From an optimization exercise on the open Yosys and OpenROAD flow, aimed at small area, a short achievable clock period and few clock cycles; shortcuts taken in it are not production practice.
At most, simulation tests tie the RTL to the original design; equivalence was not proved.
The series may have gaps, and a smaller design here may also do less where the tests do not look.
The RTL of runs 2 to 4 was laid out without a check of its function.

Run 1, flops by top-level scope:
(1 px per µm) Other sequential cells in the stronger grey, the rest of the logic in the fainter grey.
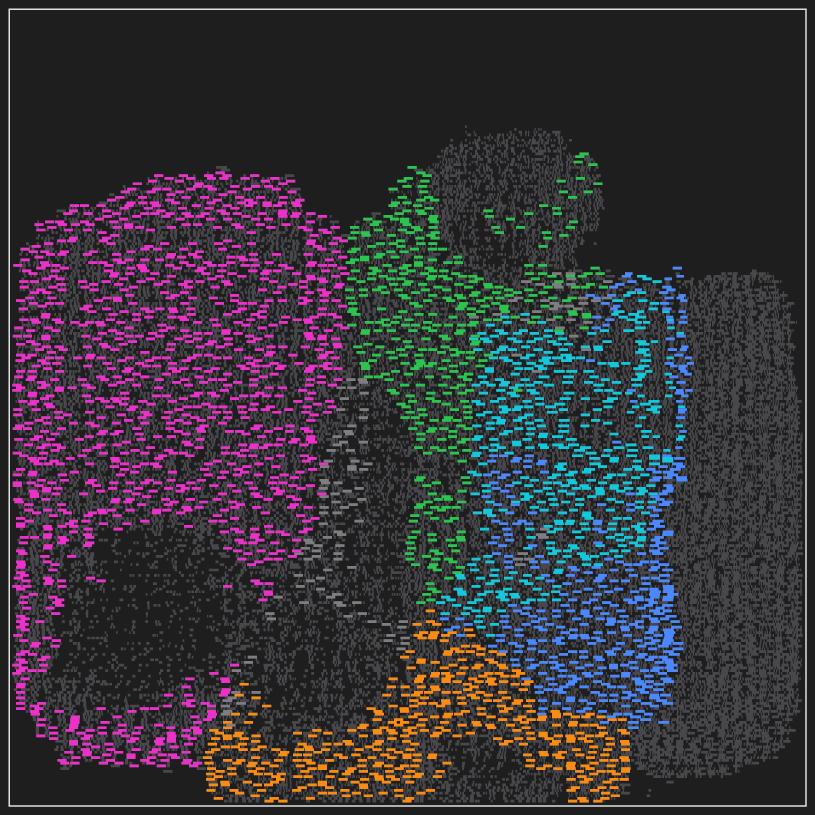
Run 1, the worst timing path:
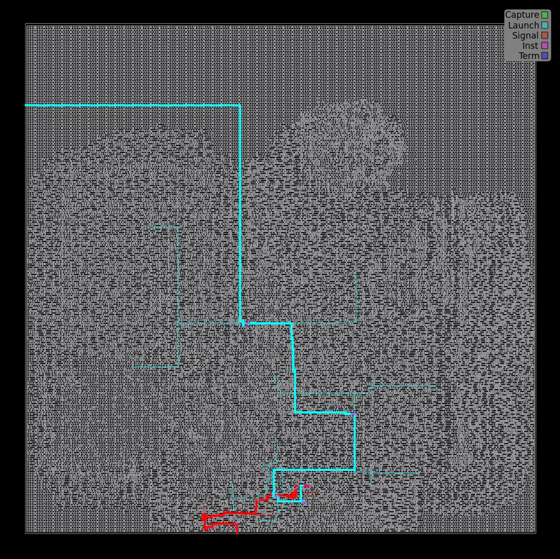
Run 1, cells coloured by class:
(1 px per µm)
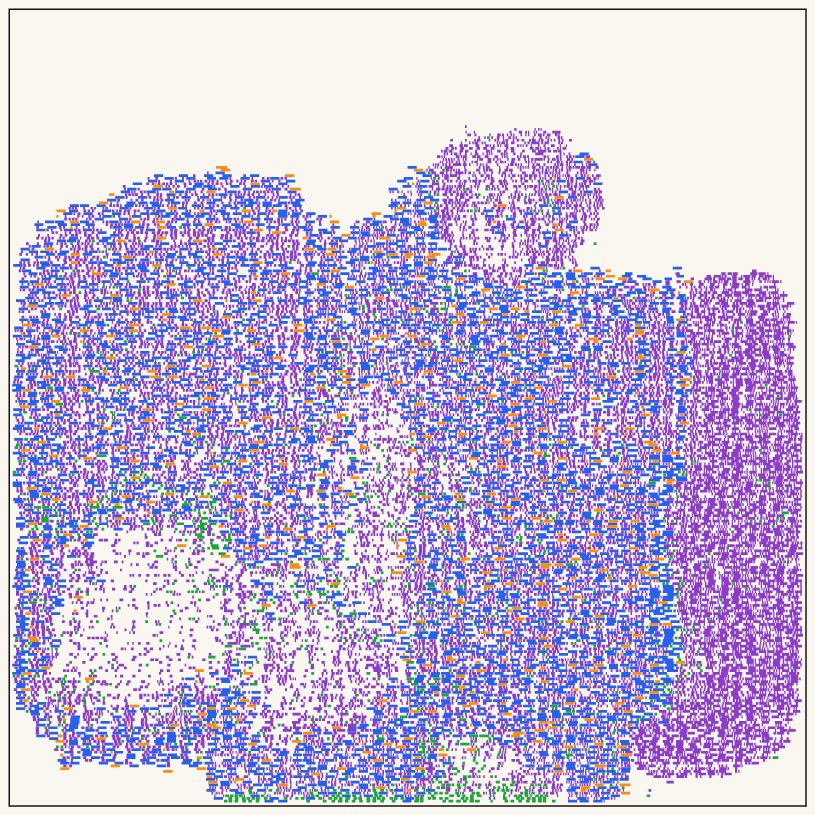
**run.sh**
```bash
#!/bin/bash
# synth_recipe.tcl (not shown) runs the flow's synth.tcl, then flattens the netlist and writes it again
# the make line also repeats each setting of config.mk as NAME=value (left out here)
make -C /OpenROAD-flow-scripts/flow DESIGN_CONFIG=/design/flow/config.mk WORK_HOME=/design/flow/orfs CLKGATE_MAP_FILE= SYNTH_SCRIPT=/design/flow/synth_recipe.tcl finish
```
**config.mk**
```make
export PLATFORM = sky130hd
export DESIGN_NAME = RV32core
export DESIGN_NICKNAME = RV32core
export VERILOG_FILES = /design/flow/design.v
export SDC_FILE = /design/flow/constraint.sdc
export NUM_CORES = 8
export LEC_CHECK = 0
export CAP_MARGIN = 20
export CELL_PAD_IN_SITES_DETAIL_PLACEMENT = 1
export CORE_MARGIN = 2
export CORE_UTILIZATION = 35
export SETUP_SLACK_MARGIN = 0.2
export SLEW_MARGIN = 20
```
**constraint.sdc**
```tcl
create_clock -name core_clock -period 13.5 [get_ports {clk}]
set_input_delay 2.7000 -clock core_clock [delete_from_list [all_inputs] [get_ports {clk}]]
set_output_delay 2.7000 -clock core_clock [all_outputs]
set_load 0.01 [all_outputs]
```
**design.v**
```verilog
`timescale 1ns / 1ps
module REG32(
                    input clk,
					input rst,
					input CE,
					input [31:0]D,
					output reg[31:0]Q
					);
	always @(posedge clk or posedge rst)
		if (rst)  Q <= 32'h00000000;
		else if (CE) Q <= D;
endmodule
`timescale 1ns / 1ps
module add_32(    input [31:0] a, 
				  input [31:0] b, 
				  output [31:0]c
    );
    assign c=a+b;
endmodule
`timescale 1ns / 1ps
module MUX2T1_32(input[31:0]I0,
				 input[31:0]I1,
				 input s,
				 output[31:0]o
    );
    assign o = s ? I1 : I0;
endmodule
`timescale 1ns / 1ps
module MUX2T1_40(input[39:0]I0,
				 input[39:0]I1,
				 input s,
				 output[39:0]o
    );
    assign o = s ? I1 : I0;
endmodule
`timescale 1ns / 1ps
module cmp_32(  input [31:0] a,
                input [31:0] b,
                input [2:0] ctrl,
                output c
    );
    localparam cmp_EQ  = 3'b001;
    localparam cmp_NE  = 3'b010;
    localparam cmp_LT  = 3'b011;
    localparam cmp_LTU = 3'b101;
    localparam cmp_GE  = 3'b100;
    localparam cmp_GEU = 3'b110;
    wire res_EQ  = a == b;
    wire res_NE  = ~res_EQ;
    wire res_LT  = (a[31] & ~b[31]) || (~(a[31] ^ b[31]) && a < b);
    wire res_LTU = a < b;
    wire res_GE  = ~res_LT;
    wire res_GEU = ~res_LTU;
    wire EQ  = ctrl == cmp_EQ ; 
    wire NE  = ctrl == cmp_NE ; 
    wire LT  = ctrl == cmp_LT ; 
    wire LTU = ctrl == cmp_LTU;
    wire GE  = ctrl == cmp_GE ; 
    wire GEU = ctrl == cmp_GEU;
    assign c = EQ  & res_EQ  |
               NE  & res_NE  |
               LT  & res_LT  |
               LTU & res_LTU |
               GE  & res_GE  |
               GEU & res_GEU ;
endmodule
`timescale 1ns / 1ps
module ImmGen(
            input  wire [2:0] ImmSel,
            input  wire [31:0] inst_field,
            output[31:0] Imm_out
    );
    parameter Imm_type_I = 3'b001;
    parameter Imm_type_B = 3'b010;
    parameter Imm_type_J = 3'b011;
    parameter Imm_type_S = 3'b100;
    parameter Imm_type_U = 3'b101;
    wire I = ImmSel == Imm_type_I;
    wire B = ImmSel == Imm_type_B;
    wire J = ImmSel == Imm_type_J;
    wire S = ImmSel == Imm_type_S;
    wire U = ImmSel == Imm_type_U;
    wire[31:0] Imm_I = {{20{inst_field[31]}}, inst_field[31:20]};
    wire[31:0] Imm_B = {{20{inst_field[31]}}, inst_field[7], inst_field[30:25], inst_field[11:8], 1'b0};
    wire[31:0] Imm_J = {{12{inst_field[31]}}, inst_field[19:12], inst_field[20], inst_field[30:21],1'b0};
    wire[31:0] Imm_S = {{20{inst_field[31]}}, inst_field[31:25], inst_field[11:7]};
    wire[31:0] Imm_U = {inst_field[31:12], 12'b0};
    assign Imm_out = {32{I}} & Imm_I |
                     {32{B}} & Imm_B |
                     {32{J}} & Imm_J |
                     {32{S}} & Imm_S |
                     {32{U}} & Imm_U ;
endmodule
`timescale 1ns / 1ps
module DecodeDispatch(
	input[31:0] inst,
	output ALU_dispatch, mul_dispatch, div_dispatch, load_dispatch, store_dispatch,
	output ujump_dispatch, branch_dispatch,  
	output[2:0] ImmSel,
	output[3:0] ALU_op,
	output[3:0] JUMP_op,
	output ALUSrcA,
	output ALUSrcB,
	output FU_regWrite
);
	wire [6:0] funct7 = inst[31:25];
	wire [2:0] funct3 = inst[14:12];
	wire [6:0] opcode = inst[6:0];
	wire [4:0] rd = inst[11:7];
	wire [4:0] rs1 = inst[19:15];
	wire [4:0] rs2 = inst[24:20];
	wire Rop = opcode == 7'b0110011;
	wire Iop = opcode == 7'b0010011;
	wire Bop = opcode == 7'b1100011;
	wire Lop = opcode == 7'b0000011;
	wire Sop = opcode == 7'b0100011;
	wire funct7_0  = funct7 == 7'h0;
	wire funct7_1  = funct7 == 7'h1;
	wire funct7_32 = funct7 == 7'h20;
	wire funct3_0 = funct3 == 3'h0;
	wire funct3_1 = funct3 == 3'h1;
	wire funct3_2 = funct3 == 3'h2;
	wire funct3_3 = funct3 == 3'h3;
	wire funct3_4 = funct3 == 3'h4;
	wire funct3_5 = funct3 == 3'h5;
	wire funct3_6 = funct3 == 3'h6;
	wire funct3_7 = funct3 == 3'h7;
	wire ADD  = Rop & funct3_0 & funct7_0;
	wire SUB  = Rop & funct3_0 & funct7_32;
	wire SLL  = Rop & funct3_1 & funct7_0;
	wire SLT  = Rop & funct3_2 & funct7_0;
	wire SLTU = Rop & funct3_3 & funct7_0;
	wire XOR  = Rop & funct3_4 & funct7_0;
	wire SRL  = Rop & funct3_5 & funct7_0;
	wire SRA  = Rop & funct3_5 & funct7_32;
	wire OR   = Rop & funct3_6 & funct7_0;
	wire AND  = Rop & funct3_7 & funct7_0;
	wire MUL    = Rop & funct3_0 & funct7_1;
	wire MULH   = Rop & funct3_1 & funct7_1;
	wire MULHSU = Rop & funct3_2 & funct7_1;
	wire MULHU  = Rop & funct3_3 & funct7_1;
	wire DIV    = Rop & funct3_4 & funct7_1;
	wire DIVU   = Rop & funct3_5 & funct7_1;
	wire REM    = Rop & funct3_6 & funct7_1;
	wire REMU   = Rop & funct3_7 & funct7_1;
	wire ADDI  = Iop & funct3_0;
	wire SLTI  = Iop & funct3_2;
	wire SLTIU = Iop & funct3_3;
	wire XORI  = Iop & funct3_4;
	wire ORI   = Iop & funct3_6;
	wire ANDI  = Iop & funct3_7;
	wire SLLI  = Iop & funct3_1 & funct7_0;
	wire SRLI  = Iop & funct3_5 & funct7_0;
	wire SRAI  = Iop & funct3_5 & funct7_32;
	wire BEQ = Bop & funct3_0;
	wire BNE = Bop & funct3_1;
	wire BLT = Bop & funct3_4;
	wire BGE = Bop & funct3_5;
	wire BLTU = Bop & funct3_6;
	wire BGEU = Bop & funct3_7;
	wire LB =  Lop & funct3_0;
	wire LH =  Lop & funct3_1;
	wire LW =  Lop & funct3_2;
	wire LBU = Lop & funct3_4;
	wire LHU = Lop & funct3_5;
	wire SB = Sop & funct3_0;
	wire SH = Sop & funct3_1;
	wire SW = Sop & funct3_2;
	wire LUI   = opcode == 7'b0110111;
	wire AUIPC = opcode == 7'b0010111;
	wire JAL  =  opcode == 7'b1101111;
	wire JALR = (opcode == 7'b1100111) && funct3_0;
	wire R_valid = AND | OR | ADD | XOR | SLL | SRL | SRA | SUB | SLT | SLTU
		| MUL | MULH | MULHSU | MULHU | DIV | DIVU | REM | REMU;
	wire I_valid = ANDI | ORI | ADDI | XORI | SLLI | SRLI | SRAI | SLTI | SLTIU;
	wire B_valid = BEQ | BNE | BLT | BGE | BLTU | BGEU;
	wire L_valid = LW | LH | LB | LHU | LBU;
	wire S_valid = SW | SH | SB;
	assign ALU_dispatch = (AND | OR | ADD | XOR | SLL | SRL | SRA | SUB | SLT | SLTU
		| I_valid | LUI | AUIPC) & |rd;
	assign mul_dispatch = (MUL | MULH | MULHSU | MULHU) & |rd;
	assign div_dispatch = (DIV | DIVU | REM | REMU) & |rd;
	assign load_dispatch = L_valid & |rd;
	assign store_dispatch = S_valid;
	assign branch_dispatch = B_valid;
	assign ujump_dispatch = JAL | JALR;
	localparam Imm_type_I = 3'b001;
	localparam Imm_type_B = 3'b010;
	localparam Imm_type_J = 3'b011;
	localparam Imm_type_S = 3'b100;
	localparam Imm_type_U = 3'b101;
	assign ImmSel = {3{JALR | L_valid | I_valid}} & Imm_type_I |
					{3{B_valid}}                  & Imm_type_B |
					{3{JAL}}                      & Imm_type_J |
					{3{S_valid}}                  & Imm_type_S |
					{3{LUI | AUIPC}}              & Imm_type_U ;
	localparam JUMP_BEQ  = 4'b0_001;
	localparam JUMP_BNE  = 4'b0_010;
	localparam JUMP_BLT  = 4'b0_011;
	localparam JUMP_BGE  = 4'b0_100;
	localparam JUMP_BLTU = 4'b0_101;
	localparam JUMP_BGEU = 4'b0_110;
	localparam JUMP_JAL  = 4'b0_000;
	localparam JUMP_JALR = 4'b1_000;
	assign JUMP_op ={4{BEQ}}  & JUMP_BEQ  |
					{4{BNE}}  & JUMP_BNE  |
					{4{BLT}}  & JUMP_BLT  |
					{4{BGE}}  & JUMP_BGE  |
					{4{BLTU}} & JUMP_BLTU |
					{4{BGEU}} & JUMP_BGEU |
					{4{JAL}}  & JUMP_JAL  |
					{4{JALR}} & JUMP_JALR ;
	localparam ALU_ADD  = 4'b0001;
	localparam ALU_SUB  = 4'b0010;
	localparam ALU_AND  = 4'b0011;
	localparam ALU_OR   = 4'b0100;
	localparam ALU_XOR  = 4'b0101;
	localparam ALU_SLL  = 4'b0110;
	localparam ALU_SRL  = 4'b0111;
	localparam ALU_SLT  = 4'b1000;
	localparam ALU_SLTU = 4'b1001;
	localparam ALU_SRA  = 4'b1010;
	localparam ALU_Ap4  = 4'b1011;
	localparam ALU_Bout = 4'b1100;
	assign ALU_op = {4{ADD | ADDI | AUIPC}} & ALU_ADD  |
					{4{SUB}}                & ALU_SUB  |
					{4{AND | ANDI}}         & ALU_AND  |
					{4{OR | ORI}}           & ALU_OR   |
					{4{XOR | XORI}}         & ALU_XOR  |
					{4{SLL | SLLI}}         & ALU_SLL  |
					{4{SRL | SRLI}}         & ALU_SRL  |
					{4{SLT | SLTI}}         & ALU_SLT  |
					{4{SLTU | SLTIU}}       & ALU_SLTU |
					{4{SRA | SRAI}}         & ALU_SRA  |
					{4{LUI}}                & ALU_Bout ;
	assign ALUSrcA = AUIPC;
	assign ALUSrcB = I_valid | LUI | AUIPC;
	assign FU_regWrite = ALU_dispatch | mul_dispatch | div_dispatch | load_dispatch;
endmodule
`timescale 1ns / 1ps
module    REG_ID(
	input clk,
	input rst,
	input EN,
	input flush,
	input [31:0] PCOUT,
	input [31:0] IR,
	output reg[31:0] IR_ID,
	output reg[31:0] PCurrent_ID,
	output reg valid
);
    always @(posedge clk or posedge rst) begin
        if(rst) begin
            IR_ID <= 32'h00000013;                             
            PCurrent_ID <= 32'h00000000;                      
            valid <= 0;
        end
        else if(flush) begin
            PCurrent_ID <= PCOUT;                        
            IR_ID <= 32'h00000013;               
            valid <= 0;
        end
        else if(EN)begin
            IR_ID <= IR;                        
            PCurrent_ID <= PCOUT;              
            valid <= 1;
        end
    end
endmodule
`timescale 1ns / 1ps
module JumpHandle(
	input branch_issue, ujump_issue,
	input[3:0]JUMP_op,
	input[8-1:0] q_rs1_in, q_rs2_in,
	input[31:0] rs1_data_in, rs2_data_in, imm, PC,
	input[41-1:0] cdb,
	output[31:0] PC_jump,
	output to_jump,
	output jump_stall
);
	wire JALR = ujump_issue & JUMP_op[3];
	wire JAL = ujump_issue & ~JUMP_op[3];
	wire cdb_match1 = cdb[40] && q_rs1_in == cdb[39:32];
	wire cdb_match2 = cdb[40] && q_rs2_in == cdb[39:32];
	wire[31:0] rs1_data = cdb_match1 ? cdb[31:0] : rs1_data_in;
	wire[31:0] rs2_data = cdb_match2 ? cdb[31:0] : rs2_data_in;
	wire cmp_res;
	cmp_32 cmp(.a(rs1_data),.b(rs2_data),.ctrl(JUMP_op[2:0]),.c(cmp_res));
	add_32 a(.a(JALR ? rs1_data : PC),.b(imm),.c(PC_jump));
	assign jump_stall = |q_rs1_in & ~cdb_match1 & (branch_issue | JALR) |
						|q_rs2_in & ~cdb_match2 & branch_issue;
	assign to_jump = ujump_issue | branch_issue & cmp_res;
endmodule
`timescale 1ns / 1ps
module taggedRegs(
	input clk, rst, FU_regWrite, ujump_wb,
	input[4:0] raddr_A, raddr_B, waddr,
	input[8-1:0] w_tag,
	input[41-1:0] cdb,
	input[31:0] PC,
	output[41-2:0] rdata_A, rdata_B,
	input[4:0] Debug_addr,
	output[39:0] Debug_regs
);
	reg [31:0] register [1:31];
	reg[8-1:0] tags [1:31];
	assign rdata_A = (raddr_A == 0) ? 40'b0 : {tags[raddr_A], register[raddr_A]};
	assign rdata_B = (raddr_B == 0) ? 40'b0 : {tags[raddr_B], register[raddr_B]};
	wire addr_match[1:31];
	wire cdb_match[1:31];
	genvar i;
	generate
		for(i=1;i<32;i=i+1) begin
			assign addr_match[i] = waddr == i;
			assign cdb_match[i] = (cdb[40] && cdb[39:32] == tags[i]);
			always @(posedge clk or posedge rst) begin
				if(rst) tags[i] <= 8'b0;
				else if(FU_regWrite & addr_match[i]) tags[i] <= w_tag;
				else if(cdb_match[i] | ujump_wb & addr_match[i]) tags[i] <= 8'b0;
			end
			always @(posedge clk or posedge rst) begin
				if(rst) register[i] <= 32'b0;
				else if(ujump_wb & addr_match[i]) register[i] <= PC + 4;
				else if(cdb_match[i]) register[i] <= cdb[31:0];
			end
		end
	endgenerate
	assign Debug_regs = (Debug_addr == 0) ? 40'b0 : {tags[Debug_addr], register[Debug_addr]};
endmodule
`timescale 1ns / 1ps
module common_data_bus(
	input clk, rst,
	input ALU_cdb_request, mul_cdb_request, div_cdb_request, ls_cdb_request,
	input[39:0] ALU_cdb_in, mul_cdb_in, div_cdb_in, ls_cdb_in,
	output reg[40:0] cdb
);
	always @(posedge clk or posedge rst) begin
		if (rst) begin
			cdb <= {1'b0, 40'b0};
		end else if (ALU_cdb_request) begin
			cdb <= {1'b1, ALU_cdb_in};
		end else if (mul_cdb_request) begin
			cdb <= {1'b1, mul_cdb_in};
		end else if (div_cdb_request) begin
			cdb <= {1'b1, div_cdb_in};
		end else if (ls_cdb_request) begin
			cdb <= {1'b1, ls_cdb_in};
		end else begin
			cdb <= {1'b0, 40'b0};
		end
	end
endmodule
`timescale 1ns / 1ps
module RS_generic_line(
    input clk, rst, issue,                 
    input FU_result_taken,                 
    input[40:0] cdb,                       
    input[7:0]  q1_in, q2_in,              
    input[31:0] v1_in, v2_in,              
    output data_ready,                     
    output reg busy,                       
    output reg[31:0] v1, v2                
);
reg[7:0] q1, q2;
wire cdb_match_q1 = cdb[40] && cdb[39:32] == q1;
wire cdb_match_q2 = cdb[40] && cdb[39:32] == q2;
wire init_clk_cdb_match_q1 = cdb[40] && cdb[39:32] == q1_in;
wire init_clk_cdb_match_q2 = cdb[40] && cdb[39:32] == q2_in;
assign data_ready = busy && q1 == 8'b0 && q2 == 8'b0;
always @(posedge clk or posedge rst) begin
    if (rst)            busy <= 1'b0;
    else if (issue)     busy <= 1'b1;
    else if (FU_result_taken) busy <= 1'b0;
end
always @(posedge clk or posedge rst) begin
    if (rst) begin
        q1 <= 8'b0; v1 <= 32'b0;
    end else if (issue) begin
        if (init_clk_cdb_match_q1) begin
            q1 <= 8'b0;
            v1 <= cdb[31:0];
        end else begin
            q1 <= q1_in;
            v1 <= v1_in;
        end
    end else if (cdb_match_q1) begin
        q1 <= 8'b0;
        v1 <= cdb[31:0];
    end
end
always @(posedge clk or posedge rst) begin
    if (rst) begin
        q2 <= 8'b0; v2 <= 32'b0;
    end else if (issue) begin
        if (init_clk_cdb_match_q2) begin
            q2 <= 8'b0;
            v2 <= cdb[31:0];
        end else begin
            q2 <= q2_in;
            v2 <= v2_in;
        end
    end else if (cdb_match_q2) begin
        q2 <= 8'b0;
        v2 <= cdb[31:0];
    end
end
endmodule
`timescale 1ns / 1ps
module RS_ALU_line(
	input clk, rst, issue,
	input FU_result_taken,
	input[40:0] cdb,
	input[3:0] ALUControl_in,
	input[7:0]  q1_in, q2_in,
	input[31:0] v1_in, v2_in,
	output data_ready,
	output busy,
	output reg[3:0] ALUControl,
	output [31:0] v1, v2
);
	RS_generic_line rs_g(.clk(clk),.rst(rst),.issue(issue),.FU_result_taken(FU_result_taken),
		.cdb(cdb),.q1_in(q1_in),.q2_in(q2_in),.v1_in(v1_in),.v2_in(v2_in),
		.data_ready(data_ready),.busy(busy),.v1(v1),.v2(v2));
	always@(posedge clk or posedge rst)begin
		if(rst) ALUControl <= 4'b0;
		else if(issue) ALUControl <= ALUControl_in;
	end
endmodule
`timescale 1ns / 1ps
module RS_load_line(
	input clk, rst, issue,
	input FU_result_taken,
	input[40:0] cdb,
	input[31:0] addr_in,
	input[2:0] mem_u_b_h_w_in,
	output reg busy,
	output reg [31:0] addr,
	output reg[2:0] mem_u_b_h_w
);
always @(posedge clk or posedge rst) begin
    if (rst) begin
        busy <= 1'b0;
        addr <= 32'b0;
        mem_u_b_h_w <= 3'b0;
    end else if (issue) begin
        busy <= 1'b1;
        addr <= addr_in;
        mem_u_b_h_w <= mem_u_b_h_w_in;
    end else if (FU_result_taken) begin
        busy <= 1'b0;
    end
end
endmodule
`timescale 1ns / 1ps
module RS_store_line(
    input clk, rst, issue,           
    input result_taken,              
    input [40:0] cdb,                
    input [7:0] q_data_in,           
    input [31:0] addr_in, data_in,   
    input [2:0] mem_u_b_h_w_in,      
    output data_ready,               
    output reg busy,                 
    output reg [31:0] addr,          
    output reg [31:0] data,          
    output reg [2:0] mem_u_b_h_w     
);
reg [7:0] q_data;                  
wire cdb_match_q   = cdb[40] && cdb[39:32] == q_data;             
wire init_clk_cdb_match_q = cdb[40] && cdb[39:32] == q_data_in;    
assign data_ready = busy && q_data == 8'b0;    
always @(posedge clk or posedge rst) begin     
    if (rst) busy <= 1'b0;                     
    else if (issue) busy <= 1'b1;              
    else if (result_taken) busy <= 1'b0;       
end
always @(posedge clk or posedge rst) begin     
    if (rst) begin
        q_data <= 8'b0;                        
        data   <= 32'b0;                       
    end else if (issue) begin
        if (init_clk_cdb_match_q) begin        
            q_data <= 8'b0;
            data   <= cdb[31:0];
        end else begin
            q_data <= q_data_in;               
            data   <= data_in;                 
        end
    end else if (cdb_match_q) begin             
        q_data <= 8'b0;
        data   <= cdb[31:0];         
    end
end
always @(posedge clk or posedge rst) begin     
    if (rst) begin
        addr        <= 32'b0;                  
        mem_u_b_h_w <= 3'b0;                   
    end else if (issue) begin
        addr        <= addr_in;                
        mem_u_b_h_w <= mem_u_b_h_w_in;         
    end
end
endmodule
`timescale 1ns / 1ps
module FU_ALU(
    input clk, rst, EN,
    input[3:0] ALUControl,
    input[31:0] ALUA, ALUB,
    output[31:0] res,
    output zero, overflow,
    output finish
);
    reg state;
    reg[3:0] Control;
    reg[31:0] A, B;
    assign finish = state == 1'b1;
    always@(posedge clk or posedge rst) begin
        if(rst) begin
            state <= 0;
            A <= 0;
            B <= 0;
            Control <= 0;
        end
        else if(EN & ~state) begin  
            A <= ALUA;
            B <= ALUB;
            Control <= ALUControl;
            state <= 1;
        end
        else state <= 0;
    end
    localparam ALU_ADD  = 4'b0001;
    localparam ALU_SUB  = 4'b0010;
    localparam ALU_AND  = 4'b0011;
    localparam ALU_OR   = 4'b0100;
    localparam ALU_XOR  = 4'b0101;
    localparam ALU_SLL  = 4'b0110;
    localparam ALU_SRL  = 4'b0111;
    localparam ALU_SLT  = 4'b1000;
    localparam ALU_SLTU = 4'b1001;
    localparam ALU_SRA  = 4'b1010;
    localparam ALU_Ap4  = 4'b1011;
    localparam ALU_Bout = 4'b1100;
    wire[4:0] shamt = B[4:0];
    wire[32:0] res_subu = {1'b0,A} - {1'b0,B};
    wire[31:0] res_ADD  = A + B;
    wire[31:0] res_SUB  = A - B;
    wire[31:0] res_AND  = A & B;
    wire[31:0] res_OR   = A | B;
    wire[31:0] res_XOR  = A ^ B;
    wire[31:0] res_SLL  = A << shamt;
    wire[31:0] res_SRL  = A >> shamt;
    wire add_of = A[31] & B[31] & ~res_ADD[31] |  
                  ~A[31] & ~B[31] & res_ADD[31];  
    wire sub_of = ~A[31] & B[31] & res_SUB[31] |  
                  A[31] & ~B[31] & ~res_SUB[31];  
    wire[31:0] res_SLT  = {31'b0, res_SUB[31] ^ sub_of};
    wire[31:0] res_SLTU = {31'b0, res_subu[32]};
    wire[31:0] res_SRA  = {{32{A[31]}}, A} >> shamt;
    wire[31:0] res_Ap4  = A + 4;
    wire[31:0] res_Bout = B;
    wire ADD  = Control == ALU_ADD ;
    wire SUB  = Control == ALU_SUB ;
    wire AND  = Control == ALU_AND ;
    wire OR   = Control == ALU_OR  ;
    wire XOR  = Control == ALU_XOR ;
    wire SLL  = Control == ALU_SLL ;
    wire SRL  = Control == ALU_SRL ;
    wire SLT  = Control == ALU_SLT ;
    wire SLTU = Control == ALU_SLTU;
    wire SRA  = Control == ALU_SRA ;
    wire Ap4  = Control == ALU_Ap4 ;
    wire Bout = Control == ALU_Bout;
    assign zero = ~|res;
    assign overflow = (Control == ALU_ADD && add_of) |
                    (Control == ALU_SUB && sub_of);
    assign res = {32{ADD }} & res_ADD  |
                 {32{SUB }} & res_SUB  |
                 {32{AND }} & res_AND  |
                 {32{OR  }} & res_OR   |
                 {32{XOR }} & res_XOR  |
                 {32{SLL }} & res_SLL  |
                 {32{SRL }} & res_SRL  |
                 {32{SLT }} & res_SLT  |
                 {32{SLTU}} & res_SLTU |
                 {32{SRA }} & res_SRA  |
                 {32{Ap4 }} & res_Ap4  |
                 {32{Bout}} & res_Bout ;
endmodule
`timescale 1ns / 1ps
module FU_mul(
    input clk, rst, EN,
    input[1:0] op,
    input[31:0] A, B,
    output[31:0] res,
    output finish
);
    reg[6:0] state;
    assign finish = state[0] == 1'b1;
    reg[31:0] A_reg, B_reg;
    reg[1:0] op_reg;
    always@(posedge clk or posedge rst) begin
        if(rst) state <= 7'b0;
        else if(EN & ~|state) state <= 7'b100_0000;
        else state <= {1'b0, state[6:1]};
    end
    always@(posedge clk) begin
        if(EN & ~|state) begin
            A_reg <= A;
            B_reg <= B;
            op_reg <= op;
        end
    end
    wire a_signed = op_reg == 2'b01 || op_reg == 2'b10;
    wire b_signed = op_reg == 2'b01;
    wire signed[32:0] a_ext = {a_signed & A_reg[31], A_reg};
    wire signed[32:0] b_ext = {b_signed & B_reg[31], B_reg};
    wire signed[65:0] mulres = a_ext * b_ext;
    reg[31:0] res_reg;
    always@(posedge clk) begin
        res_reg <= op_reg == 2'b00 ? mulres[31:0] : mulres[63:32];
    end
    assign res = res_reg;
endmodule
`timescale 1ns / 1ps
module FU_div(
    input clk, rst, EN,
    input[1:0] op,
    input[31:0] A, B,
    output[31:0] res,
    output finish
);
    reg running, done;
    reg[5:0] cnt;
    reg[31:0] quo, rem, divisor;
    reg q_neg, r_neg, sel_rem, div_zero;
    assign finish = done;
    wire is_signed = ~op[0];
    wire a_neg = is_signed & A[31];
    wire b_neg = is_signed & B[31];
    wire[32:0] rem_sh = {rem, quo[31]};
    wire[32:0] rem_sub = rem_sh - {1'b0, divisor};
    wire fits = ~rem_sub[32];
    always@(posedge clk or posedge rst) begin
        if(rst) begin
            running <= 1'b0;
            done <= 1'b0;
            cnt <= 6'd0;
        end
        else if(EN & ~running & ~done) begin
            running <= 1'b1;
            cnt <= 6'd32;
        end
        else if(running) begin
            cnt <= cnt - 6'd1;
            if(cnt == 6'd1) begin
                running <= 1'b0;
                done <= 1'b1;
            end
        end
        else done <= 1'b0;
    end
    always@(posedge clk) begin
        if(EN & ~running & ~done) begin
            quo <= a_neg ? -A : A;
            divisor <= b_neg ? -B : B;
            rem <= 32'd0;
            div_zero <= B == 32'd0;
            q_neg <= a_neg ^ b_neg;
            r_neg <= a_neg;
            sel_rem <= op[1];
        end
        else if(running) begin
            rem <= fits ? rem_sub[31:0] : rem_sh[31:0];
            quo <= {quo[30:0], fits};
        end
    end
    wire[31:0] q_out = div_zero ? 32'hFFFF_FFFF : (q_neg ? -quo : quo);
    wire[31:0] r_out = r_neg ? -rem : rem;
    assign res = sel_rem ? r_out : q_out;
endmodule
`timescale 1ns / 1ps
module unit_ALU(
    input clk, rst, issue,
    input[41-1:0] cdb,              
    input[3:0]  ALUControl_in,                
    input[7:0]  q1_in, q2_in,                 
    input[31:0] v1_in, v2_in,                 
    output all_busy,                          
    output any_busy,                          
    output cdb_request,                       
    output[41-2:0] cdb_out,         
    output[8-1:0] issue_tag         
);
reg rs1_FU_result_taken, rs2_FU_result_taken, rs3_FU_result_taken;
wire rs1_data_ready, rs2_data_ready, rs3_data_ready;
wire rs1_busy, rs2_busy, rs3_busy;
wire[3:0]  rs1_ALUControl, rs2_ALUControl, rs3_ALUControl;
wire[31:0] rs1_v1, rs1_v2, rs2_v1, rs2_v2, rs3_v1, rs3_v2;
assign all_busy    = rs1_busy & rs2_busy & rs3_busy;
assign any_busy    = rs1_busy | rs2_busy | rs3_busy;
wire rs1_issue     = issue & ~rs1_busy;
wire rs2_issue     = issue &  rs1_busy & ~rs2_busy;
wire rs3_issue     = issue &  rs1_busy &  rs2_busy & ~rs3_busy;
assign issue_tag   = {5'b10000, rs1_issue, rs2_issue, rs3_issue}
                     & {8{issue}};
wire FU_result_taken = cdb[40]
                     && cdb[39:35] == 5'b10000;
RS_ALU_line rs1_alu(
    .clk(clk), .rst(rst), .issue(rs1_issue),
    .FU_result_taken(rs1_FU_result_taken),
    .cdb(cdb),
    .q1_in(q1_in), .q2_in(q2_in),
    .v1_in(v1_in), .v2_in(v2_in),
    .data_ready(rs1_data_ready), .busy(rs1_busy),
    .v1(rs1_v1), .v2(rs1_v2),
    .ALUControl_in(ALUControl_in), .ALUControl(rs1_ALUControl)
);
RS_ALU_line rs2_alu(.clk(clk),.rst(rst),.issue(rs2_issue),.FU_result_taken(rs2_FU_result_taken),
	.cdb(cdb),.q1_in(q1_in),.q2_in(q2_in),.v1_in(v1_in),.v2_in(v2_in),
	.data_ready(rs2_data_ready),.busy(rs2_busy),.v1(rs2_v1),.v2(rs2_v2),
	.ALUControl_in(ALUControl_in),.ALUControl(rs2_ALUControl));
RS_ALU_line rs3_alu(.clk(clk),.rst(rst),.issue(rs3_issue),.FU_result_taken(rs3_FU_result_taken),
	.cdb(cdb),.q1_in(q1_in),.q2_in(q2_in),.v1_in(v1_in),.v2_in(v2_in),
	.data_ready(rs3_data_ready),.busy(rs3_busy),.v1(rs3_v1),.v2(rs3_v2),
	.ALUControl_in(ALUControl_in),.ALUControl(rs3_ALUControl));
reg FU_ALU_EN;
reg[2:0] FU_poi;
reg[3:0]  FU_ALUControl;
reg[31:0] ALUA, ALUB;
wire FU_ALU_finish;
reg  FU_ALU_finish_reg;
wire[31:0] ALUout;
reg[31:0] ALUout_reg;
always @(negedge clk or posedge rst) begin
    if (rst) begin
        FU_poi         <= 3'b000;
        ALUA           <= 0; ALUB <= 0;
        FU_ALUControl  <= 0;
        FU_ALU_EN      <= 0;
    end else if (FU_result_taken || FU_poi == 3'b000) begin
        if (rs1_data_ready && ~FU_poi[2]) begin
            FU_poi        <= 3'b100;
            ALUA          <= rs1_v1; ALUB <= rs1_v2;
            FU_ALUControl <= rs1_ALUControl;
            FU_ALU_EN     <= 1;
        end
        else if (rs2_data_ready && ~FU_poi[1]) begin
            FU_poi        <= 3'b010;
            ALUA          <= rs2_v1; ALUB <= rs2_v2;
            FU_ALUControl <= rs2_ALUControl;
            FU_ALU_EN     <= 1;
        end
        else if (rs3_data_ready && ~FU_poi[0]) begin
            FU_poi        <= 3'b001;
            ALUA          <= rs3_v1; ALUB <= rs3_v2;
            FU_ALUControl <= rs3_ALUControl;
            FU_ALU_EN     <= 1;
        end
        else begin
            FU_poi    <= 3'b000;
            FU_ALU_EN <= 0;
        end
    end
    else FU_ALU_EN <= 0;
end
FU_ALU alu(
    .clk(clk), .rst(rst), .EN(FU_ALU_EN), .finish(FU_ALU_finish),
    .ALUControl(FU_ALUControl), .ALUA(ALUA), .ALUB(ALUB),
    .res(ALUout), .zero(), .overflow()
);
always @(negedge clk or posedge rst) begin
    if (rst) begin
        FU_ALU_finish_reg <= 0;
        ALUout_reg        <= 0;
    end else if (FU_ALU_finish && ~FU_result_taken) begin
        FU_ALU_finish_reg <= 1;
        ALUout_reg        <= ALUout;
    end else if (FU_result_taken) begin
        FU_ALU_finish_reg <= 0;
    end
end
assign cdb_request = FU_ALU_finish | FU_ALU_finish_reg;
assign cdb_out     = { 5'b10000,    
                       FU_poi,          
                       (FU_ALU_finish_reg ? ALUout_reg : ALUout)
                     };
always @(negedge clk or posedge rst) begin
	if(rst) begin
		rs1_FU_result_taken <= 1'b0;
		rs2_FU_result_taken <= 1'b0;
		rs3_FU_result_taken <= 1'b0;
	end else begin
		rs1_FU_result_taken <= cdb[34:32] == 3'b100 && FU_result_taken;
		rs2_FU_result_taken <= cdb[34:32] == 3'b010 && FU_result_taken;
		rs3_FU_result_taken <= cdb[34:32] == 3'b001 && FU_result_taken;
	end
end
endmodule
`timescale 1ns / 1ps
module unit_mul(
	input clk, rst, issue,
	input[41-1:0]cdb,
	input[1:0]  op_in,
	input[7:0]  q1_in, q2_in,
	input[31:0] v1_in, v2_in,
	output all_busy, any_busy,
	output cdb_request,
	output[41-2:0] cdb_out,
	output[8-1:0] issue_tag
);
    reg rs1_FU_result_taken, rs2_FU_result_taken, rs3_FU_result_taken;
    wire rs1_data_ready, rs2_data_ready, rs3_data_ready;
    wire rs1_busy, rs2_busy, rs3_busy;
    wire[31:0] rs1_v1, rs1_v2, rs2_v1, rs2_v2, rs3_v1, rs3_v2;
    wire[3:0] rs1_op, rs2_op, rs3_op;
    assign all_busy = rs1_busy & rs2_busy & rs3_busy;
    assign any_busy = rs1_busy | rs2_busy | rs3_busy;
    wire rs1_issue = issue & ~rs1_busy;
    wire rs2_issue = issue & rs1_busy & ~rs2_busy;
    wire rs3_issue = issue & rs1_busy & rs2_busy & ~rs3_busy;
    assign issue_tag = {5'b01000, rs1_issue, rs2_issue, rs3_issue} & {8{issue}};
    wire FU_result_taken = cdb[40] && cdb[39:35] == 5'b01000;
    RS_ALU_line rs1_mul(.clk(clk),.rst(rst),.issue(rs1_issue),.FU_result_taken(rs1_FU_result_taken),
        .cdb(cdb),.q1_in(q1_in),.q2_in(q2_in),.v1_in(v1_in),.v2_in(v2_in),
        .data_ready(rs1_data_ready),.busy(rs1_busy),.v1(rs1_v1),.v2(rs1_v2),
        .ALUControl_in({2'b00, op_in}), .ALUControl(rs1_op));
    RS_ALU_line rs2_mul(.clk(clk),.rst(rst),.issue(rs2_issue),.FU_result_taken(rs2_FU_result_taken),
        .cdb(cdb),.q1_in(q1_in),.q2_in(q2_in),.v1_in(v1_in),.v2_in(v2_in),
        .data_ready(rs2_data_ready),.busy(rs2_busy),.v1(rs2_v1),.v2(rs2_v2),
        .ALUControl_in({2'b00, op_in}), .ALUControl(rs2_op));
    RS_ALU_line rs3_mul(.clk(clk),.rst(rst),.issue(rs3_issue),.FU_result_taken(rs3_FU_result_taken),
        .cdb(cdb),.q1_in(q1_in),.q2_in(q2_in),.v1_in(v1_in),.v2_in(v2_in),
        .data_ready(rs3_data_ready),.busy(rs3_busy),.v1(rs3_v1),.v2(rs3_v2),
        .ALUControl_in({2'b00, op_in}), .ALUControl(rs3_op));
    reg FU_mul_EN;
    reg[2:0] FU_poi;
    wire FU_mul_finish;
    reg FU_mul_finish_reg;
    reg[31:0] ALUA, ALUB;
    reg[1:0] FU_op;
    wire[31:0] mul_out;
    reg[31:0] mul_out_reg;
    always @(negedge clk or posedge rst) begin
        if (rst) begin
            FU_poi <= 3'b0;
            ALUA <= 32'b0;
            ALUB <= 32'b0;
            FU_op <= 2'b0;
            FU_mul_EN <= 1'b0;
        end else if (FU_result_taken || FU_poi == 3'b0) begin
            if (rs1_data_ready & ~FU_poi[2]) begin
                FU_poi <= 3'b100;
                ALUA <= rs1_v1;
                ALUB <= rs1_v2;
                FU_op <= rs1_op[1:0];
                FU_mul_EN <= 1'b1;
            end else if (rs2_data_ready & ~FU_poi[1]) begin
                FU_poi <= 3'b010;
                ALUA <= rs2_v1;
                ALUB <= rs2_v2;
                FU_op <= rs2_op[1:0];
                FU_mul_EN <= 1'b1;
            end else if (rs3_data_ready & ~FU_poi[0]) begin
                FU_poi <= 3'b001;
                ALUA <= rs3_v1;
                ALUB <= rs3_v2;
                FU_op <= rs3_op[1:0];
                FU_mul_EN <= 1'b1;
            end else begin
                FU_poi <= 3'b0;
                FU_mul_EN <= 1'b0;
            end
        end else
            FU_mul_EN <= 1'b0;
    end
    FU_mul mul(.clk(clk), .rst(rst), .op(FU_op), .EN(FU_mul_EN),.A(ALUA),.B(ALUB),.res(mul_out),.finish(FU_mul_finish));
    always @(negedge clk or posedge rst) begin
        if (rst) begin
            FU_mul_finish_reg <= 1'b0;
            mul_out_reg <= 32'b0;
        end else if (FU_mul_finish & ~FU_result_taken) begin
            FU_mul_finish_reg <= 1'b1;
            mul_out_reg <= mul_out;
        end else if (FU_result_taken) begin
            FU_mul_finish_reg <= 1'b0;
        end
    end
    assign cdb_request = FU_mul_finish | FU_mul_finish_reg;
    assign cdb_out = {5'b01000, FU_poi, FU_mul_finish_reg ? mul_out_reg : mul_out};
    always @(negedge clk or posedge rst) begin
        if (rst) begin
            rs1_FU_result_taken <= 1'b0;
            rs2_FU_result_taken <= 1'b0;
            rs3_FU_result_taken <= 1'b0;
        end else begin
            rs1_FU_result_taken <= cdb[34:32] == 3'b100 && FU_result_taken;
            rs2_FU_result_taken <= cdb[34:32] == 3'b010 && FU_result_taken;
            rs3_FU_result_taken <= cdb[34:32] == 3'b001 && FU_result_taken;
        end
    end
endmodule
`timescale 1ns / 1ps
module unit_div(
	input clk, rst, issue,
	input[41-1:0]cdb,
	input[1:0]  op_in,
	input[7:0]  q1_in, q2_in,
	input[31:0] v1_in, v2_in,
	output all_busy, any_busy,
	output cdb_request,
	output[41-2:0] cdb_out,
	output[8-1:0] issue_tag
);
    reg rs1_FU_result_taken, rs2_FU_result_taken, rs3_FU_result_taken;
    wire rs1_data_ready, rs2_data_ready, rs3_data_ready;
    wire rs1_busy, rs2_busy, rs3_busy;
    wire[31:0] rs1_v1, rs1_v2, rs2_v1, rs2_v2, rs3_v1, rs3_v2;
    wire[3:0] rs1_op, rs2_op, rs3_op;
    assign all_busy = rs1_busy & rs2_busy & rs3_busy;
    assign any_busy = rs1_busy | rs2_busy | rs3_busy;
    wire rs1_issue = issue & ~rs1_busy;
    wire rs2_issue = issue & rs1_busy & ~rs2_busy;
    wire rs3_issue = issue & rs1_busy & rs2_busy & ~rs3_busy;
    assign issue_tag = {5'b00100, rs1_issue, rs2_issue, rs3_issue} & {8{issue}};
    wire FU_result_taken = cdb[40] && cdb[39:35] == 5'b00100;
    RS_ALU_line rs1_div(.clk(clk), .rst(rst), .issue(rs1_issue), .FU_result_taken(rs1_FU_result_taken),
        .cdb(cdb), .q1_in(q1_in), .q2_in(q2_in), .v1_in(v1_in), .v2_in(v2_in),
        .data_ready(rs1_data_ready), .busy(rs1_busy), .v1(rs1_v1), .v2(rs1_v2),
        .ALUControl_in({2'b00, op_in}), .ALUControl(rs1_op));
    RS_ALU_line rs2_div(.clk(clk), .rst(rst), .issue(rs2_issue), .FU_result_taken(rs2_FU_result_taken),
        .cdb(cdb), .q1_in(q1_in), .q2_in(q2_in), .v1_in(v1_in), .v2_in(v2_in),
        .data_ready(rs2_data_ready), .busy(rs2_busy), .v1(rs2_v1), .v2(rs2_v2),
        .ALUControl_in({2'b00, op_in}), .ALUControl(rs2_op));
    RS_ALU_line rs3_div(.clk(clk), .rst(rst), .issue(rs3_issue), .FU_result_taken(rs3_FU_result_taken),
        .cdb(cdb), .q1_in(q1_in), .q2_in(q2_in), .v1_in(v1_in), .v2_in(v2_in),
        .data_ready(rs3_data_ready), .busy(rs3_busy), .v1(rs3_v1), .v2(rs3_v2),
        .ALUControl_in({2'b00, op_in}), .ALUControl(rs3_op));
    reg FU_div_EN;
    reg[2:0] FU_poi;
    wire FU_div_finish;
    reg FU_div_finish_reg;
    reg[31:0] ALUA, ALUB;
    reg[1:0] FU_op;
    wire[31:0] div_out;
    reg[31:0] div_out_reg;
    always @(negedge clk or posedge rst) begin
        if (rst) begin
            FU_poi <= 3'b0;
            ALUA <= 32'b0;
            ALUB <= 32'b0;
            FU_op <= 2'b0;
            FU_div_EN <= 1'b0;
        end else if (FU_result_taken || FU_poi == 3'b0) begin
            if (rs1_data_ready & ~FU_poi[2]) begin
                FU_poi <= 3'b100;
                ALUA <= rs1_v1;
                ALUB <= rs1_v2;
                FU_op <= rs1_op[1:0];
                FU_div_EN <= 1'b1;
            end else if (rs2_data_ready & ~FU_poi[1]) begin
                FU_poi <= 3'b010;
                ALUA <= rs2_v1;
                ALUB <= rs2_v2;
                FU_op <= rs2_op[1:0];
                FU_div_EN <= 1'b1;
            end else if (rs3_data_ready & ~FU_poi[0]) begin
                FU_poi <= 3'b001;
                ALUA <= rs3_v1;
                ALUB <= rs3_v2;
                FU_op <= rs3_op[1:0];
                FU_div_EN <= 1'b1;
            end else begin
                FU_poi <= 3'b0;
                FU_div_EN <= 1'b0;
            end
        end else
            FU_div_EN <= 1'b0;
    end
    FU_div div(.clk(clk), .rst(rst), .op(FU_op), .EN(FU_div_EN), .A(ALUA), .B(ALUB), .res(div_out), .finish(FU_div_finish));
    always @(negedge clk or posedge rst) begin
        if (rst) begin
            FU_div_finish_reg <= 1'b0;
            div_out_reg <= 32'b0;
        end else if (FU_div_finish & ~FU_result_taken) begin
            FU_div_finish_reg <= 1'b1;
            div_out_reg <= div_out;
        end else if (FU_result_taken) begin
            FU_div_finish_reg <= 1'b0;
        end
    end
    assign cdb_request = FU_div_finish | FU_div_finish_reg;
    assign cdb_out = {5'b00100, FU_poi, FU_div_finish_reg ? div_out_reg : div_out};
    always @(negedge clk or posedge rst) begin
        if (rst) begin
            rs1_FU_result_taken <= 1'b0;
            rs2_FU_result_taken <= 1'b0;
            rs3_FU_result_taken <= 1'b0;
        end else begin
            rs1_FU_result_taken <= cdb[34:32] == 3'b100 && FU_result_taken;
            rs2_FU_result_taken <= cdb[34:32] == 3'b010 && FU_result_taken;
            rs3_FU_result_taken <= cdb[34:32] == 3'b001 && FU_result_taken;
        end
    end
endmodule
`timescale 1ns / 1ps
module unit_load_store(
	input clk, rst,
	input[41-1:0]cdb,
	output cdb_request,
	output[41-2:0] cdb_out,
	input[31:0] ls_addr_in,
	input[2:0] ls_u_b_h_w_in,
	input load_issue,
	output load_all_busy,
	output[8-1:0] load_issue_tag,
	input store_issue,
	input[7:0]  store_q_data_in,
	input[31:0] store_data_in,
	output store_all_busy,
	output store_conflict_stall,
	output any_busy,
	output[29:0] dmem_addr,
	output dmem_we,
	output[3:0] dmem_wstrb,
	output[31:0] dmem_wdata,
	input[31:0] dmem_rdata
);
	reg[2:0] load_finish;
	reg[2:0] load_wait [2:0];      
	reg[31:0] load_data [2:0];
	reg[2:0] store_written;        
	wire load_result_taken = cdb[40] && cdb[39:35] == 5'b00010;
	wire rs1_load_busy, rs2_load_busy, rs3_load_busy;
	wire rs1_store_busy, rs2_store_busy, rs3_store_busy;
	wire rs1_store_data_ready, rs2_store_data_ready, rs3_store_data_ready;
	reg rs1_load_result_taken, rs2_load_result_taken, rs3_load_result_taken;
	wire[31:0] rs1_load_addr, rs2_load_addr, rs3_load_addr;
	wire[2:0] rs1_load_u_b_h_w, rs2_load_u_b_h_w, rs3_load_u_b_h_w;
	wire[31:0] rs1_store_addr, rs2_store_addr, rs3_store_addr;
	wire[31:0] rs1_store_data, rs2_store_data, rs3_store_data;
	wire[2:0] rs1_store_u_b_h_w, rs2_store_u_b_h_w, rs3_store_u_b_h_w;
	wire rs1_load_issue = load_issue & ~rs1_load_busy;
	wire rs2_load_issue = load_issue & rs1_load_busy & ~rs2_load_busy;
	wire rs3_load_issue = load_issue & rs1_load_busy & rs2_load_busy & ~rs3_load_busy;
	assign load_all_busy = rs1_load_busy & rs2_load_busy & rs3_load_busy;
	assign load_issue_tag = {5'b00010, rs1_load_issue, rs2_load_issue, rs3_load_issue} &{8{load_issue}};
	RS_load_line rs1_load(.clk(clk),.rst(rst),.issue(rs1_load_issue),.cdb(cdb),
		.FU_result_taken(rs1_load_result_taken),.addr_in(ls_addr_in),.mem_u_b_h_w_in(ls_u_b_h_w_in),
		.busy(rs1_load_busy),.addr(rs1_load_addr),.mem_u_b_h_w(rs1_load_u_b_h_w));
	RS_load_line rs2_load(.clk(clk),.rst(rst),.issue(rs2_load_issue),.cdb(cdb),
		.FU_result_taken(rs2_load_result_taken),.addr_in(ls_addr_in),.mem_u_b_h_w_in(ls_u_b_h_w_in),
		.busy(rs2_load_busy),.addr(rs2_load_addr),.mem_u_b_h_w(rs2_load_u_b_h_w));
	RS_load_line rs3_load(.clk(clk),.rst(rst),.issue(rs3_load_issue),.cdb(cdb),
		.FU_result_taken(rs3_load_result_taken),.addr_in(ls_addr_in),.mem_u_b_h_w_in(ls_u_b_h_w_in),
		.busy(rs3_load_busy),.addr(rs3_load_addr),.mem_u_b_h_w(rs3_load_u_b_h_w));
	wire rs1_store_pending = rs1_store_busy & ~store_written[2];
	wire rs2_store_pending = rs2_store_busy & ~store_written[1];
	wire rs3_store_pending = rs3_store_busy & ~store_written[0];
	wire rs1_s_addr_match = rs1_store_pending && ls_addr_in[31:2] == rs1_store_addr[31:2];
	wire rs2_s_addr_match = rs2_store_pending && ls_addr_in[31:2] == rs2_store_addr[31:2];
	wire rs3_s_addr_match = rs3_store_pending && ls_addr_in[31:2] == rs3_store_addr[31:2];
	wire rs1_store_issue = store_issue & ~rs1_store_busy;
	wire rs2_store_issue = store_issue & rs1_store_busy & ~rs2_store_busy;
	wire rs3_store_issue = store_issue & rs1_store_busy & rs2_store_busy & ~rs3_store_busy;
	assign store_all_busy = rs1_store_busy & rs2_store_busy & rs3_store_busy;
	assign store_conflict_stall = rs1_s_addr_match | rs2_s_addr_match | rs3_s_addr_match;
	assign any_busy = rs1_load_busy | rs2_load_busy | rs3_load_busy |
					rs1_store_busy | rs2_store_busy | rs3_store_busy;
	RS_store_line rs1_store(.clk(clk),.rst(rst),.issue(rs1_store_issue),.result_taken(store_written[2]),
		.cdb(cdb),.q_data_in(store_q_data_in),.addr_in(ls_addr_in),.data_in(store_data_in),
		.mem_u_b_h_w_in(ls_u_b_h_w_in),.data_ready(rs1_store_data_ready),
		.busy(rs1_store_busy),.addr(rs1_store_addr),.data(rs1_store_data),.mem_u_b_h_w(rs1_store_u_b_h_w));
	RS_store_line rs2_store(.clk(clk),.rst(rst),.issue(rs2_store_issue),.result_taken(store_written[1]),
		.cdb(cdb),.q_data_in(store_q_data_in),.addr_in(ls_addr_in),.data_in(store_data_in),
		.mem_u_b_h_w_in(ls_u_b_h_w_in),.data_ready(rs2_store_data_ready),
		.busy(rs2_store_busy),.addr(rs2_store_addr),.data(rs2_store_data),.mem_u_b_h_w(rs2_store_u_b_h_w));
	RS_store_line rs3_store(.clk(clk),.rst(rst),.issue(rs3_store_issue),.result_taken(store_written[0]),
		.cdb(cdb),.q_data_in(store_q_data_in),.addr_in(ls_addr_in),.data_in(store_data_in),
		.mem_u_b_h_w_in(ls_u_b_h_w_in),.data_ready(rs3_store_data_ready),
		.busy(rs3_store_busy),.addr(rs3_store_addr),.data(rs3_store_data),.mem_u_b_h_w(rs3_store_u_b_h_w));
	wire rs1_load_ready = rs1_load_busy & ~load_finish[2] & ~|load_wait[2];
	wire rs2_load_ready = rs2_load_busy & ~load_finish[1] & ~|load_wait[1];
	wire rs3_load_ready = rs3_load_busy & ~load_finish[0] & ~|load_wait[0];
	wire any_load_ready = rs1_load_ready | rs2_load_ready | rs3_load_ready;
	wire rs1_load_out = rs1_load_ready;
	wire rs2_load_out = ~rs1_load_ready & rs2_load_ready;
	wire rs3_load_out = ~rs1_load_ready & ~rs2_load_ready & rs3_load_ready;
	wire rs1_store_ready = rs1_store_data_ready & ~store_written[2];
	wire rs2_store_ready = rs2_store_data_ready & ~store_written[1];
	wire rs3_store_ready = rs3_store_data_ready & ~store_written[0];
	wire rs1_store_out = ~any_load_ready & rs1_store_ready;
	wire rs2_store_out = ~any_load_ready & ~rs1_store_ready & rs2_store_ready;
	wire rs3_store_out = ~any_load_ready & ~rs1_store_ready & ~rs2_store_ready & rs3_store_ready;
	wire rs1_load_on_cdb = load_finish[2];
	wire rs2_load_on_cdb = ~load_finish[2] & load_finish[1];
	wire rs3_load_on_cdb = ~load_finish[2] & ~load_finish[1] & load_finish[0];
	assign cdb_request = |load_finish;
	assign cdb_out = {5'b00010, rs1_load_on_cdb, rs2_load_on_cdb, rs3_load_on_cdb,
					rs1_load_on_cdb ? load_data[2] : rs2_load_on_cdb ? load_data[1] : load_data[0]};
	wire[31:0] mem_addr = rs1_load_out ? rs1_load_addr :
						rs2_load_out ? rs2_load_addr :
						rs3_load_out ? rs3_load_addr :
						rs1_store_out ? rs1_store_addr :
						rs2_store_out ? rs2_store_addr : rs3_store_addr;
	wire[2:0] mem_bhw = rs1_load_out ? rs1_load_u_b_h_w :
						rs2_load_out ? rs2_load_u_b_h_w :
						rs3_load_out ? rs3_load_u_b_h_w :
						rs1_store_out ? rs1_store_u_b_h_w :
						rs2_store_out ? rs2_store_u_b_h_w : rs3_store_u_b_h_w;
	wire[31:0] mem_store_data = rs1_store_out ? rs1_store_data :
						rs2_store_out ? rs2_store_data : rs3_store_data;
	assign dmem_addr = mem_addr[31:2];
	assign dmem_we = rs1_store_out | rs2_store_out | rs3_store_out;
	assign dmem_wstrb = mem_bhw[1] ? 4'b1111 :
						mem_bhw[0] ? (4'b0011 << mem_addr[1:0]) : (4'b0001 << mem_addr[1:0]);
	assign dmem_wdata = mem_bhw[1] ? mem_store_data :
						mem_bhw[0] ? {2{mem_store_data[15:0]}} : {4{mem_store_data[7:0]}};
	wire[31:0] rdata_sh = dmem_rdata >> {mem_addr[1:0], 3'b000};
	wire[31:0] mem_load_data = mem_bhw[1] ? dmem_rdata :
		mem_bhw[0] ? {mem_bhw[2] ? 16'b0 : {16{rdata_sh[15]}}, rdata_sh[15:0]} :
		{mem_bhw[2] ? 24'b0 : {24{rdata_sh[7]}}, rdata_sh[7:0]};
	always@(posedge clk or posedge rst) begin
		if(rst) begin
			load_wait[2] <= 3'b0;
			load_wait[1] <= 3'b0;
			load_wait[0] <= 3'b0;
		end
		else begin
			if(rs1_load_issue)
				load_wait[2] <= {rs1_s_addr_match, rs2_s_addr_match, rs3_s_addr_match};
			else
				load_wait[2] <= load_wait[2] & ~store_written;
			if(rs2_load_issue)
				load_wait[1] <= {rs1_s_addr_match, rs2_s_addr_match, rs3_s_addr_match};
			else
				load_wait[1] <= load_wait[1] & ~store_written;
			if(rs3_load_issue)
				load_wait[0] <= {rs1_s_addr_match, rs2_s_addr_match, rs3_s_addr_match};
			else
				load_wait[0] <= load_wait[0] & ~store_written;
		end
	end
	always@(negedge clk or posedge rst) begin
		if(rst)
			store_written <= 3'b0;
		else
			store_written <= {rs1_store_out, rs2_store_out, rs3_store_out};
	end
	always@(negedge clk or posedge rst) begin
		if(rst) begin
			rs1_load_result_taken <= 1'b0;
			rs2_load_result_taken <= 1'b0;
			rs3_load_result_taken <= 1'b0;
		end
		else begin
			rs1_load_result_taken <= cdb[34:32] == 3'b100 && load_result_taken;
			rs2_load_result_taken <= cdb[34:32] == 3'b010 && load_result_taken;
			rs3_load_result_taken <= cdb[34:32] == 3'b001 && load_result_taken;
		end
	end
	always@(negedge clk or posedge rst) begin
		if(rst)
			load_finish <= 3'b0;
		else begin
			if(rs1_load_out)
				load_finish[2] <= 1'b1;
			else if(cdb[34:32] == 3'b100 && load_result_taken)
				load_finish[2] <= 1'b0;
			if(rs2_load_out)
				load_finish[1] <= 1'b1;
			else if(cdb[34:32] == 3'b010 && load_result_taken)
				load_finish[1] <= 1'b0;
			if(rs3_load_out)
				load_finish[0] <= 1'b1;
			else if(cdb[34:32] == 3'b001 && load_result_taken)
				load_finish[0] <= 1'b0;
		end
	end
	always@(negedge clk or posedge rst) begin
		if(rst) begin
			load_data[2] <= 32'b0;
			load_data[1] <= 32'b0;
			load_data[0] <= 32'b0;
		end
		else begin
			if(rs1_load_out) load_data[2] <= mem_load_data;
			if(rs2_load_out) load_data[1] <= mem_load_data;
			if(rs3_load_out) load_data[0] <= mem_load_data;
		end
	end
endmodule
`timescale 1ns / 1ps
module  RV32core(
		input clk,             
		input rst,             
		output[29:0] imem_addr,   
		input[31:0] imem_rdata,   
		output[29:0] dmem_addr,   
		output dmem_we,           
		output[3:0] dmem_wstrb,   
		output[31:0] dmem_wdata,  
		input[31:0] dmem_rdata,   
		input[4:0] dbg_addr,      
		output[31:0] dbg_data,    
		output halted             
	);
	wire ls_addr_unresolved;   
	wire struct_hazard;        
	wire waw_hazard;           
	wire normal_stall;         
	wire to_jump;              
	wire jump_stall;           
	wire halt_stall;           
	wire[31:0] PC_IF;           
	wire[31:0] next_PC_IF;      
	wire[31:0] PCp4_IF;         
	wire[31:0] PC_jump;         
	wire[31:0] inst_IF;         
	wire ALUSrcA;               
	wire ALUSrcB;               
	wire FU_regWrite;           
	wire ALU_issue;             
	wire mul_issue;             
	wire div_issue;             
	wire load_issue;            
	wire store_issue;           
	wire ujump_issue;           
	wire branch_issue;          
	wire[2:0] ImmSel;           
	wire[3:0] ALU_op;           
	wire[3:0] JUMP_op;          
	wire[31:0] inst_ID;         
	wire[31:0] PC_ID;           
	wire[31:0] Imm;             
	wire[31:0] ls_addr;         
	wire[39:0] rs1_data;        
	wire[39:0] rs2_data;        
	wire[39:0] ALUA;            
	wire[39:0] ALUB;            
	wire ALU_cdb_request;       
	wire mul_cdb_request;       
	wire div_cdb_request;       
	wire load_cdb_request;      
	wire ALU_all_busy;          
	wire mul_all_busy;          
	wire div_all_busy;          
	wire load_all_busy;         
	wire store_all_busy;        
	wire store_conflict_stall;  
	wire ALU_any_busy, mul_any_busy, div_any_busy, ls_any_busy;
	wire[7:0] ALU_issue_tag;    
	wire[7:0] mul_issue_tag;    
	wire[7:0] div_issue_tag;    
	wire[7:0] load_issue_tag;   
	wire[7:0] reg_w_tag;        
	wire[39:0] ALU_cdb_in;      
	wire[39:0] mul_cdb_in;      
	wire[39:0] div_cdb_in;      
	wire[39:0] load_cdb_in;     
	wire[40:0] cdb;             
	REG32 REG_PC(
		.clk(clk),
		.rst(rst),
		.CE(~normal_stall & ~jump_stall & ~halt_stall),   
		.D(next_PC_IF),                     
		.Q(PC_IF)                          
	);
	add_32 add_IF(
		.a(PC_IF),
		.b(32'd4),
		.c(PCp4_IF)                        
	);
	MUX2T1_32 mux_IF(
		.I0(PCp4_IF),                       
		.I1(PC_jump),                       
		.s(to_jump),                        
		.o(next_PC_IF)                      
	);
	assign imem_addr = PC_IF[31:2];
	assign inst_IF = imem_rdata;
	REG_ID reg_ID(
		.clk(clk),
		.rst(rst),
		.EN(~normal_stall & ~jump_stall & ~halt_stall),   
		.flush(to_jump & ~jump_stall),      
		.PCOUT(PC_IF),                      
		.IR(inst_IF),                       
		.IR_ID(inst_ID),                    
		.PCurrent_ID(PC_ID),                
		.valid()                            
	);
	DecodeDispatch dispatch(
		.inst(inst_ID),                     
		.ujump_dispatch(ujump_issue),        
		.branch_dispatch(branch_issue),      
		.ALU_dispatch(ALU_issue),           
		.mul_dispatch(mul_issue),           
		.div_dispatch(div_issue),           
		.load_dispatch(load_issue),         
		.store_dispatch(store_issue),       
		.ImmSel(ImmSel),                    
		.ALU_op(ALU_op),                    
		.JUMP_op(JUMP_op),                  
		.ALUSrcA(ALUSrcA),                 
		.ALUSrcB(ALUSrcB),                 
		.FU_regWrite(FU_regWrite)           
	);
	ImmGen imm_gen(
		.ImmSel(ImmSel),                    
		.inst_field(inst_ID),               
		.Imm_out(Imm)                       
	);
	wire[4:0] raddr_A = halt_stall ? dbg_addr : inst_ID[19:15];
	assign reg_w_tag = ALU_issue_tag | mul_issue_tag | div_issue_tag | load_issue_tag;
	taggedRegs tregs(
		.clk(clk),
		.rst(rst),
		.FU_regWrite(FU_regWrite & ~normal_stall),  
		.ujump_wb(ujump_issue & ~jump_stall),       
		.raddr_A(raddr_A),                  
		.rdata_A(rs1_data),                 
		.raddr_B(inst_ID[24:20]),           
		.rdata_B(rs2_data),                 
		.waddr(inst_ID[11:7]),              
		.w_tag(reg_w_tag),                  
		.cdb(cdb),                          
		.PC(PC_ID),                         
		.Debug_addr(5'd0),                  
		.Debug_regs()                       
	);
	MUX2T1_40 mux_imm_ALU_A(
		.I0(rs1_data),                      
		.I1({8'd0,PC_ID}),                  
		.s(ALUSrcA),                        
		.o(ALUA)                            
	);
	MUX2T1_40 mux_imm_ALU_B(
		.I0(rs2_data),                      
		.I1({8'd0,Imm}),                    
		.s(ALUSrcB),                        
		.o(ALUB)                            
	);
	JumpHandle jh(
		.branch_issue(branch_issue),         
		.ujump_issue(ujump_issue),           
		.JUMP_op(JUMP_op),                  
		.q_rs1_in(rs1_data[39:32]),         
		.q_rs2_in(rs2_data[39:32]),         
		.rs1_data_in(rs1_data[31:0]),       
		.rs2_data_in(rs2_data[31:0]),       
		.imm(Imm),                          
		.PC(PC_ID),                         
		.cdb(cdb),                          
		.PC_jump(PC_jump),                  
		.to_jump(to_jump),                  
		.jump_stall(jump_stall)             
	);
	add_32 add_addr(
		.a(rs1_data[31:0]),                
		.b(Imm),                            
		.c(ls_addr)                         
	);
	assign ls_addr_unresolved = |rs1_data[39:32] & (load_issue | store_issue);
	assign struct_hazard =  ALU_issue & ALU_all_busy |
							mul_issue & mul_all_busy |
							div_issue & div_all_busy |
							load_issue & load_all_busy |
							store_issue & store_all_busy;
	assign waw_hazard = store_issue & store_conflict_stall;
	assign normal_stall = ls_addr_unresolved | struct_hazard | waw_hazard;
	assign halt_stall = inst_ID == 32'h00100073;
	assign halted = halt_stall & ~(ALU_any_busy | mul_any_busy | div_any_busy | ls_any_busy);
	assign dbg_data = rs1_data[31:0];
	unit_ALU alu(
		.clk(clk),
		.rst(rst),
		.issue(ALU_issue & ~normal_stall),   
		.cdb(cdb),                          
		.ALUControl_in(ALU_op),             
		.q1_in(ALUA[39:32]),                
		.v1_in(ALUA[31:0]),                 
		.q2_in(ALUB[39:32]),                
		.v2_in(ALUB[31:0]),                 
		.all_busy(ALU_all_busy),            
		.any_busy(ALU_any_busy),            
		.cdb_request(ALU_cdb_request),      
		.cdb_out(ALU_cdb_in),               
		.issue_tag(ALU_issue_tag)            
	);
	unit_mul mul(
		.clk(clk),
		.rst(rst),
		.issue(mul_issue & ~normal_stall),   
		.cdb(cdb),                          
		.op_in(inst_ID[13:12]),             
		.q1_in(rs1_data[39:32]),            
		.v1_in(rs1_data[31:0]),             
		.q2_in(rs2_data[39:32]),            
		.v2_in(rs2_data[31:0]),             
		.all_busy(mul_all_busy),            
		.any_busy(mul_any_busy),            
		.cdb_request(mul_cdb_request),      
		.cdb_out(mul_cdb_in),               
		.issue_tag(mul_issue_tag)            
	);
	unit_div div(
		.clk(clk),
		.rst(rst),
		.issue(div_issue & ~normal_stall),   
		.cdb(cdb),                          
		.op_in(inst_ID[13:12]),             
		.q1_in(rs1_data[39:32]),            
		.v1_in(rs1_data[31:0]),             
		.q2_in(rs2_data[39:32]),            
		.v2_in(rs2_data[31:0]),             
		.all_busy(div_all_busy),            
		.any_busy(div_any_busy),            
		.cdb_request(div_cdb_request),      
		.cdb_out(div_cdb_in),               
		.issue_tag(div_issue_tag)            
	);
	unit_load_store ls(
		.clk(clk),
		.rst(rst),
		.cdb(cdb),                          
		.cdb_request(load_cdb_request),      
		.cdb_out(load_cdb_in),               
		.ls_addr_in(ls_addr),                
		.ls_u_b_h_w_in(inst_ID[14:12]),      
		.store_issue(store_issue & ~normal_stall),   
		.store_q_data_in(rs2_data[39:32]),   
		.store_data_in(rs2_data[31:0]),      
		.store_all_busy(store_all_busy),     
		.load_issue(load_issue & ~normal_stall),     
		.load_all_busy(load_all_busy),       
		.load_issue_tag(load_issue_tag),     
		.store_conflict_stall(store_conflict_stall),   
		.any_busy(ls_any_busy),              
		.dmem_addr(dmem_addr),
		.dmem_we(dmem_we),
		.dmem_wstrb(dmem_wstrb),
		.dmem_wdata(dmem_wdata),
		.dmem_rdata(dmem_rdata)
	);
	common_data_bus bus(
		.clk(clk),
		.rst(rst),
		.cdb(cdb),                          
		.ALU_cdb_request(ALU_cdb_request),   
		.ALU_cdb_in(ALU_cdb_in),            
		.mul_cdb_request(mul_cdb_request),   
		.mul_cdb_in(mul_cdb_in),            
		.div_cdb_request(div_cdb_request),   
		.div_cdb_in(div_cdb_in),            
		.ls_cdb_request(load_cdb_request),   
		.ls_cdb_in(load_cdb_in)             
	);
endmodule
```
==> summary.md, run 1 <==
| Metric | Value |
|---|---|
| Cells along the critical path | `nor4b_2 -> buf_4 -> or3_1 -> or2_4 -> buf_12 -> a211oi_1 -> a21oi_1 -> nor2_1 -> a21oi_1 -> o21ai_1 -> clkdlybuf4s50_1` |
| IO Port Bufs | `200` |
| Clock transition at the registers of the reported paths | `approximately 70 ps` |
| Die ar. | `632500 µm²` |
| Worst path max stage delay | `590 ps` |
| Gpl congestion | `1.088` |
| Seq cells post-synth | `3129` |
| Critical Path Start Type | `register` |
| Status | `finished clean` |
| RSZ-0062 raised after global routing | `yes` |
| CTS tree | `yes` |
| Core area | `623700 µm²` |
| Wirelength, routed | `about 1200000 µm` |
| First-pass GRT wire length | `about 1700000 µm` |
| Die Ht | `795.3 µm` |
| Mapped Cells | `approximately 24000` |
| Worst skew pair latency | `~1100 ps` |
| Synth Net Count | `25910` |
| Gr ovfl total | `0` |
| # hold bufs at CTS | `0` |
| Synthesis-to-layout area growth | `12.44%` |
| Starting density of the core | `between 30% and 40%` |
| Clock sink total | `3129` |
| Num ports | `201` |
| DRC marker count from the first detailed-route iteration | `approximately 29000` |
| Hpwl dp | `822700 µm` |
| Mean Syn Cell Area | `9.034 µm²` |
| Post-synth ARST share | `roughly 94%` |
Testbench counts for the RTL of run 1, summed over its fixed seeds: cycles 36,618.
## Picture notes: 'flops by top-level scope'
`div` -> cyan  # flops 457
`tregs` -> magenta  # flops 1209
`ls` -> orange  # flops 447, where bottom centre
`mul` -> blue  # flops 454
`alu` -> green  # flops 426
not coloured = 136

## Picture notes: 'the worst timing path'
non-filler instance count after layout: 32490
setup TNS: 0 ps
Final Util: 39.51%
Final WS setup: 214.7 ps

## Picture notes: 'cells coloured by class'
flip-flops -> blue  # cells 3129
all other logic -> purple  # cells 18991
other buffers and delay cells -> green  # cells 1214
clock drivers and dummy loads -> orange  # cells 656
FP Rows: 290
Seq/total area: 31.95%

==> run 1: worst reg2reg max path, delay by kind of cell, from the launching register on <==
family          cells  cell delay (ps)
compound gates     12             3380
simple gates        4              880
fa+ha+maj           1              550
buf+inv             1              440
flops               1              390
==> run 1: final timing paths <==
check / start / end / slack, ps / depth (start not counted)
max: ls.load_finish[0]$_DFFE_NP0P_ / dmem_addr[8] / 210 / 11
min: mul.mul.state[6]$_DFF_PP0_ / mul.mul.state[5]$_DFF_PP0_ / 380 / 0
max reg2reg: alu.alu.B[1]$_DFFE_PP0P_ / alu.ALUout_reg[29]$_DFFE_NP0P_ / 860 / 18
min reg2reg: mul.mul.state[6]$_DFF_PP0_ / mul.mul.state[5]$_DFF_PP0_ / 380 / 0
max in group asynchronous: rst / mul.mul_out_reg[19]$_DFFE_NP0P_ / 3170 / 3
min in group asynchronous: rst / mul.rs3_mul.rs_g.v2[17]$_DFFE_PP0P_ / 2290 / 2
==> run 1: cell type report <==
cell class	count	area, µm²	area share, %
clock buffer	523	10700	4.342
timing repair inverter	1	7.507	0.003047
tap	8322	10410	4.226
multi-input combinational	17630	129000	52.33
sequential	3129	78740	31.95
clock inverter	133	1483	0.6017
antenna	174	435.4	0.1767
timing repair buffer	1214	10580	4.294
inverter	1359	5110	2.074
==> run 1: through the flow <==
| stage | instance area, µm² | hold WS (ps) | util (%) | instances |
|---|---|---|---|---|
| 2_1_floorplan | 219200 | 404.9 | - | 24260 |
| 6_report | 246400 | 380.1 | 39.51 | 32490 |
| 4_1_cts | 245600 | 377.6 | 39.37 | 32300 |
| 5_1_grt | 246100 | 384.8 | 39.46 | 32370 |
| 3_3_place_gp | 233000 | 354.1 | 37.36 | 31630 |
| 3_5_place_dp | 233200 | 370.4 | 37.38 | 31630 |
==> run 1: layer usage <==
layer  wire length (µm)  GRT usage (%)  vias to the layer above
met5               1404          1.202                        -
met4             133300          32.23                       66
met3             130900          12.77                     5740
met2             490600          52.04                    15100
met1             421800          42.07                   109700
li1                   -              -                    84230
==> run 1: cells by family after synthesis <==
kind of cell	count (synthesis)	share of synthesized area, %
AOI/OAI and AO/OA	7138	20.93
xor gates and xnor gates	799	3.307
adders and majority gates	1577	12.87
buffers and inverters	3498	6.243
DFF	3129	35.89
muxes	1217	5.785
and+or+nand+nor	6900	14.97
==> run 1: what timing repair did <==
| action | CTS | global route |
|---|---|---|
| gates cloned | 1 | 3 |
| resized for setup | 56 | 40 |
| endpoints found under the setup margin | 65 | 39 |
| pin swaps | 7 | 3 |
| setup buffers | 8 | 4 |
| endpoints found under the hold margin | 0 | 0 |
==> run 1: layout by cell type (no fill, tap or decap), types with 437 or more instances in the layout <==
master and count:
a211oi_1 1169, a21oi_1 2142, a22o_1 437, a22oi_1 507, buf_4 935, dfrtp_1 2459, fa_1 1130, ha_1 445
inv_1 1340, mux2i_1 867, nand2_1 2884, nor2_1 1066, nor2b_1 937, o21ai_0 1510, xnor2_1 536
Run 1, placement density heat map:
(0.5 px per µm) 40 x 40 tiles, from dark purple (low) to yellow (high), 0 to 100% covered.
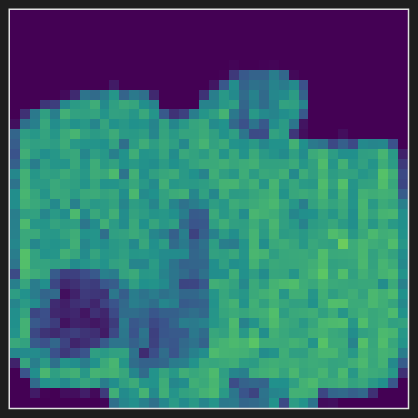

--- run 2 (changed files replaced; the others as in run 1) ---
==> design.v <==
`timescale 1ns / 1ps
module regfile(
	input clk, rst,
	input we,
	input[4:0] waddr,
	input[31:0] wdata,
	input[4:0] raddr_a, raddr_b,
	output[31:0] rdata_a, rdata_b
);
	reg[31:1] valid;
	wire[31:0] vld = {valid, 1'b0};
	wire[31:0] regs [0:31];
	assign regs[0] = 32'b0;
	genvar i;
	generate
		for(i = 1; i < 32; i = i + 1) begin : g_reg
			reg[31:0] r;
			always @(posedge clk)
				if(we && waddr == i) r <= wdata;
			assign regs[i] = r;
		end
	endgenerate
	always @(posedge clk or posedge rst)
		if(rst) valid <= 31'b0;
		else if(we && waddr != 5'd0) valid[waddr] <= 1'b1;
	assign rdata_a = regs[raddr_a] & {32{vld[raddr_a]}};
	assign rdata_b = regs[raddr_b] & {32{vld[raddr_b]}};
endmodule
`timescale 1ns / 1ps
module mul_unit(
	input clk, rst,
	input go,
	input[1:0] op,
	input[31:0] a, b,
	output done,
	output[31:0] res
);
	reg[1:0] cnt;
	reg[33:0] hi;
	reg[23:0] lo;
	wire a_signed = op == 2'b01 || op == 2'b10;
	wire b_signed = op == 2'b01;
	wire[32:0] a_ext = {a_signed & a[31], a};
	reg[8:0] chunk;
	always @* begin
		case(cnt)
			2'd0: chunk = {1'b0, b[7:0]};
			2'd1: chunk = {1'b0, b[15:8]};
			2'd2: chunk = {1'b0, b[23:16]};
			default: chunk = {b_signed & b[31], b[31:24]};
		endcase
	end
	wire signed[41:0] prod = $signed(a_ext) * $signed(chunk);
	wire signed[41:0] acc = (cnt == 2'd0) ? 42'sd0 : {{8{hi[33]}}, hi};
	wire signed[41:0] sum = acc + prod;
	always @(posedge clk or posedge rst)
		if(rst) cnt <= 2'd0;
		else if(go) cnt <= cnt + 2'd1;
	always @(posedge clk)
		if(go) begin
			hi <= sum[41:8];
			lo <= {sum[7:0], lo[23:8]};
		end
	assign done = go && cnt == 2'd3;
	assign res = (op == 2'b00) ? {sum[7:0], lo} : sum[39:8];
endmodule
`timescale 1ns / 1ps
module div_unit(
	input clk, rst,
	input go,
	input[1:0] op,
	input[31:0] a, b,
	output done,
	output[31:0] res
);
	reg busy;
	reg[4:0] cnt;
	reg[31:0] R, D, Q;
	reg q_neg, r_neg;
	wire sgn = ~op[0];
	wire a_neg = sgn & a[31];
	wire b_neg = sgn & b[31];
	wire[31:0] ua = a_neg ? -a : a;
	wire[31:0] ub = b_neg ? -b : b;
	function [5:0] clz32(input[31:0] x);
		integer k;
		begin
			clz32 = 6'd32;
			for(k = 0; k < 32; k = k + 1)
				if(x[k]) clz32 = 6'd31 - k[5:0];
		end
	endfunction
	wire[5:0] za = clz32(ua);
	wire[5:0] zb = clz32(ub);
	wire b_zero = b == 32'd0;
	wire b_big = zb < za;             
	wire[4:0] sh = zb[4:0] - za[4:0];
	wire[32:0] diff = {1'b0, R} - {1'b0, D};
	wire fits = ~diff[32];
	wire[31:0] Rn = fits ? diff[31:0] : R;
	wire[31:0] Qn = {Q[30:0], fits};
	always @(posedge clk or posedge rst)
		if(rst) begin
			busy <= 1'b0;
			cnt <= 5'd0;
		end
		else if(go) begin
			if(!busy) begin
				busy <= ~(b_zero | b_big);
				cnt <= sh;
			end
			else begin
				cnt <= cnt - 5'd1;
				if(cnt == 5'd0) busy <= 1'b0;
			end
		end
	always @(posedge clk)
		if(go) begin
			if(!busy) begin
				R <= ua;
				D <= ub << sh;
				Q <= 32'd0;
				q_neg <= a_neg ^ b_neg;
				r_neg <= a_neg;
			end
			else begin
				R <= Rn;
				D <= {1'b0, D[31:1]};
				Q <= Qn;
			end
		end
	assign done = go & (busy ? cnt == 5'd0 : (b_zero | b_big));
	wire[31:0] q_fin = q_neg ? -Qn : Qn;
	wire[31:0] r_fin = r_neg ? -Rn : Rn;
	assign res = busy ? (op[1] ? r_fin : q_fin) :
	             (op[1] ? a : {32{b_zero}});
endmodule
`timescale 1ns / 1ps
module RV32core(
		input clk,
		input rst,
		output[29:0] imem_addr,
		input[31:0] imem_rdata,
		output[29:0] dmem_addr,
		output dmem_we,
		output[3:0] dmem_wstrb,
		output[31:0] dmem_wdata,
		input[31:0] dmem_rdata,
		input[4:0] dbg_addr,
		output[31:0] dbg_data,
		output halted
	);
	reg ex_valid;
	reg ex_load, ex_store, ex_branch, ex_jal, ex_jalr, ex_md, ex_passb, ex_wr;
	reg ex_sub, ex_alt;
	reg[2:0] ex_f3;
	reg[4:0] ex_rd;
	reg[31:0] ex_a, ex_b, ex_imm;
	reg[29:0] ex_t;
	reg[29:0] pc_f;
	reg halt_r;
	wire redirect;
	wire[29:0] redirect_pc;
	wire ex_hold;
	wire wb_en;
	wire[31:0] wb_data;
	wire[29:0] fpc = redirect ? redirect_pc : pc_f;
	assign imem_addr = fpc;
	wire[31:0] inst = imem_rdata;
	wire[29:0] fpc_p1 = fpc + 30'd1;
	wire[4:0] op5 = inst[6:2];
	wire[2:0] f3 = inst[14:12];
	wire[4:0] rd = inst[11:7];
	wire[4:0] rs1 = inst[19:15];
	wire[4:0] rs2 = inst[24:20];
	wire d_load   = op5 == 5'b00000;
	wire d_store  = op5 == 5'b01000;
	wire d_branch = op5 == 5'b11000;
	wire d_jalr   = op5 == 5'b11001;
	wire d_jal    = op5 == 5'b11011;
	wire d_opimm  = op5 == 5'b00100;
	wire d_op     = op5 == 5'b01100;
	wire d_auipc  = op5 == 5'b00101;
	wire d_lui    = op5 == 5'b01101;
	wire d_system = op5 == 5'b11100;    
	wire d_md     = d_op & inst[25];
	wire[31:0] imm_i = {{20{inst[31]}}, inst[31:20]};
	wire[31:0] imm_s = {{20{inst[31]}}, inst[31:25], inst[11:7]};
	wire[31:0] imm_b = {{20{inst[31]}}, inst[7], inst[30:25], inst[11:8], 1'b0};
	wire[31:0] imm_u = {inst[31:12], 12'b0};
	wire[31:0] imm_j = {{12{inst[31]}}, inst[19:12], inst[20], inst[30:21], 1'b0};
	wire[31:0] pc_rel = {fpc, 2'b00} + (d_jal ? imm_j : d_branch ? imm_b : imm_u);
	wire[31:0] rf_a, rf_b;
	regfile rf(
		.clk(clk), .rst(rst),
		.we(wb_en), .waddr(ex_rd), .wdata(wb_data),
		.raddr_a(halt_r ? dbg_addr : rs1), .raddr_b(rs2),
		.rdata_a(rf_a), .rdata_b(rf_b)
	);
	assign dbg_data = rf_a;
	wire[31:0] rs1v = (wb_en && ex_rd == rs1) ? wb_data : rf_a;
	wire[31:0] rs2v = (wb_en && ex_rd == rs2) ? wb_data : rf_b;
	wire issue = ~ex_hold & ~d_system & ~halt_r;
	always @(posedge clk or posedge rst) begin
		if(rst) begin
			pc_f <= 30'd0;
			halt_r <= 1'b0;
		end
		else begin
			pc_f <= issue ? fpc_p1 : fpc;
			if(d_system & ~ex_hold) halt_r <= 1'b1;
		end
	end
	always @(posedge clk or posedge rst) begin
		if(rst) ex_valid <= 1'b0;
		else if(~ex_hold) ex_valid <= issue;
	end
	always @(posedge clk) begin
		if(issue) begin
			ex_load   <= d_load;
			ex_store  <= d_store;
			ex_branch <= d_branch;
			ex_jal    <= d_jal;
			ex_jalr   <= d_jalr;
			ex_md     <= d_md;
			ex_passb  <= d_lui | d_auipc | d_jal | d_jalr;
			ex_wr     <= ~(d_store | d_branch) & (rd != 5'd0);
			ex_sub    <= d_branch | (d_op & inst[30] & f3 == 3'd0) | ((d_op | d_opimm) & f3[2:1] == 2'b01);
			ex_alt    <= inst[30];
			ex_f3     <= f3;
			ex_rd     <= rd;
			ex_a      <= rs1v;
			ex_b      <= d_opimm ? imm_i :
			             d_lui ? imm_u :
			             d_auipc ? pc_rel :
			             (d_jal | d_jalr) ? {fpc_p1, 2'b00} : rs2v;
			ex_imm    <= d_store ? imm_s : imm_i;
			ex_t      <= pc_rel[31:2];
		end
	end
	wire[31:0] bx = ex_b ^ {32{ex_sub}};
	wire[32:0] sum = {1'b0, ex_a} + {1'b0, bx} + {32'd0, ex_sub};
	wire ltu = ~sum[32];
	wire lt = (ex_a[31] ^ ex_b[31]) ? ex_a[31] : sum[31];
	wire[31:0] xorv = ex_a ^ ex_b;
	wire eq = ~|xorv;
	wire[4:0] shamt = ex_b[4:0];
	wire[31:0] sll = ex_a << shamt;
	wire[31:0] srx = $signed({ex_alt & ex_a[31], ex_a}) >>> shamt;
	reg[31:0] alu;
	always @* begin
		case(ex_f3)
			3'd0: alu = sum[31:0];
			3'd1: alu = sll;
			3'd2: alu = {31'd0, lt};
			3'd3: alu = {31'd0, ltu};
			3'd4: alu = xorv;
			3'd5: alu = srx;
			3'd6: alu = ex_a | ex_b;
			default: alu = ex_a & ex_b;
		endcase
	end
	wire cond = ex_f3[2] ? (ex_f3[1] ? ltu : lt) : eq;
	wire taken = cond ^ ex_f3[0];
	wire[31:0] agu = ex_a + ex_imm;
	assign redirect = ex_valid & (ex_jal | ex_jalr | ex_branch & taken);
	assign redirect_pc = ex_jalr ? agu[31:2] : ex_t;
	wire[1:0] la = agu[1:0];
	assign dmem_addr = agu[31:2];
	assign dmem_we = ex_valid & ex_store;
	assign dmem_wstrb = ex_f3[1] ? 4'b1111 :
	                    ex_f3[0] ? (4'b0011 << la) : (4'b0001 << la);
	assign dmem_wdata = ex_f3[1] ? ex_b :
	                    ex_f3[0] ? {2{ex_b[15:0]}} : {4{ex_b[7:0]}};
	wire[31:0] rsh = dmem_rdata >> {la, 3'b000};
	wire[31:0] ldata = ex_f3[1] ? dmem_rdata :
	                   ex_f3[0] ? {{16{~ex_f3[2] & rsh[15]}}, rsh[15:0]} :
	                              {{24{~ex_f3[2] & rsh[7]}}, rsh[7:0]};
	wire mul_done, div_done;
	wire[31:0] mul_res, div_res;
	wire md_go = ex_valid & ex_md;
	mul_unit mu(.clk(clk), .rst(rst), .go(md_go & ~ex_f3[2]), .op(ex_f3[1:0]),
		.a(ex_a), .b(ex_b), .done(mul_done), .res(mul_res));
	div_unit du(.clk(clk), .rst(rst), .go(md_go & ex_f3[2]), .op(ex_f3[1:0]),
		.a(ex_a), .b(ex_b), .done(div_done), .res(div_res));
	wire md_done = ex_f3[2] ? div_done : mul_done;
	assign ex_hold = md_go & ~md_done;
	assign wb_en = ex_valid & ex_wr & ~ex_hold;
	assign wb_data = ex_passb ? ex_b :
	                 ex_load ? ldata :
	                 ex_md ? (ex_f3[2] ? div_res : mul_res) : alu;
	assign halted = halt_r;
endmodule
Run 2, placement density heat map:
26 x 26 tiles, from dark purple (low) to yellow (high), 0 to 100% covered.
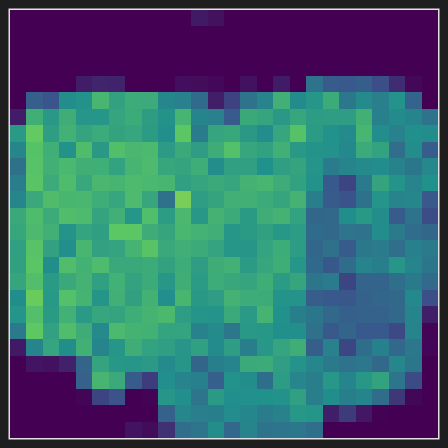
nearly empty tiles = 24%
tiles over 75% full = 0.40%
fullest tile = 79%
mean over tiles = 38%

Run 2, flops by top-level scope:
(1 px per µm) Other sequential cells in the stronger grey, the rest of the logic in the fainter grey.
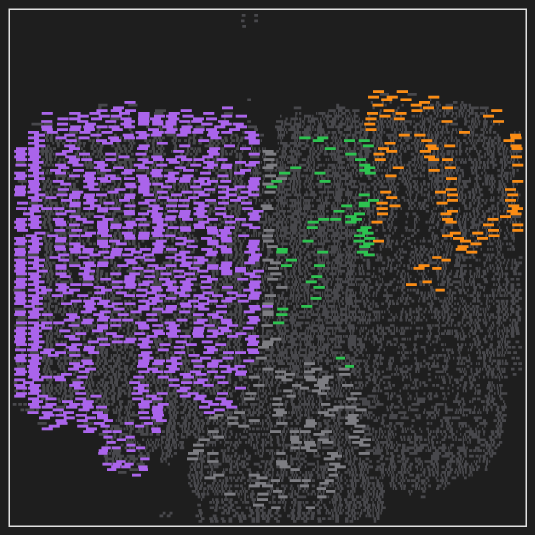
`rf` -> purple  # flops 1023
`du` -> orange  # flops 103
`mu` -> green  # flops 60

Run 2, the worst timing path:
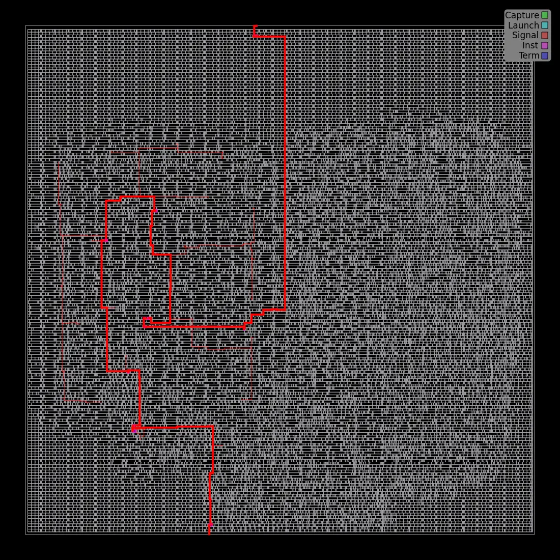
non-filler instance count after layout: 12450
Final WS setup: 2280 ps
Final Util: 39.99%
fin crit period: 11220 ps

==> run 2 against run 1 <==
  * Core utilization grew 0.49 points
  * Design area shrank 58%
  * Largest cell class unchanged
  * Sequential cell count shrank 1788
  * Hold slack gained 74 ps
==> summary.md, run 2 <==
| Metric | Value |
|---|---|
| Status | `finished clean` |
| Die ar. | `265700 µm²` |
| Gr ovfl total | `0` |
| Mapped Cells | `approximately 8800` |
| R2R cell count | `26` |
| Multi-input gate area | `48590 µm²` |
| Endpoints failing hold | `0` |
| FP Rows | `187` |
| Origin of the critical flop-to-flop path | `mu.cnt[0]$_DFFE_PP0P_` |
| Num ports | `201` |
| Clock sink total | `roughly 1300` |
| DRT Pass-1 Iters | `10` |
| IO Port Bufs | `198` |
| Crit path to | `dbg_data[5]` |
| Reg area | `around 40000 µm²` |
| Cells along the critical path | `clkdlybuf4s50_1 -> mux2i_1 -> nor2b_1 -> nand2b_1 -> nor2_4 -> buf_4 -> a22oi_1 -> nand4_1 -> nor3_1 -> nor2_1 -> clkdlybuf4s50_1` |
| Critical Path Start Type | `input pin` |
| Die Ht | `515.4 µm` |
| Placed Area | `98910 µm²` |
| Synth warn | `4` |
| Seq cells post-synth | `approximately 1300` |
| Post-Layout Inst Area | `104000 µm²` |
| Core area | `~260000 µm²` |
| Synth top area share | `41.66%` |
| Post-synth ARST share | `under 10%` |
| Critical Path Source | `imem_rdata[17]` |
| DRC marker count from the first detailed-route iteration | `15960` |
| Critical path peak fanout | `17` |
| First-pass GRT wire length | `673300 µm` |
| Leading cell type in the layout, fill and taps excluded | `edfxtp_1` |
| Setup TNS | `0 ps` |
| Flop2flop setup slack | `2670 ps` |
| Clock transition at the registers of the reported paths | `approximately 60 ps` |
| Synth Net Count | `9439` |
| # hold bufs at CTS | `0` |
| Mean Syn Cell Area | `10.44 µm²` |
| Hold slack | `roughly 450 ps` |
| Wirelength, routed | `slightly below 500000 µm` |
| Largest area contributor in the netlist | `edfxtp_1` |
| Hpwl dp | `approximately 330000 µm` |
| Most frequent cells in the layout | `edfxtp_1 (1270), nand2_1 (719), nor2_1 (505)` |
| Gpl congestion | `approximately 1.1` |
| Worst R2R End | `rf.g_reg[27].r[28]$_DFFE_PP_` |
| RSZ-0062 raised after global routing | `no` |
| CP Data Required Time | `10800 ps` |
| Synthesis-to-layout area growth | `13.56%` |
| Worst path max stage delay | `980 ps` |
| CTS-repair resized insts | `0` |
| Worst skew pair latency | `around 840 ps` |
| CTS tree | `yes` |
| Postcts setup bufs | `0` |
==> run 2: metal layers <==
metal | share of wire (%) | up-vias | track usage, % | routed length (µm)
li1 | - | 33540 | - | -
met1 | 34 | 43110 | 42.31 | 166900
met2 | 41 | 7786 | 51.76 | 201100
met3 | 14 | 2452 | 13.36 | 70460
met4 | 10 | 38 | 28.11 | 49690
met5 | 0.14 | - | 1.169 | 708
==> run 2: area by class of cell <==
class                      instances  share of cell area [%]
multi-input combinational       6354                   46.74
sequential                      1341                   38.40
timing repair buffer             517                   4.249
tap                             3496                   4.208
clock buffer                     183                   3.730
inverter                         461                   1.673
clock inverter                    83                  0.9665
antenna                           14                 0.03370
==> run 2: per-stage QoR <==
step | cells | setup slack (ps)
final | 12450 | 2280
after floorplan | 8767 | 3742
after detailed placement | 12170 | 2634
after CTS | 12430 | 2572
after global routing | 12440 | 2464
after global placement | 12170 | 2879
==> run 2: cells by family (layout without fill, tap and decap cells) <==
group / after synthesis / in the layout / share of synthesized area (%)
compound gates: 2654 / 2654 / 20.73
flops: 1341 / 1341 / 43.60
buf+inv: 1072 / 1244 / 4.490
xor+xnor: 360 / 360 / 3.453
mux: 314 / 314 / 4.521
simple gates: 2425 / 2425 / 12.69
fa+ha+maj: 601 / 601 / 10.51
other cells: 0 / 14 / 0
==> run 2: worst min path at each step <==
stage / start / to / slack [ps] / cells after the start
finish: mu.lo[11]$_DFFE_PP_ / mu.lo[3]$_DFFE_PP_ / 450 / 0
global route: mu.lo[17]$_DFFE_PP_ / mu.lo[9]$_DFFE_PP_ / 470 / 0
CTS: mu.lo[11]$_DFFE_PP_ / mu.lo[3]$_DFFE_PP_ / 450 / 0
detailed placement: mu.lo[22]$_DFFE_PP_ / mu.lo[14]$_DFFE_PP_ / 440 / 0
global placement: mu.lo[17]$_DFFE_PP_ / mu.lo[9]$_DFFE_PP_ / 430 / 0
floorplan: mu.lo[19]$_DFFE_PP_ / mu.lo[11]$_DFFE_PP_ / 430 / 0
Run 2, cells coloured by class:
(1.5 px per µm)
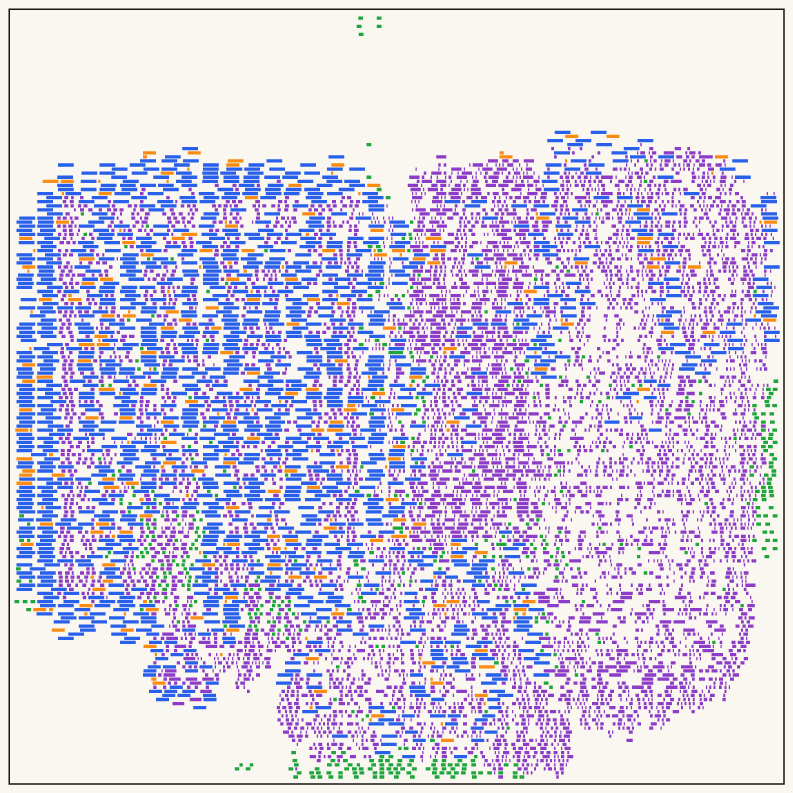

--- run 3 (changed files replaced; the others as in run 2) ---
==> design.v <==
`timescale 1ns / 1ps
module regfile(
	input clk, rst,
	input we,
	input[4:0] waddr,
	input[31:0] wdata,
	input[4:0] raddr_a, raddr_b,
	output[31:0] rdata_a, rdata_b
);
	reg[31:1] valid;
	wire[31:0] vld = {valid, 1'b0};
	wire[31:0] regs [0:31];
	assign regs[0] = 32'b0;
	genvar i;
	generate
		for(i = 1; i < 32; i = i + 1) begin : g_reg
			reg[31:0] r;
			always @(posedge clk)
				if(we && waddr == i) r <= wdata;
			assign regs[i] = r;
		end
	endgenerate
	always @(posedge clk or posedge rst)
		if(rst) valid <= 31'b0;
		else if(we && waddr != 5'd0) valid[waddr] <= 1'b1;
	wire[31:0] sel_a = vld & (32'd1 << raddr_a);
	wire[31:0] sel_b = vld & (32'd1 << raddr_b);
	reg[31:0] ra, rb;
	integer k;
	always @* begin
		ra = 32'd0;
		rb = 32'd0;
		for(k = 1; k < 32; k = k + 1) begin
			ra = ra | (regs[k] & {32{sel_a[k]}});
			rb = rb | (regs[k] & {32{sel_b[k]}});
		end
	end
	assign rdata_a = ra;
	assign rdata_b = rb;
endmodule
`timescale 1ns / 1ps
module md_unit(
	input clk, rst,
	input start,                
	input[2:0] f3_in,
	input[4:0] rd_in,
	input[31:0] a_in, b_in,
	input cancel,               
	input slot_free,            
	output active,              
	output[4:0] rd,
	output wr,                  
	output done,                
	output[31:0] res
);
	reg busy, setup;
	reg is_div;
	reg[1:0] op;
	reg[4:0] cnt;
	reg[4:0] rd_r;
	reg wr_r;
	reg[31:0] X, Y;
	reg[33:0] Z;
	reg q_neg, r_neg;
	reg bp;
	wire a_signed = op == 2'b01 || op == 2'b10;
	wire b_signed = op == 2'b01;
	wire last = cnt[1:0] == 2'd3;
	wire[34:0] ax = {{3{a_signed & X[31]}}, X};
	wire[8:0] cb = {Y[7:0], bp & ~setup};
	reg[41:0] row [0:5];
	integer j;
	always @* begin
		row[0] = setup ? 42'd0 : {{8{Z[33]}}, Z};
		for(j = 0; j < 4; j = j + 1) begin : booth
			reg one, two, neg;
			reg[34:0] mag;
			one = cb[2*j] ^ cb[2*j+1];
			two = (cb[2*j+2] & ~cb[2*j+1] & ~cb[2*j]) | (~cb[2*j+2] & cb[2*j+1] & cb[2*j]);
			neg = cb[2*j+2];
			mag = one ? ax : two ? {ax[33:0], 1'b0} : 35'd0;
			row[j+1] = {{7{mag[34] ^ neg}}, mag ^ {35{neg}}} << (2*j);
		end
		row[5] = (last & ~b_signed & Y[7]) ? ({{7{ax[34]}}, ax} << 8) : 42'd0;
		row[2][0] = cb[2];
		row[3][2] = cb[4];
		row[4][4] = cb[6];
		row[5][6] = cb[8];
	end
	function [83:0] csa(input[41:0] a, input[41:0] b, input[41:0] c);
		csa = {(a & b | a & c | b & c) << 1, a ^ b ^ c};
	endfunction
	wire[83:0] l1a = csa(row[0], row[1], row[2]);
	wire[83:0] l1b = csa(row[3], row[4], row[5]);
	wire[83:0] l2 = csa(l1a[41:0], l1a[83:42], l1b[41:0]);
	wire[83:0] l3 = csa(l2[41:0], l2[83:42], l1b[83:42]);
	wire[41:0] msum = l3[41:0] + l3[83:42];
	wire[31:0] mul_res = (op == 2'b00) ? {msum[7:0], Y[31:8]} : msum[39:8];
	wire sgn = ~op[0];
	wire a_neg = sgn & X[31];
	wire b_neg = sgn & Y[31];
	wire[32:0] diff = {1'b0, Z[31:0]} - {1'b0, X};
	wire fits = ~diff[32];
	wire[31:0] Rn = fits ? diff[31:0] : Z[31:0];
	wire[31:0] Qn = {Y[30:0], fits};
	wire[31:0] n_in = setup ? X : (op[1] ? Rn : Qn);
	wire n_neg = setup ? a_neg : (op[1] ? r_neg : q_neg);
	wire[31:0] n_out = n_neg ? -n_in : n_in;
	wire[31:0] ua = n_out;
	wire[31:0] ub = b_neg ? -Y : Y;
	function [5:0] clz32(input[31:0] x);
		integer k;
		begin
			clz32 = 6'd32;
			for(k = 0; k < 32; k = k + 1)
				if(x[k]) clz32 = 6'd31 - k[5:0];
		end
	endfunction
	wire[5:0] za = clz32(ua);
	wire[5:0] zb = clz32(ub);
	wire b_zero = Y == 32'd0;
	wire b_big = zb < za;
	wire early = b_zero | b_big;
	wire[4:0] sh = zb[4:0] - za[4:0];
	wire[31:0] div_res = setup ? (op[1] ? X : {32{b_zero}}) : n_out;
	wire fin = busy & (is_div ? (setup ? early : cnt == 5'd0) : last);
	wire step = busy & ~(fin & ~slot_free);    
	assign active = busy;
	assign rd = rd_r;
	assign wr = wr_r;
	assign done = fin & slot_free;
	assign res = is_div ? div_res : mul_res;
	always @(posedge clk or posedge rst) begin
		if(rst) begin
			busy <= 1'b0;
			setup <= 1'b0;
			wr_r <= 1'b0;
		end
		else if(start) begin
			busy <= 1'b1;
			setup <= 1'b1;
			wr_r <= rd_in != 5'd0;
		end
		else begin
			if(step) setup <= 1'b0;
			if(done) busy <= 1'b0;
			if(cancel) wr_r <= 1'b0;
		end
	end
	always @(posedge clk) begin
		if(start) begin
			X <= a_in;
			Y <= b_in;
			op <= f3_in[1:0];
			is_div <= f3_in[2];
			rd_r <= rd_in;
			cnt <= 5'd0;
		end
		else if(step) begin
			if(!is_div) begin
				Y <= {msum[7:0], Y[31:8]};
				Z <= msum[41:8];
				bp <= Y[7];
				cnt <= cnt + 5'd1;
			end
			else if(setup) begin
				Z <= {2'b00, ua};
				X <= ub << sh;
				Y <= 32'd0;
				cnt <= sh;
				q_neg <= a_neg ^ b_neg;
				r_neg <= a_neg;
			end
			else begin
				Z <= {2'b00, Rn};
				X <= {1'b0, X[31:1]};
				Y <= Qn;
				cnt <= cnt - 5'd1;
			end
		end
	end
endmodule
`timescale 1ns / 1ps
module RV32core(
		input clk,
		input rst,
		output[29:0] imem_addr,
		input[31:0] imem_rdata,
		output[29:0] dmem_addr,
		output dmem_we,
		output[3:0] dmem_wstrb,
		output[31:0] dmem_wdata,
		input[31:0] dmem_rdata,
		input[4:0] dbg_addr,
		output[31:0] dbg_data,
		output halted
	);
	reg ex_valid;
	reg ex_load, ex_store, ex_branch, ex_jal, ex_jalr, ex_passb, ex_wr;
	reg ex_sub, ex_alt;
	reg[2:0] ex_f3;
	reg[4:0] ex_rd;
	reg[31:0] ex_a, ex_b, ex_imm;
	reg[29:0] ex_t;
	reg[29:0] pc_f;
	reg halt_r;
	wire redirect;
	wire[29:0] redirect_pc;
	wire wb_en;
	wire[4:0] wb_rd;
	wire[31:0] wb_data;
	wire md_active, md_wr, md_done;
	wire[4:0] md_rd;
	wire[31:0] md_res;
	wire[29:0] fpc = redirect ? redirect_pc : pc_f;
	assign imem_addr = fpc;
	wire[31:0] inst = imem_rdata;
	wire[29:0] fpc_p1 = fpc + 30'd1;
	wire[4:0] op5 = inst[6:2];
	wire[2:0] f3 = inst[14:12];
	wire[4:0] rd = inst[11:7];
	wire[4:0] rs1 = inst[19:15];
	wire[4:0] rs2 = inst[24:20];
	wire d_load   = op5 == 5'b00000;
	wire d_store  = op5 == 5'b01000;
	wire d_branch = op5 == 5'b11000;
	wire d_jalr   = op5 == 5'b11001;
	wire d_jal    = op5 == 5'b11011;
	wire d_opimm  = op5 == 5'b00100;
	wire d_op     = op5 == 5'b01100;
	wire d_auipc  = op5 == 5'b00101;
	wire d_lui    = op5 == 5'b01101;
	wire d_system = op5 == 5'b11100;    
	wire d_md     = d_op & inst[25];
	wire[31:0] imm_i = {{20{inst[31]}}, inst[31:20]};
	wire[31:0] imm_s = {{20{inst[31]}}, inst[31:25], inst[11:7]};
	wire[31:0] imm_b = {{20{inst[31]}}, inst[7], inst[30:25], inst[11:8], 1'b0};
	wire[31:0] imm_u = {inst[31:12], 12'b0};
	wire[31:0] imm_j = {{12{inst[31]}}, inst[19:12], inst[20], inst[30:21], 1'b0};
	wire[31:0] pc_rel = {fpc, 2'b00} + (d_jal ? imm_j : d_branch ? imm_b : imm_u);
	wire[31:0] rf_a, rf_b;
	regfile rf(
		.clk(clk), .rst(rst),
		.we(wb_en), .waddr(wb_rd), .wdata(wb_data),
		.raddr_a(halt_r ? dbg_addr : rs1), .raddr_b(rs2),
		.rdata_a(rf_a), .rdata_b(rf_b)
	);
	assign dbg_data = rf_a;
	wire[31:0] rs1v = (wb_en && wb_rd == rs1) ? wb_data : rf_a;
	wire[31:0] rs2v = (wb_en && wb_rd == rs2) ? wb_data : rf_b;
	wire d_use1 = ~(d_lui | d_auipc | d_jal);
	wire d_use2 = d_op | d_store | d_branch;
	wire d_writes = ~(d_store | d_branch) & (rd != 5'd0);
	wire md_pending = md_active & ~md_done;          
	wire md_raw = md_pending & md_wr & (d_use1 & rs1 == md_rd | d_use2 & rs2 == md_rd);
	wire md_busy = md_pending & d_md;
	wire issue = ~md_raw & ~md_busy & ~d_system & ~halt_r;
	wire md_start = issue & d_md;
	wire md_cancel = issue & d_writes & (rd == md_rd);
	always @(posedge clk or posedge rst) begin
		if(rst) begin
			pc_f <= 30'd0;
			halt_r <= 1'b0;
		end
		else begin
			pc_f <= issue ? fpc_p1 : fpc;
			if(d_system & ~md_pending) halt_r <= 1'b1;
		end
	end
	always @(posedge clk or posedge rst) begin
		if(rst) ex_valid <= 1'b0;
		else ex_valid <= issue & ~d_md;
	end
	always @(posedge clk) begin
		begin
			ex_load   <= d_load;
			ex_store  <= d_store;
			ex_branch <= d_branch;
			ex_jal    <= d_jal;
			ex_jalr   <= d_jalr;
			ex_passb  <= d_lui | d_auipc | d_jal | d_jalr;
			ex_wr     <= d_writes;
			ex_sub    <= d_branch | (d_op & inst[30] & f3 == 3'd0) | ((d_op | d_opimm) & f3[2:1] == 2'b01);
			ex_alt    <= inst[30];
			ex_f3     <= f3;
			ex_rd     <= rd;
			ex_a      <= rs1v;
			ex_b      <= d_opimm ? imm_i :
			             d_lui ? imm_u :
			             d_auipc ? pc_rel :
			             (d_jal | d_jalr) ? {fpc_p1, 2'b00} : rs2v;
			ex_imm    <= d_store ? imm_s : imm_i;
			ex_t      <= pc_rel[31:2];
		end
	end
	wire[31:0] bx = ex_b ^ {32{ex_sub}};
	wire[32:0] sum = {1'b0, ex_a} + {1'b0, bx} + {32'd0, ex_sub};
	wire ltu = ~sum[32];
	wire lt = (ex_a[31] ^ ex_b[31]) ? ex_a[31] : sum[31];
	wire[31:0] xorv = ex_a ^ ex_b;
	wire eq = ~|xorv;
	wire[4:0] shamt = ex_b[4:0];
	wire[31:0] sll = ex_a << shamt;
	wire[31:0] srx = $signed({ex_alt & ex_a[31], ex_a}) >>> shamt;
	reg[31:0] alu;
	always @* begin
		case(ex_f3)
			3'd0: alu = sum[31:0];
			3'd1: alu = sll;
			3'd2: alu = {31'd0, lt};
			3'd3: alu = {31'd0, ltu};
			3'd4: alu = xorv;
			3'd5: alu = srx;
			3'd6: alu = ex_a | ex_b;
			default: alu = ex_a & ex_b;
		endcase
	end
	wire cond = ex_f3[2] ? (ex_f3[1] ? ltu : lt) : eq;
	wire taken = cond ^ ex_f3[0];
	wire[31:0] agu = ex_a + ex_imm;
	assign redirect = ex_valid & (ex_jal | ex_jalr | ex_branch & taken);
	assign redirect_pc = ex_jalr ? agu[31:2] : ex_t;
	wire[1:0] la = agu[1:0];
	assign dmem_addr = agu[31:2];
	assign dmem_we = ex_valid & ex_store;
	assign dmem_wstrb = ex_f3[1] ? 4'b1111 :
	                    ex_f3[0] ? (4'b0011 << la) : (4'b0001 << la);
	assign dmem_wdata = ex_f3[1] ? ex_b :
	                    ex_f3[0] ? {2{ex_b[15:0]}} : {4{ex_b[7:0]}};
	wire[31:0] rsh = dmem_rdata >> {la, 3'b000};
	wire[31:0] ldata = ex_f3[1] ? dmem_rdata :
	                   ex_f3[0] ? {{16{~ex_f3[2] & rsh[15]}}, rsh[15:0]} :
	                              {{24{~ex_f3[2] & rsh[7]}}, rsh[7:0]};
	wire ex_wen = ex_valid & ex_wr;
	md_unit md(.clk(clk), .rst(rst), .start(md_start), .f3_in(f3), .rd_in(rd),
		.a_in(rs1v), .b_in(rs2v), .cancel(md_cancel), .slot_free(~ex_wen),
		.active(md_active), .rd(md_rd), .wr(md_wr), .done(md_done), .res(md_res));
	wire md_wen = md_done & md_wr;
	assign wb_en = ex_wen | md_wen;
	assign wb_rd = ex_wen ? ex_rd : md_rd;
	assign wb_data = ~ex_wen ? md_res :
	                 ex_passb ? ex_b :
	                 ex_load ? ldata : alu;
	assign halted = halt_r;
endmodule
==> config.mk <==
export PLATFORM = sky130hd
export DESIGN_NAME = RV32core
export DESIGN_NICKNAME = RV32core
export VERILOG_FILES = /design/flow/design.v
export SDC_FILE = /design/flow/constraint.sdc
export NUM_CORES = 8
export LEC_CHECK = 0
export ABC_CLOCK_PERIOD_IN_PS = 7000
export CAP_MARGIN = 20
export CELL_PAD_IN_SITES_DETAIL_PLACEMENT = 1
export CORE_MARGIN = 2
export CORE_UTILIZATION = 35
export SETUP_SLACK_MARGIN = 5.0
export SLEW_MARGIN = 20
Run 3, cells coloured by class:
(1.5 px per µm)
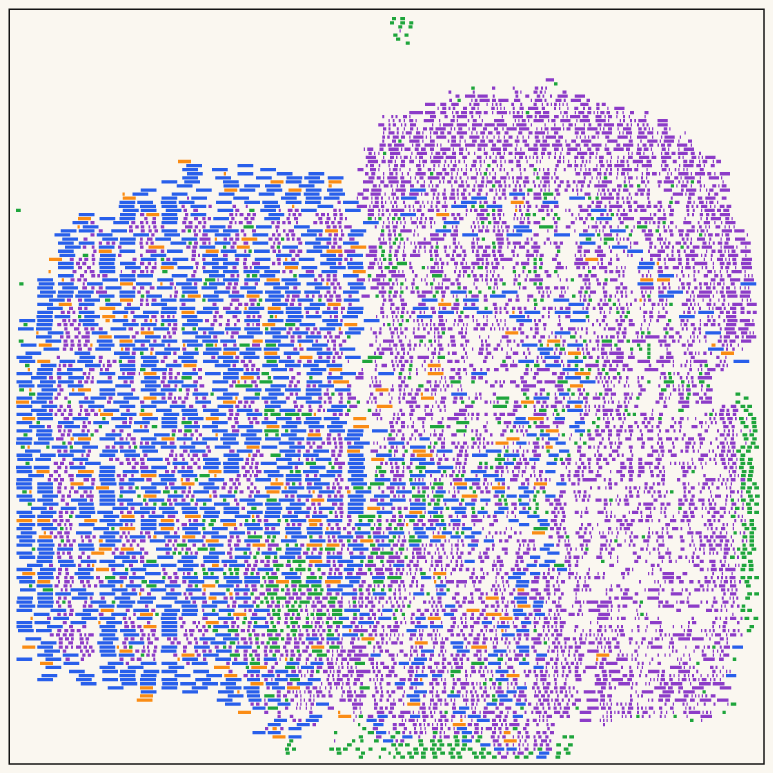
clock drivers and dummy loads -> orange  # cells 256
other buffers and delay cells -> green  # cells 851
all other logic -> purple  # cells 6608
flip-flops -> blue  # cells 1294
FP Rows: 182
Final Util: 42.80%
Seq/total area: 35.36%
core area: 246400 µm²
Post-Layout Inst Area: 105400 µm²

Run 3, the worst timing path:
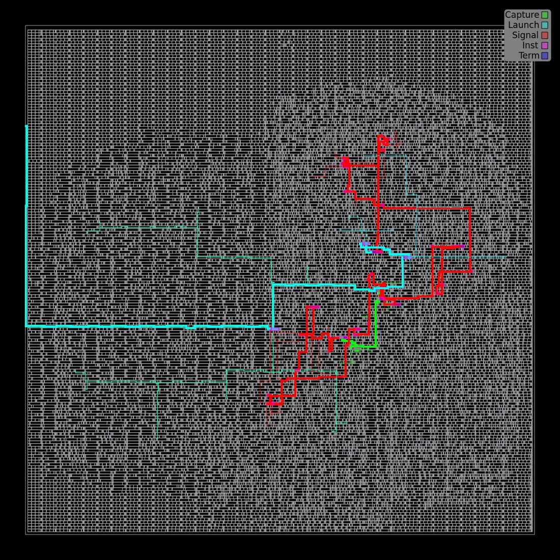
Final WS setup: 4771 ps
non-filler instance count after layout: 12350
fin crit period: 8729 ps

==> run 3 against run 2 <==
  * Still clean
  * Hold slack improved by 66 ps
  * Sequential cell count shrank 47
  * Core utilization grew 2.8 points
  * Setup slack improved by 2500 ps
  * Design area is 1.4% higher
  * Via count increased by 2.6%
  * Die area is 5.1% lower
  * Cell count fell by 0.84%
  * Highest routed layer unchanged
==> summary.md, run 3 <==
| Metric | Value |
|---|---|
| Status | `finished clean` |
| Largest area contributor in the netlist | `edfxtp_1` |
| Most frequent cells in the layout | `edfxtp_1 (1101), nor2_1 (586), nand2_1 (531)` |
| Seq cells post-synth | `1294` |
| Reg area | `approximately 37000 µm²` |
| Die Ht | `502.2 µm` |
| Synth warn | `4` |
| Mapped Cells | `8579` |
| Critical Path Start Type | `register` |
| Wirelength, routed | `507900 µm` |
| Gpl congestion | `between 1 and 1.5` |
| Post-synth ARST share | `between 5 and 6%` |
| Count of cell types in the netlist | `114` |
| Routed wl met2 | `206900 µm` |
| Number of max-cap violations | `0` |
| Placed Area | `93440 µm²` |
| Starting density of the core | `roughly a third` |
| Met3 wire length | `75320 µm` |
| CTS tree | `yes` |
| First-pass GRT wire length | `685000 µm` |
| Gr ovfl total | `0` |
| CP Data Required Time | `14020 ps` |
| Wl on met1 | `172900 µm` |
| DRC marker count from the first detailed-route iteration | `16530` |
| Worst skew pair latency | `850 ps` |
| Highest metal used | `met5` |
| Num ports | `201` |
| Clock transition at the registers of the reported paths | `70 ps` |
| DRT Pass-1 Iters | `12` |
| Endpoints failing hold | `0` |
| Die ar. | `252200 µm²` |
| Hpwl dp | `319900 µm` |
| Synth top area share | `roughly two fifths` |
| # hold bufs at CTS | `0` |
| Synth Net Count | `9063` |
| Multi-input gate area | `between 40000 and 50000 µm²` |
| Critical path peak fanout | `8` |
| Setup TNS | `0 ps` |
| Worst path max stage delay | `570 ps` |
| Leading cell type in the layout, fill and taps excluded | `edfxtp_1` |
Run 3, placement density heat map:
25 x 25 tiles, from dark purple (low) to yellow (high), 0 to 100% covered.
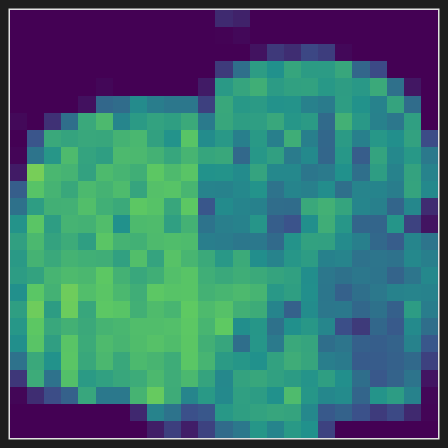
tiles over 75% full = 1.0%
nearly empty tiles = 20%
mean over tiles = 40%

-- run 3: cell types whose count changed after synthesis, sizes merged, moves of 70 or more --
cell,before,now
clkbuf,503,573
dfxtp,0,127
and2,180,46
fa,280,146
nand2,721,548
edfxtp,1270,1101
inv,451,323
-- run 3: timing repair --
action / in CTS / in global routing
gates cloned: 15 / 9
endpoints found under the setup margin: 2173 / 1569
resized for setup: 558 / 342
pin swaps: 134 / 112
hold endpoints to repair: 0 / 0
setup buffers: 231 / 93
-- run 3: per-layer routing --
| metal | track usage, % | up-vias |
|---|---|---|
| met4 | 30.47 | 38 |
| met3 | 14.97 | 2856 |
| met2 | 55.11 | 8346 |
| li1 | - | 33850 |
| met5 | 0.05788 | - |
| met1 | 45.53 | 44130 |
-- run 3: path summary, 6_finish.rpt --
kind	start	to	slack, ps	cells past startpoint
worst min-delay path	rf.valid[17]$_DFFE_PP0P_	rf.valid[17]$_DFFE_PP0P_	520	1
min in group asynchronous	rst	rf.valid[2]$_DFFE_PP0P_	2470	3
worst min register to register	rf.valid[17]$_DFFE_PP0P_	rf.valid[17]$_DFFE_PP0P_	520	1
max in group asynchronous	rst	md.setup$_DFFE_PP0P_	10240	3
worst max-delay path	md.X[13]$_DFFE_PP_	md.Y[17]$_DFFE_PP_	4770	35
worst max register to register	md.X[13]$_DFFE_PP_	md.Y[17]$_DFFE_PP_	4770	35
-- run 3: metrics by stage --
step	cells	utilization, %	hold WS, ps
after detailed placement	11710	37.92	479.0
after floorplan	8579	-	424.4
after global placement	11710	37.90	487.9
final	12350	42.80	520.1
after global routing	12330	42.78	519.3
after CTS	12220	41.75	501.2
-- run 3: cells by family (layout without fill, tap and decap cells) --
logic type                 after synthesis  count (layout)  synth area share (%)
buffers and inverters                 1016            1440                 4.488
adders and majority gates              413             413                 7.210
muxes                                  392             392                 5.405
DFF                                   1294            1294                 42.89
xor gates and xnor gates               452             452                 4.557
and+or+nand+nor                       2240            2244                 12.47
other                                    0              24                     0
AOI/OAI and AO/OA                     2772            2774                 22.98
-- run 3: area by class of cell --
cell class                 instances  share of cell area, %
antenna                           24                0.05696
clock buffer                     168                  3.550
clock inverter                    88                  1.050
inverter                         330                  1.239
multi-input combinational       6275                  46.77
sequential                      1294                  35.36
tap                             3312                  3.930
timing repair buffer             851                  8.026
timing repair inverter             3                0.02017
Run 3, flops by top-level scope:
(1 px per µm) Other sequential cells in the stronger grey, the rest of the logic in the fainter grey.
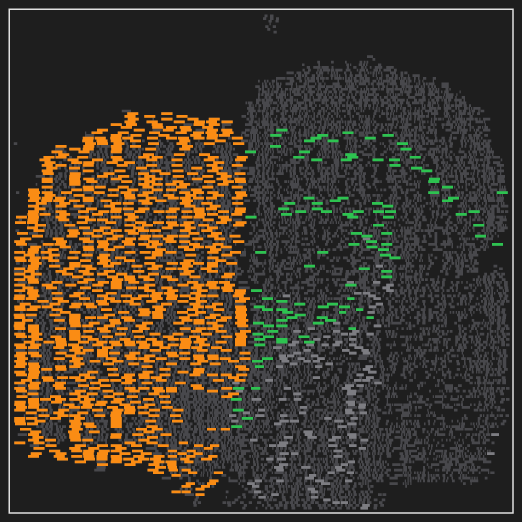

==> run 4, diff against run 3 <==
--- a/config.mk
+++ b/config.mk
@@ -7,2 +7,3 @@
 export LEC_CHECK = 0
+export ABC_AREA = 1
 export ABC_CLOCK_PERIOD_IN_PS = 7000
Run 4, flops by top-level scope:
(1 px per µm) Other sequential cells in the stronger grey, the rest of the logic in the fainter grey.
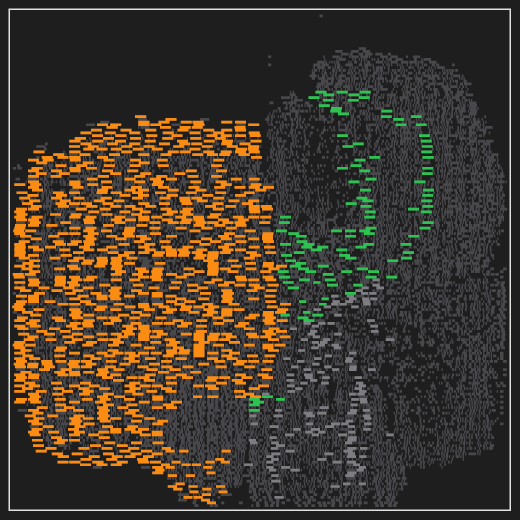
`rf` -> orange  # flops 1023
`md` -> green  # flops 117
not coloured = 154

Run 4, the worst timing path:
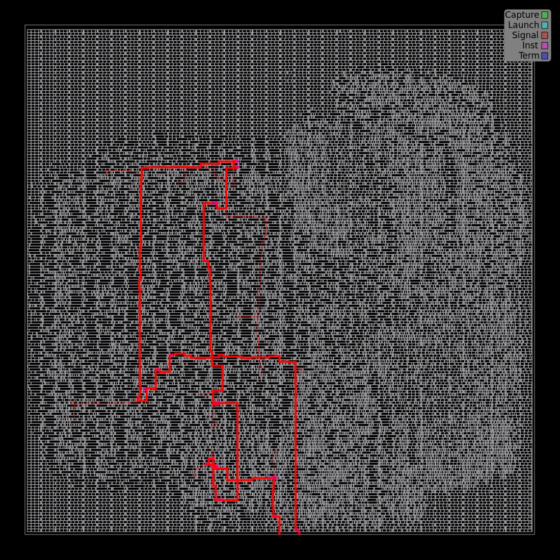
Final Util: 43.16%
non-filler instance count after layout: 14240
fin crit period: 8692 ps
Final WS setup: 4808 ps

Run 4, cells coloured by class:
(1.5 px per µm)
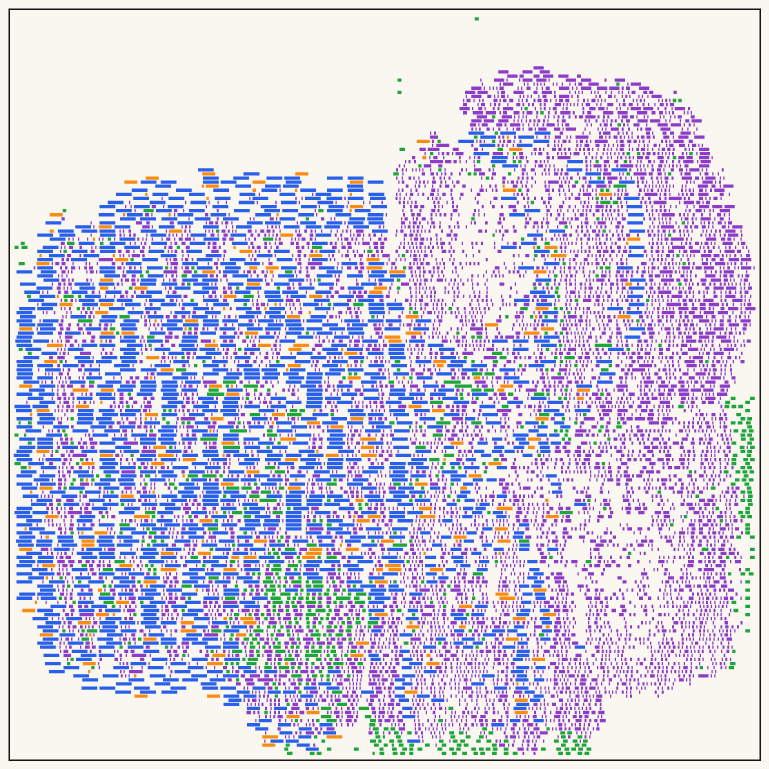
other buffers and delay cells -> green  # cells 827
flip-flops -> blue  # cells 1294
all other logic -> purple  # cells 8550
clock drivers and dummy loads -> orange  # cells 272
FP Rows: 181
core area: 243700 µm²
Seq/total area: 35.45%
Post-Layout Inst Area: 105200 µm²

==> run 4 against run 3 <==
  * The layout now fails its checks (capacitance limit, slew limit)
  * Sequential cell count did not move
  * Count of clock-buffer cells in the layout increased by 31
  * Non-clock buffer count down 24
==> summary.md, run 4 <==
| Metric | Value |
|---|---|
| Die Ht | `approximately 500 µm` |
| Hpwl dp | `between 300000 and 400000 µm` |
| Number of max-cap violations | `1` |
| DRC marker count from the first detailed-route iteration | `~18000` |
| Post-synth ARST share | `under 10%` |
| Flop2flop setup slack | `roughly 4900 ps` |
| RSZ-0062 raised after global routing | `yes` |
| Multi-input gate area | `approximately 45000 µm²` |
| Synth Area in Compound Gates | `19.17%` |
| First-pass GRT wire length | `705600 µm` |
| Leading cell type in the layout, fill and taps excluded | `nand2_1` |
| Placed Area | `92940 µm²` |
| Routed wl met2 | `about 210000 µm` |
| Critical path peak fanout | `9` |
| Starting density of the core | `35.28%` |
| Synth Net Count | `10830` |
| Worst path max stage delay | `420 ps` |
| Synthesis-to-layout area growth | `22.33%` |
| Origin of the critical flop-to-flop path | `md.Y[7]$_DFFE_PP_` |
| Wl on met1 | `176800 µm` |
| Worst R2R End | `md.X[27]$_DFFE_PP_` |
| Largest family of logic cells by synthesized area | `compound AO/OA/AOI/OAI gates` |
| Count of cell types in the netlist | `79` |
| # hold bufs at CTS | `0` |
| Wirelength, routed | `528200 µm` |
| IO Port Bufs | `a little under 200` |
| Critical Path Source | `imem_rdata[17]` |
| Gpl congestion | `1.043` |
| Failed Checks | `capacitance limit, slew limit` |
| Mapped Cells | `between 10000 and 15000` |
| Synth warn | `4` |
| Worst Hold Path EP | `md.cnt[0]$_SDFFE_PP0P_` |
| Most frequent cells in the layout | `nand2_1 (2461), inv_1 (1171), edfxtp_1 (1101)` |
| Num ports | `201` |
| Mux contribution to synthesized area | `0.2561%` |
| Placed cells | `13520` |
| Synth Area in Adders | `7.285%` |
| Mean Syn Cell Area | `8.313 µm²` |
| Met3 wire length | `81390 µm` |
| Hold Path Stages | `2` |
| Highest metal used | `met5` |
| Die ar. | `249600 µm²` |
| Clock transition at the registers of the reported paths | `70 ps` |
| Post-Synth Simple-Gate Area | `18.34%` |
| Reg area | `37280 µm²` |
| Seq cells post-synth | `1294` |
| Final Max Tran Viols | `3` |
| Status | `complete, but fails checks` |
| Clock sink total | `1294` |
| Worst skew pair latency | `890 ps` |
| Cells along the critical path | `dlygate4sd2_1 -> o21ai_4 -> buf_12 -> nor2_4 -> nand2_2 -> nor3_4 -> buf_12 -> buf_8 -> clkinvlp_4 -> buf_6 -> o21ai_1 -> nor4_2 -> nand4_1 -> buf_4 -> dlygate4sd2_1` |
run 4: cell count changes after synthesis, sizes merged, moves of 113 or more:
cell / change
xnor2: -222
inv: +930
and3: -113
clkbuf: -153
a22oi: -328
nand2: +2007
o22ai: +127
mux2i: -242
xor2: +124
nand3: +117
a22o: -245
o21ai: +642
a21o: -122
run 4: repair_timing:
action / 4_1_cts / 5_1_grt
resized for setup: 564 / 366
setup endpoints to repair: 2028 / 1620
setup buffers: 213 / 105
gates cloned: 18 / 12
pin swaps: 87 / 86
run 4: final cells by class:
cell class	count	share of cell area [%]
multi-input combinational	7251	42.62
sequential	1294	35.45
timing repair inverter	7	0.04640
inverter	1292	4.874
clock buffer	199	3.911
tap	3202	3.809
clock inverter	73	0.9910
antenna	94	0.2237
timing repair buffer	827	8.081
run 4: how the worst max path moves through the flow:
stage                             endpoint  slack [ps]  cells past startpoint
5_1_grt                   ex_b[19]$_DFF_P_        4740                     69
4_1_cts                       dbg_data[26]        4810                     15
2_1_floorplan  rf.g_reg[12].r[0]$_DFFE_PP_        4750                     54
3_5_place_dp            md.X[26]$_DFFE_PP_        2170                     55
6_report                      dbg_data[22]        4810                     15
3_3_place_gp            md.X[31]$_DFFE_PP_        2270                     55
run 4: routing by layer:
| layer | GRT usage (%) | up-vias |
|---|---|---|
| met3 | 17.66 | 3265 |
| met4 | 33.42 | 47 |
| met2 | 55.53 | 9566 |
| met5 | 2.933 | - |
| met1 | 46.56 | 46740 |
| li1 | - | 37120 |
run 4: kinds of logic (layout without fill, tap and decap cells):
logic type / count (synthesis) / count (layout)
and+or+nand+nor: 3835 / 3841
AOI/OAI and AO/OA: 2621 / 2621
buffers and inverters: 1803 / 2398
DFF: 1294 / 1294
adders and majority gates: 413 / 413
xor gates and xnor gates: 354 / 354
muxes: 22 / 22
other: 0 / 94
run 4: worst max-delay path: cells and delay by family:
kind | cells | cell delay [ps]
compound gates | 2 | 390
simple gates | 5 | 960
buf+inv | 8 | 1890
Run 4, placement density heat map:
25 x 25 tiles, from dark purple (low) to yellow (high), 0 to 100% covered.
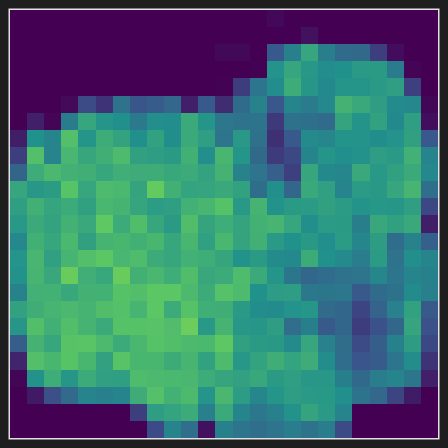

--- run 5 (changed files replaced; the others as in run 4) ---
==> design.v <==
`timescale 1ns / 1ps
module regfile(
	input clk, rst,
	input we,
	input[4:0] waddr,
	input[31:0] wdata,
	input[4:0] raddr_a, raddr_b,
	input[4:0] raddr_d,
	input dbg_en,
	output[31:0] rdata_a, rdata_b
);
	reg[31:1] valid;
	wire[31:0] vld = {valid, 1'b0};
	wire[31:0] regs [0:31];
	assign regs[0] = 32'b0;
	genvar i;
	generate
		for(i = 1; i < 32; i = i + 1) begin : g_reg
			reg[31:0] r;
			always @(posedge clk)
				if(we && waddr == i) r <= wdata;
			assign regs[i] = r;
		end
	endgenerate
	always @(posedge clk or posedge rst)
		if(rst) valid <= 31'b0;
		else if(we && waddr != 5'd0) valid[waddr] <= 1'b1;
	wire[31:0] sel_a = vld & ((32'd1 << raddr_a) | ({32{dbg_en}} & (32'd1 << raddr_d)));
	wire[31:0] sel_b = vld & (32'd1 << raddr_b);
	reg[31:0] ra, rb;
	integer k;
	always @* begin
		ra = 32'd0;
		rb = 32'd0;
		for(k = 1; k < 32; k = k + 1) begin
			ra = ra | (regs[k] & {32{sel_a[k]}});
			rb = rb | (regs[k] & {32{sel_b[k]}});
		end
	end
	assign rdata_a = ra;
	assign rdata_b = rb;
endmodule
`timescale 1ns / 1ps
module md_unit(
	input clk, rst,
	input start,                
	input[2:0] f3_in,
	input[4:0] rd_in,
	input[31:0] a_in, b_in,
	input cancel,               
	input slot_free,            
	output active,              
	output[4:0] rd,
	output wr,                  
	output done,                
	output[31:0] res
);
	reg busy, setup;
	reg is_div;
	reg[1:0] op;
	reg[5:0] cnt;
	reg[4:0] rd_r;
	reg wr_r;
	reg[33:0] X;
	reg[31:0] Y;
	reg[33:0] Z;
	reg q_neg, r_neg;
	reg bp;
	wire a_signed = op == 2'b01 || op == 2'b10;
	wire b_signed = op == 2'b01;
	wire last = cnt[1:0] == 2'd3;
	wire[34:0] ax = {{3{a_signed & X[31]}}, X[31:0]};
	wire[8:0] bw = {Y[7:0], bp & ~setup};
	reg[41:0] row [0:5];
	integer j;
	always @* begin
		row[0] = setup ? 42'd0 : {{8{Z[33]}}, Z};
		for(j = 0; j < 4; j = j + 1) begin : booth
			reg one, two, neg;
			reg[34:0] mag;
			one = bw[2*j] ^ bw[2*j+1];
			two = (bw[2*j+2] & ~bw[2*j+1] & ~bw[2*j]) | (~bw[2*j+2] & bw[2*j+1] & bw[2*j]);
			neg = bw[2*j+2];
			mag = one ? ax : two ? {ax[33:0], 1'b0} : 35'd0;
			row[j+1] = {{7{mag[34] ^ neg}}, mag ^ {35{neg}}} << (2*j);
		end
		row[5] = (last & ~b_signed & Y[7]) ? ({{7{ax[34]}}, ax} << 8) : 42'd0;
		row[2][0] = bw[2];
		row[3][2] = bw[4];
		row[4][4] = bw[6];
		row[5][6] = bw[8];
	end
	function [83:0] csa(input[41:0] a, input[41:0] b, input[41:0] c);
		csa = {(a & b | a & c | b & c) << 1, a ^ b ^ c};
	endfunction
	wire[83:0] l1a = csa(row[0], row[1], row[2]);
	wire[83:0] l1b = csa(row[3], row[4], row[5]);
	wire[83:0] l2 = csa(l1a[41:0], l1a[83:42], l1b[41:0]);
	wire[83:0] l3 = csa(l2[41:0], l2[83:42], l1b[83:42]);
	wire[41:0] msum = l3[41:0] + l3[83:42];
	wire[31:0] mul_res = (op == 2'b00) ? {msum[7:0], Y[31:8]} : msum[39:8];
	wire sgn = ~op[0];
	wire a_neg = sgn & X[31];
	wire b_neg = sgn & Y[31];
	wire[34:0] diff = {3'b000, Z[31:0]} - {1'b0, X};
	wire fits = ~diff[34];
	wire[31:0] Rn = fits ? diff[31:0] : Z[31:0];
	wire[31:0] Qn = {Y[30:0], fits};
	wire[31:0] n_in = setup ? X[31:0] : (op[1] ? Rn : Qn);
	wire n_neg = setup ? a_neg : (op[1] ? r_neg : q_neg);
	wire[31:0] n_out = n_neg ? -n_in : n_in;
	wire[31:0] ua = n_out;
	wire[31:0] ub = b_neg ? -Y : Y;
	function [5:0] clz32(input[31:0] x);
		reg[15:0] h;
		reg[7:0] q;
		reg[3:0] e;
		reg[1:0] t;
		begin
			clz32[5] = x == 32'd0;
			clz32[4] = x[31:16] == 16'd0;
			h = clz32[4] ? x[15:0] : x[31:16];
			clz32[3] = h[15:8] == 8'd0;
			q = clz32[3] ? h[7:0] : h[15:8];
			clz32[2] = q[7:4] == 4'd0;
			e = clz32[2] ? q[3:0] : q[7:4];
			clz32[1] = e[3:2] == 2'd0;
			t = clz32[1] ? e[1:0] : e[3:2];
			clz32[0] = ~t[1];
			if(clz32[5]) clz32[4:0] = 5'd0;
		end
	endfunction
	function [31:0] smear(input[31:0] x);
		reg[31:0] y;
		begin
			y = x | (x >> 1);
			y = y | (y >> 2);
			y = y | (y >> 4);
			y = y | (y >> 8);
			smear = y | (y >> 16);
		end
	endfunction
	wire[31:0] ca = X[31:0] ^ {32{a_neg}};
	wire[31:0] cb = Y ^ {32{b_neg}};
	wire[5:0] lza = clz32(ca);
	wire[5:0] lzb = clz32(cb);
	wire[6:0] sdiff = {1'b0, lzb} - {1'b0, lza} + {6'd0, a_neg};
	wire b_zero = Y == 32'd0;
	wire[31:0] ta = smear(ca);
	wire b_big = |(smear(cb) & ~(a_neg ? {ta[30:0], 1'b1} : ta));
	wire early = b_zero | b_big;
	wire[5:0] sh = sdiff[5:0];
	wire[31:0] div_res = setup ? (op[1] ? X[31:0] : {32{b_zero}}) : n_out;
	wire fin = busy & (is_div ? (setup ? early : cnt == 6'd0) : last);
	wire step = busy & ~(fin & ~slot_free);    
	assign active = busy;
	assign rd = rd_r;
	assign wr = wr_r;
	assign done = fin & slot_free;
	assign res = is_div ? div_res : mul_res;
	always @(posedge clk or posedge rst) begin
		if(rst) begin
			busy <= 1'b0;
			setup <= 1'b0;
			wr_r <= 1'b0;
		end
		else if(start) begin
			busy <= 1'b1;
			setup <= 1'b1;
			wr_r <= rd_in != 5'd0;
		end
		else begin
			if(step) setup <= 1'b0;
			if(done) busy <= 1'b0;
			if(cancel) wr_r <= 1'b0;
		end
	end
	always @(posedge clk) begin
		if(start) begin
			X <= {2'b00, a_in};
			Y <= b_in;
			op <= f3_in[1:0];
			is_div <= f3_in[2];
			rd_r <= rd_in;
			cnt <= 6'd0;
		end
		else if(step) begin
			if(!is_div) begin
				Y <= {msum[7:0], Y[31:8]};
				Z <= msum[41:8];
				bp <= Y[7];
				cnt <= cnt + 6'd1;
			end
			else if(setup) begin
				Z <= {2'b00, ua};
				X <= {2'b00, ub} << sh;
				Y <= 32'd0;
				cnt <= sh;
				q_neg <= a_neg ^ b_neg;
				r_neg <= a_neg;
			end
			else begin
				Z <= {2'b00, Rn};
				X <= {1'b0, X[33:1]};
				Y <= Qn;
				cnt <= cnt - 6'd1;
			end
		end
	end
endmodule
`timescale 1ns / 1ps
module RV32core(
		input clk,
		input rst,
		output[29:0] imem_addr,
		input[31:0] imem_rdata,
		output[29:0] dmem_addr,
		output dmem_we,
		output[3:0] dmem_wstrb,
		output[31:0] dmem_wdata,
		input[31:0] dmem_rdata,
		input[4:0] dbg_addr,
		output[31:0] dbg_data,
		output halted
	);
	reg ex_valid;
	reg ex_load, ex_store, ex_taken, ex_jump, ex_passb, ex_wr;
	reg ex_sub, ex_alt;
	reg[2:0] ex_f3;
	reg[4:0] ex_rd;
	reg[31:0] ex_a, ex_b, ex_c;
	reg[29:0] pc_f;
	reg halt_r;
	wire redirect;
	wire[29:0] redirect_pc;
	wire wb_en;
	wire[4:0] wb_rd;
	wire[31:0] wb_data;
	wire md_active, md_wr, md_done;
	wire[4:0] md_rd;
	wire[31:0] md_res;
	wire[29:0] fpc = redirect ? redirect_pc : pc_f;
	assign imem_addr = fpc;
	wire[31:0] inst = imem_rdata;
	wire[29:0] fpc_p1 = fpc + 30'd1;
	wire[4:0] op5 = inst[6:2];
	wire[2:0] f3 = inst[14:12];
	wire[4:0] rd = inst[11:7];
	wire[4:0] rs1 = inst[19:15];
	wire[4:0] rs2 = inst[24:20];
	wire d_load   = op5 == 5'b00000;
	wire d_store  = op5 == 5'b01000;
	wire d_branch = op5 == 5'b11000;
	wire d_jalr   = op5 == 5'b11001;
	wire d_jal    = op5 == 5'b11011;
	wire d_opimm  = op5 == 5'b00100;
	wire d_op     = op5 == 5'b01100;
	wire d_auipc  = op5 == 5'b00101;
	wire d_lui    = op5 == 5'b01101;
	wire d_system = op5 == 5'b11100;    
	wire d_md     = d_op & inst[25];
	wire[31:0] imm_i = {{20{inst[31]}}, inst[31:20]};
	wire[31:0] imm_s = {{20{inst[31]}}, inst[31:25], inst[11:7]};
	wire[31:0] imm_b = {{20{inst[31]}}, inst[7], inst[30:25], inst[11:8], 1'b0};
	wire[31:0] imm_u = {inst[31:12], 12'b0};
	wire[31:0] imm_j = {{12{inst[31]}}, inst[19:12], inst[20], inst[30:21], 1'b0};
	wire[31:0] rf_a, rf_b;
	regfile rf(
		.clk(clk), .rst(rst),
		.we(wb_en), .waddr(wb_rd), .wdata(wb_data),
		.raddr_a(rs1), .raddr_b(rs2), .raddr_d(dbg_addr), .dbg_en(halt_r),
		.rdata_a(rf_a), .rdata_b(rf_b)
	);
	assign dbg_data = rf_a;
	wire ex_wen, md_wen;
	wire[31:0] ex_res;
	wire[31:0] rs1e = (ex_wen && ex_rd == rs1) ? ex_res : rf_a;
	wire[31:0] rs2e = (ex_wen && ex_rd == rs2) ? ex_res : rf_b;
	wire[31:0] rs1v = (md_wen && md_rd == rs1) ? md_res : rs1e;
	wire[31:0] rs2v = (md_wen && md_rd == rs2) ? md_res : rs2e;
	wire d_use1 = ~(d_lui | d_auipc | d_jal);
	wire d_use2 = d_op | d_store | d_branch;
	wire d_writes = ~(d_store | d_branch) & (rd != 5'd0);
	wire md_pending = md_active & ~md_done;          
	wire md_raw = (md_pending | d_branch & md_active) & md_wr & (d_use1 & rs1 == md_rd | d_use2 & rs2 == md_rd);
	wire md_busy = md_pending & d_md;
	wire issue = ~md_raw & ~md_busy & ~d_system & ~halt_r;
	wire[32:0] bdiff = {1'b0, rs1e} - {1'b0, rs2e};
	wire b_eq = rs1e == rs2e;
	wire b_ltu = bdiff[32];
	wire b_lt = (rs1e[31] ^ rs2e[31]) ? rs1e[31] : bdiff[31];
	wire b_taken = ((f3[2] ? (f3[1] ? b_ltu : b_lt) : b_eq) ^ f3[0]) & d_branch;
	wire md_start = issue & d_md;
	wire md_cancel = issue & d_writes & (rd == md_rd);
	always @(posedge clk or posedge rst) begin
		if(rst) begin
			pc_f <= 30'd0;
			halt_r <= 1'b0;
		end
		else begin
			pc_f <= issue ? fpc_p1 : fpc;
			if(d_system & ~md_pending) halt_r <= 1'b1;
		end
	end
	always @(posedge clk or posedge rst) begin
		if(rst) ex_valid <= 1'b0;
		else ex_valid <= issue & ~d_md;
	end
	always @(posedge clk) begin
		begin
			ex_load   <= d_load;
			ex_store  <= d_store;
			ex_taken  <= b_taken;
			ex_jump   <= d_jal | d_jalr;
			ex_passb  <= d_lui | d_jal | d_jalr;
			ex_wr     <= d_writes;
			ex_sub    <= (d_op & inst[30] & f3 == 3'd0) | ((d_op | d_opimm) & f3[2:1] == 2'b01);
			ex_alt    <= inst[30];
			ex_f3     <= d_auipc ? 3'd0 : f3;
			ex_rd     <= rd;
			ex_a      <= (d_branch | d_jal | d_auipc) ? {fpc, 2'b00} : rs1v;
			ex_b      <= (d_opimm | d_load | d_jalr) ? imm_i :
			             d_store ? imm_s :
			             d_branch ? imm_b :
			             d_jal ? imm_j :
			             d_auipc ? imm_u : rs2v;
			ex_c      <= d_store ? rs2v :
			             d_lui ? imm_u : {fpc_p1, 2'b00};
		end
	end
	wire[31:0] bx = ex_b ^ {32{ex_sub}};
	wire[32:0] sum = {1'b0, ex_a} + {1'b0, bx} + {32'd0, ex_sub};
	wire ltu = ~sum[32];
	wire lt = (ex_a[31] ^ ex_b[31]) ? ex_a[31] : sum[31];
	wire[31:0] xorv = ex_a ^ ex_b;
	wire[4:0] shamt = ex_b[4:0];
	function [31:0] rev32(input[31:0] x);
		integer k;
		for(k = 0; k < 32; k = k + 1) rev32[k] = x[31-k];
	endfunction
	wire shl = ~ex_f3[2];
	wire[31:0] sh_in = shl ? rev32(ex_a) : ex_a;
	wire signed[32:0] sh_ext = {ex_alt & ~shl & ex_a[31], sh_in};
	wire[32:0] sh_res = sh_ext >>> shamt;
	wire[31:0] sh_out = sh_res[31:0];
	wire[31:0] sll = rev32(sh_out);
	wire[31:0] srx = sh_out;
	reg[31:0] alu;
	always @* begin
		case(ex_f3)
			3'd0: alu = sum[31:0];
			3'd1: alu = sll;
			3'd2: alu = {31'd0, lt};
			3'd3: alu = {31'd0, ltu};
			3'd4: alu = xorv;
			3'd5: alu = srx;
			3'd6: alu = ex_a | ex_b;
			default: alu = ex_a & ex_b;
		endcase
	end
	assign redirect = ex_valid & (ex_jump | ex_taken);
	assign redirect_pc = sum[31:2];
	wire[1:0] la = sum[1:0];
	assign dmem_addr = sum[31:2];
	assign dmem_we = ex_valid & ex_store;
	assign dmem_wstrb = ex_f3[1] ? 4'b1111 :
	                    ex_f3[0] ? (4'b0011 << la) : (4'b0001 << la);
	assign dmem_wdata = ex_f3[1] ? ex_c :
	                    ex_f3[0] ? {2{ex_c[15:0]}} : {4{ex_c[7:0]}};
	wire[31:0] rsh = dmem_rdata >> {la, 3'b000};
	wire[31:0] ldata = ex_f3[1] ? dmem_rdata :
	                   ex_f3[0] ? {{16{~ex_f3[2] & rsh[15]}}, rsh[15:0]} :
	                              {{24{~ex_f3[2] & rsh[7]}}, rsh[7:0]};
	assign ex_wen = ex_valid & ex_wr;
	md_unit md(.clk(clk), .rst(rst), .start(md_start), .f3_in(f3), .rd_in(rd),
		.a_in(rs1v), .b_in(rs2v), .cancel(md_cancel), .slot_free(~ex_wen),
		.active(md_active), .rd(md_rd), .wr(md_wr), .done(md_done), .res(md_res));
	assign md_wen = md_done & md_wr;
	assign wb_en = ex_wen | md_wen;
	assign wb_rd = ex_wen ? ex_rd : md_rd;
	assign ex_res = ex_passb ? ex_c :
	                ex_load ? ldata : alu;
	assign wb_data = ex_wen ? ex_res : md_res;
	assign halted = halt_r;
endmodule
==> config.mk <==
export PLATFORM = sky130hd
export DESIGN_NAME = RV32core
export DESIGN_NICKNAME = RV32core
export VERILOG_FILES = /design/flow/design.v
export SDC_FILE = /design/flow/constraint.sdc
export NUM_CORES = 8
export LEC_CHECK = 0
export CAP_MARGIN = 20
export CELL_PAD_IN_SITES_DETAIL_PLACEMENT = 1
export CORE_MARGIN = 2
export CORE_UTILIZATION = 35
export SETUP_SLACK_MARGIN = 5.0
export SLEW_MARGIN = 20
Run 5, placement density heat map:
25 x 25 tiles, from dark purple (low) to yellow (high), 0 to 100% covered.
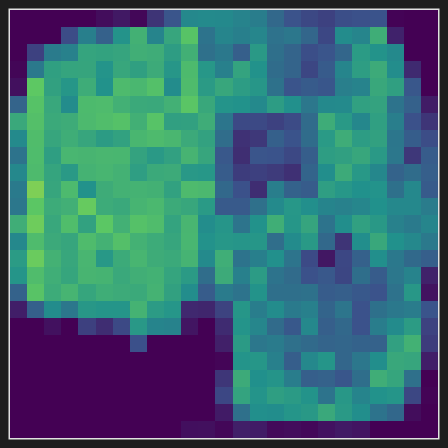
tiles over 75% full = 0.60%
emptiest ninth of the die = lower left
nearly empty tiles = 16%
fullest tile = 80%
mean over tiles = 38%

Run 5, cells coloured by class:
(1.5 px per µm)
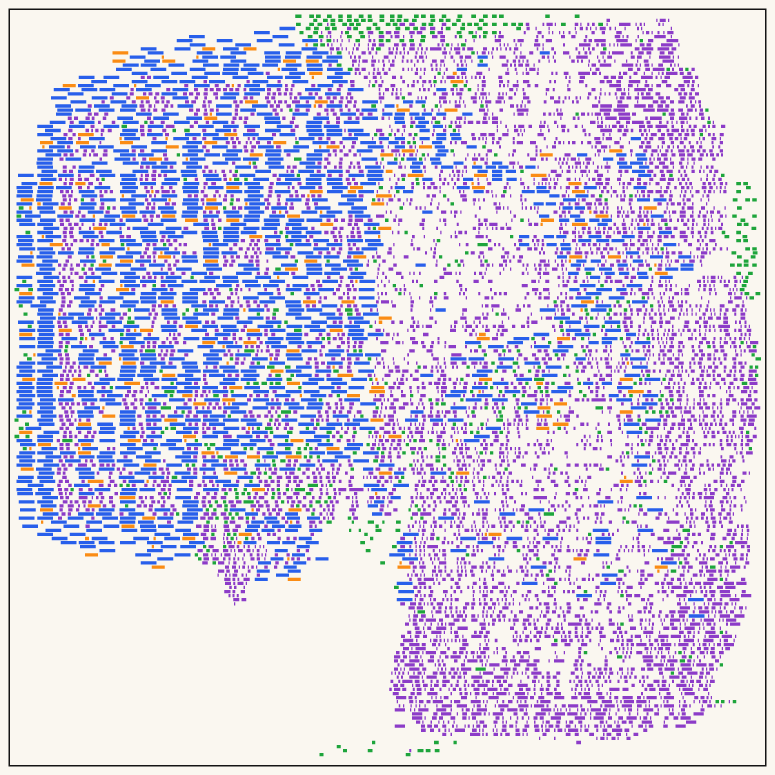
Post-Layout Inst Area: 100500 µm²
Final Util: 40.48%
Seq/total area: 36.95%
FP Rows: 183

Run 5, flops by top-level scope:
(1 px per µm) Other sequential cells in the stronger grey, the rest of the logic in the fainter grey.
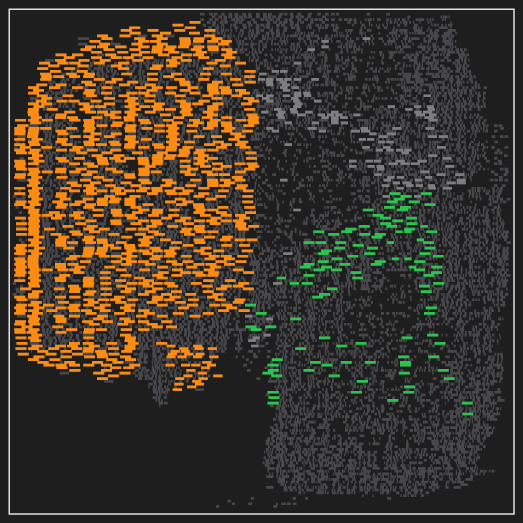
non-filler instance count after layout: 12360
Die ar.: 253300 µm²

==> run 5 against run 4 <==
  * The run now finishes clean
  * Synthesized area up 1.5%
  * Via count down 7.7%
  * Maximum frequency up 1.9%
==> summary.md, run 5 <==
| Metric | Value |
|---|---|
| Synthesis-to-layout area growth | `15.16%` |
| Delay-heaviest family, CP | `compound AO/OA/AOI/OAI gates` |
| DRT Pass-1 Iters | `12` |
| Die Ht | `503.3 µm` |
| Placed cells | `12000` |
| CP Data Required Time | `14060 ps` |
| Mapped Cells | `about 8800` |
| First-pass GRT wire length | `706200 µm` |
| CTS tree | `yes` |
| Mean Syn Cell Area | `9.893 µm²` |
| Skew final | `83.69 ps` |
| Number of max-cap violations | `0` |
| Synth Net Count | `9276` |
| Flop2flop setup slack | `4970 ps` |
| Worst skew pair latency | `850 ps` |
| RSZ-0062 raised after global routing | `yes` |
| Leading cell type in the layout, fill and taps excluded | `edfxtp_1` |
| Cells along the critical path | `clkinvlp_4 -> ha_4 -> buf_6 -> mux2i_1 -> nor2_1 -> xnor2_1 -> fa_1 -> fa_1 -> inv_1 -> fa_1 -> ha_1 -> a21o_1 -> a221o_1 -> o21bai_1 -> a31oi_4 -> a21o_1 -> or2_2 -> xnor2_1 -> o21ai_0 -> a21oi_1 -> o41a_1 -> a21oi_1 -> a21oi_1 -> a21oi_1` |
| Gr ovfl total | `0` |
| Clock transition at the registers of the reported paths | `~70 ps` |
| Critical Path Start Type | `register` |
| Endpoints failing hold | `0` |
| Wirelength, routed | `around 520000 µm` |
| Num ports | `201` |
| WP buf/inv | `3` |
| Setup TNS | `0 ps` |
| Hpwl dp | `350000 µm` |
| Seq cells post-synth | `1287` |
| Count of cell types in the netlist | `108` |
| DRC marker count from the first detailed-route iteration | `~17000` |
| Core area | `248200 µm²` |
| Synth warn | `4` |
| Post-synth ARST share | `approximately 5%` |
| Fin crit period | `8526 ps` |
| Largest area contributor in the netlist | `edfxtp_1` |
| Synth top area share | `37.89%` |
| Most frequent cells in the layout | `edfxtp_1 (1101), nand2_1 (707), nor2_1 (558)` |
| Critical path peak fanout | `21` |
| Mapped Area | `87250 µm²` |
| Gpl congestion | `1.026` |
| Avg WL per Cell | `42.12 µm` |
| Clock sink total | `1287` |
| Placed Area | `about 94000 µm²` |
| Share of layout cells above drive strength 1 | `13.01%` |
| Worst path max stage delay | `700 ps` |
| Synth area leaders | `edfxtp_1 (38%), a221oi_1 (3.7%), ha_1 (3.5%)` |
| Vias | `between 80000 and 90000` |
| Biggest register | `rf.g.r` |
| Final Max Tran Viols | `0` |
| IO Port Bufs | `198` |
| Starting density of the core | `35.15%` |
| Status | `finished clean` |
Testbench counts for the RTL of run 5, summed over its fixed seeds: cycles 22,691.
[run 5: worst reg2reg max path: stages, from the launching register on]
cell and delay, ps:
edfxtp_1 390, clkinvlp_4 400, ha_4 670, buf_6 380, mux2i_1 280, nor2_1 70, xnor2_1 170, fa_1 550
fa_1 510, inv_1 50, fa_1 480, ha_1 380, a21o_1 230, a221o_1 370, o21bai_1 290, a31oi_4 190
a21o_1 220, or2_2 310, xnor2_1 700, o21ai_0 180, a21oi_1 200, o41a_1 440, a21oi_1 140, a21oi_1 530
a21oi_1 140
[run 5: cell type report]
| cell class | count | area [µm²] |
|---|---|---|
| flip-flops and latches | 1287 | 37130 |
| clock buffers | 178 | 3699 |
| well taps | 3330 | 4167 |
| repair buffers | 673 | 5889 |
| fillers | 27640 | 147700 |
| multi-input cells | 6450 | 47430 |
| inverters | 331 | 1257 |
| clock inverters | 75 | 815.8 |
| diodes | 37 | 92.59 |
[run 5: final timing paths]
kind,to,depth (start not counted),startpoint
max reg2reg,md.X[15]$_DFFE_PP_,24,md.Y[2]$_DFFE_PP_
min,rf.valid[6]$_DFFE_PP0P_,1,rf.valid[6]$_DFFE_PP0P_
max,md.X[15]$_DFFE_PP_,24,md.Y[2]$_DFFE_PP_
min reg2reg,rf.valid[6]$_DFFE_PP0P_,1,rf.valid[6]$_DFFE_PP0P_
max in group asynchronous,pc_f[8]$_DFF_PP0_,3,rst
min in group asynchronous,rf.valid[2]$_DFFE_PP0P_,2,rst
[run 5: kinds of logic after synthesis]
logic type	Yosys count	share of synthesized area (%)
AO/OA/AOI/OAI	2837	23.33
AND/OR/NAND/NOR	2416	13.19
flip-flops	1287	42.54
buffers and inverters	1086	4.793
XOR/XNOR	423	4.246
adder cells (fa/ha/maj)	386	6.783
multiplexers	384	5.115
[run 5: metal layers]
| metal | vias to the layer above | part of all wire [%] | track usage [%] | wire, µm |
|---|---|---|---|---|
| li1 | 34110 | - | - | - |
| met4 | 62 | 9.3 | 28.41 | 48470 |
| met3 | 2617 | 14 | 14.79 | 74950 |
| met1 | 44140 | 35 | 48.29 | 181700 |
| met2 | 8330 | 41 | 57.61 | 214600 |
| met5 | - | 0.15 | 0.7233 | 805 |
[run 5: per-stage QoR]
step	worst slack [ps]	hold WS [ps]
floorplan	5276	433.1
global placement	3528	470.9
finish	4974	485.9
CTS	4936	483.7
detailed placement	3497	472.9
global route	4985	505.7
[run 5: repair_timing]
item,CTS,global route
setup endpoints to repair,776,502
hold endpoints to repair,0,0
setup buffers,51,20
pin swaps,9,11
hold buffers,0,0
resized for setup,208,96
cloned,2,2
Run 5, the worst timing path:
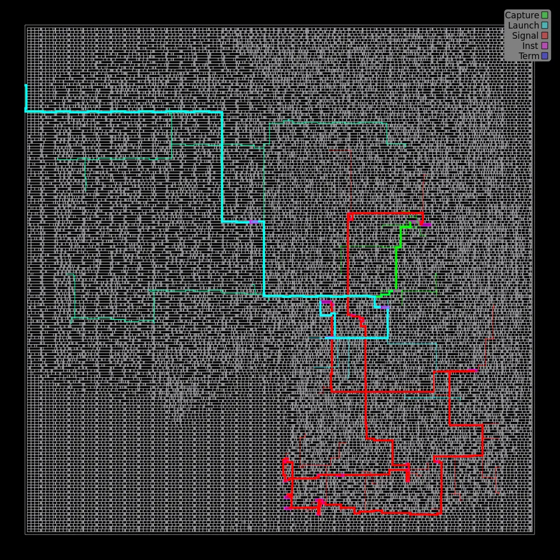

==> run 6, diff against run 5 <==
--- a/config.mk
+++ b/config.mk
@@ -11,2 +11,4 @@
 export CORE_UTILIZATION = 35
+export CTS_CLUSTER_DIAMETER = 120
+export CTS_CLUSTER_SIZE = 20
 export SETUP_SLACK_MARGIN = 5.0
Run 6, the worst timing path:
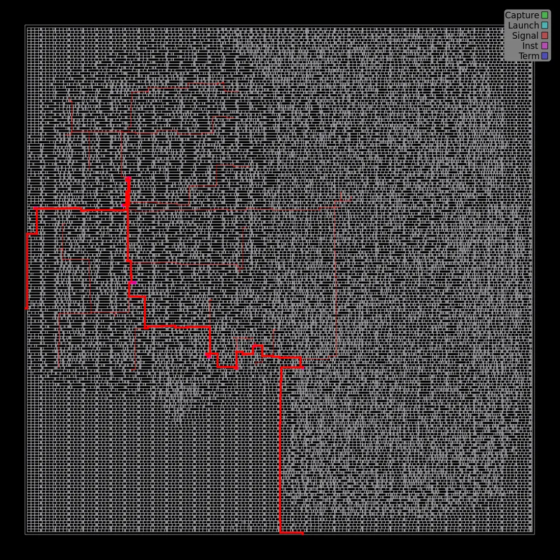
non-filler instance count after layout: 12240
Final WS setup: 4925 ps

Run 6, cells coloured by class:
(1.5 px per µm)
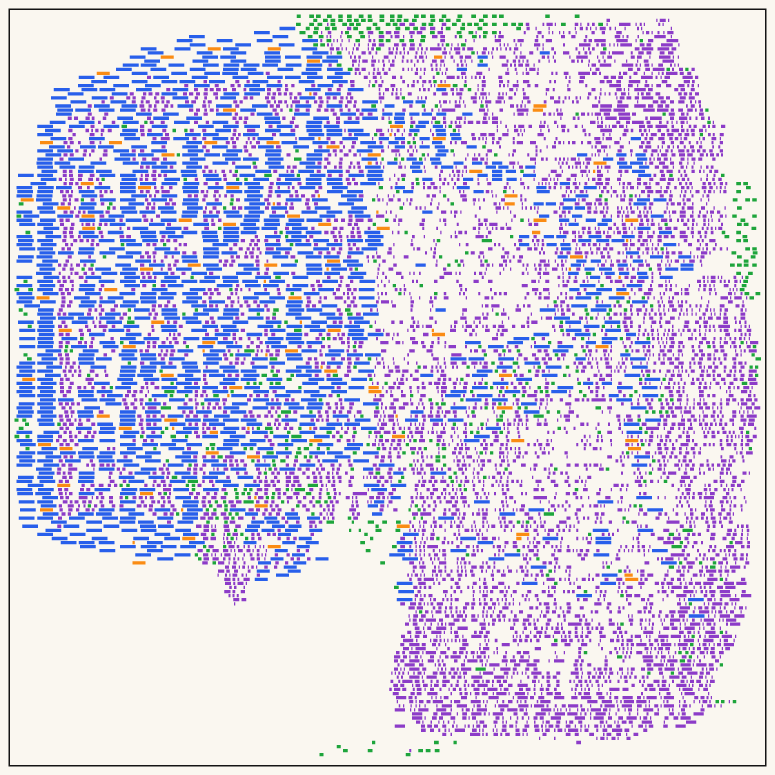
other buffers and delay cells -> green  # cells 681
flip-flops -> blue  # cells 1287
all other logic -> purple  # cells 6782
clock drivers and dummy loads -> orange  # cells 115

==> run 6 against run 5 <==
  * Still clean
  * Synthesized cell count is the same
  * Setup slack lost 49 ps
  * Register-to-register slack about the same
  * Synthesized area did not move
  * Die area is the same
  * Global-route usage down 0.26 points
  * Critical endpoint is now dbg_data[26]
  * Highest routed layer unchanged
==> summary.md, run 6 <==
| Metric | Value |
|---|---|
| Status | `finished clean` |
| Synth top area share | `37.89%` |
| Gr ovfl total | `0` |
| Origin of the critical flop-to-flop path | `md.Y[3]$_DFFE_PP_` |
| IO Port Bufs | `198` |
| Hold Path Stages | `1` |
| Clock transition at the registers of the reported paths | `100 ps` |
| Worst Hold Path EP | `rf.valid[6]$_DFFE_PP0P_` |
| Critical path peak fanout | `21` |
| Place WS | `3497 ps` |
| Met3 wire length | `74050 µm` |
| Post-synth ARST share | `5.128%` |
| Synth warn | `4` |
| Biggest register | `rf.g.r` |
| Synth Area in Compound Gates | `23.33%` |
| HP Start | `rf.valid[6]$_DFFE_PP0P_` |
| Synth Net Count | `9276` |
| Routed wl met2 | `215500 µm` |
| Highest metal used | `met5` |
| Critical Path Start Type | `input pin` |
| Mux contribution to synthesized area | `5.115%` |
| Post-synthesis xor/xnor area fraction | `~4.2%` |
| DRT Pass-1 Iters | `8` |
| Synth Area in Adders | `6.783%` |
| Share of layout cells above drive strength 1 | `between 10% and 20%` |
| Skew final | `42.18 ps` |
| Setup TNS | `0 ps` |
| Mean Syn Cell Area | `9.893 µm²` |
| Final Max Tran Viols | `0` |
| Num ports | `201` |
| Clock sink total | `1287` |
| CP Data Required Time | `10800 ps` |
| Post-Synth Simple-Gate Area | `13.19%` |
| First-pass GRT wire length | `701700 µm` |
| Number of max-cap violations | `0` |
| Leading cell type in the layout, fill and taps excluded | `edfxtp_1` |
| Synthesis-to-layout area growth | `12.66%` |
Run 6, placement density heat map:
25 x 25 tiles, from dark purple (low) to yellow (high), 0 to 100% covered.
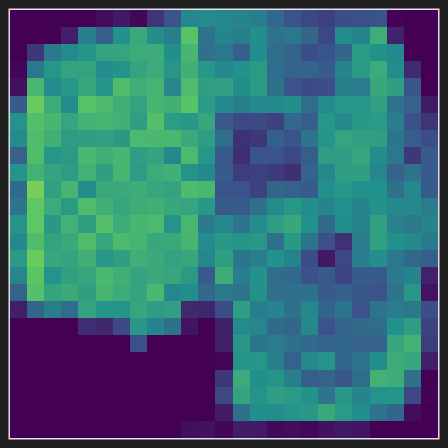
fullest tile = 79%
mean over tiles = 37%
densest ninth of the die = middle left
tiles over 75% full = 0.50%
emptiest ninth of the die = lower left
Final Util: 39.60%
core area: 248200 µm²
starting density of the core: 35.15%

run 6: cell counts after synthesis:
Identical to the previous run, type by type.
run 6: cell families after synthesis:
logic type / count (synthesis)
adders and majority gates: 386
xor gates and xnor gates: 423
AOI/OAI and AO/OA: 2837
buffers and inverters: 1086
muxes: 384
DFF: 1287
and+or+nand+nor: 2416
run 6: metal layers:
metal,vias to the layer above,GRT usage [%]
met5,-,0.6281
li1,33910,-
met1,43630,48.22
met3,2541,14.09
met4,48,28.14
met2,8173,57.46
run 6: worst max path at each step:
stage	slack, ps	endpoint	cells past startpoint	startpoint
floorplan	5280	rf.g_reg[10].r[9]$_DFFE_PP_	27	md.setup$_DFFE_PP0P_
global placement	3530	dbg_data[26]	10	imem_rdata[15]
detailed placement	3500	ex_taken$_DFF_P_	32	imem_rdata[15]
CTS	4970	dbg_data[28]	12	dbg_addr[1]
global route	4960	dbg_data[26]	12	imem_rdata[19]
finish	4930	dbg_data[26]	12	imem_rdata[19]
run 6: through the flow:
step | cell area, µm²
2_1_floorplan | 87250
3_3_place_gp | 94200
3_5_place_dp | 94240
4_1_cts | 97500
5_1_grt | 98220
6_report | 98290
run 6: timing repair:
item | in CTS | in global routing
pin swaps | 12 | 16
hold buffers | 0 | 0
endpoints found under the hold margin | 0 | 0
buffers inserted | 51 | 27
resized for setup | 204 | 89
setup endpoints to repair | 774 | 493
cloned | 2 | 3
run 6: critical path: cells and delay by family:
kind / cells / cell delay (ps)
compound gates: 3 / 670
buf+inv: 4 / 1290
simple gates: 5 / 1170
run 6: cell type report:
type	count	area, µm²	share of cell area [%]
Multi-Input combinational cell	6451	47460	48.28
Sequential cell	1287	37130	37.77
Timing Repair Buffer	681	5928	6.031
Tap cell	3330	4167	4.239
Clock buffer	103	2067	2.103
Inverter	331	1255	1.277
Clock inverter	12	185.2	0.1884
Antenna cell	41	102.6	0.1044
Run 6, flops by top-level scope:
(1 px per µm) Other sequential cells in the stronger grey, the rest of the logic in the fainter grey.
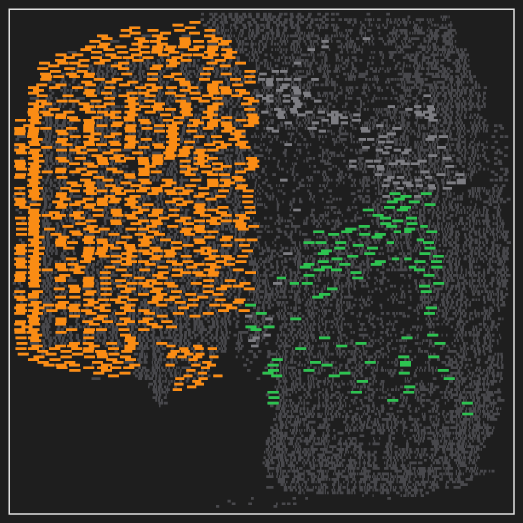

==> run 7, diff against run 6 <==
==> flow/run.sh (new file) <==
#!/bin/bash
set -euo pipefail
MARGIN=6.0
sed "s/SETUP_SLACK_MARGIN=[0-9.]*/SETUP_SLACK_MARGIN=$MARGIN/" standard.sh > standard_margin.sh
grep -q "SETUP_SLACK_MARGIN=$MARGIN" standard_margin.sh
bash standard_margin.sh > flow.log 2>&1
==> standard.sh (new file) <==
#!/bin/bash
# synth_recipe.tcl (not shown) runs the flow's synth.tcl, then flattens the netlist and writes it again
# the make line also repeats each setting of config.mk as NAME=value (left out here)
make -C /OpenROAD-flow-scripts/flow DESIGN_CONFIG=/design/flow/config.mk WORK_HOME=/design/flow/orfs CLKGATE_MAP_FILE= SYNTH_SCRIPT=/design/flow/synth_recipe.tcl "${@:-finish}"
removed: run.sh
Run 7, flops by top-level scope:
(1 px per µm) Other sequential cells in the stronger grey, the rest of the logic in the fainter grey.
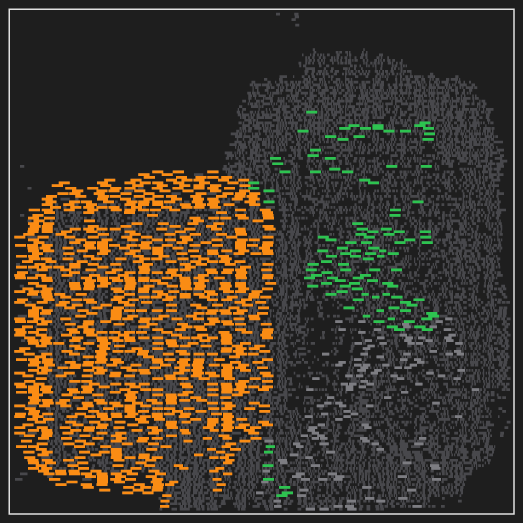
Final Util: 42.06%
non-filler instance count after layout: 12470

Run 7, placement density heat map:
25 x 25 tiles, from dark purple (low) to yellow (high), 0 to 100% covered.
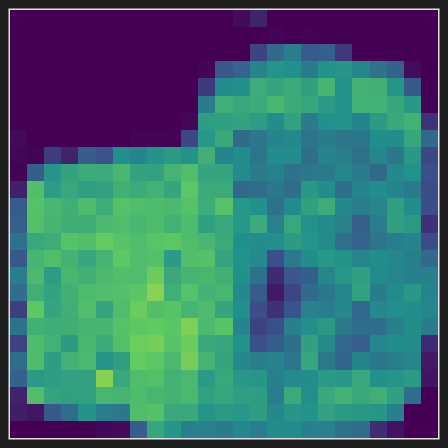

Run 7, the worst timing path:
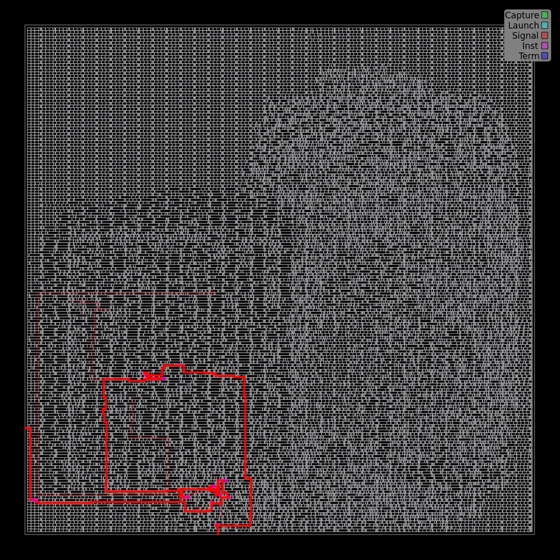
fin crit period: 7916 ps
Final WS setup: 5584 ps

==> run 7 against run 6 <==
  * Via count increased by 4.8%
  * Die area unchanged
  * Critical path depth increased by 1
  * Global-route usage increased by 0.27 points
  * Count of clock-buffer cells in the layout decreased by 6
  * Sequential share of layout area decreased by 2.2 points
  * Non-clock buffer count increased by 231
  * Core utilization increased by 2.5 points
  * Routed wire length increased by 2.4%
  * Setup slack improved by 660 ps
  * Sequential cell count unchanged
==> summary.md, run 7 <==
| Metric | Value |
|---|---|
| Status | `finished clean` |
| Synth warn | `4` |
| Clock sink total | `1287` |
| Clock transition at the registers of the reported paths | `110 ps` |
| Delay-heaviest family, CP | `simple AND/OR/NAND/NOR gates` |
| Skew final | `56.50 ps` |
| Layout fillers | `approximately 27000` |
| Synth Net Count | `~9300` |
| Final Max Tran Viols | `0` |
| Place WS | `3291 ps` |
| Worst path max stage delay | `270 ps` |
| Largest net degree at the start of global routing | `70` |
| CP Data Required Time | `10800 ps` |
| Synth top area share | `37.89%` |
| Core area | `248200 µm²` |
| Reg area | `~37000 µm²` |
| Mean Syn Cell Area | `approximately 9.9 µm²` |
| Number of max-cap violations | `0` |
| RSZ-0062 raised after global routing | `yes` |
| Gpl congestion | `1.042` |
| FP Rows | `183` |
| Gr ovfl total | `0` |
| Leading cell type in the layout, fill and taps excluded | `edfxtp_1` |
| Mapped Cells | `slightly below 9000` |
| Multi-input gate area | `~50000 µm²` |
| DRT Pass-1 Iters | `14` |
| Hpwl dp | `330100 µm` |
| Avg WL per Cell | `42.57 µm` |
| Seq cells post-synth | `1287` |
| WP buf/inv | `5` |
| Critical Path Start Type | `input pin` |
| Wirelength, routed | `530700 µm` |
| Num ports | `between 200 and 250` |
| CTS tree | `yes` |
| DRC marker count from the first detailed-route iteration | `around 19000` |
| Worst skew pair latency | `820 ps` |
| Placed cells | `11940` |
| TritonCTS buffer count | `76` |
| Most frequent cells in the layout | `edfxtp_1 (1101), nand2_1 (694), nor2_1 (547)` |
| IO Port Bufs | `198` |
| Vias | `around 93000` |
| Cells along the critical path | `buf_12 -> nand3b_1 -> buf_4 -> o22ai_4 -> and2_4 -> buf_8 -> buf_12 -> a22o_1 -> a221oi_2 -> nand4_1 -> nor3_2 -> nand2_2 -> buf_6` |
| Die Ht | `503.3 µm` |
| Mapped Area | `slightly below 90000 µm²` |
| Synth area leaders | `edfxtp_1 (38%), a221oi_1 (3.7%), ha_1 (3.5%)` |
| Synthesis-to-layout area growth | `19.65%` |
| Count of cell types in the netlist | `108` |
| Starting density of the core | `a little over a third` |
| Share of layout cells above drive strength 1 | `a little under a fifth` |
| First-pass GRT wire length | `709400 µm` |
| Die ar. | `253300 µm²` |
| Synth top cells by count | `edfxtp_1 (1101), nand2_1 (730), clkbuf_1 (600)` |
| Post-synth top flop | `edfxtp_1` |
| Setup TNS | `0 ps` |
| Largest area contributor in the netlist | `edfxtp_1` |
| Critical path peak fanout | `5` |
| Endpoints failing hold | `0` |
| Worst Max-Slew Pin Slew | `1343 ps` |
==> run 7: worst register-to-register path, cell delays in order, from the launching register on <==
cell	delay, ps
edfxtp_1	460
buf_12	180
inv_1	100
buf_12	170
ha_4	260
buf_12	160
nor3_4	160
buf_12	170
bufbuf_16	340
nor2_1	90
xnor2_1	150
fa_1	560
inv_1	50
fa_1	450
ha_1	330
ha_1	310
a21o_1	170
a21oi_2	260
o21bai_1	110
a21oi_1	180
xnor2_1	230
mux2i_1	210
nor2_1	60
a21oi_1	1030
mux2i_1	760
mux2_2	510
==> run 7: logic make-up after synthesis <==
logic type	count (synthesis)	synth area share, %
compound gates	2837	23.33
simple gates	2416	13.19
flops	1287	42.54
buf+inv	1086	4.793
xor+xnor	423	4.246
fa+ha+maj	386	6.783
mux	384	5.115
==> run 7: path summary, 6_finish.rpt <==
check | startpoint | endpoint | slack [ps] | depth (start not counted)
hold / removal | rf.valid[15]$_DFFE_PP0P_ | rf.valid[15]$_DFFE_PP0P_ | 500 | 1
setup reg to reg | md.Y[1]$_DFFE_PP_ | md.X[0]$_DFFE_PP_ | 5820 | 25
min in group asynchronous | rst | rf.valid[1]$_DFFE_PP0P_ | 2510 | 3
max in group asynchronous | rst | md.setup$_DFFE_PP0P_ | 10050 | 3
setup / recovery | dbg_addr[1] | dbg_data[6] | 5580 | 13
hold reg to reg | rf.valid[15]$_DFFE_PP0P_ | rf.valid[15]$_DFFE_PP0P_ | 500 | 1
==> run 7: metal layers <==
metal	global-route usage [%]	part of all wire (%)
met4	32.09	11
met2	54.91	39
met5	1.960	0.19
met1	46.63	34
met3	18.64	16
==> run 7: stage by stage <==
stage | cell area [µm²] | hold slack, ps | utilization, %
global placement | 93790 | 446.6 | 37.79
floorplan | 87370 | 433.1 | -
CTS | 101700 | 498.0 | 40.99
global route | 104300 | 508.6 | 42.03
detailed placement | 93830 | 463.8 | 37.80
finish | 104400 | 501.5 | 42.06
==> run 7: what timing repair did <==
action | in CTS | in global routing
gates resized for setup | 931 | 264
setup buffers | 218 | 115
gates cloned | 28 | 14
hold buffers | 0 | 0
setup endpoints to repair | 1179 | 978
pin swaps | 168 | 160
==> run 7: final cells by class <==
cell class | instances | share of cell area (%)
Antenna cell | 39 | 0.09348
Clock buffer | 97 | 1.918
Clock inverter | 14 | 0.2229
Inverter | 331 | 1.254
Multi-Input combinational cell | 6457 | 47.65
Sequential cell | 1287 | 35.57
Tap cell | 3330 | 3.991
Timing Repair Buffer | 912 | 9.300
Run 7, cells coloured by class:
(1.5 px per µm)
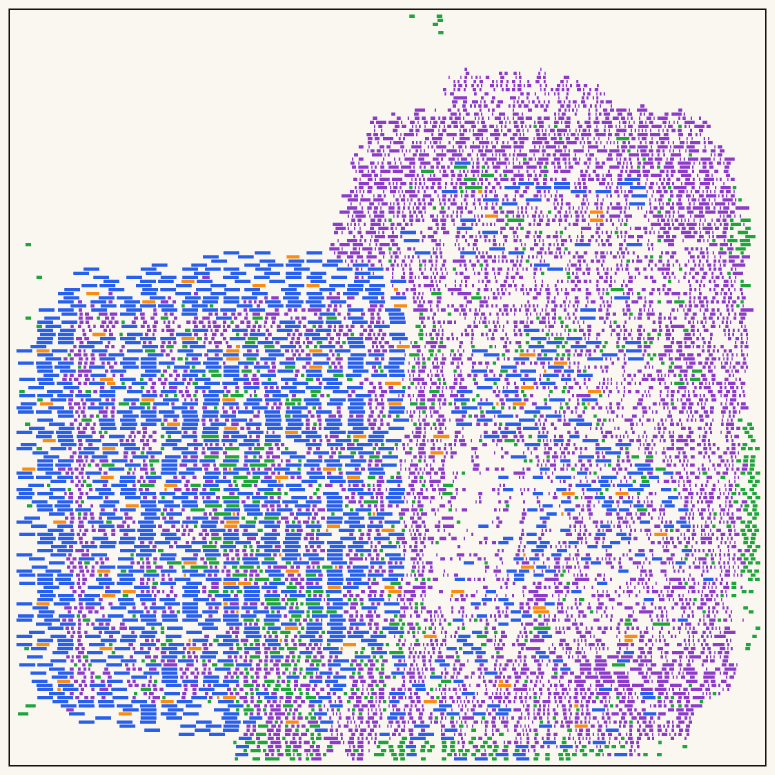

==> run 8, diff against run 7 <==
--- a/flow/run.sh
+++ b/flow/run.sh
@@ -2,3 +2,3 @@
 set -euo pipefail
-MARGIN=6.0
+MARGIN=5.5
 sed "s/SETUP_SLACK_MARGIN=[0-9.]*/SETUP_SLACK_MARGIN=$MARGIN/" standard.sh > standard_margin.sh
Run 8, cells coloured by class:
(1.5 px per µm)
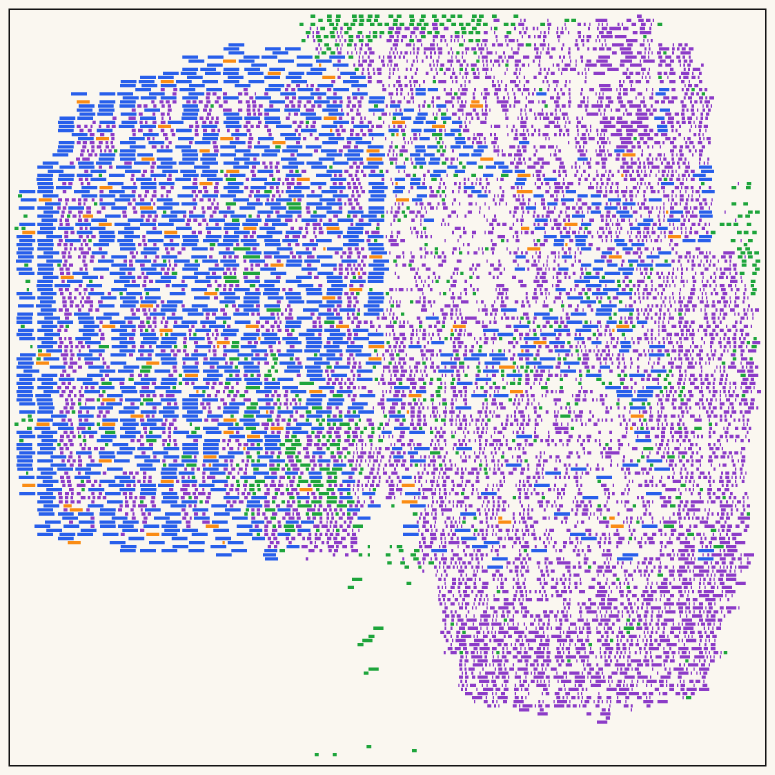
other buffers and delay cells -> green  # cells 727
flip-flops -> blue  # cells 1287
clock drivers and dummy loads -> orange  # cells 113
all other logic -> purple  # cells 6779
Final Util: 40.29%
Post-Layout Inst Area: 99990 µm²

Run 8, flops by top-level scope:
(1 px per µm) Other sequential cells in the stronger grey, the rest of the logic in the fainter grey.
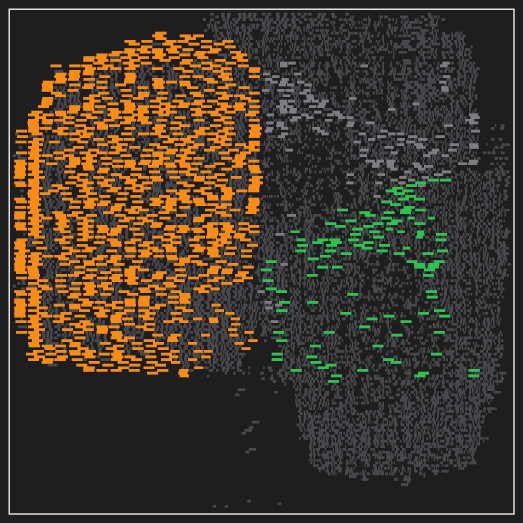
non-filler instance count after layout: 12280

==> run 8 against run 7 <==
  * Die area stayed put
  * Non-clock buffer count is 185 lower
  * Synthesized cell count stayed put
  * Count of clock-buffer cells in the layout is 1 higher
  * Cell count is 1.5% lower
==> summary.md, run 8 <==
| Metric | Value |
|---|---|
| Largest net degree at the start of global routing | `71` |
| Synth top cells by count | `edfxtp_1 (1101), nand2_1 (730), clkbuf_1 (600)` |
| First-pass GRT wire length | `just under 700000 µm` |
| Place WS | `around 3400 ps` |
| Leading cell type in the layout, fill and taps excluded | `edfxtp_1` |
| Wirelength, routed | `512700 µm` |
| Starting density of the core | `35.15%` |
| Clock transition at the registers of the reported paths | `110 ps` |
| Mean Syn Cell Area | `between 9 and 10 µm²` |
| Clock sink total | `approximately 1300` |
| Setup TNS | `0 ps` |
| CTS tree | `yes` |
| Final Max Tran Viols | `0` |
| Synth area leaders | `edfxtp_1 (38%), a221oi_1 (3.7%), ha_1 (3.5%)` |
| Status | `finished clean` |
| Synthesis-to-layout area growth | `14.60%` |
| Share of layout cells above drive strength 1 | `between 10% and 20%` |
| RSZ-0062 raised after global routing | `yes` |
| Worst skew pair latency | `800 ps` |
| Vias | `90060` |
| DRC marker count from the first detailed-route iteration | `between 15000 and 20000` |
| Synth top area share | `37.89%` |
| Critical Path Start Type | `register` |
| Post-synth ARST share | `5.128%` |
| Layout fillers | `~28000` |
| Avg WL per Cell | `between 40 and 50 µm` |
| Largest area contributor in the netlist | `edfxtp_1` |
| Gpl congestion | `1.055` |
| Gr ovfl total | `0` |
| FP Rows | `between 150 and 200` |
| Skew final | `74.20 ps` |
| Num ports | `201` |
| Placed cells | `11970` |
| Hpwl dp | `around 340000 µm` |
| DRT Pass-1 Iters | `10` |
| CP Data Required Time | `14060 ps` |
| Mapped Area | `87250 µm²` |
| Count of cell types in the netlist | `108` |
| Core area | `248200 µm²` |
| Synth Net Count | `~9300` |
| Most frequent cells in the layout | `edfxtp_1 (1101), nand2_1 (703), nor2_1 (555)` |
| Endpoints failing hold | `0` |
| Seq cells post-synth | `around 1300` |
| Register area share after synthesis | `42.54%` |
| Die Ht | `503.3 µm` |
| Critical path peak fanout | `33` |
| CP Capture Type | `register` |
| Number of max-cap violations | `0` |
| Synth warn | `4` |
| Post-synth top flop | `edfxtp_1` |
| Die ar. | `about 250000 µm²` |
| Biggest register | `rf.g.r` |
| IO Port Bufs | `198` |
| Mapped Cells | `8819` |
| Worst Max-Slew Pin Slew | `around 1300 ps` |
| TritonCTS buffer count | `77` |
Run 8, the worst timing path:
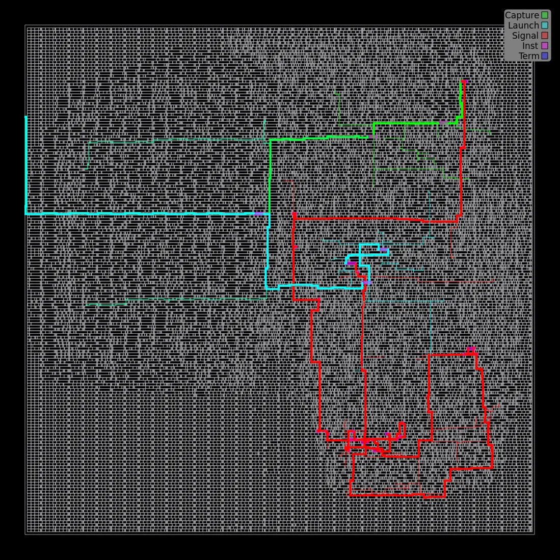
Final WS setup: 5386 ps
fin crit period: 8114 ps

==> run 8: kinds of logic (layout without fill, tap and decap cells) <==
logic type | after synthesis | in the layout | share of synthesized area, %
compound gates | 2837 | 2838 | 23.33
simple gates | 2416 | 2417 | 13.19
xor+xnor | 423 | 423 | 4.246
fa+ha+maj | 386 | 386 | 6.783
buf+inv | 1086 | 1171 | 4.793
mux | 384 | 384 | 5.115
flops | 1287 | 1287 | 42.54
other cells | 0 | 48 | 0
==> run 8: worst max-delay path: stages, from the launching register on <==
cell,delay [ps]
edfxtp_1,400
buf_4,360
ha_1,370
o31ai_4,260
buf_6,360
a21oi_1,130
xnor2_1,230
fa_1,480
fa_1,500
inv_1,60
fa_1,470
ha_1,240
or3_1,400
nor2_1,160
o21ai_2,140
a31o_2,260
a21oi_1,170
xor2_1,540
o21ai_0,150
o21ai_0,510
or2_2,300
nor2_1,60
a21oi_1,880
a21oi_1,290
==> run 8: per-layer routing <==
layer / GRT usage [%] / part of all wire [%] / vias up
li1: - / - / 34000
met2: 55.21 / 40 / 8792
met3: 15.47 / 16 / 2820
met5: 0.3426 / 0.072 / -
met4: 29.73 / 10 / 40
met1: 46.69 / 34 / 44410
==> run 8: metrics by stage <==
stage                     cell area [µm²]  utilization [%]
after global routing                99900            40.25
after detailed placement            93970            37.86
after floorplan                     87250                -
after CTS                           98520            39.69
final                               99990            40.29
after global placement              93960            37.86
==> run 8: final cells by class <==
| cell class | instances | area (µm²) | area share (%) |
|---|---|---|---|
| clock inverters | 15 | 289.0 | 0.2891 |
| inverters | 331 | 1269 | 1.269 |
| flip-flops and latches | 1287 | 37130 | 37.13 |
| repair buffers | 727 | 7049 | 7.050 |
| multi-input cells | 6448 | 47960 | 47.96 |
| diodes | 48 | 120.1 | 0.1201 |
| well taps | 3330 | 4167 | 4.167 |
| clock buffers | 98 | 2006 | 2.006 |
==> run 8: worst paths after layout <==
check | slack, ps | endpoint | from | depth (start not counted)
max | 5390 | ex_a[4]$_DFF_P_ | md.Y[1]$_DFFE_PP_ | 23
min | 490 | rf.valid[25]$_DFFE_PP0P_ | rf.valid[25]$_DFFE_PP0P_ | 1
max reg2reg | 5390 | ex_a[4]$_DFF_P_ | md.Y[1]$_DFFE_PP_ | 23
min reg2reg | 490 | rf.valid[25]$_DFFE_PP0P_ | rf.valid[25]$_DFFE_PP0P_ | 1
max in group asynchronous | 9950 | pc_f[13]$_DFF_PP0_ | rst | 3
min in group asynchronous | 2230 | rf.valid[22]$_DFFE_PP0P_ | rst | 2
==> run 8: what timing repair did <==
action / CTS / global route
pin swaps: 35 / 42
endpoints found under the setup margin: 1030 / 676
cloned: 6 / 3
resized for setup: 421 / 184
hold buffers: 0 / 0
setup buffers: 84 / 64
Run 8, placement density heat map:
25 x 25 tiles, from dark purple (low) to yellow (high), 0 to 100% covered.
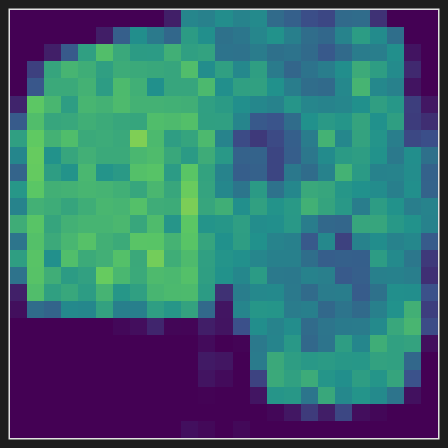

==> run 9, diff against run 8 <==
--- a/flow/run.sh
+++ b/flow/run.sh
@@ -2,3 +2,3 @@
 set -euo pipefail
-MARGIN=5.5
+MARGIN=6.5
 sed "s/SETUP_SLACK_MARGIN=[0-9.]*/SETUP_SLACK_MARGIN=$MARGIN/" standard.sh > standard_margin.sh
Run 9, placement density heat map:
25 x 25 tiles, from dark purple (low) to yellow (high), 0 to 100% covered.
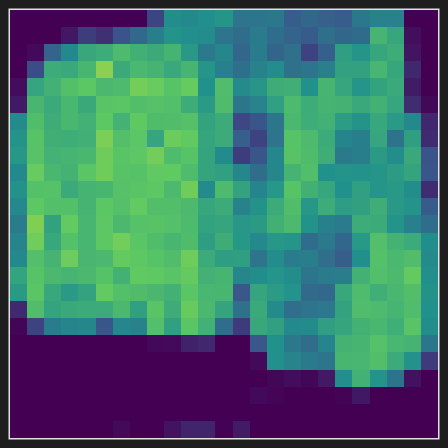
tiles over 75% full = 4.3%
densest ninth of the die = middle left
fullest tile = 82%
Final Util: 45.23%

Run 9, cells coloured by class:
(1.5 px per µm)
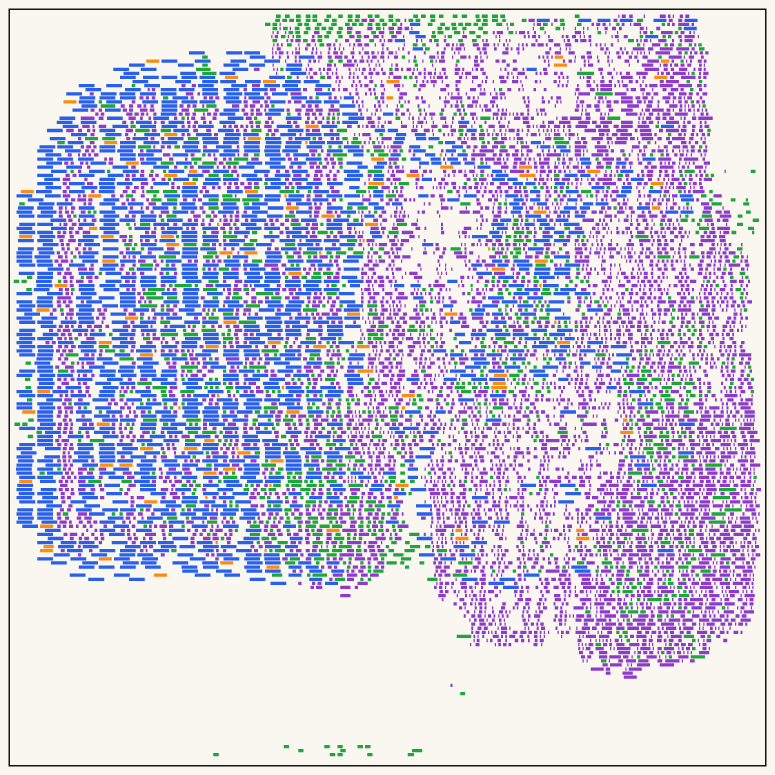
all other logic -> purple  # cells 6801
clock drivers and dummy loads -> orange  # cells 114
other buffers and delay cells -> green  # cells 1301
flip-flops -> blue  # cells 1287

==> run 9 against run 8 <==
  * Design area increased by 12%
  * The layout now fails its checks (capacitance limit, slew limit)
  * First-iteration DRC count is 27% higher
  * Cell count grew 5.1%
  * Synthesized cell count is the same
  * Critical path type unchanged
==> summary.md, run 9 <==
| Metric | Value |
|---|---|
| First-pass GRT wire length | `759000 µm` |
| Largest area contributor in the netlist | `edfxtp_1` |
| Worst skew pair latency | `810 ps` |
| Met1 GRT Util | `49.09%` |
| R2R cell count | `33` |
| Leading cell type in the layout, fill and taps excluded | `edfxtp_1` |
| Endpoints failing hold | `0` |
| Worst path slowest cell | `fa_1` |
| Critical path peak fanout | `8` |
| CTS tree | `yes` |
| Hpwl dp | `about 340000 µm` |
| Failed Checks | `capacitance limit, slew limit` |
| FP Rows | `183` |
| Hold slack | `between 400 and 500 ps` |
| Post-synth ARST share | `approximately 5.1%` |
| Setup TNS | `0 ps` |
| Vias | `slightly below 100k` |
| Largest net degree at the start of global routing | `75` |
| Synth warn | `4` |
| Die Ht | `503.3 µm` |
| Multi-input gate area | `52300 µm²` |
| Seq cells post-synth | `1287` |
| Met3 GRT Util | `about 22%` |
| IO Port Bufs | `198` |
| Clock sink total | `about 1300` |
| Most frequent cells in the layout | `edfxtp_1 (1101), buf_4 (694), nand2_1 (687)` |
| Most numerous cell on the critical path | `buf_12` |
| Mapped Area | `87250 µm²` |
| GR Util met2 | `58.25%` |
| Starting density of the core | `35.15%` |
| Avg WL per Cell | `approximately 46 µm` |
| Synth top area share | `37.89%` |
| Clock transition at the registers of the reported paths | `100 ps` |
| Skew final | `about 65 ps` |
| Status | `complete, but fails checks` |
| Hold Path Stages | `1` |
| Die ar. | `253300 µm²` |
| Share of layout cells above drive strength 1 | `25.06%` |
| Worst Max-Slew Pin Slew | `just under 2000 ps` |
| CP Data Required Time | `14060 ps` |
| Gr ovfl total | `0` |
| Reg area | `37150 µm²` |
| Mean Syn Cell Area | `around 9.9 µm²` |
| Biggest register | `rf.g.r` |
| Critical Path Start Type | `register` |
| Post-synth top flop | `edfxtp_1` |
| Final Max Tran Viols | `8` |
| Core area | `248200 µm²` |
| # hold bufs at CTS | `0` |
| Synth top cells by count | `edfxtp_1 (1101), nand2_1 (730), clkbuf_1 (600)` |
| Number of max-cap violations | `2` |
Run 9, the worst timing path:
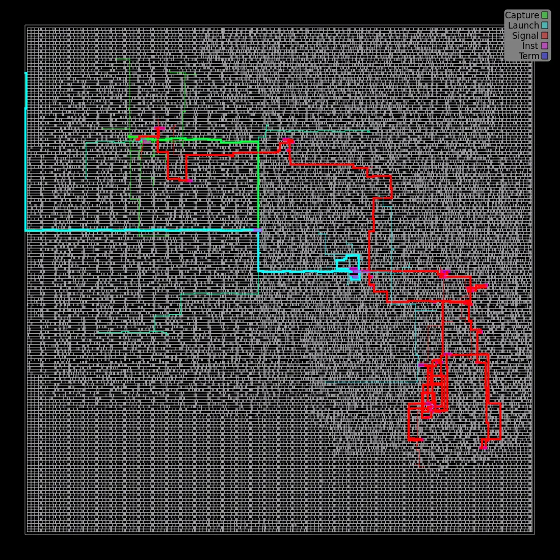
non-filler instance count after layout: 12910
Final WS setup: 5303 ps
fin crit period: 8197 ps

==> run 9: routing by layer <==
layer	up-vias	wire, µm	part of all wire, %
li1	35310	-	-
met4	64	73050	12
met5	-	1967	0.33
met2	11630	224500	38
met3	4393	102200	17
met1	47980	186500	32
==> run 9: final timing paths <==
| check | from | endpoint | slack, ps |
|---|---|---|---|
| max | md.Y[1]$_DFFE_PP_ | rf.g_reg[19].r[31]$_DFFE_PP_ | 5300 |
| min | rf.valid[30]$_DFFE_PP0P_ | rf.valid[30]$_DFFE_PP0P_ | 500 |
| max reg2reg | md.Y[1]$_DFFE_PP_ | rf.g_reg[19].r[31]$_DFFE_PP_ | 5300 |
| min reg2reg | rf.valid[30]$_DFFE_PP0P_ | rf.valid[30]$_DFFE_PP0P_ | 500 |
| max in group asynchronous | rst | pc_f[0]$_DFF_PP0_ | 9910 |
| min in group asynchronous | rst | rf.valid[3]$_DFFE_PP0P_ | 2280 |
==> run 9: through the flow <==
stage / std cells / worst slack (ps) / area (µm²) / util, %
after floorplan: 8819 / 6283 / 88440 / -
after global placement: 11950 / 3303 / 94270 / 37.98
after detailed placement: 11960 / 3326 / 94320 / 38.00
after CTS: 12580 / 5910 / 106900 / 43.07
after global routing: 12860 / 5438 / 112100 / 45.18
final: 12910 / 5303 / 112300 / 45.23
==> run 9: cell families after synthesis <==
kind of cell / after synthesis / synth area share, %
AND/OR/NAND/NOR: 2416 / 13.19
AO/OA/AOI/OAI: 2837 / 23.33
multiplexers: 384 / 5.115
flip-flops: 1287 / 42.54
XOR/XNOR: 423 / 4.246
adder cells (fa/ha/maj): 386 / 6.783
buffers and inverters: 1086 / 4.793
==> run 9: critical path, delay by kind of cell (launching register included) <==
| family | cells | cell delay, ps |
|---|---|---|
| flip-flops | 1 | 390 |
| XOR/XNOR | 2 | 550 |
| AND/OR/NAND/NOR | 6 | 930 |
| adder cells (fa/ha/maj) | 5 | 2180 |
| buffers and inverters | 12 | 1950 |
| AO/OA/AOI/OAI | 8 | 1890 |
==> run 9: what timing repair did <==
action	4_1_cts	5_1_grt
setup endpoints to repair	1907	1371
gates cloned	62	31
buffers inserted	446	225
gates resized for setup	1273	561
pin swaps	311	279
==> run 9: layout make-up <==
| type | count | area share, % |
|---|---|---|
| Antenna cell | 80 | 0.1783 |
| Clock inverter | 15 | 0.2519 |
| Sequential cell | 1287 | 33.09 |
| Tap cell | 3330 | 3.711 |
| Multi-Input combinational cell | 6470 | 46.58 |
| Timing Repair Buffer | 1301 | 13.16 |
| Clock buffer | 99 | 1.827 |
| Inverter | 331 | 1.200 |
Run 9, flops by top-level scope:
(1 px per µm) Other sequential cells in the stronger grey, the rest of the logic in the fainter grey.
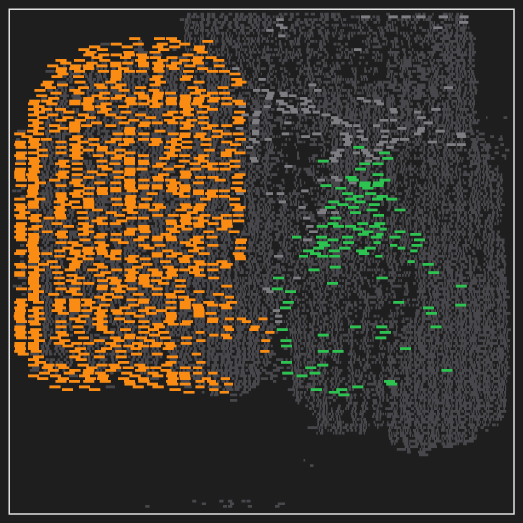

==> run 10, diff against run 9 <==
--- a/flow/run.sh
+++ b/flow/run.sh
@@ -2,3 +2,3 @@
 set -euo pipefail
-MARGIN=6.5
+MARGIN=5.75
 sed "s/SETUP_SLACK_MARGIN=[0-9.]*/SETUP_SLACK_MARGIN=$MARGIN/" standard.sh > standard_margin.sh
Run 10, flops by top-level scope:
(1 px per µm) Other sequential cells in the stronger grey, the rest of the logic in the fainter grey.
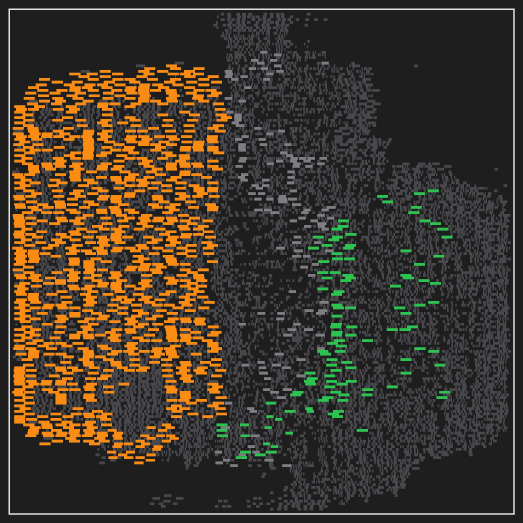
`rf` -> orange  # flops 1023
`md` -> green  # flops 120
not coloured = 144
Final Util: 41.01%
non-filler instance count after layout: 12360

Run 10, the worst timing path:
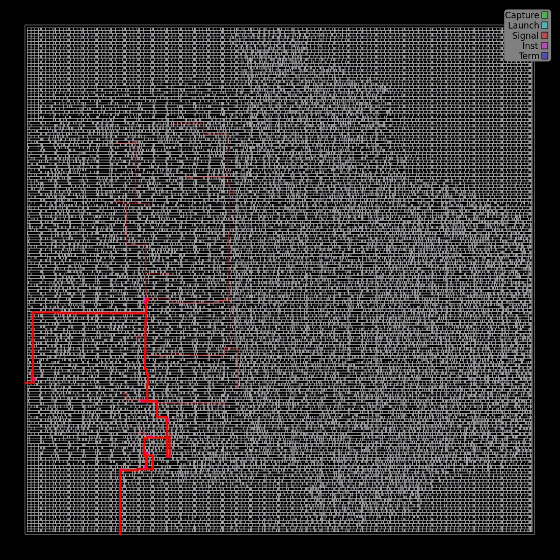
Final WS setup: 5632 ps
fin crit period: 7868 ps

Run 10, cells coloured by class:
(1.5 px per µm)
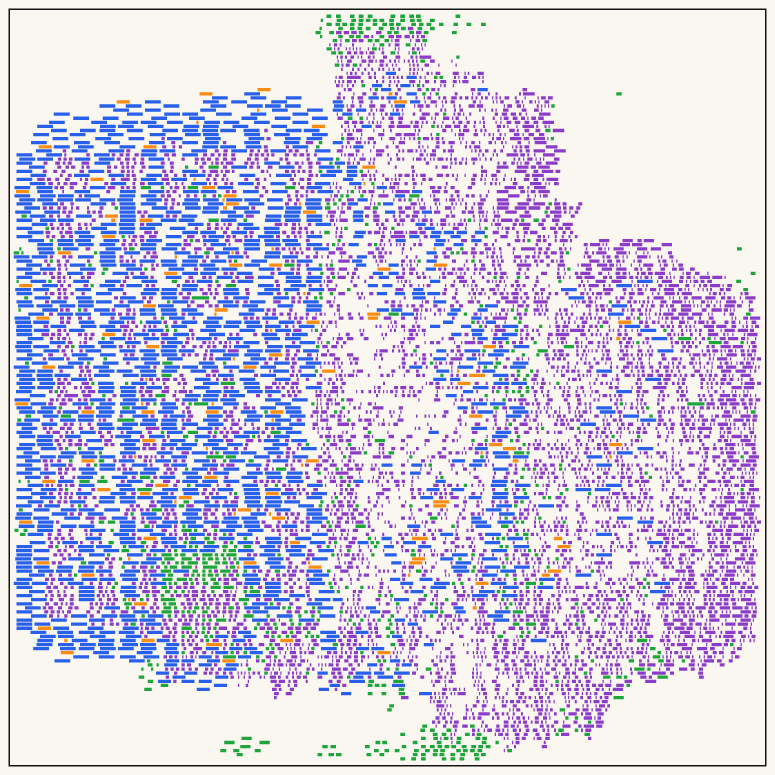
other buffers and delay cells -> green  # cells 799
flip-flops -> blue  # cells 1287
all other logic -> purple  # cells 6782
clock drivers and dummy loads -> orange  # cells 125

==> run 10 against run 9 <==
  * The run now finishes clean
  * Sequential cell count unchanged
  * Register-to-register slack gained 380 ps
  * Global-route usage is 2.6 points lower
  * Cell count down 4.3%
  * Critical endpoint is now dbg_data[19]
==> summary.md, run 10 <==
| Metric | Value |
|---|---|
| Status | `finished clean` |
| Critical path peak fanout | `20` |
| Starting density of the core | `a little over a third` |
| Synth Net Count | `~9300` |
| Leading cell type in the layout, fill and taps excluded | `edfxtp_1` |
| Synth warn | `4` |
| Hpwl dp | `356700 µm` |
| Layout fillers | `27410` |
| Largest area contributor in the netlist | `edfxtp_1` |
| Num ports | `201` |
| Skew final | `64.14 ps` |
| Die Ht | `503.3 µm` |
| Final Max Tran Viols | `0` |
| # hold bufs at CTS | `0` |
| Post-synth ARST share | `5.128%` |
| CP Data Required Time | `10800 ps` |
| IO Port Bufs | `198` |
| Number of max-cap violations | `0` |
| Placed cells | `around 12000` |
| Clock transition at the registers of the reported paths | `100 ps` |
| Critical Path Start Type | `input pin` |
| Multi-input gate area | `48970 µm²` |
| First-pass GRT wire length | `713400 µm` |
| Synth top cells by count | `edfxtp_1 (1101), nand2_1 (730), clkbuf_1 (600)` |
| Seq cells post-synth | `1287` |
| Gr ovfl total | `0` |
| Reg area | `around 37000 µm²` |
| Vias | `89890` |
| Endpoints failing hold | `0` |
| Mean Syn Cell Area | `9.893 µm²` |
| Count of cell types in the netlist | `108` |
| TritonCTS buffer count | `77` |
| Gpl congestion | `roughly 1.1` |
| RSZ-0062 raised after global routing | `yes` |
| Post-synth top flop | `edfxtp_1` |
| Share of layout cells above drive strength 1 | `16.20%` |
| Register area share after synthesis | `42.54%` |
| Synth top area share | `37.89%` |
| Clock sink total | `~1300` |
| Wirelength, routed | `532000 µm` |
| FP Rows | `183` |
| Mapped Area | `87250 µm²` |
| CP Capture Type | `primary output` |
| CTS tree | `yes` |
run 10: cells by family (layout without fill, tap and decap cells):
kind of cell	count (synthesis)	after routing	share of synthesized area (%)
flops	1287	1287	42.54
mux	384	384	5.115
other cells	0	39	0
fa+ha+maj	386	386	6.783
xor+xnor	423	423	4.246
compound gates	2837	2841	23.33
buf+inv	1086	1255	4.793
simple gates	2416	2417	13.19
run 10: worst paths after layout:
path                                         start                        to  slack, ps  cells past startpoint
hold reg to reg            rf.valid[6]$_DFFE_PP0P_   rf.valid[6]$_DFFE_PP0P_        520                      1
setup reg to reg                 md.X[0]$_DFFE_PP_           ex_b[2]$_DFF_P_       5680                     20
max in group asynchronous                      rst  rf.valid[26]$_DFFE_PP0P_      10210                      4
min in group asynchronous                      rst        pc_f[17]$_DFF_PP0_       2370                      3
hold / removal             rf.valid[6]$_DFFE_PP0P_   rf.valid[6]$_DFFE_PP0P_        520                      1
setup / recovery                       dbg_addr[1]              dbg_data[19]       5630                     10
run 10: through the flow:
step	hold slack [ps]	cell area [µm²]	setup slack, ps
final	518.6	101800	5632
after global placement	500.0	94250	3374
after global routing	543.0	101700	5573
after detailed placement	499.2	94290	3342
after CTS	531.1	99720	5606
after floorplan	433.1	87300	5763
run 10: cell type report:
class / count / area share (%)
multi-input cells: 6451 / 48.12
flip-flops and latches: 1287 / 36.49
repair buffers: 799 / 7.632
well taps: 3330 / 4.094
clock buffers: 108 / 2.008
inverters: 331 / 1.286
clock inverters: 17 / 0.2766
diodes: 39 / 0.09589
run 10: worst max-delay path: stages:
cell	delay, ps
buf_2	170
nor2b_2	90
nand2b_2	130
or2_2	180
o22ai_1	110
and2_4	210
buf_12	190
a222oi_1	890
nand2_4	240
buf_6	220
run 10: routing by layer:
| layer | global-route usage, % | vias to the layer above | routed length [µm] |
|---|---|---|---|
| li1 | - | 34160 | - |
| met1 | 44.32 | 44170 | 171600 |
| met2 | 58.74 | 8441 | 221000 |
| met3 | 15.67 | 3085 | 71590 |
| met4 | 40.50 | 35 | 67590 |
| met5 | 0 | - | 296 |
run 10: what timing repair did:
action	CTS	global route
setup endpoints to repair	979	728
resized for setup	607	282
buffers inserted	118	61
pin swaps	64	96
gates cloned	8	5
Run 10, placement density heat map:
25 x 25 tiles, from dark purple (low) to yellow (high), 0 to 100% covered.
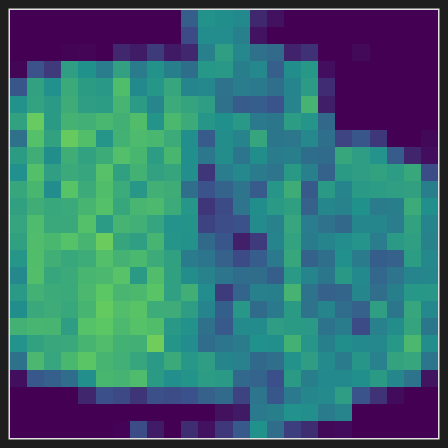

==> run 11, diff against run 10 <==
--- a/config.mk
+++ b/config.mk
@@ -7,2 +7,3 @@
 export LEC_CHECK = 0
+export ABC_AREA = 1
 export CAP_MARGIN = 20
Run 11, placement density heat map:
25 x 25 tiles, from dark purple (low) to yellow (high), 0 to 100% covered.
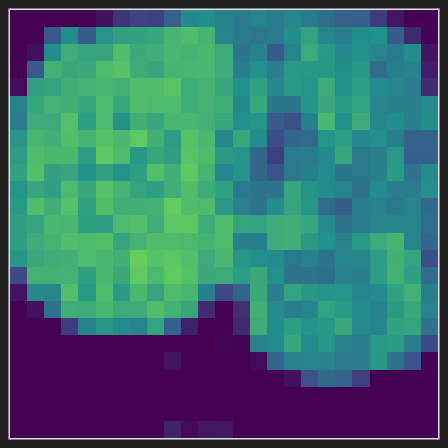
tiles over 75% full = 0.80%
mean over tiles = 40%
emptiest ninth of the die = lower left
fullest tile = 77%
nearly empty tiles = 22%

Run 11, the worst timing path:
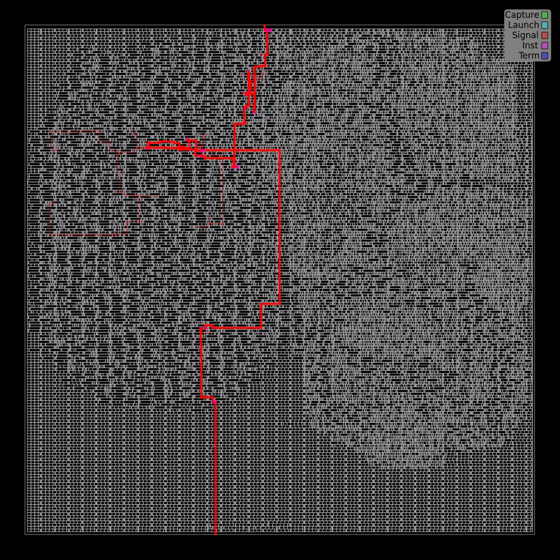
Final WS setup: 4873 ps
fin crit period: 8627 ps
Final Util: 42.26%
non-filler instance count after layout: 15040

Run 11, cells coloured by class:
(1.5 px per µm)
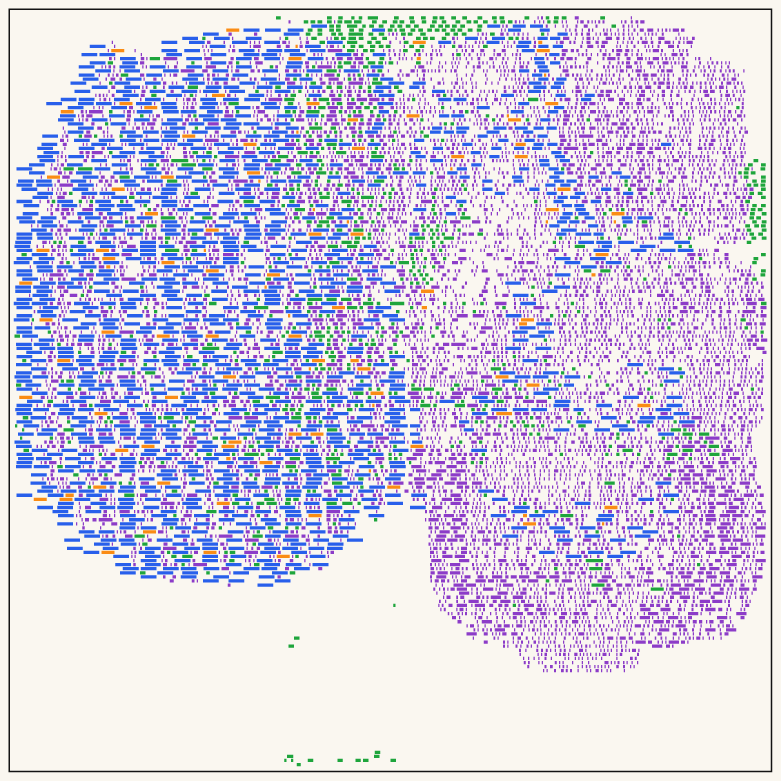
other buffers and delay cells -> green  # cells 923
flip-flops -> blue  # cells 1287
clock drivers and dummy loads -> orange  # cells 107
all other logic -> purple  # cells 9352
Seq/total area: 34.91%
FP Rows: 184

==> run 11 against run 10 <==
  * Hold slack worse by 1.2 ps
  * Setup slack got worse by 760 ps
  * Die area increased by 1.5%
  * Still clean
  * Maximum frequency shrank 8.8%
  * Critical path type unchanged
  * Via count grew 8.4%
  * Routed wire length decreased by 1.1%
  * Highest routed layer unchanged
  * First-iteration DRC count shrank 2.4%
  * Non-clock buffer count increased by 124
  * Critical endpoint is now dbg_data[5]
  * Critical path depth is 4 higher
==> summary.md, run 11 <==
| Metric | Value |
|---|---|
| Critical path peak fanout | `13` |
| Setup TNS | `0 ps` |
| Seq cells post-synth | `1287` |
| Wirelength, routed | `526200 µm` |
| Synth top cells by count | `nand2_1 (3170), inv_1 (1252), edfxtp_1 (1101)` |
| CTS tree | `yes` |
| Register area share after synthesis | `41.90%` |
| Critical Path Start Type | `input pin` |
| CP Capture Type | `primary output` |
| # hold bufs at CTS | `0` |
| Worst skew pair latency | `810 ps` |
| Clock transition at the registers of the reported paths | `100 ps` |
| Num ports | `between 200 and 250` |
| First-pass GRT wire length | `700500 µm` |
| Post-synth ARST share | `slightly above 5%` |
| Status | `finished clean` |
| Endpoints failing hold | `0` |
| Hpwl dp | `between 300000 and 400000 µm` |
| Wl on met1 | `178600 µm` |
| Post-synth top flop | `edfxtp_1` |
| Synthesis-to-layout area growth | `20.04%` |
| Worst R2R End | `ex_b[18]$_DFF_P_` |
| Synth area leaders | `edfxtp_1 (37%), nand2_1 (13%), inv_1 (5.3%)` |
| TritonCTS buffer count | `77` |
| Synth Net Count | `11630` |
| Number of max-cap violations | `0` |
| Worst Hold Path EP | `rf.valid[13]$_DFFE_PP0P_` |
## run 11: final cells by class
cell class,instances,area share (%)
multi-input combinational,8023,45.21
antenna,26,0.06118
inverter,1326,5.003
tap,3348,3.939
clock inverter,14,0.1765
timing repair buffer,923,8.812
sequential,1287,34.91
timing repair inverter,3,0.01882
clock buffer,93,1.868
## run 11: metrics by stage
step	instances
2_1_floorplan	11170
3_3_place_gp	14480
3_5_place_dp	14480
4_1_cts	14880
5_1_grt	15020
6_report	15040
## run 11: routing by layer
layer / GRT usage (%) / up-vias
met1: 45.00 / 47700
met4: 32.19 / 30
met3: 14.66 / 2423
met2: 54.53 / 8065
li1: - / 39240
met5: 0.5741 / -
## run 11: how the worst max path moves through the flow
stage / start / end / slack [ps] / depth (start not counted)
after CTS: imem_rdata[17] / dbg_data[24] / 5380 / 16
after global routing: imem_rdata[17] / dbg_data[2] / 4910 / 16
final: dbg_addr[3] / dbg_data[5] / 4870 / 14
after detailed placement: imem_rdata[19] / dbg_data[18] / 2120 / 12
after floorplan: md.Y[3]$_DFFE_PP_ / rf.g_reg[10].r[14]$_DFFE_PP_ / 6020 / 28
after global placement: imem_rdata[19] / dbg_data[24] / 2120 / 14
## run 11: kinds of logic (layout without fill, tap and decap cells)
group | Yosys count | after routing | share of synthesized area [%]
other | 0 | 26 | 0
muxes | 22 | 22 | 0.2486
DFF | 1287 | 1287 | 41.90
AOI/OAI and AO/OA | 2345 | 2354 | 16.54
buffers and inverters | 1876 | 2359 | 8.307
adders and majority gates | 386 | 386 | 6.680
xor gates and xnor gates | 334 | 334 | 3.344
and+or+nand+nor | 4923 | 4927 | 22.98
## run 11: critical path, delay by kind of cell
kind	cells	cell delay, ps
compound gates	3	1270
buf+inv	7	1190
simple gates	4	760
## run 11: repair_timing
action	in CTS	in global routing
gates resized for setup	919	294
buffers inserted	283	114
setup endpoints to repair	1095	924
gates cloned	16	15
pin swaps	160	135
Run 11, flops by top-level scope:
(1 px per µm) Other sequential cells in the stronger grey, the rest of the logic in the fainter grey.
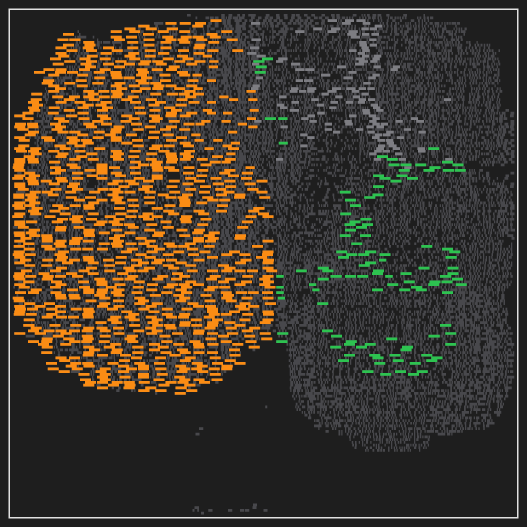

==> run 12, diff against run 11 <==
--- a/design.v
+++ b/design.v
@@ -63,3 +63,3 @@
 	reg wr_r;
-	reg[33:0] X;
+	reg[34:0] X;
 	reg[31:0] Y;
@@ -104,3 +104,4 @@
 	wire b_neg = sgn & Y[31];
-	wire[34:0] diff = {3'b000, Z[31:0]} - {1'b0, X};
+	wire d_add = q_neg ^ r_neg;
+	wire[34:0] diff = {3'b000, Z[31:0]} + (X ^ {35{~d_add}}) + {34'd0, ~d_add};
 	wire fits = ~diff[34];
@@ -112,3 +113,2 @@
 	wire[31:0] ua = n_out;
-	wire[31:0] ub = b_neg ? -Y : Y;
 	function [5:0] clz32(input[31:0] x);
@@ -179,3 +179,3 @@
 		if(start) begin
-			X <= {2'b00, a_in};
+			X <= {3'b000, a_in};
 			Y <= b_in;
@@ -195,3 +195,3 @@
 				Z <= {2'b00, ua};
-				X <= {2'b00, ub} << sh;
+				X <= {{3{b_neg}}, Y} << sh;
 				Y <= 32'd0;
@@ -203,3 +203,3 @@
 				Z <= {2'b00, Rn};
-				X <= {1'b0, X[33:1]};
+				X <= {X[34], X[34:1]};
 				Y <= Qn;
--- a/config.mk
+++ b/config.mk
@@ -7,3 +7,2 @@
 export LEC_CHECK = 0
-export ABC_AREA = 1
 export CAP_MARGIN = 20
Run 12, flops by top-level scope:
(1 px per µm) Other sequential cells in the stronger grey, the rest of the logic in the fainter grey.
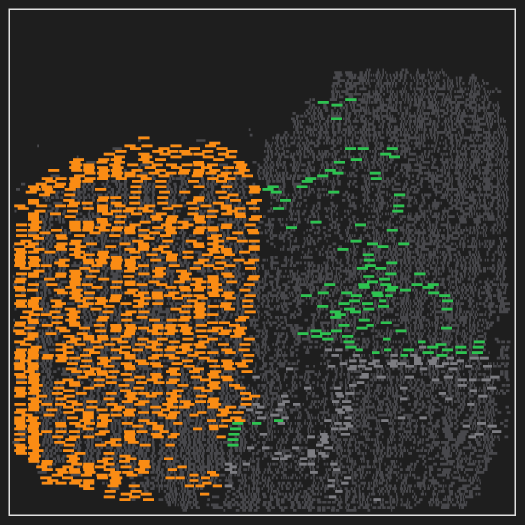
non-filler instance count after layout: 12570
Final Util: 41.12%

Run 12, placement density heat map:
25 x 25 tiles, from dark purple (low) to yellow (high), 0 to 100% covered.
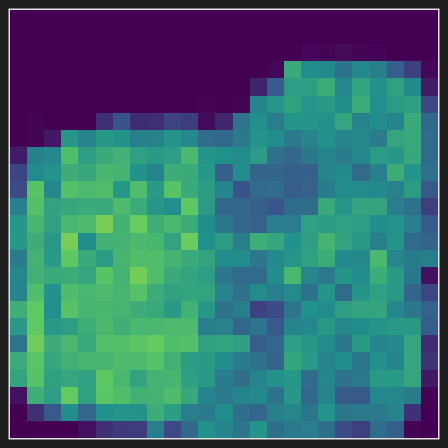
tiles over 75% full = 1.3%
nearly empty tiles = 21%
emptiest ninth of the die = upper left
mean over tiles = 39%
starting density of the core: 35.23%
core area: 248900 µm²

==> run 12 against run 11 <==
  * Via count fell by 4.4%
  * Setup slack gained 600 ps
  * Hold slack worse by 24 ps
  * Synthesized cell count down 19%
  * Sequential cell count up 1
  * Routed wire length down 1.4%
  * Maximum frequency up 7.5%
  * Clock skew decreased by 13 ps
  * Cell count is 16% lower
==> summary.md, run 12 <==
| Metric | Value |
|---|---|
| Status | `finished clean` |
| Critical Path Source | `imem_rdata[16]` |
| RSZ-0062 raised after global routing | `yes` |
| Critical Path Start Type | `input pin` |
| Wirelength, routed | `519000 µm` |
| Synth area leaders | `edfxtp_1 (38%), a22oi_1 (4.4%), a21oi_1 (3.6%)` |
| Num ports | `201` |
| Post-synth top flop | `edfxtp_1` |
| R2R cell count | `19` |
| TritonCTS buffer count | `just under 80` |
| Hold slack | `493.8 ps` |
| CP Data Required Time | `10800 ps` |
| Worst Hold Path EP | `rf.valid[10]$_DFFE_PP0P_` |
| Seq cells post-synth | `between 1000 and 1500` |
| Largest area contributor in the netlist | `edfxtp_1` |
| Cells along the critical path | `buf_12 -> nand3b_1 -> buf_4 -> o22ai_2 -> and2_4 -> buf_12 -> buf_16 -> a222oi_1 -> nand3_1 -> or4_4 -> buf_6` |
| Clock sink total | `1288` |
| Gr ovfl total | `0` |
| HP Start | `rf.valid[10]$_DFFE_PP0P_` |
| DRT Pass-1 Iters | `13` |
| Worst Max-Slew Pin Slew | `1243 ps` |
| Avg WL per Cell | `41.30 µm` |
| CP Capture Type | `primary output` |
| Worst path max stage delay | `630 ps` |
| WP buf/inv | `5` |
| Delay-heaviest family, CP | `simple AND/OR/NAND/NOR gates` |
| Synth warn | `4` |
| Skew final | `57.67 ps` |
| Origin of the critical flop-to-flop path | `md.q_neg$_DFFE_PP_` |
| Register area share after synthesis | `between 40% and 50%` |
| Synthesis-to-layout area growth | `16.73%` |
| Gpl congestion | `about 1` |
| DRC marker count from the first detailed-route iteration | `18800` |
| First-pass GRT wire length | `roughly 700000 µm` |
| Synth Net Count | `9550` |
Testbench counts for the RTL of run 12, summed over its fixed seeds: cycles 22,691.
Run 12, cells coloured by class:
(1.5 px per µm)
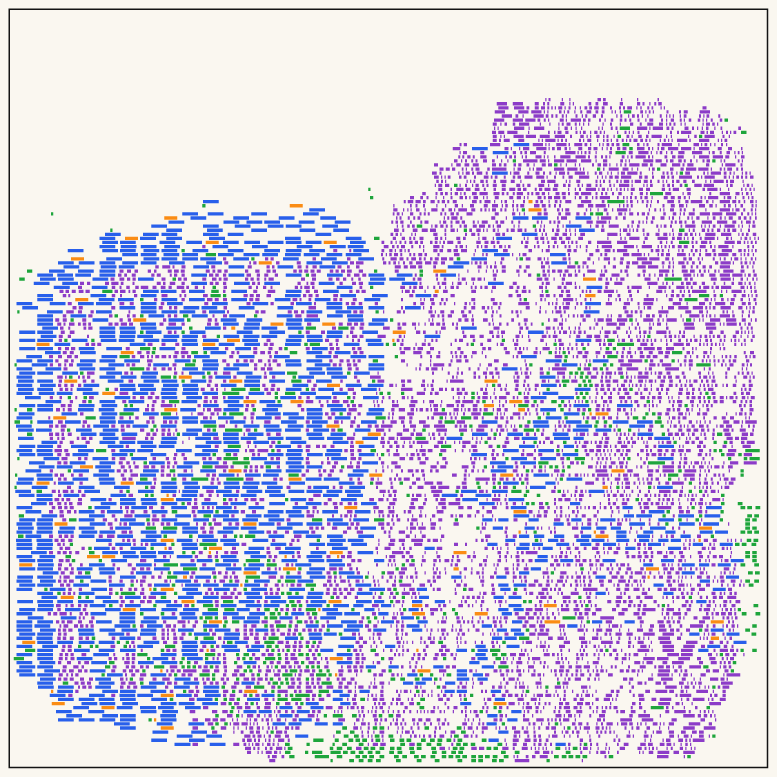
flip-flops -> blue  # cells 1288
other buffers and delay cells -> green  # cells 833
clock drivers and dummy loads -> orange  # cells 110
all other logic -> purple  # cells 6971
Post-Layout Inst Area: 102300 µm²
Seq/total area: 36.30%
FP Rows: 183

run 12: worst max path at each step:
stage,slack (ps),end,depth (start not counted)
floorplan,5650,md.Y[25]$_DFFE_PP_,30
global placement,3530,ex_taken$_DFF_P_,29
detailed placement,3330,md.X[30]$_DFFE_PP_,35
CTS,5660,imem_addr[29],16
global route,5540,dbg_data[22],11
finish,5470,dbg_data[22],11
run 12: cell families after synthesis:
group / count (synthesis) / share of synthesized area, %
AOI/OAI and AO/OA: 3156 / 25.11
and+or+nand+nor: 2511 / 13.52
adders and majority gates: 388 / 6.753
DFF: 1288 / 42.35
xor gates and xnor gates: 308 / 3.085
buffers and inverters: 1156 / 5.033
muxes: 293 / 4.144
run 12: metrics by stage:
step / worst slack [ps] / util, % / std cells
4_1_cts: 5660 / 40.13 / 12410
5_1_grt: 5540 / 41.09 / 12540
3_5_place_dp: 3333 / 37.73 / 12130
3_3_place_gp: 3529 / 37.71 / 12130
2_1_floorplan: 5648 / - / 9100
6_report: 5474 / 41.12 / 12570
run 12: final cells by class:
| cell class | instances | area, µm² | area share, % |
|---|---|---|---|
| sequential | 1288 | 37160 | 36.30 |
| inverter | 305 | 1175 | 1.148 |
| antenna | 35 | 87.58 | 0.08557 |
| tap | 3330 | 4167 | 4.071 |
| clock inverter | 13 | 185.2 | 0.1809 |
| clock buffer | 97 | 2012 | 1.966 |
| timing repair buffer | 833 | 8551 | 8.354 |
| multi-input combinational | 6666 | 49020 | 47.89 |
run 12: what timing repair did:
action                                  CTS  global route
pin swaps                                81           102
resized for setup                       631           287
setup endpoints to repair              1026           888
cloned                                   22             7
endpoints found under the hold margin     0             0
setup buffers                           154           109
run 12: metal layers:
metal | up-vias | GRT usage [%] | part of all wire (%)
li1 | 35120 | - | -
met1 | 45780 | 46.76 | 34
met2 | 9325 | 54.78 | 40
met3 | 2897 | 15.52 | 16
met4 | 28 | 27.46 | 9.7
met5 | - | 1.483 | 0.16

==> separate check: timing with driven ports <==
In the flow no input, the clock included, has a driving cell. The finished layouts below were timed again as built, in two steps.
Step 1 sets driving cells, clkbuf_16 on the clock port and buf_2 on the other inputs (assumed; they add their load-dependent delay and slew).
Step 2 also shifts input and output timing later by t, the mid clock arrival at the registers, as if the neighbouring blocks saw the same clock.
a / b / c = ideal / step 1 / step 2; a / b = the first two.
run	t, ns	setup slack, ns	cell pins on the clock port's net
run 2	0.898	2.280 / 2.257 / 2.257	1
run 3	0.897	4.771 / 4.771 / 4.322	1
run 4	0.943	4.808 / 4.770 / 4.763	1
run 5	0.901	4.974 / 4.811 / 4.173	1
run 6	0.848	4.925 / 4.750 / 4.267	1
run 7	0.881	5.584 / 5.494 / 4.851	1
run 8	0.847	5.386 / 5.290 / 4.616	1
run 9	0.877	5.303 / 5.303 / 4.563	1
run 10	0.877	5.632 / 5.573 / 5.036	1
run 11	0.871	4.873 / 4.812 / 4.480	1
run 12	0.868	5.474 / 5.363 / 4.830	1
For run 5, which loses most, drivers alone change the setup slack by -0.163 ns; drivers and shift together by -0.801 ns.
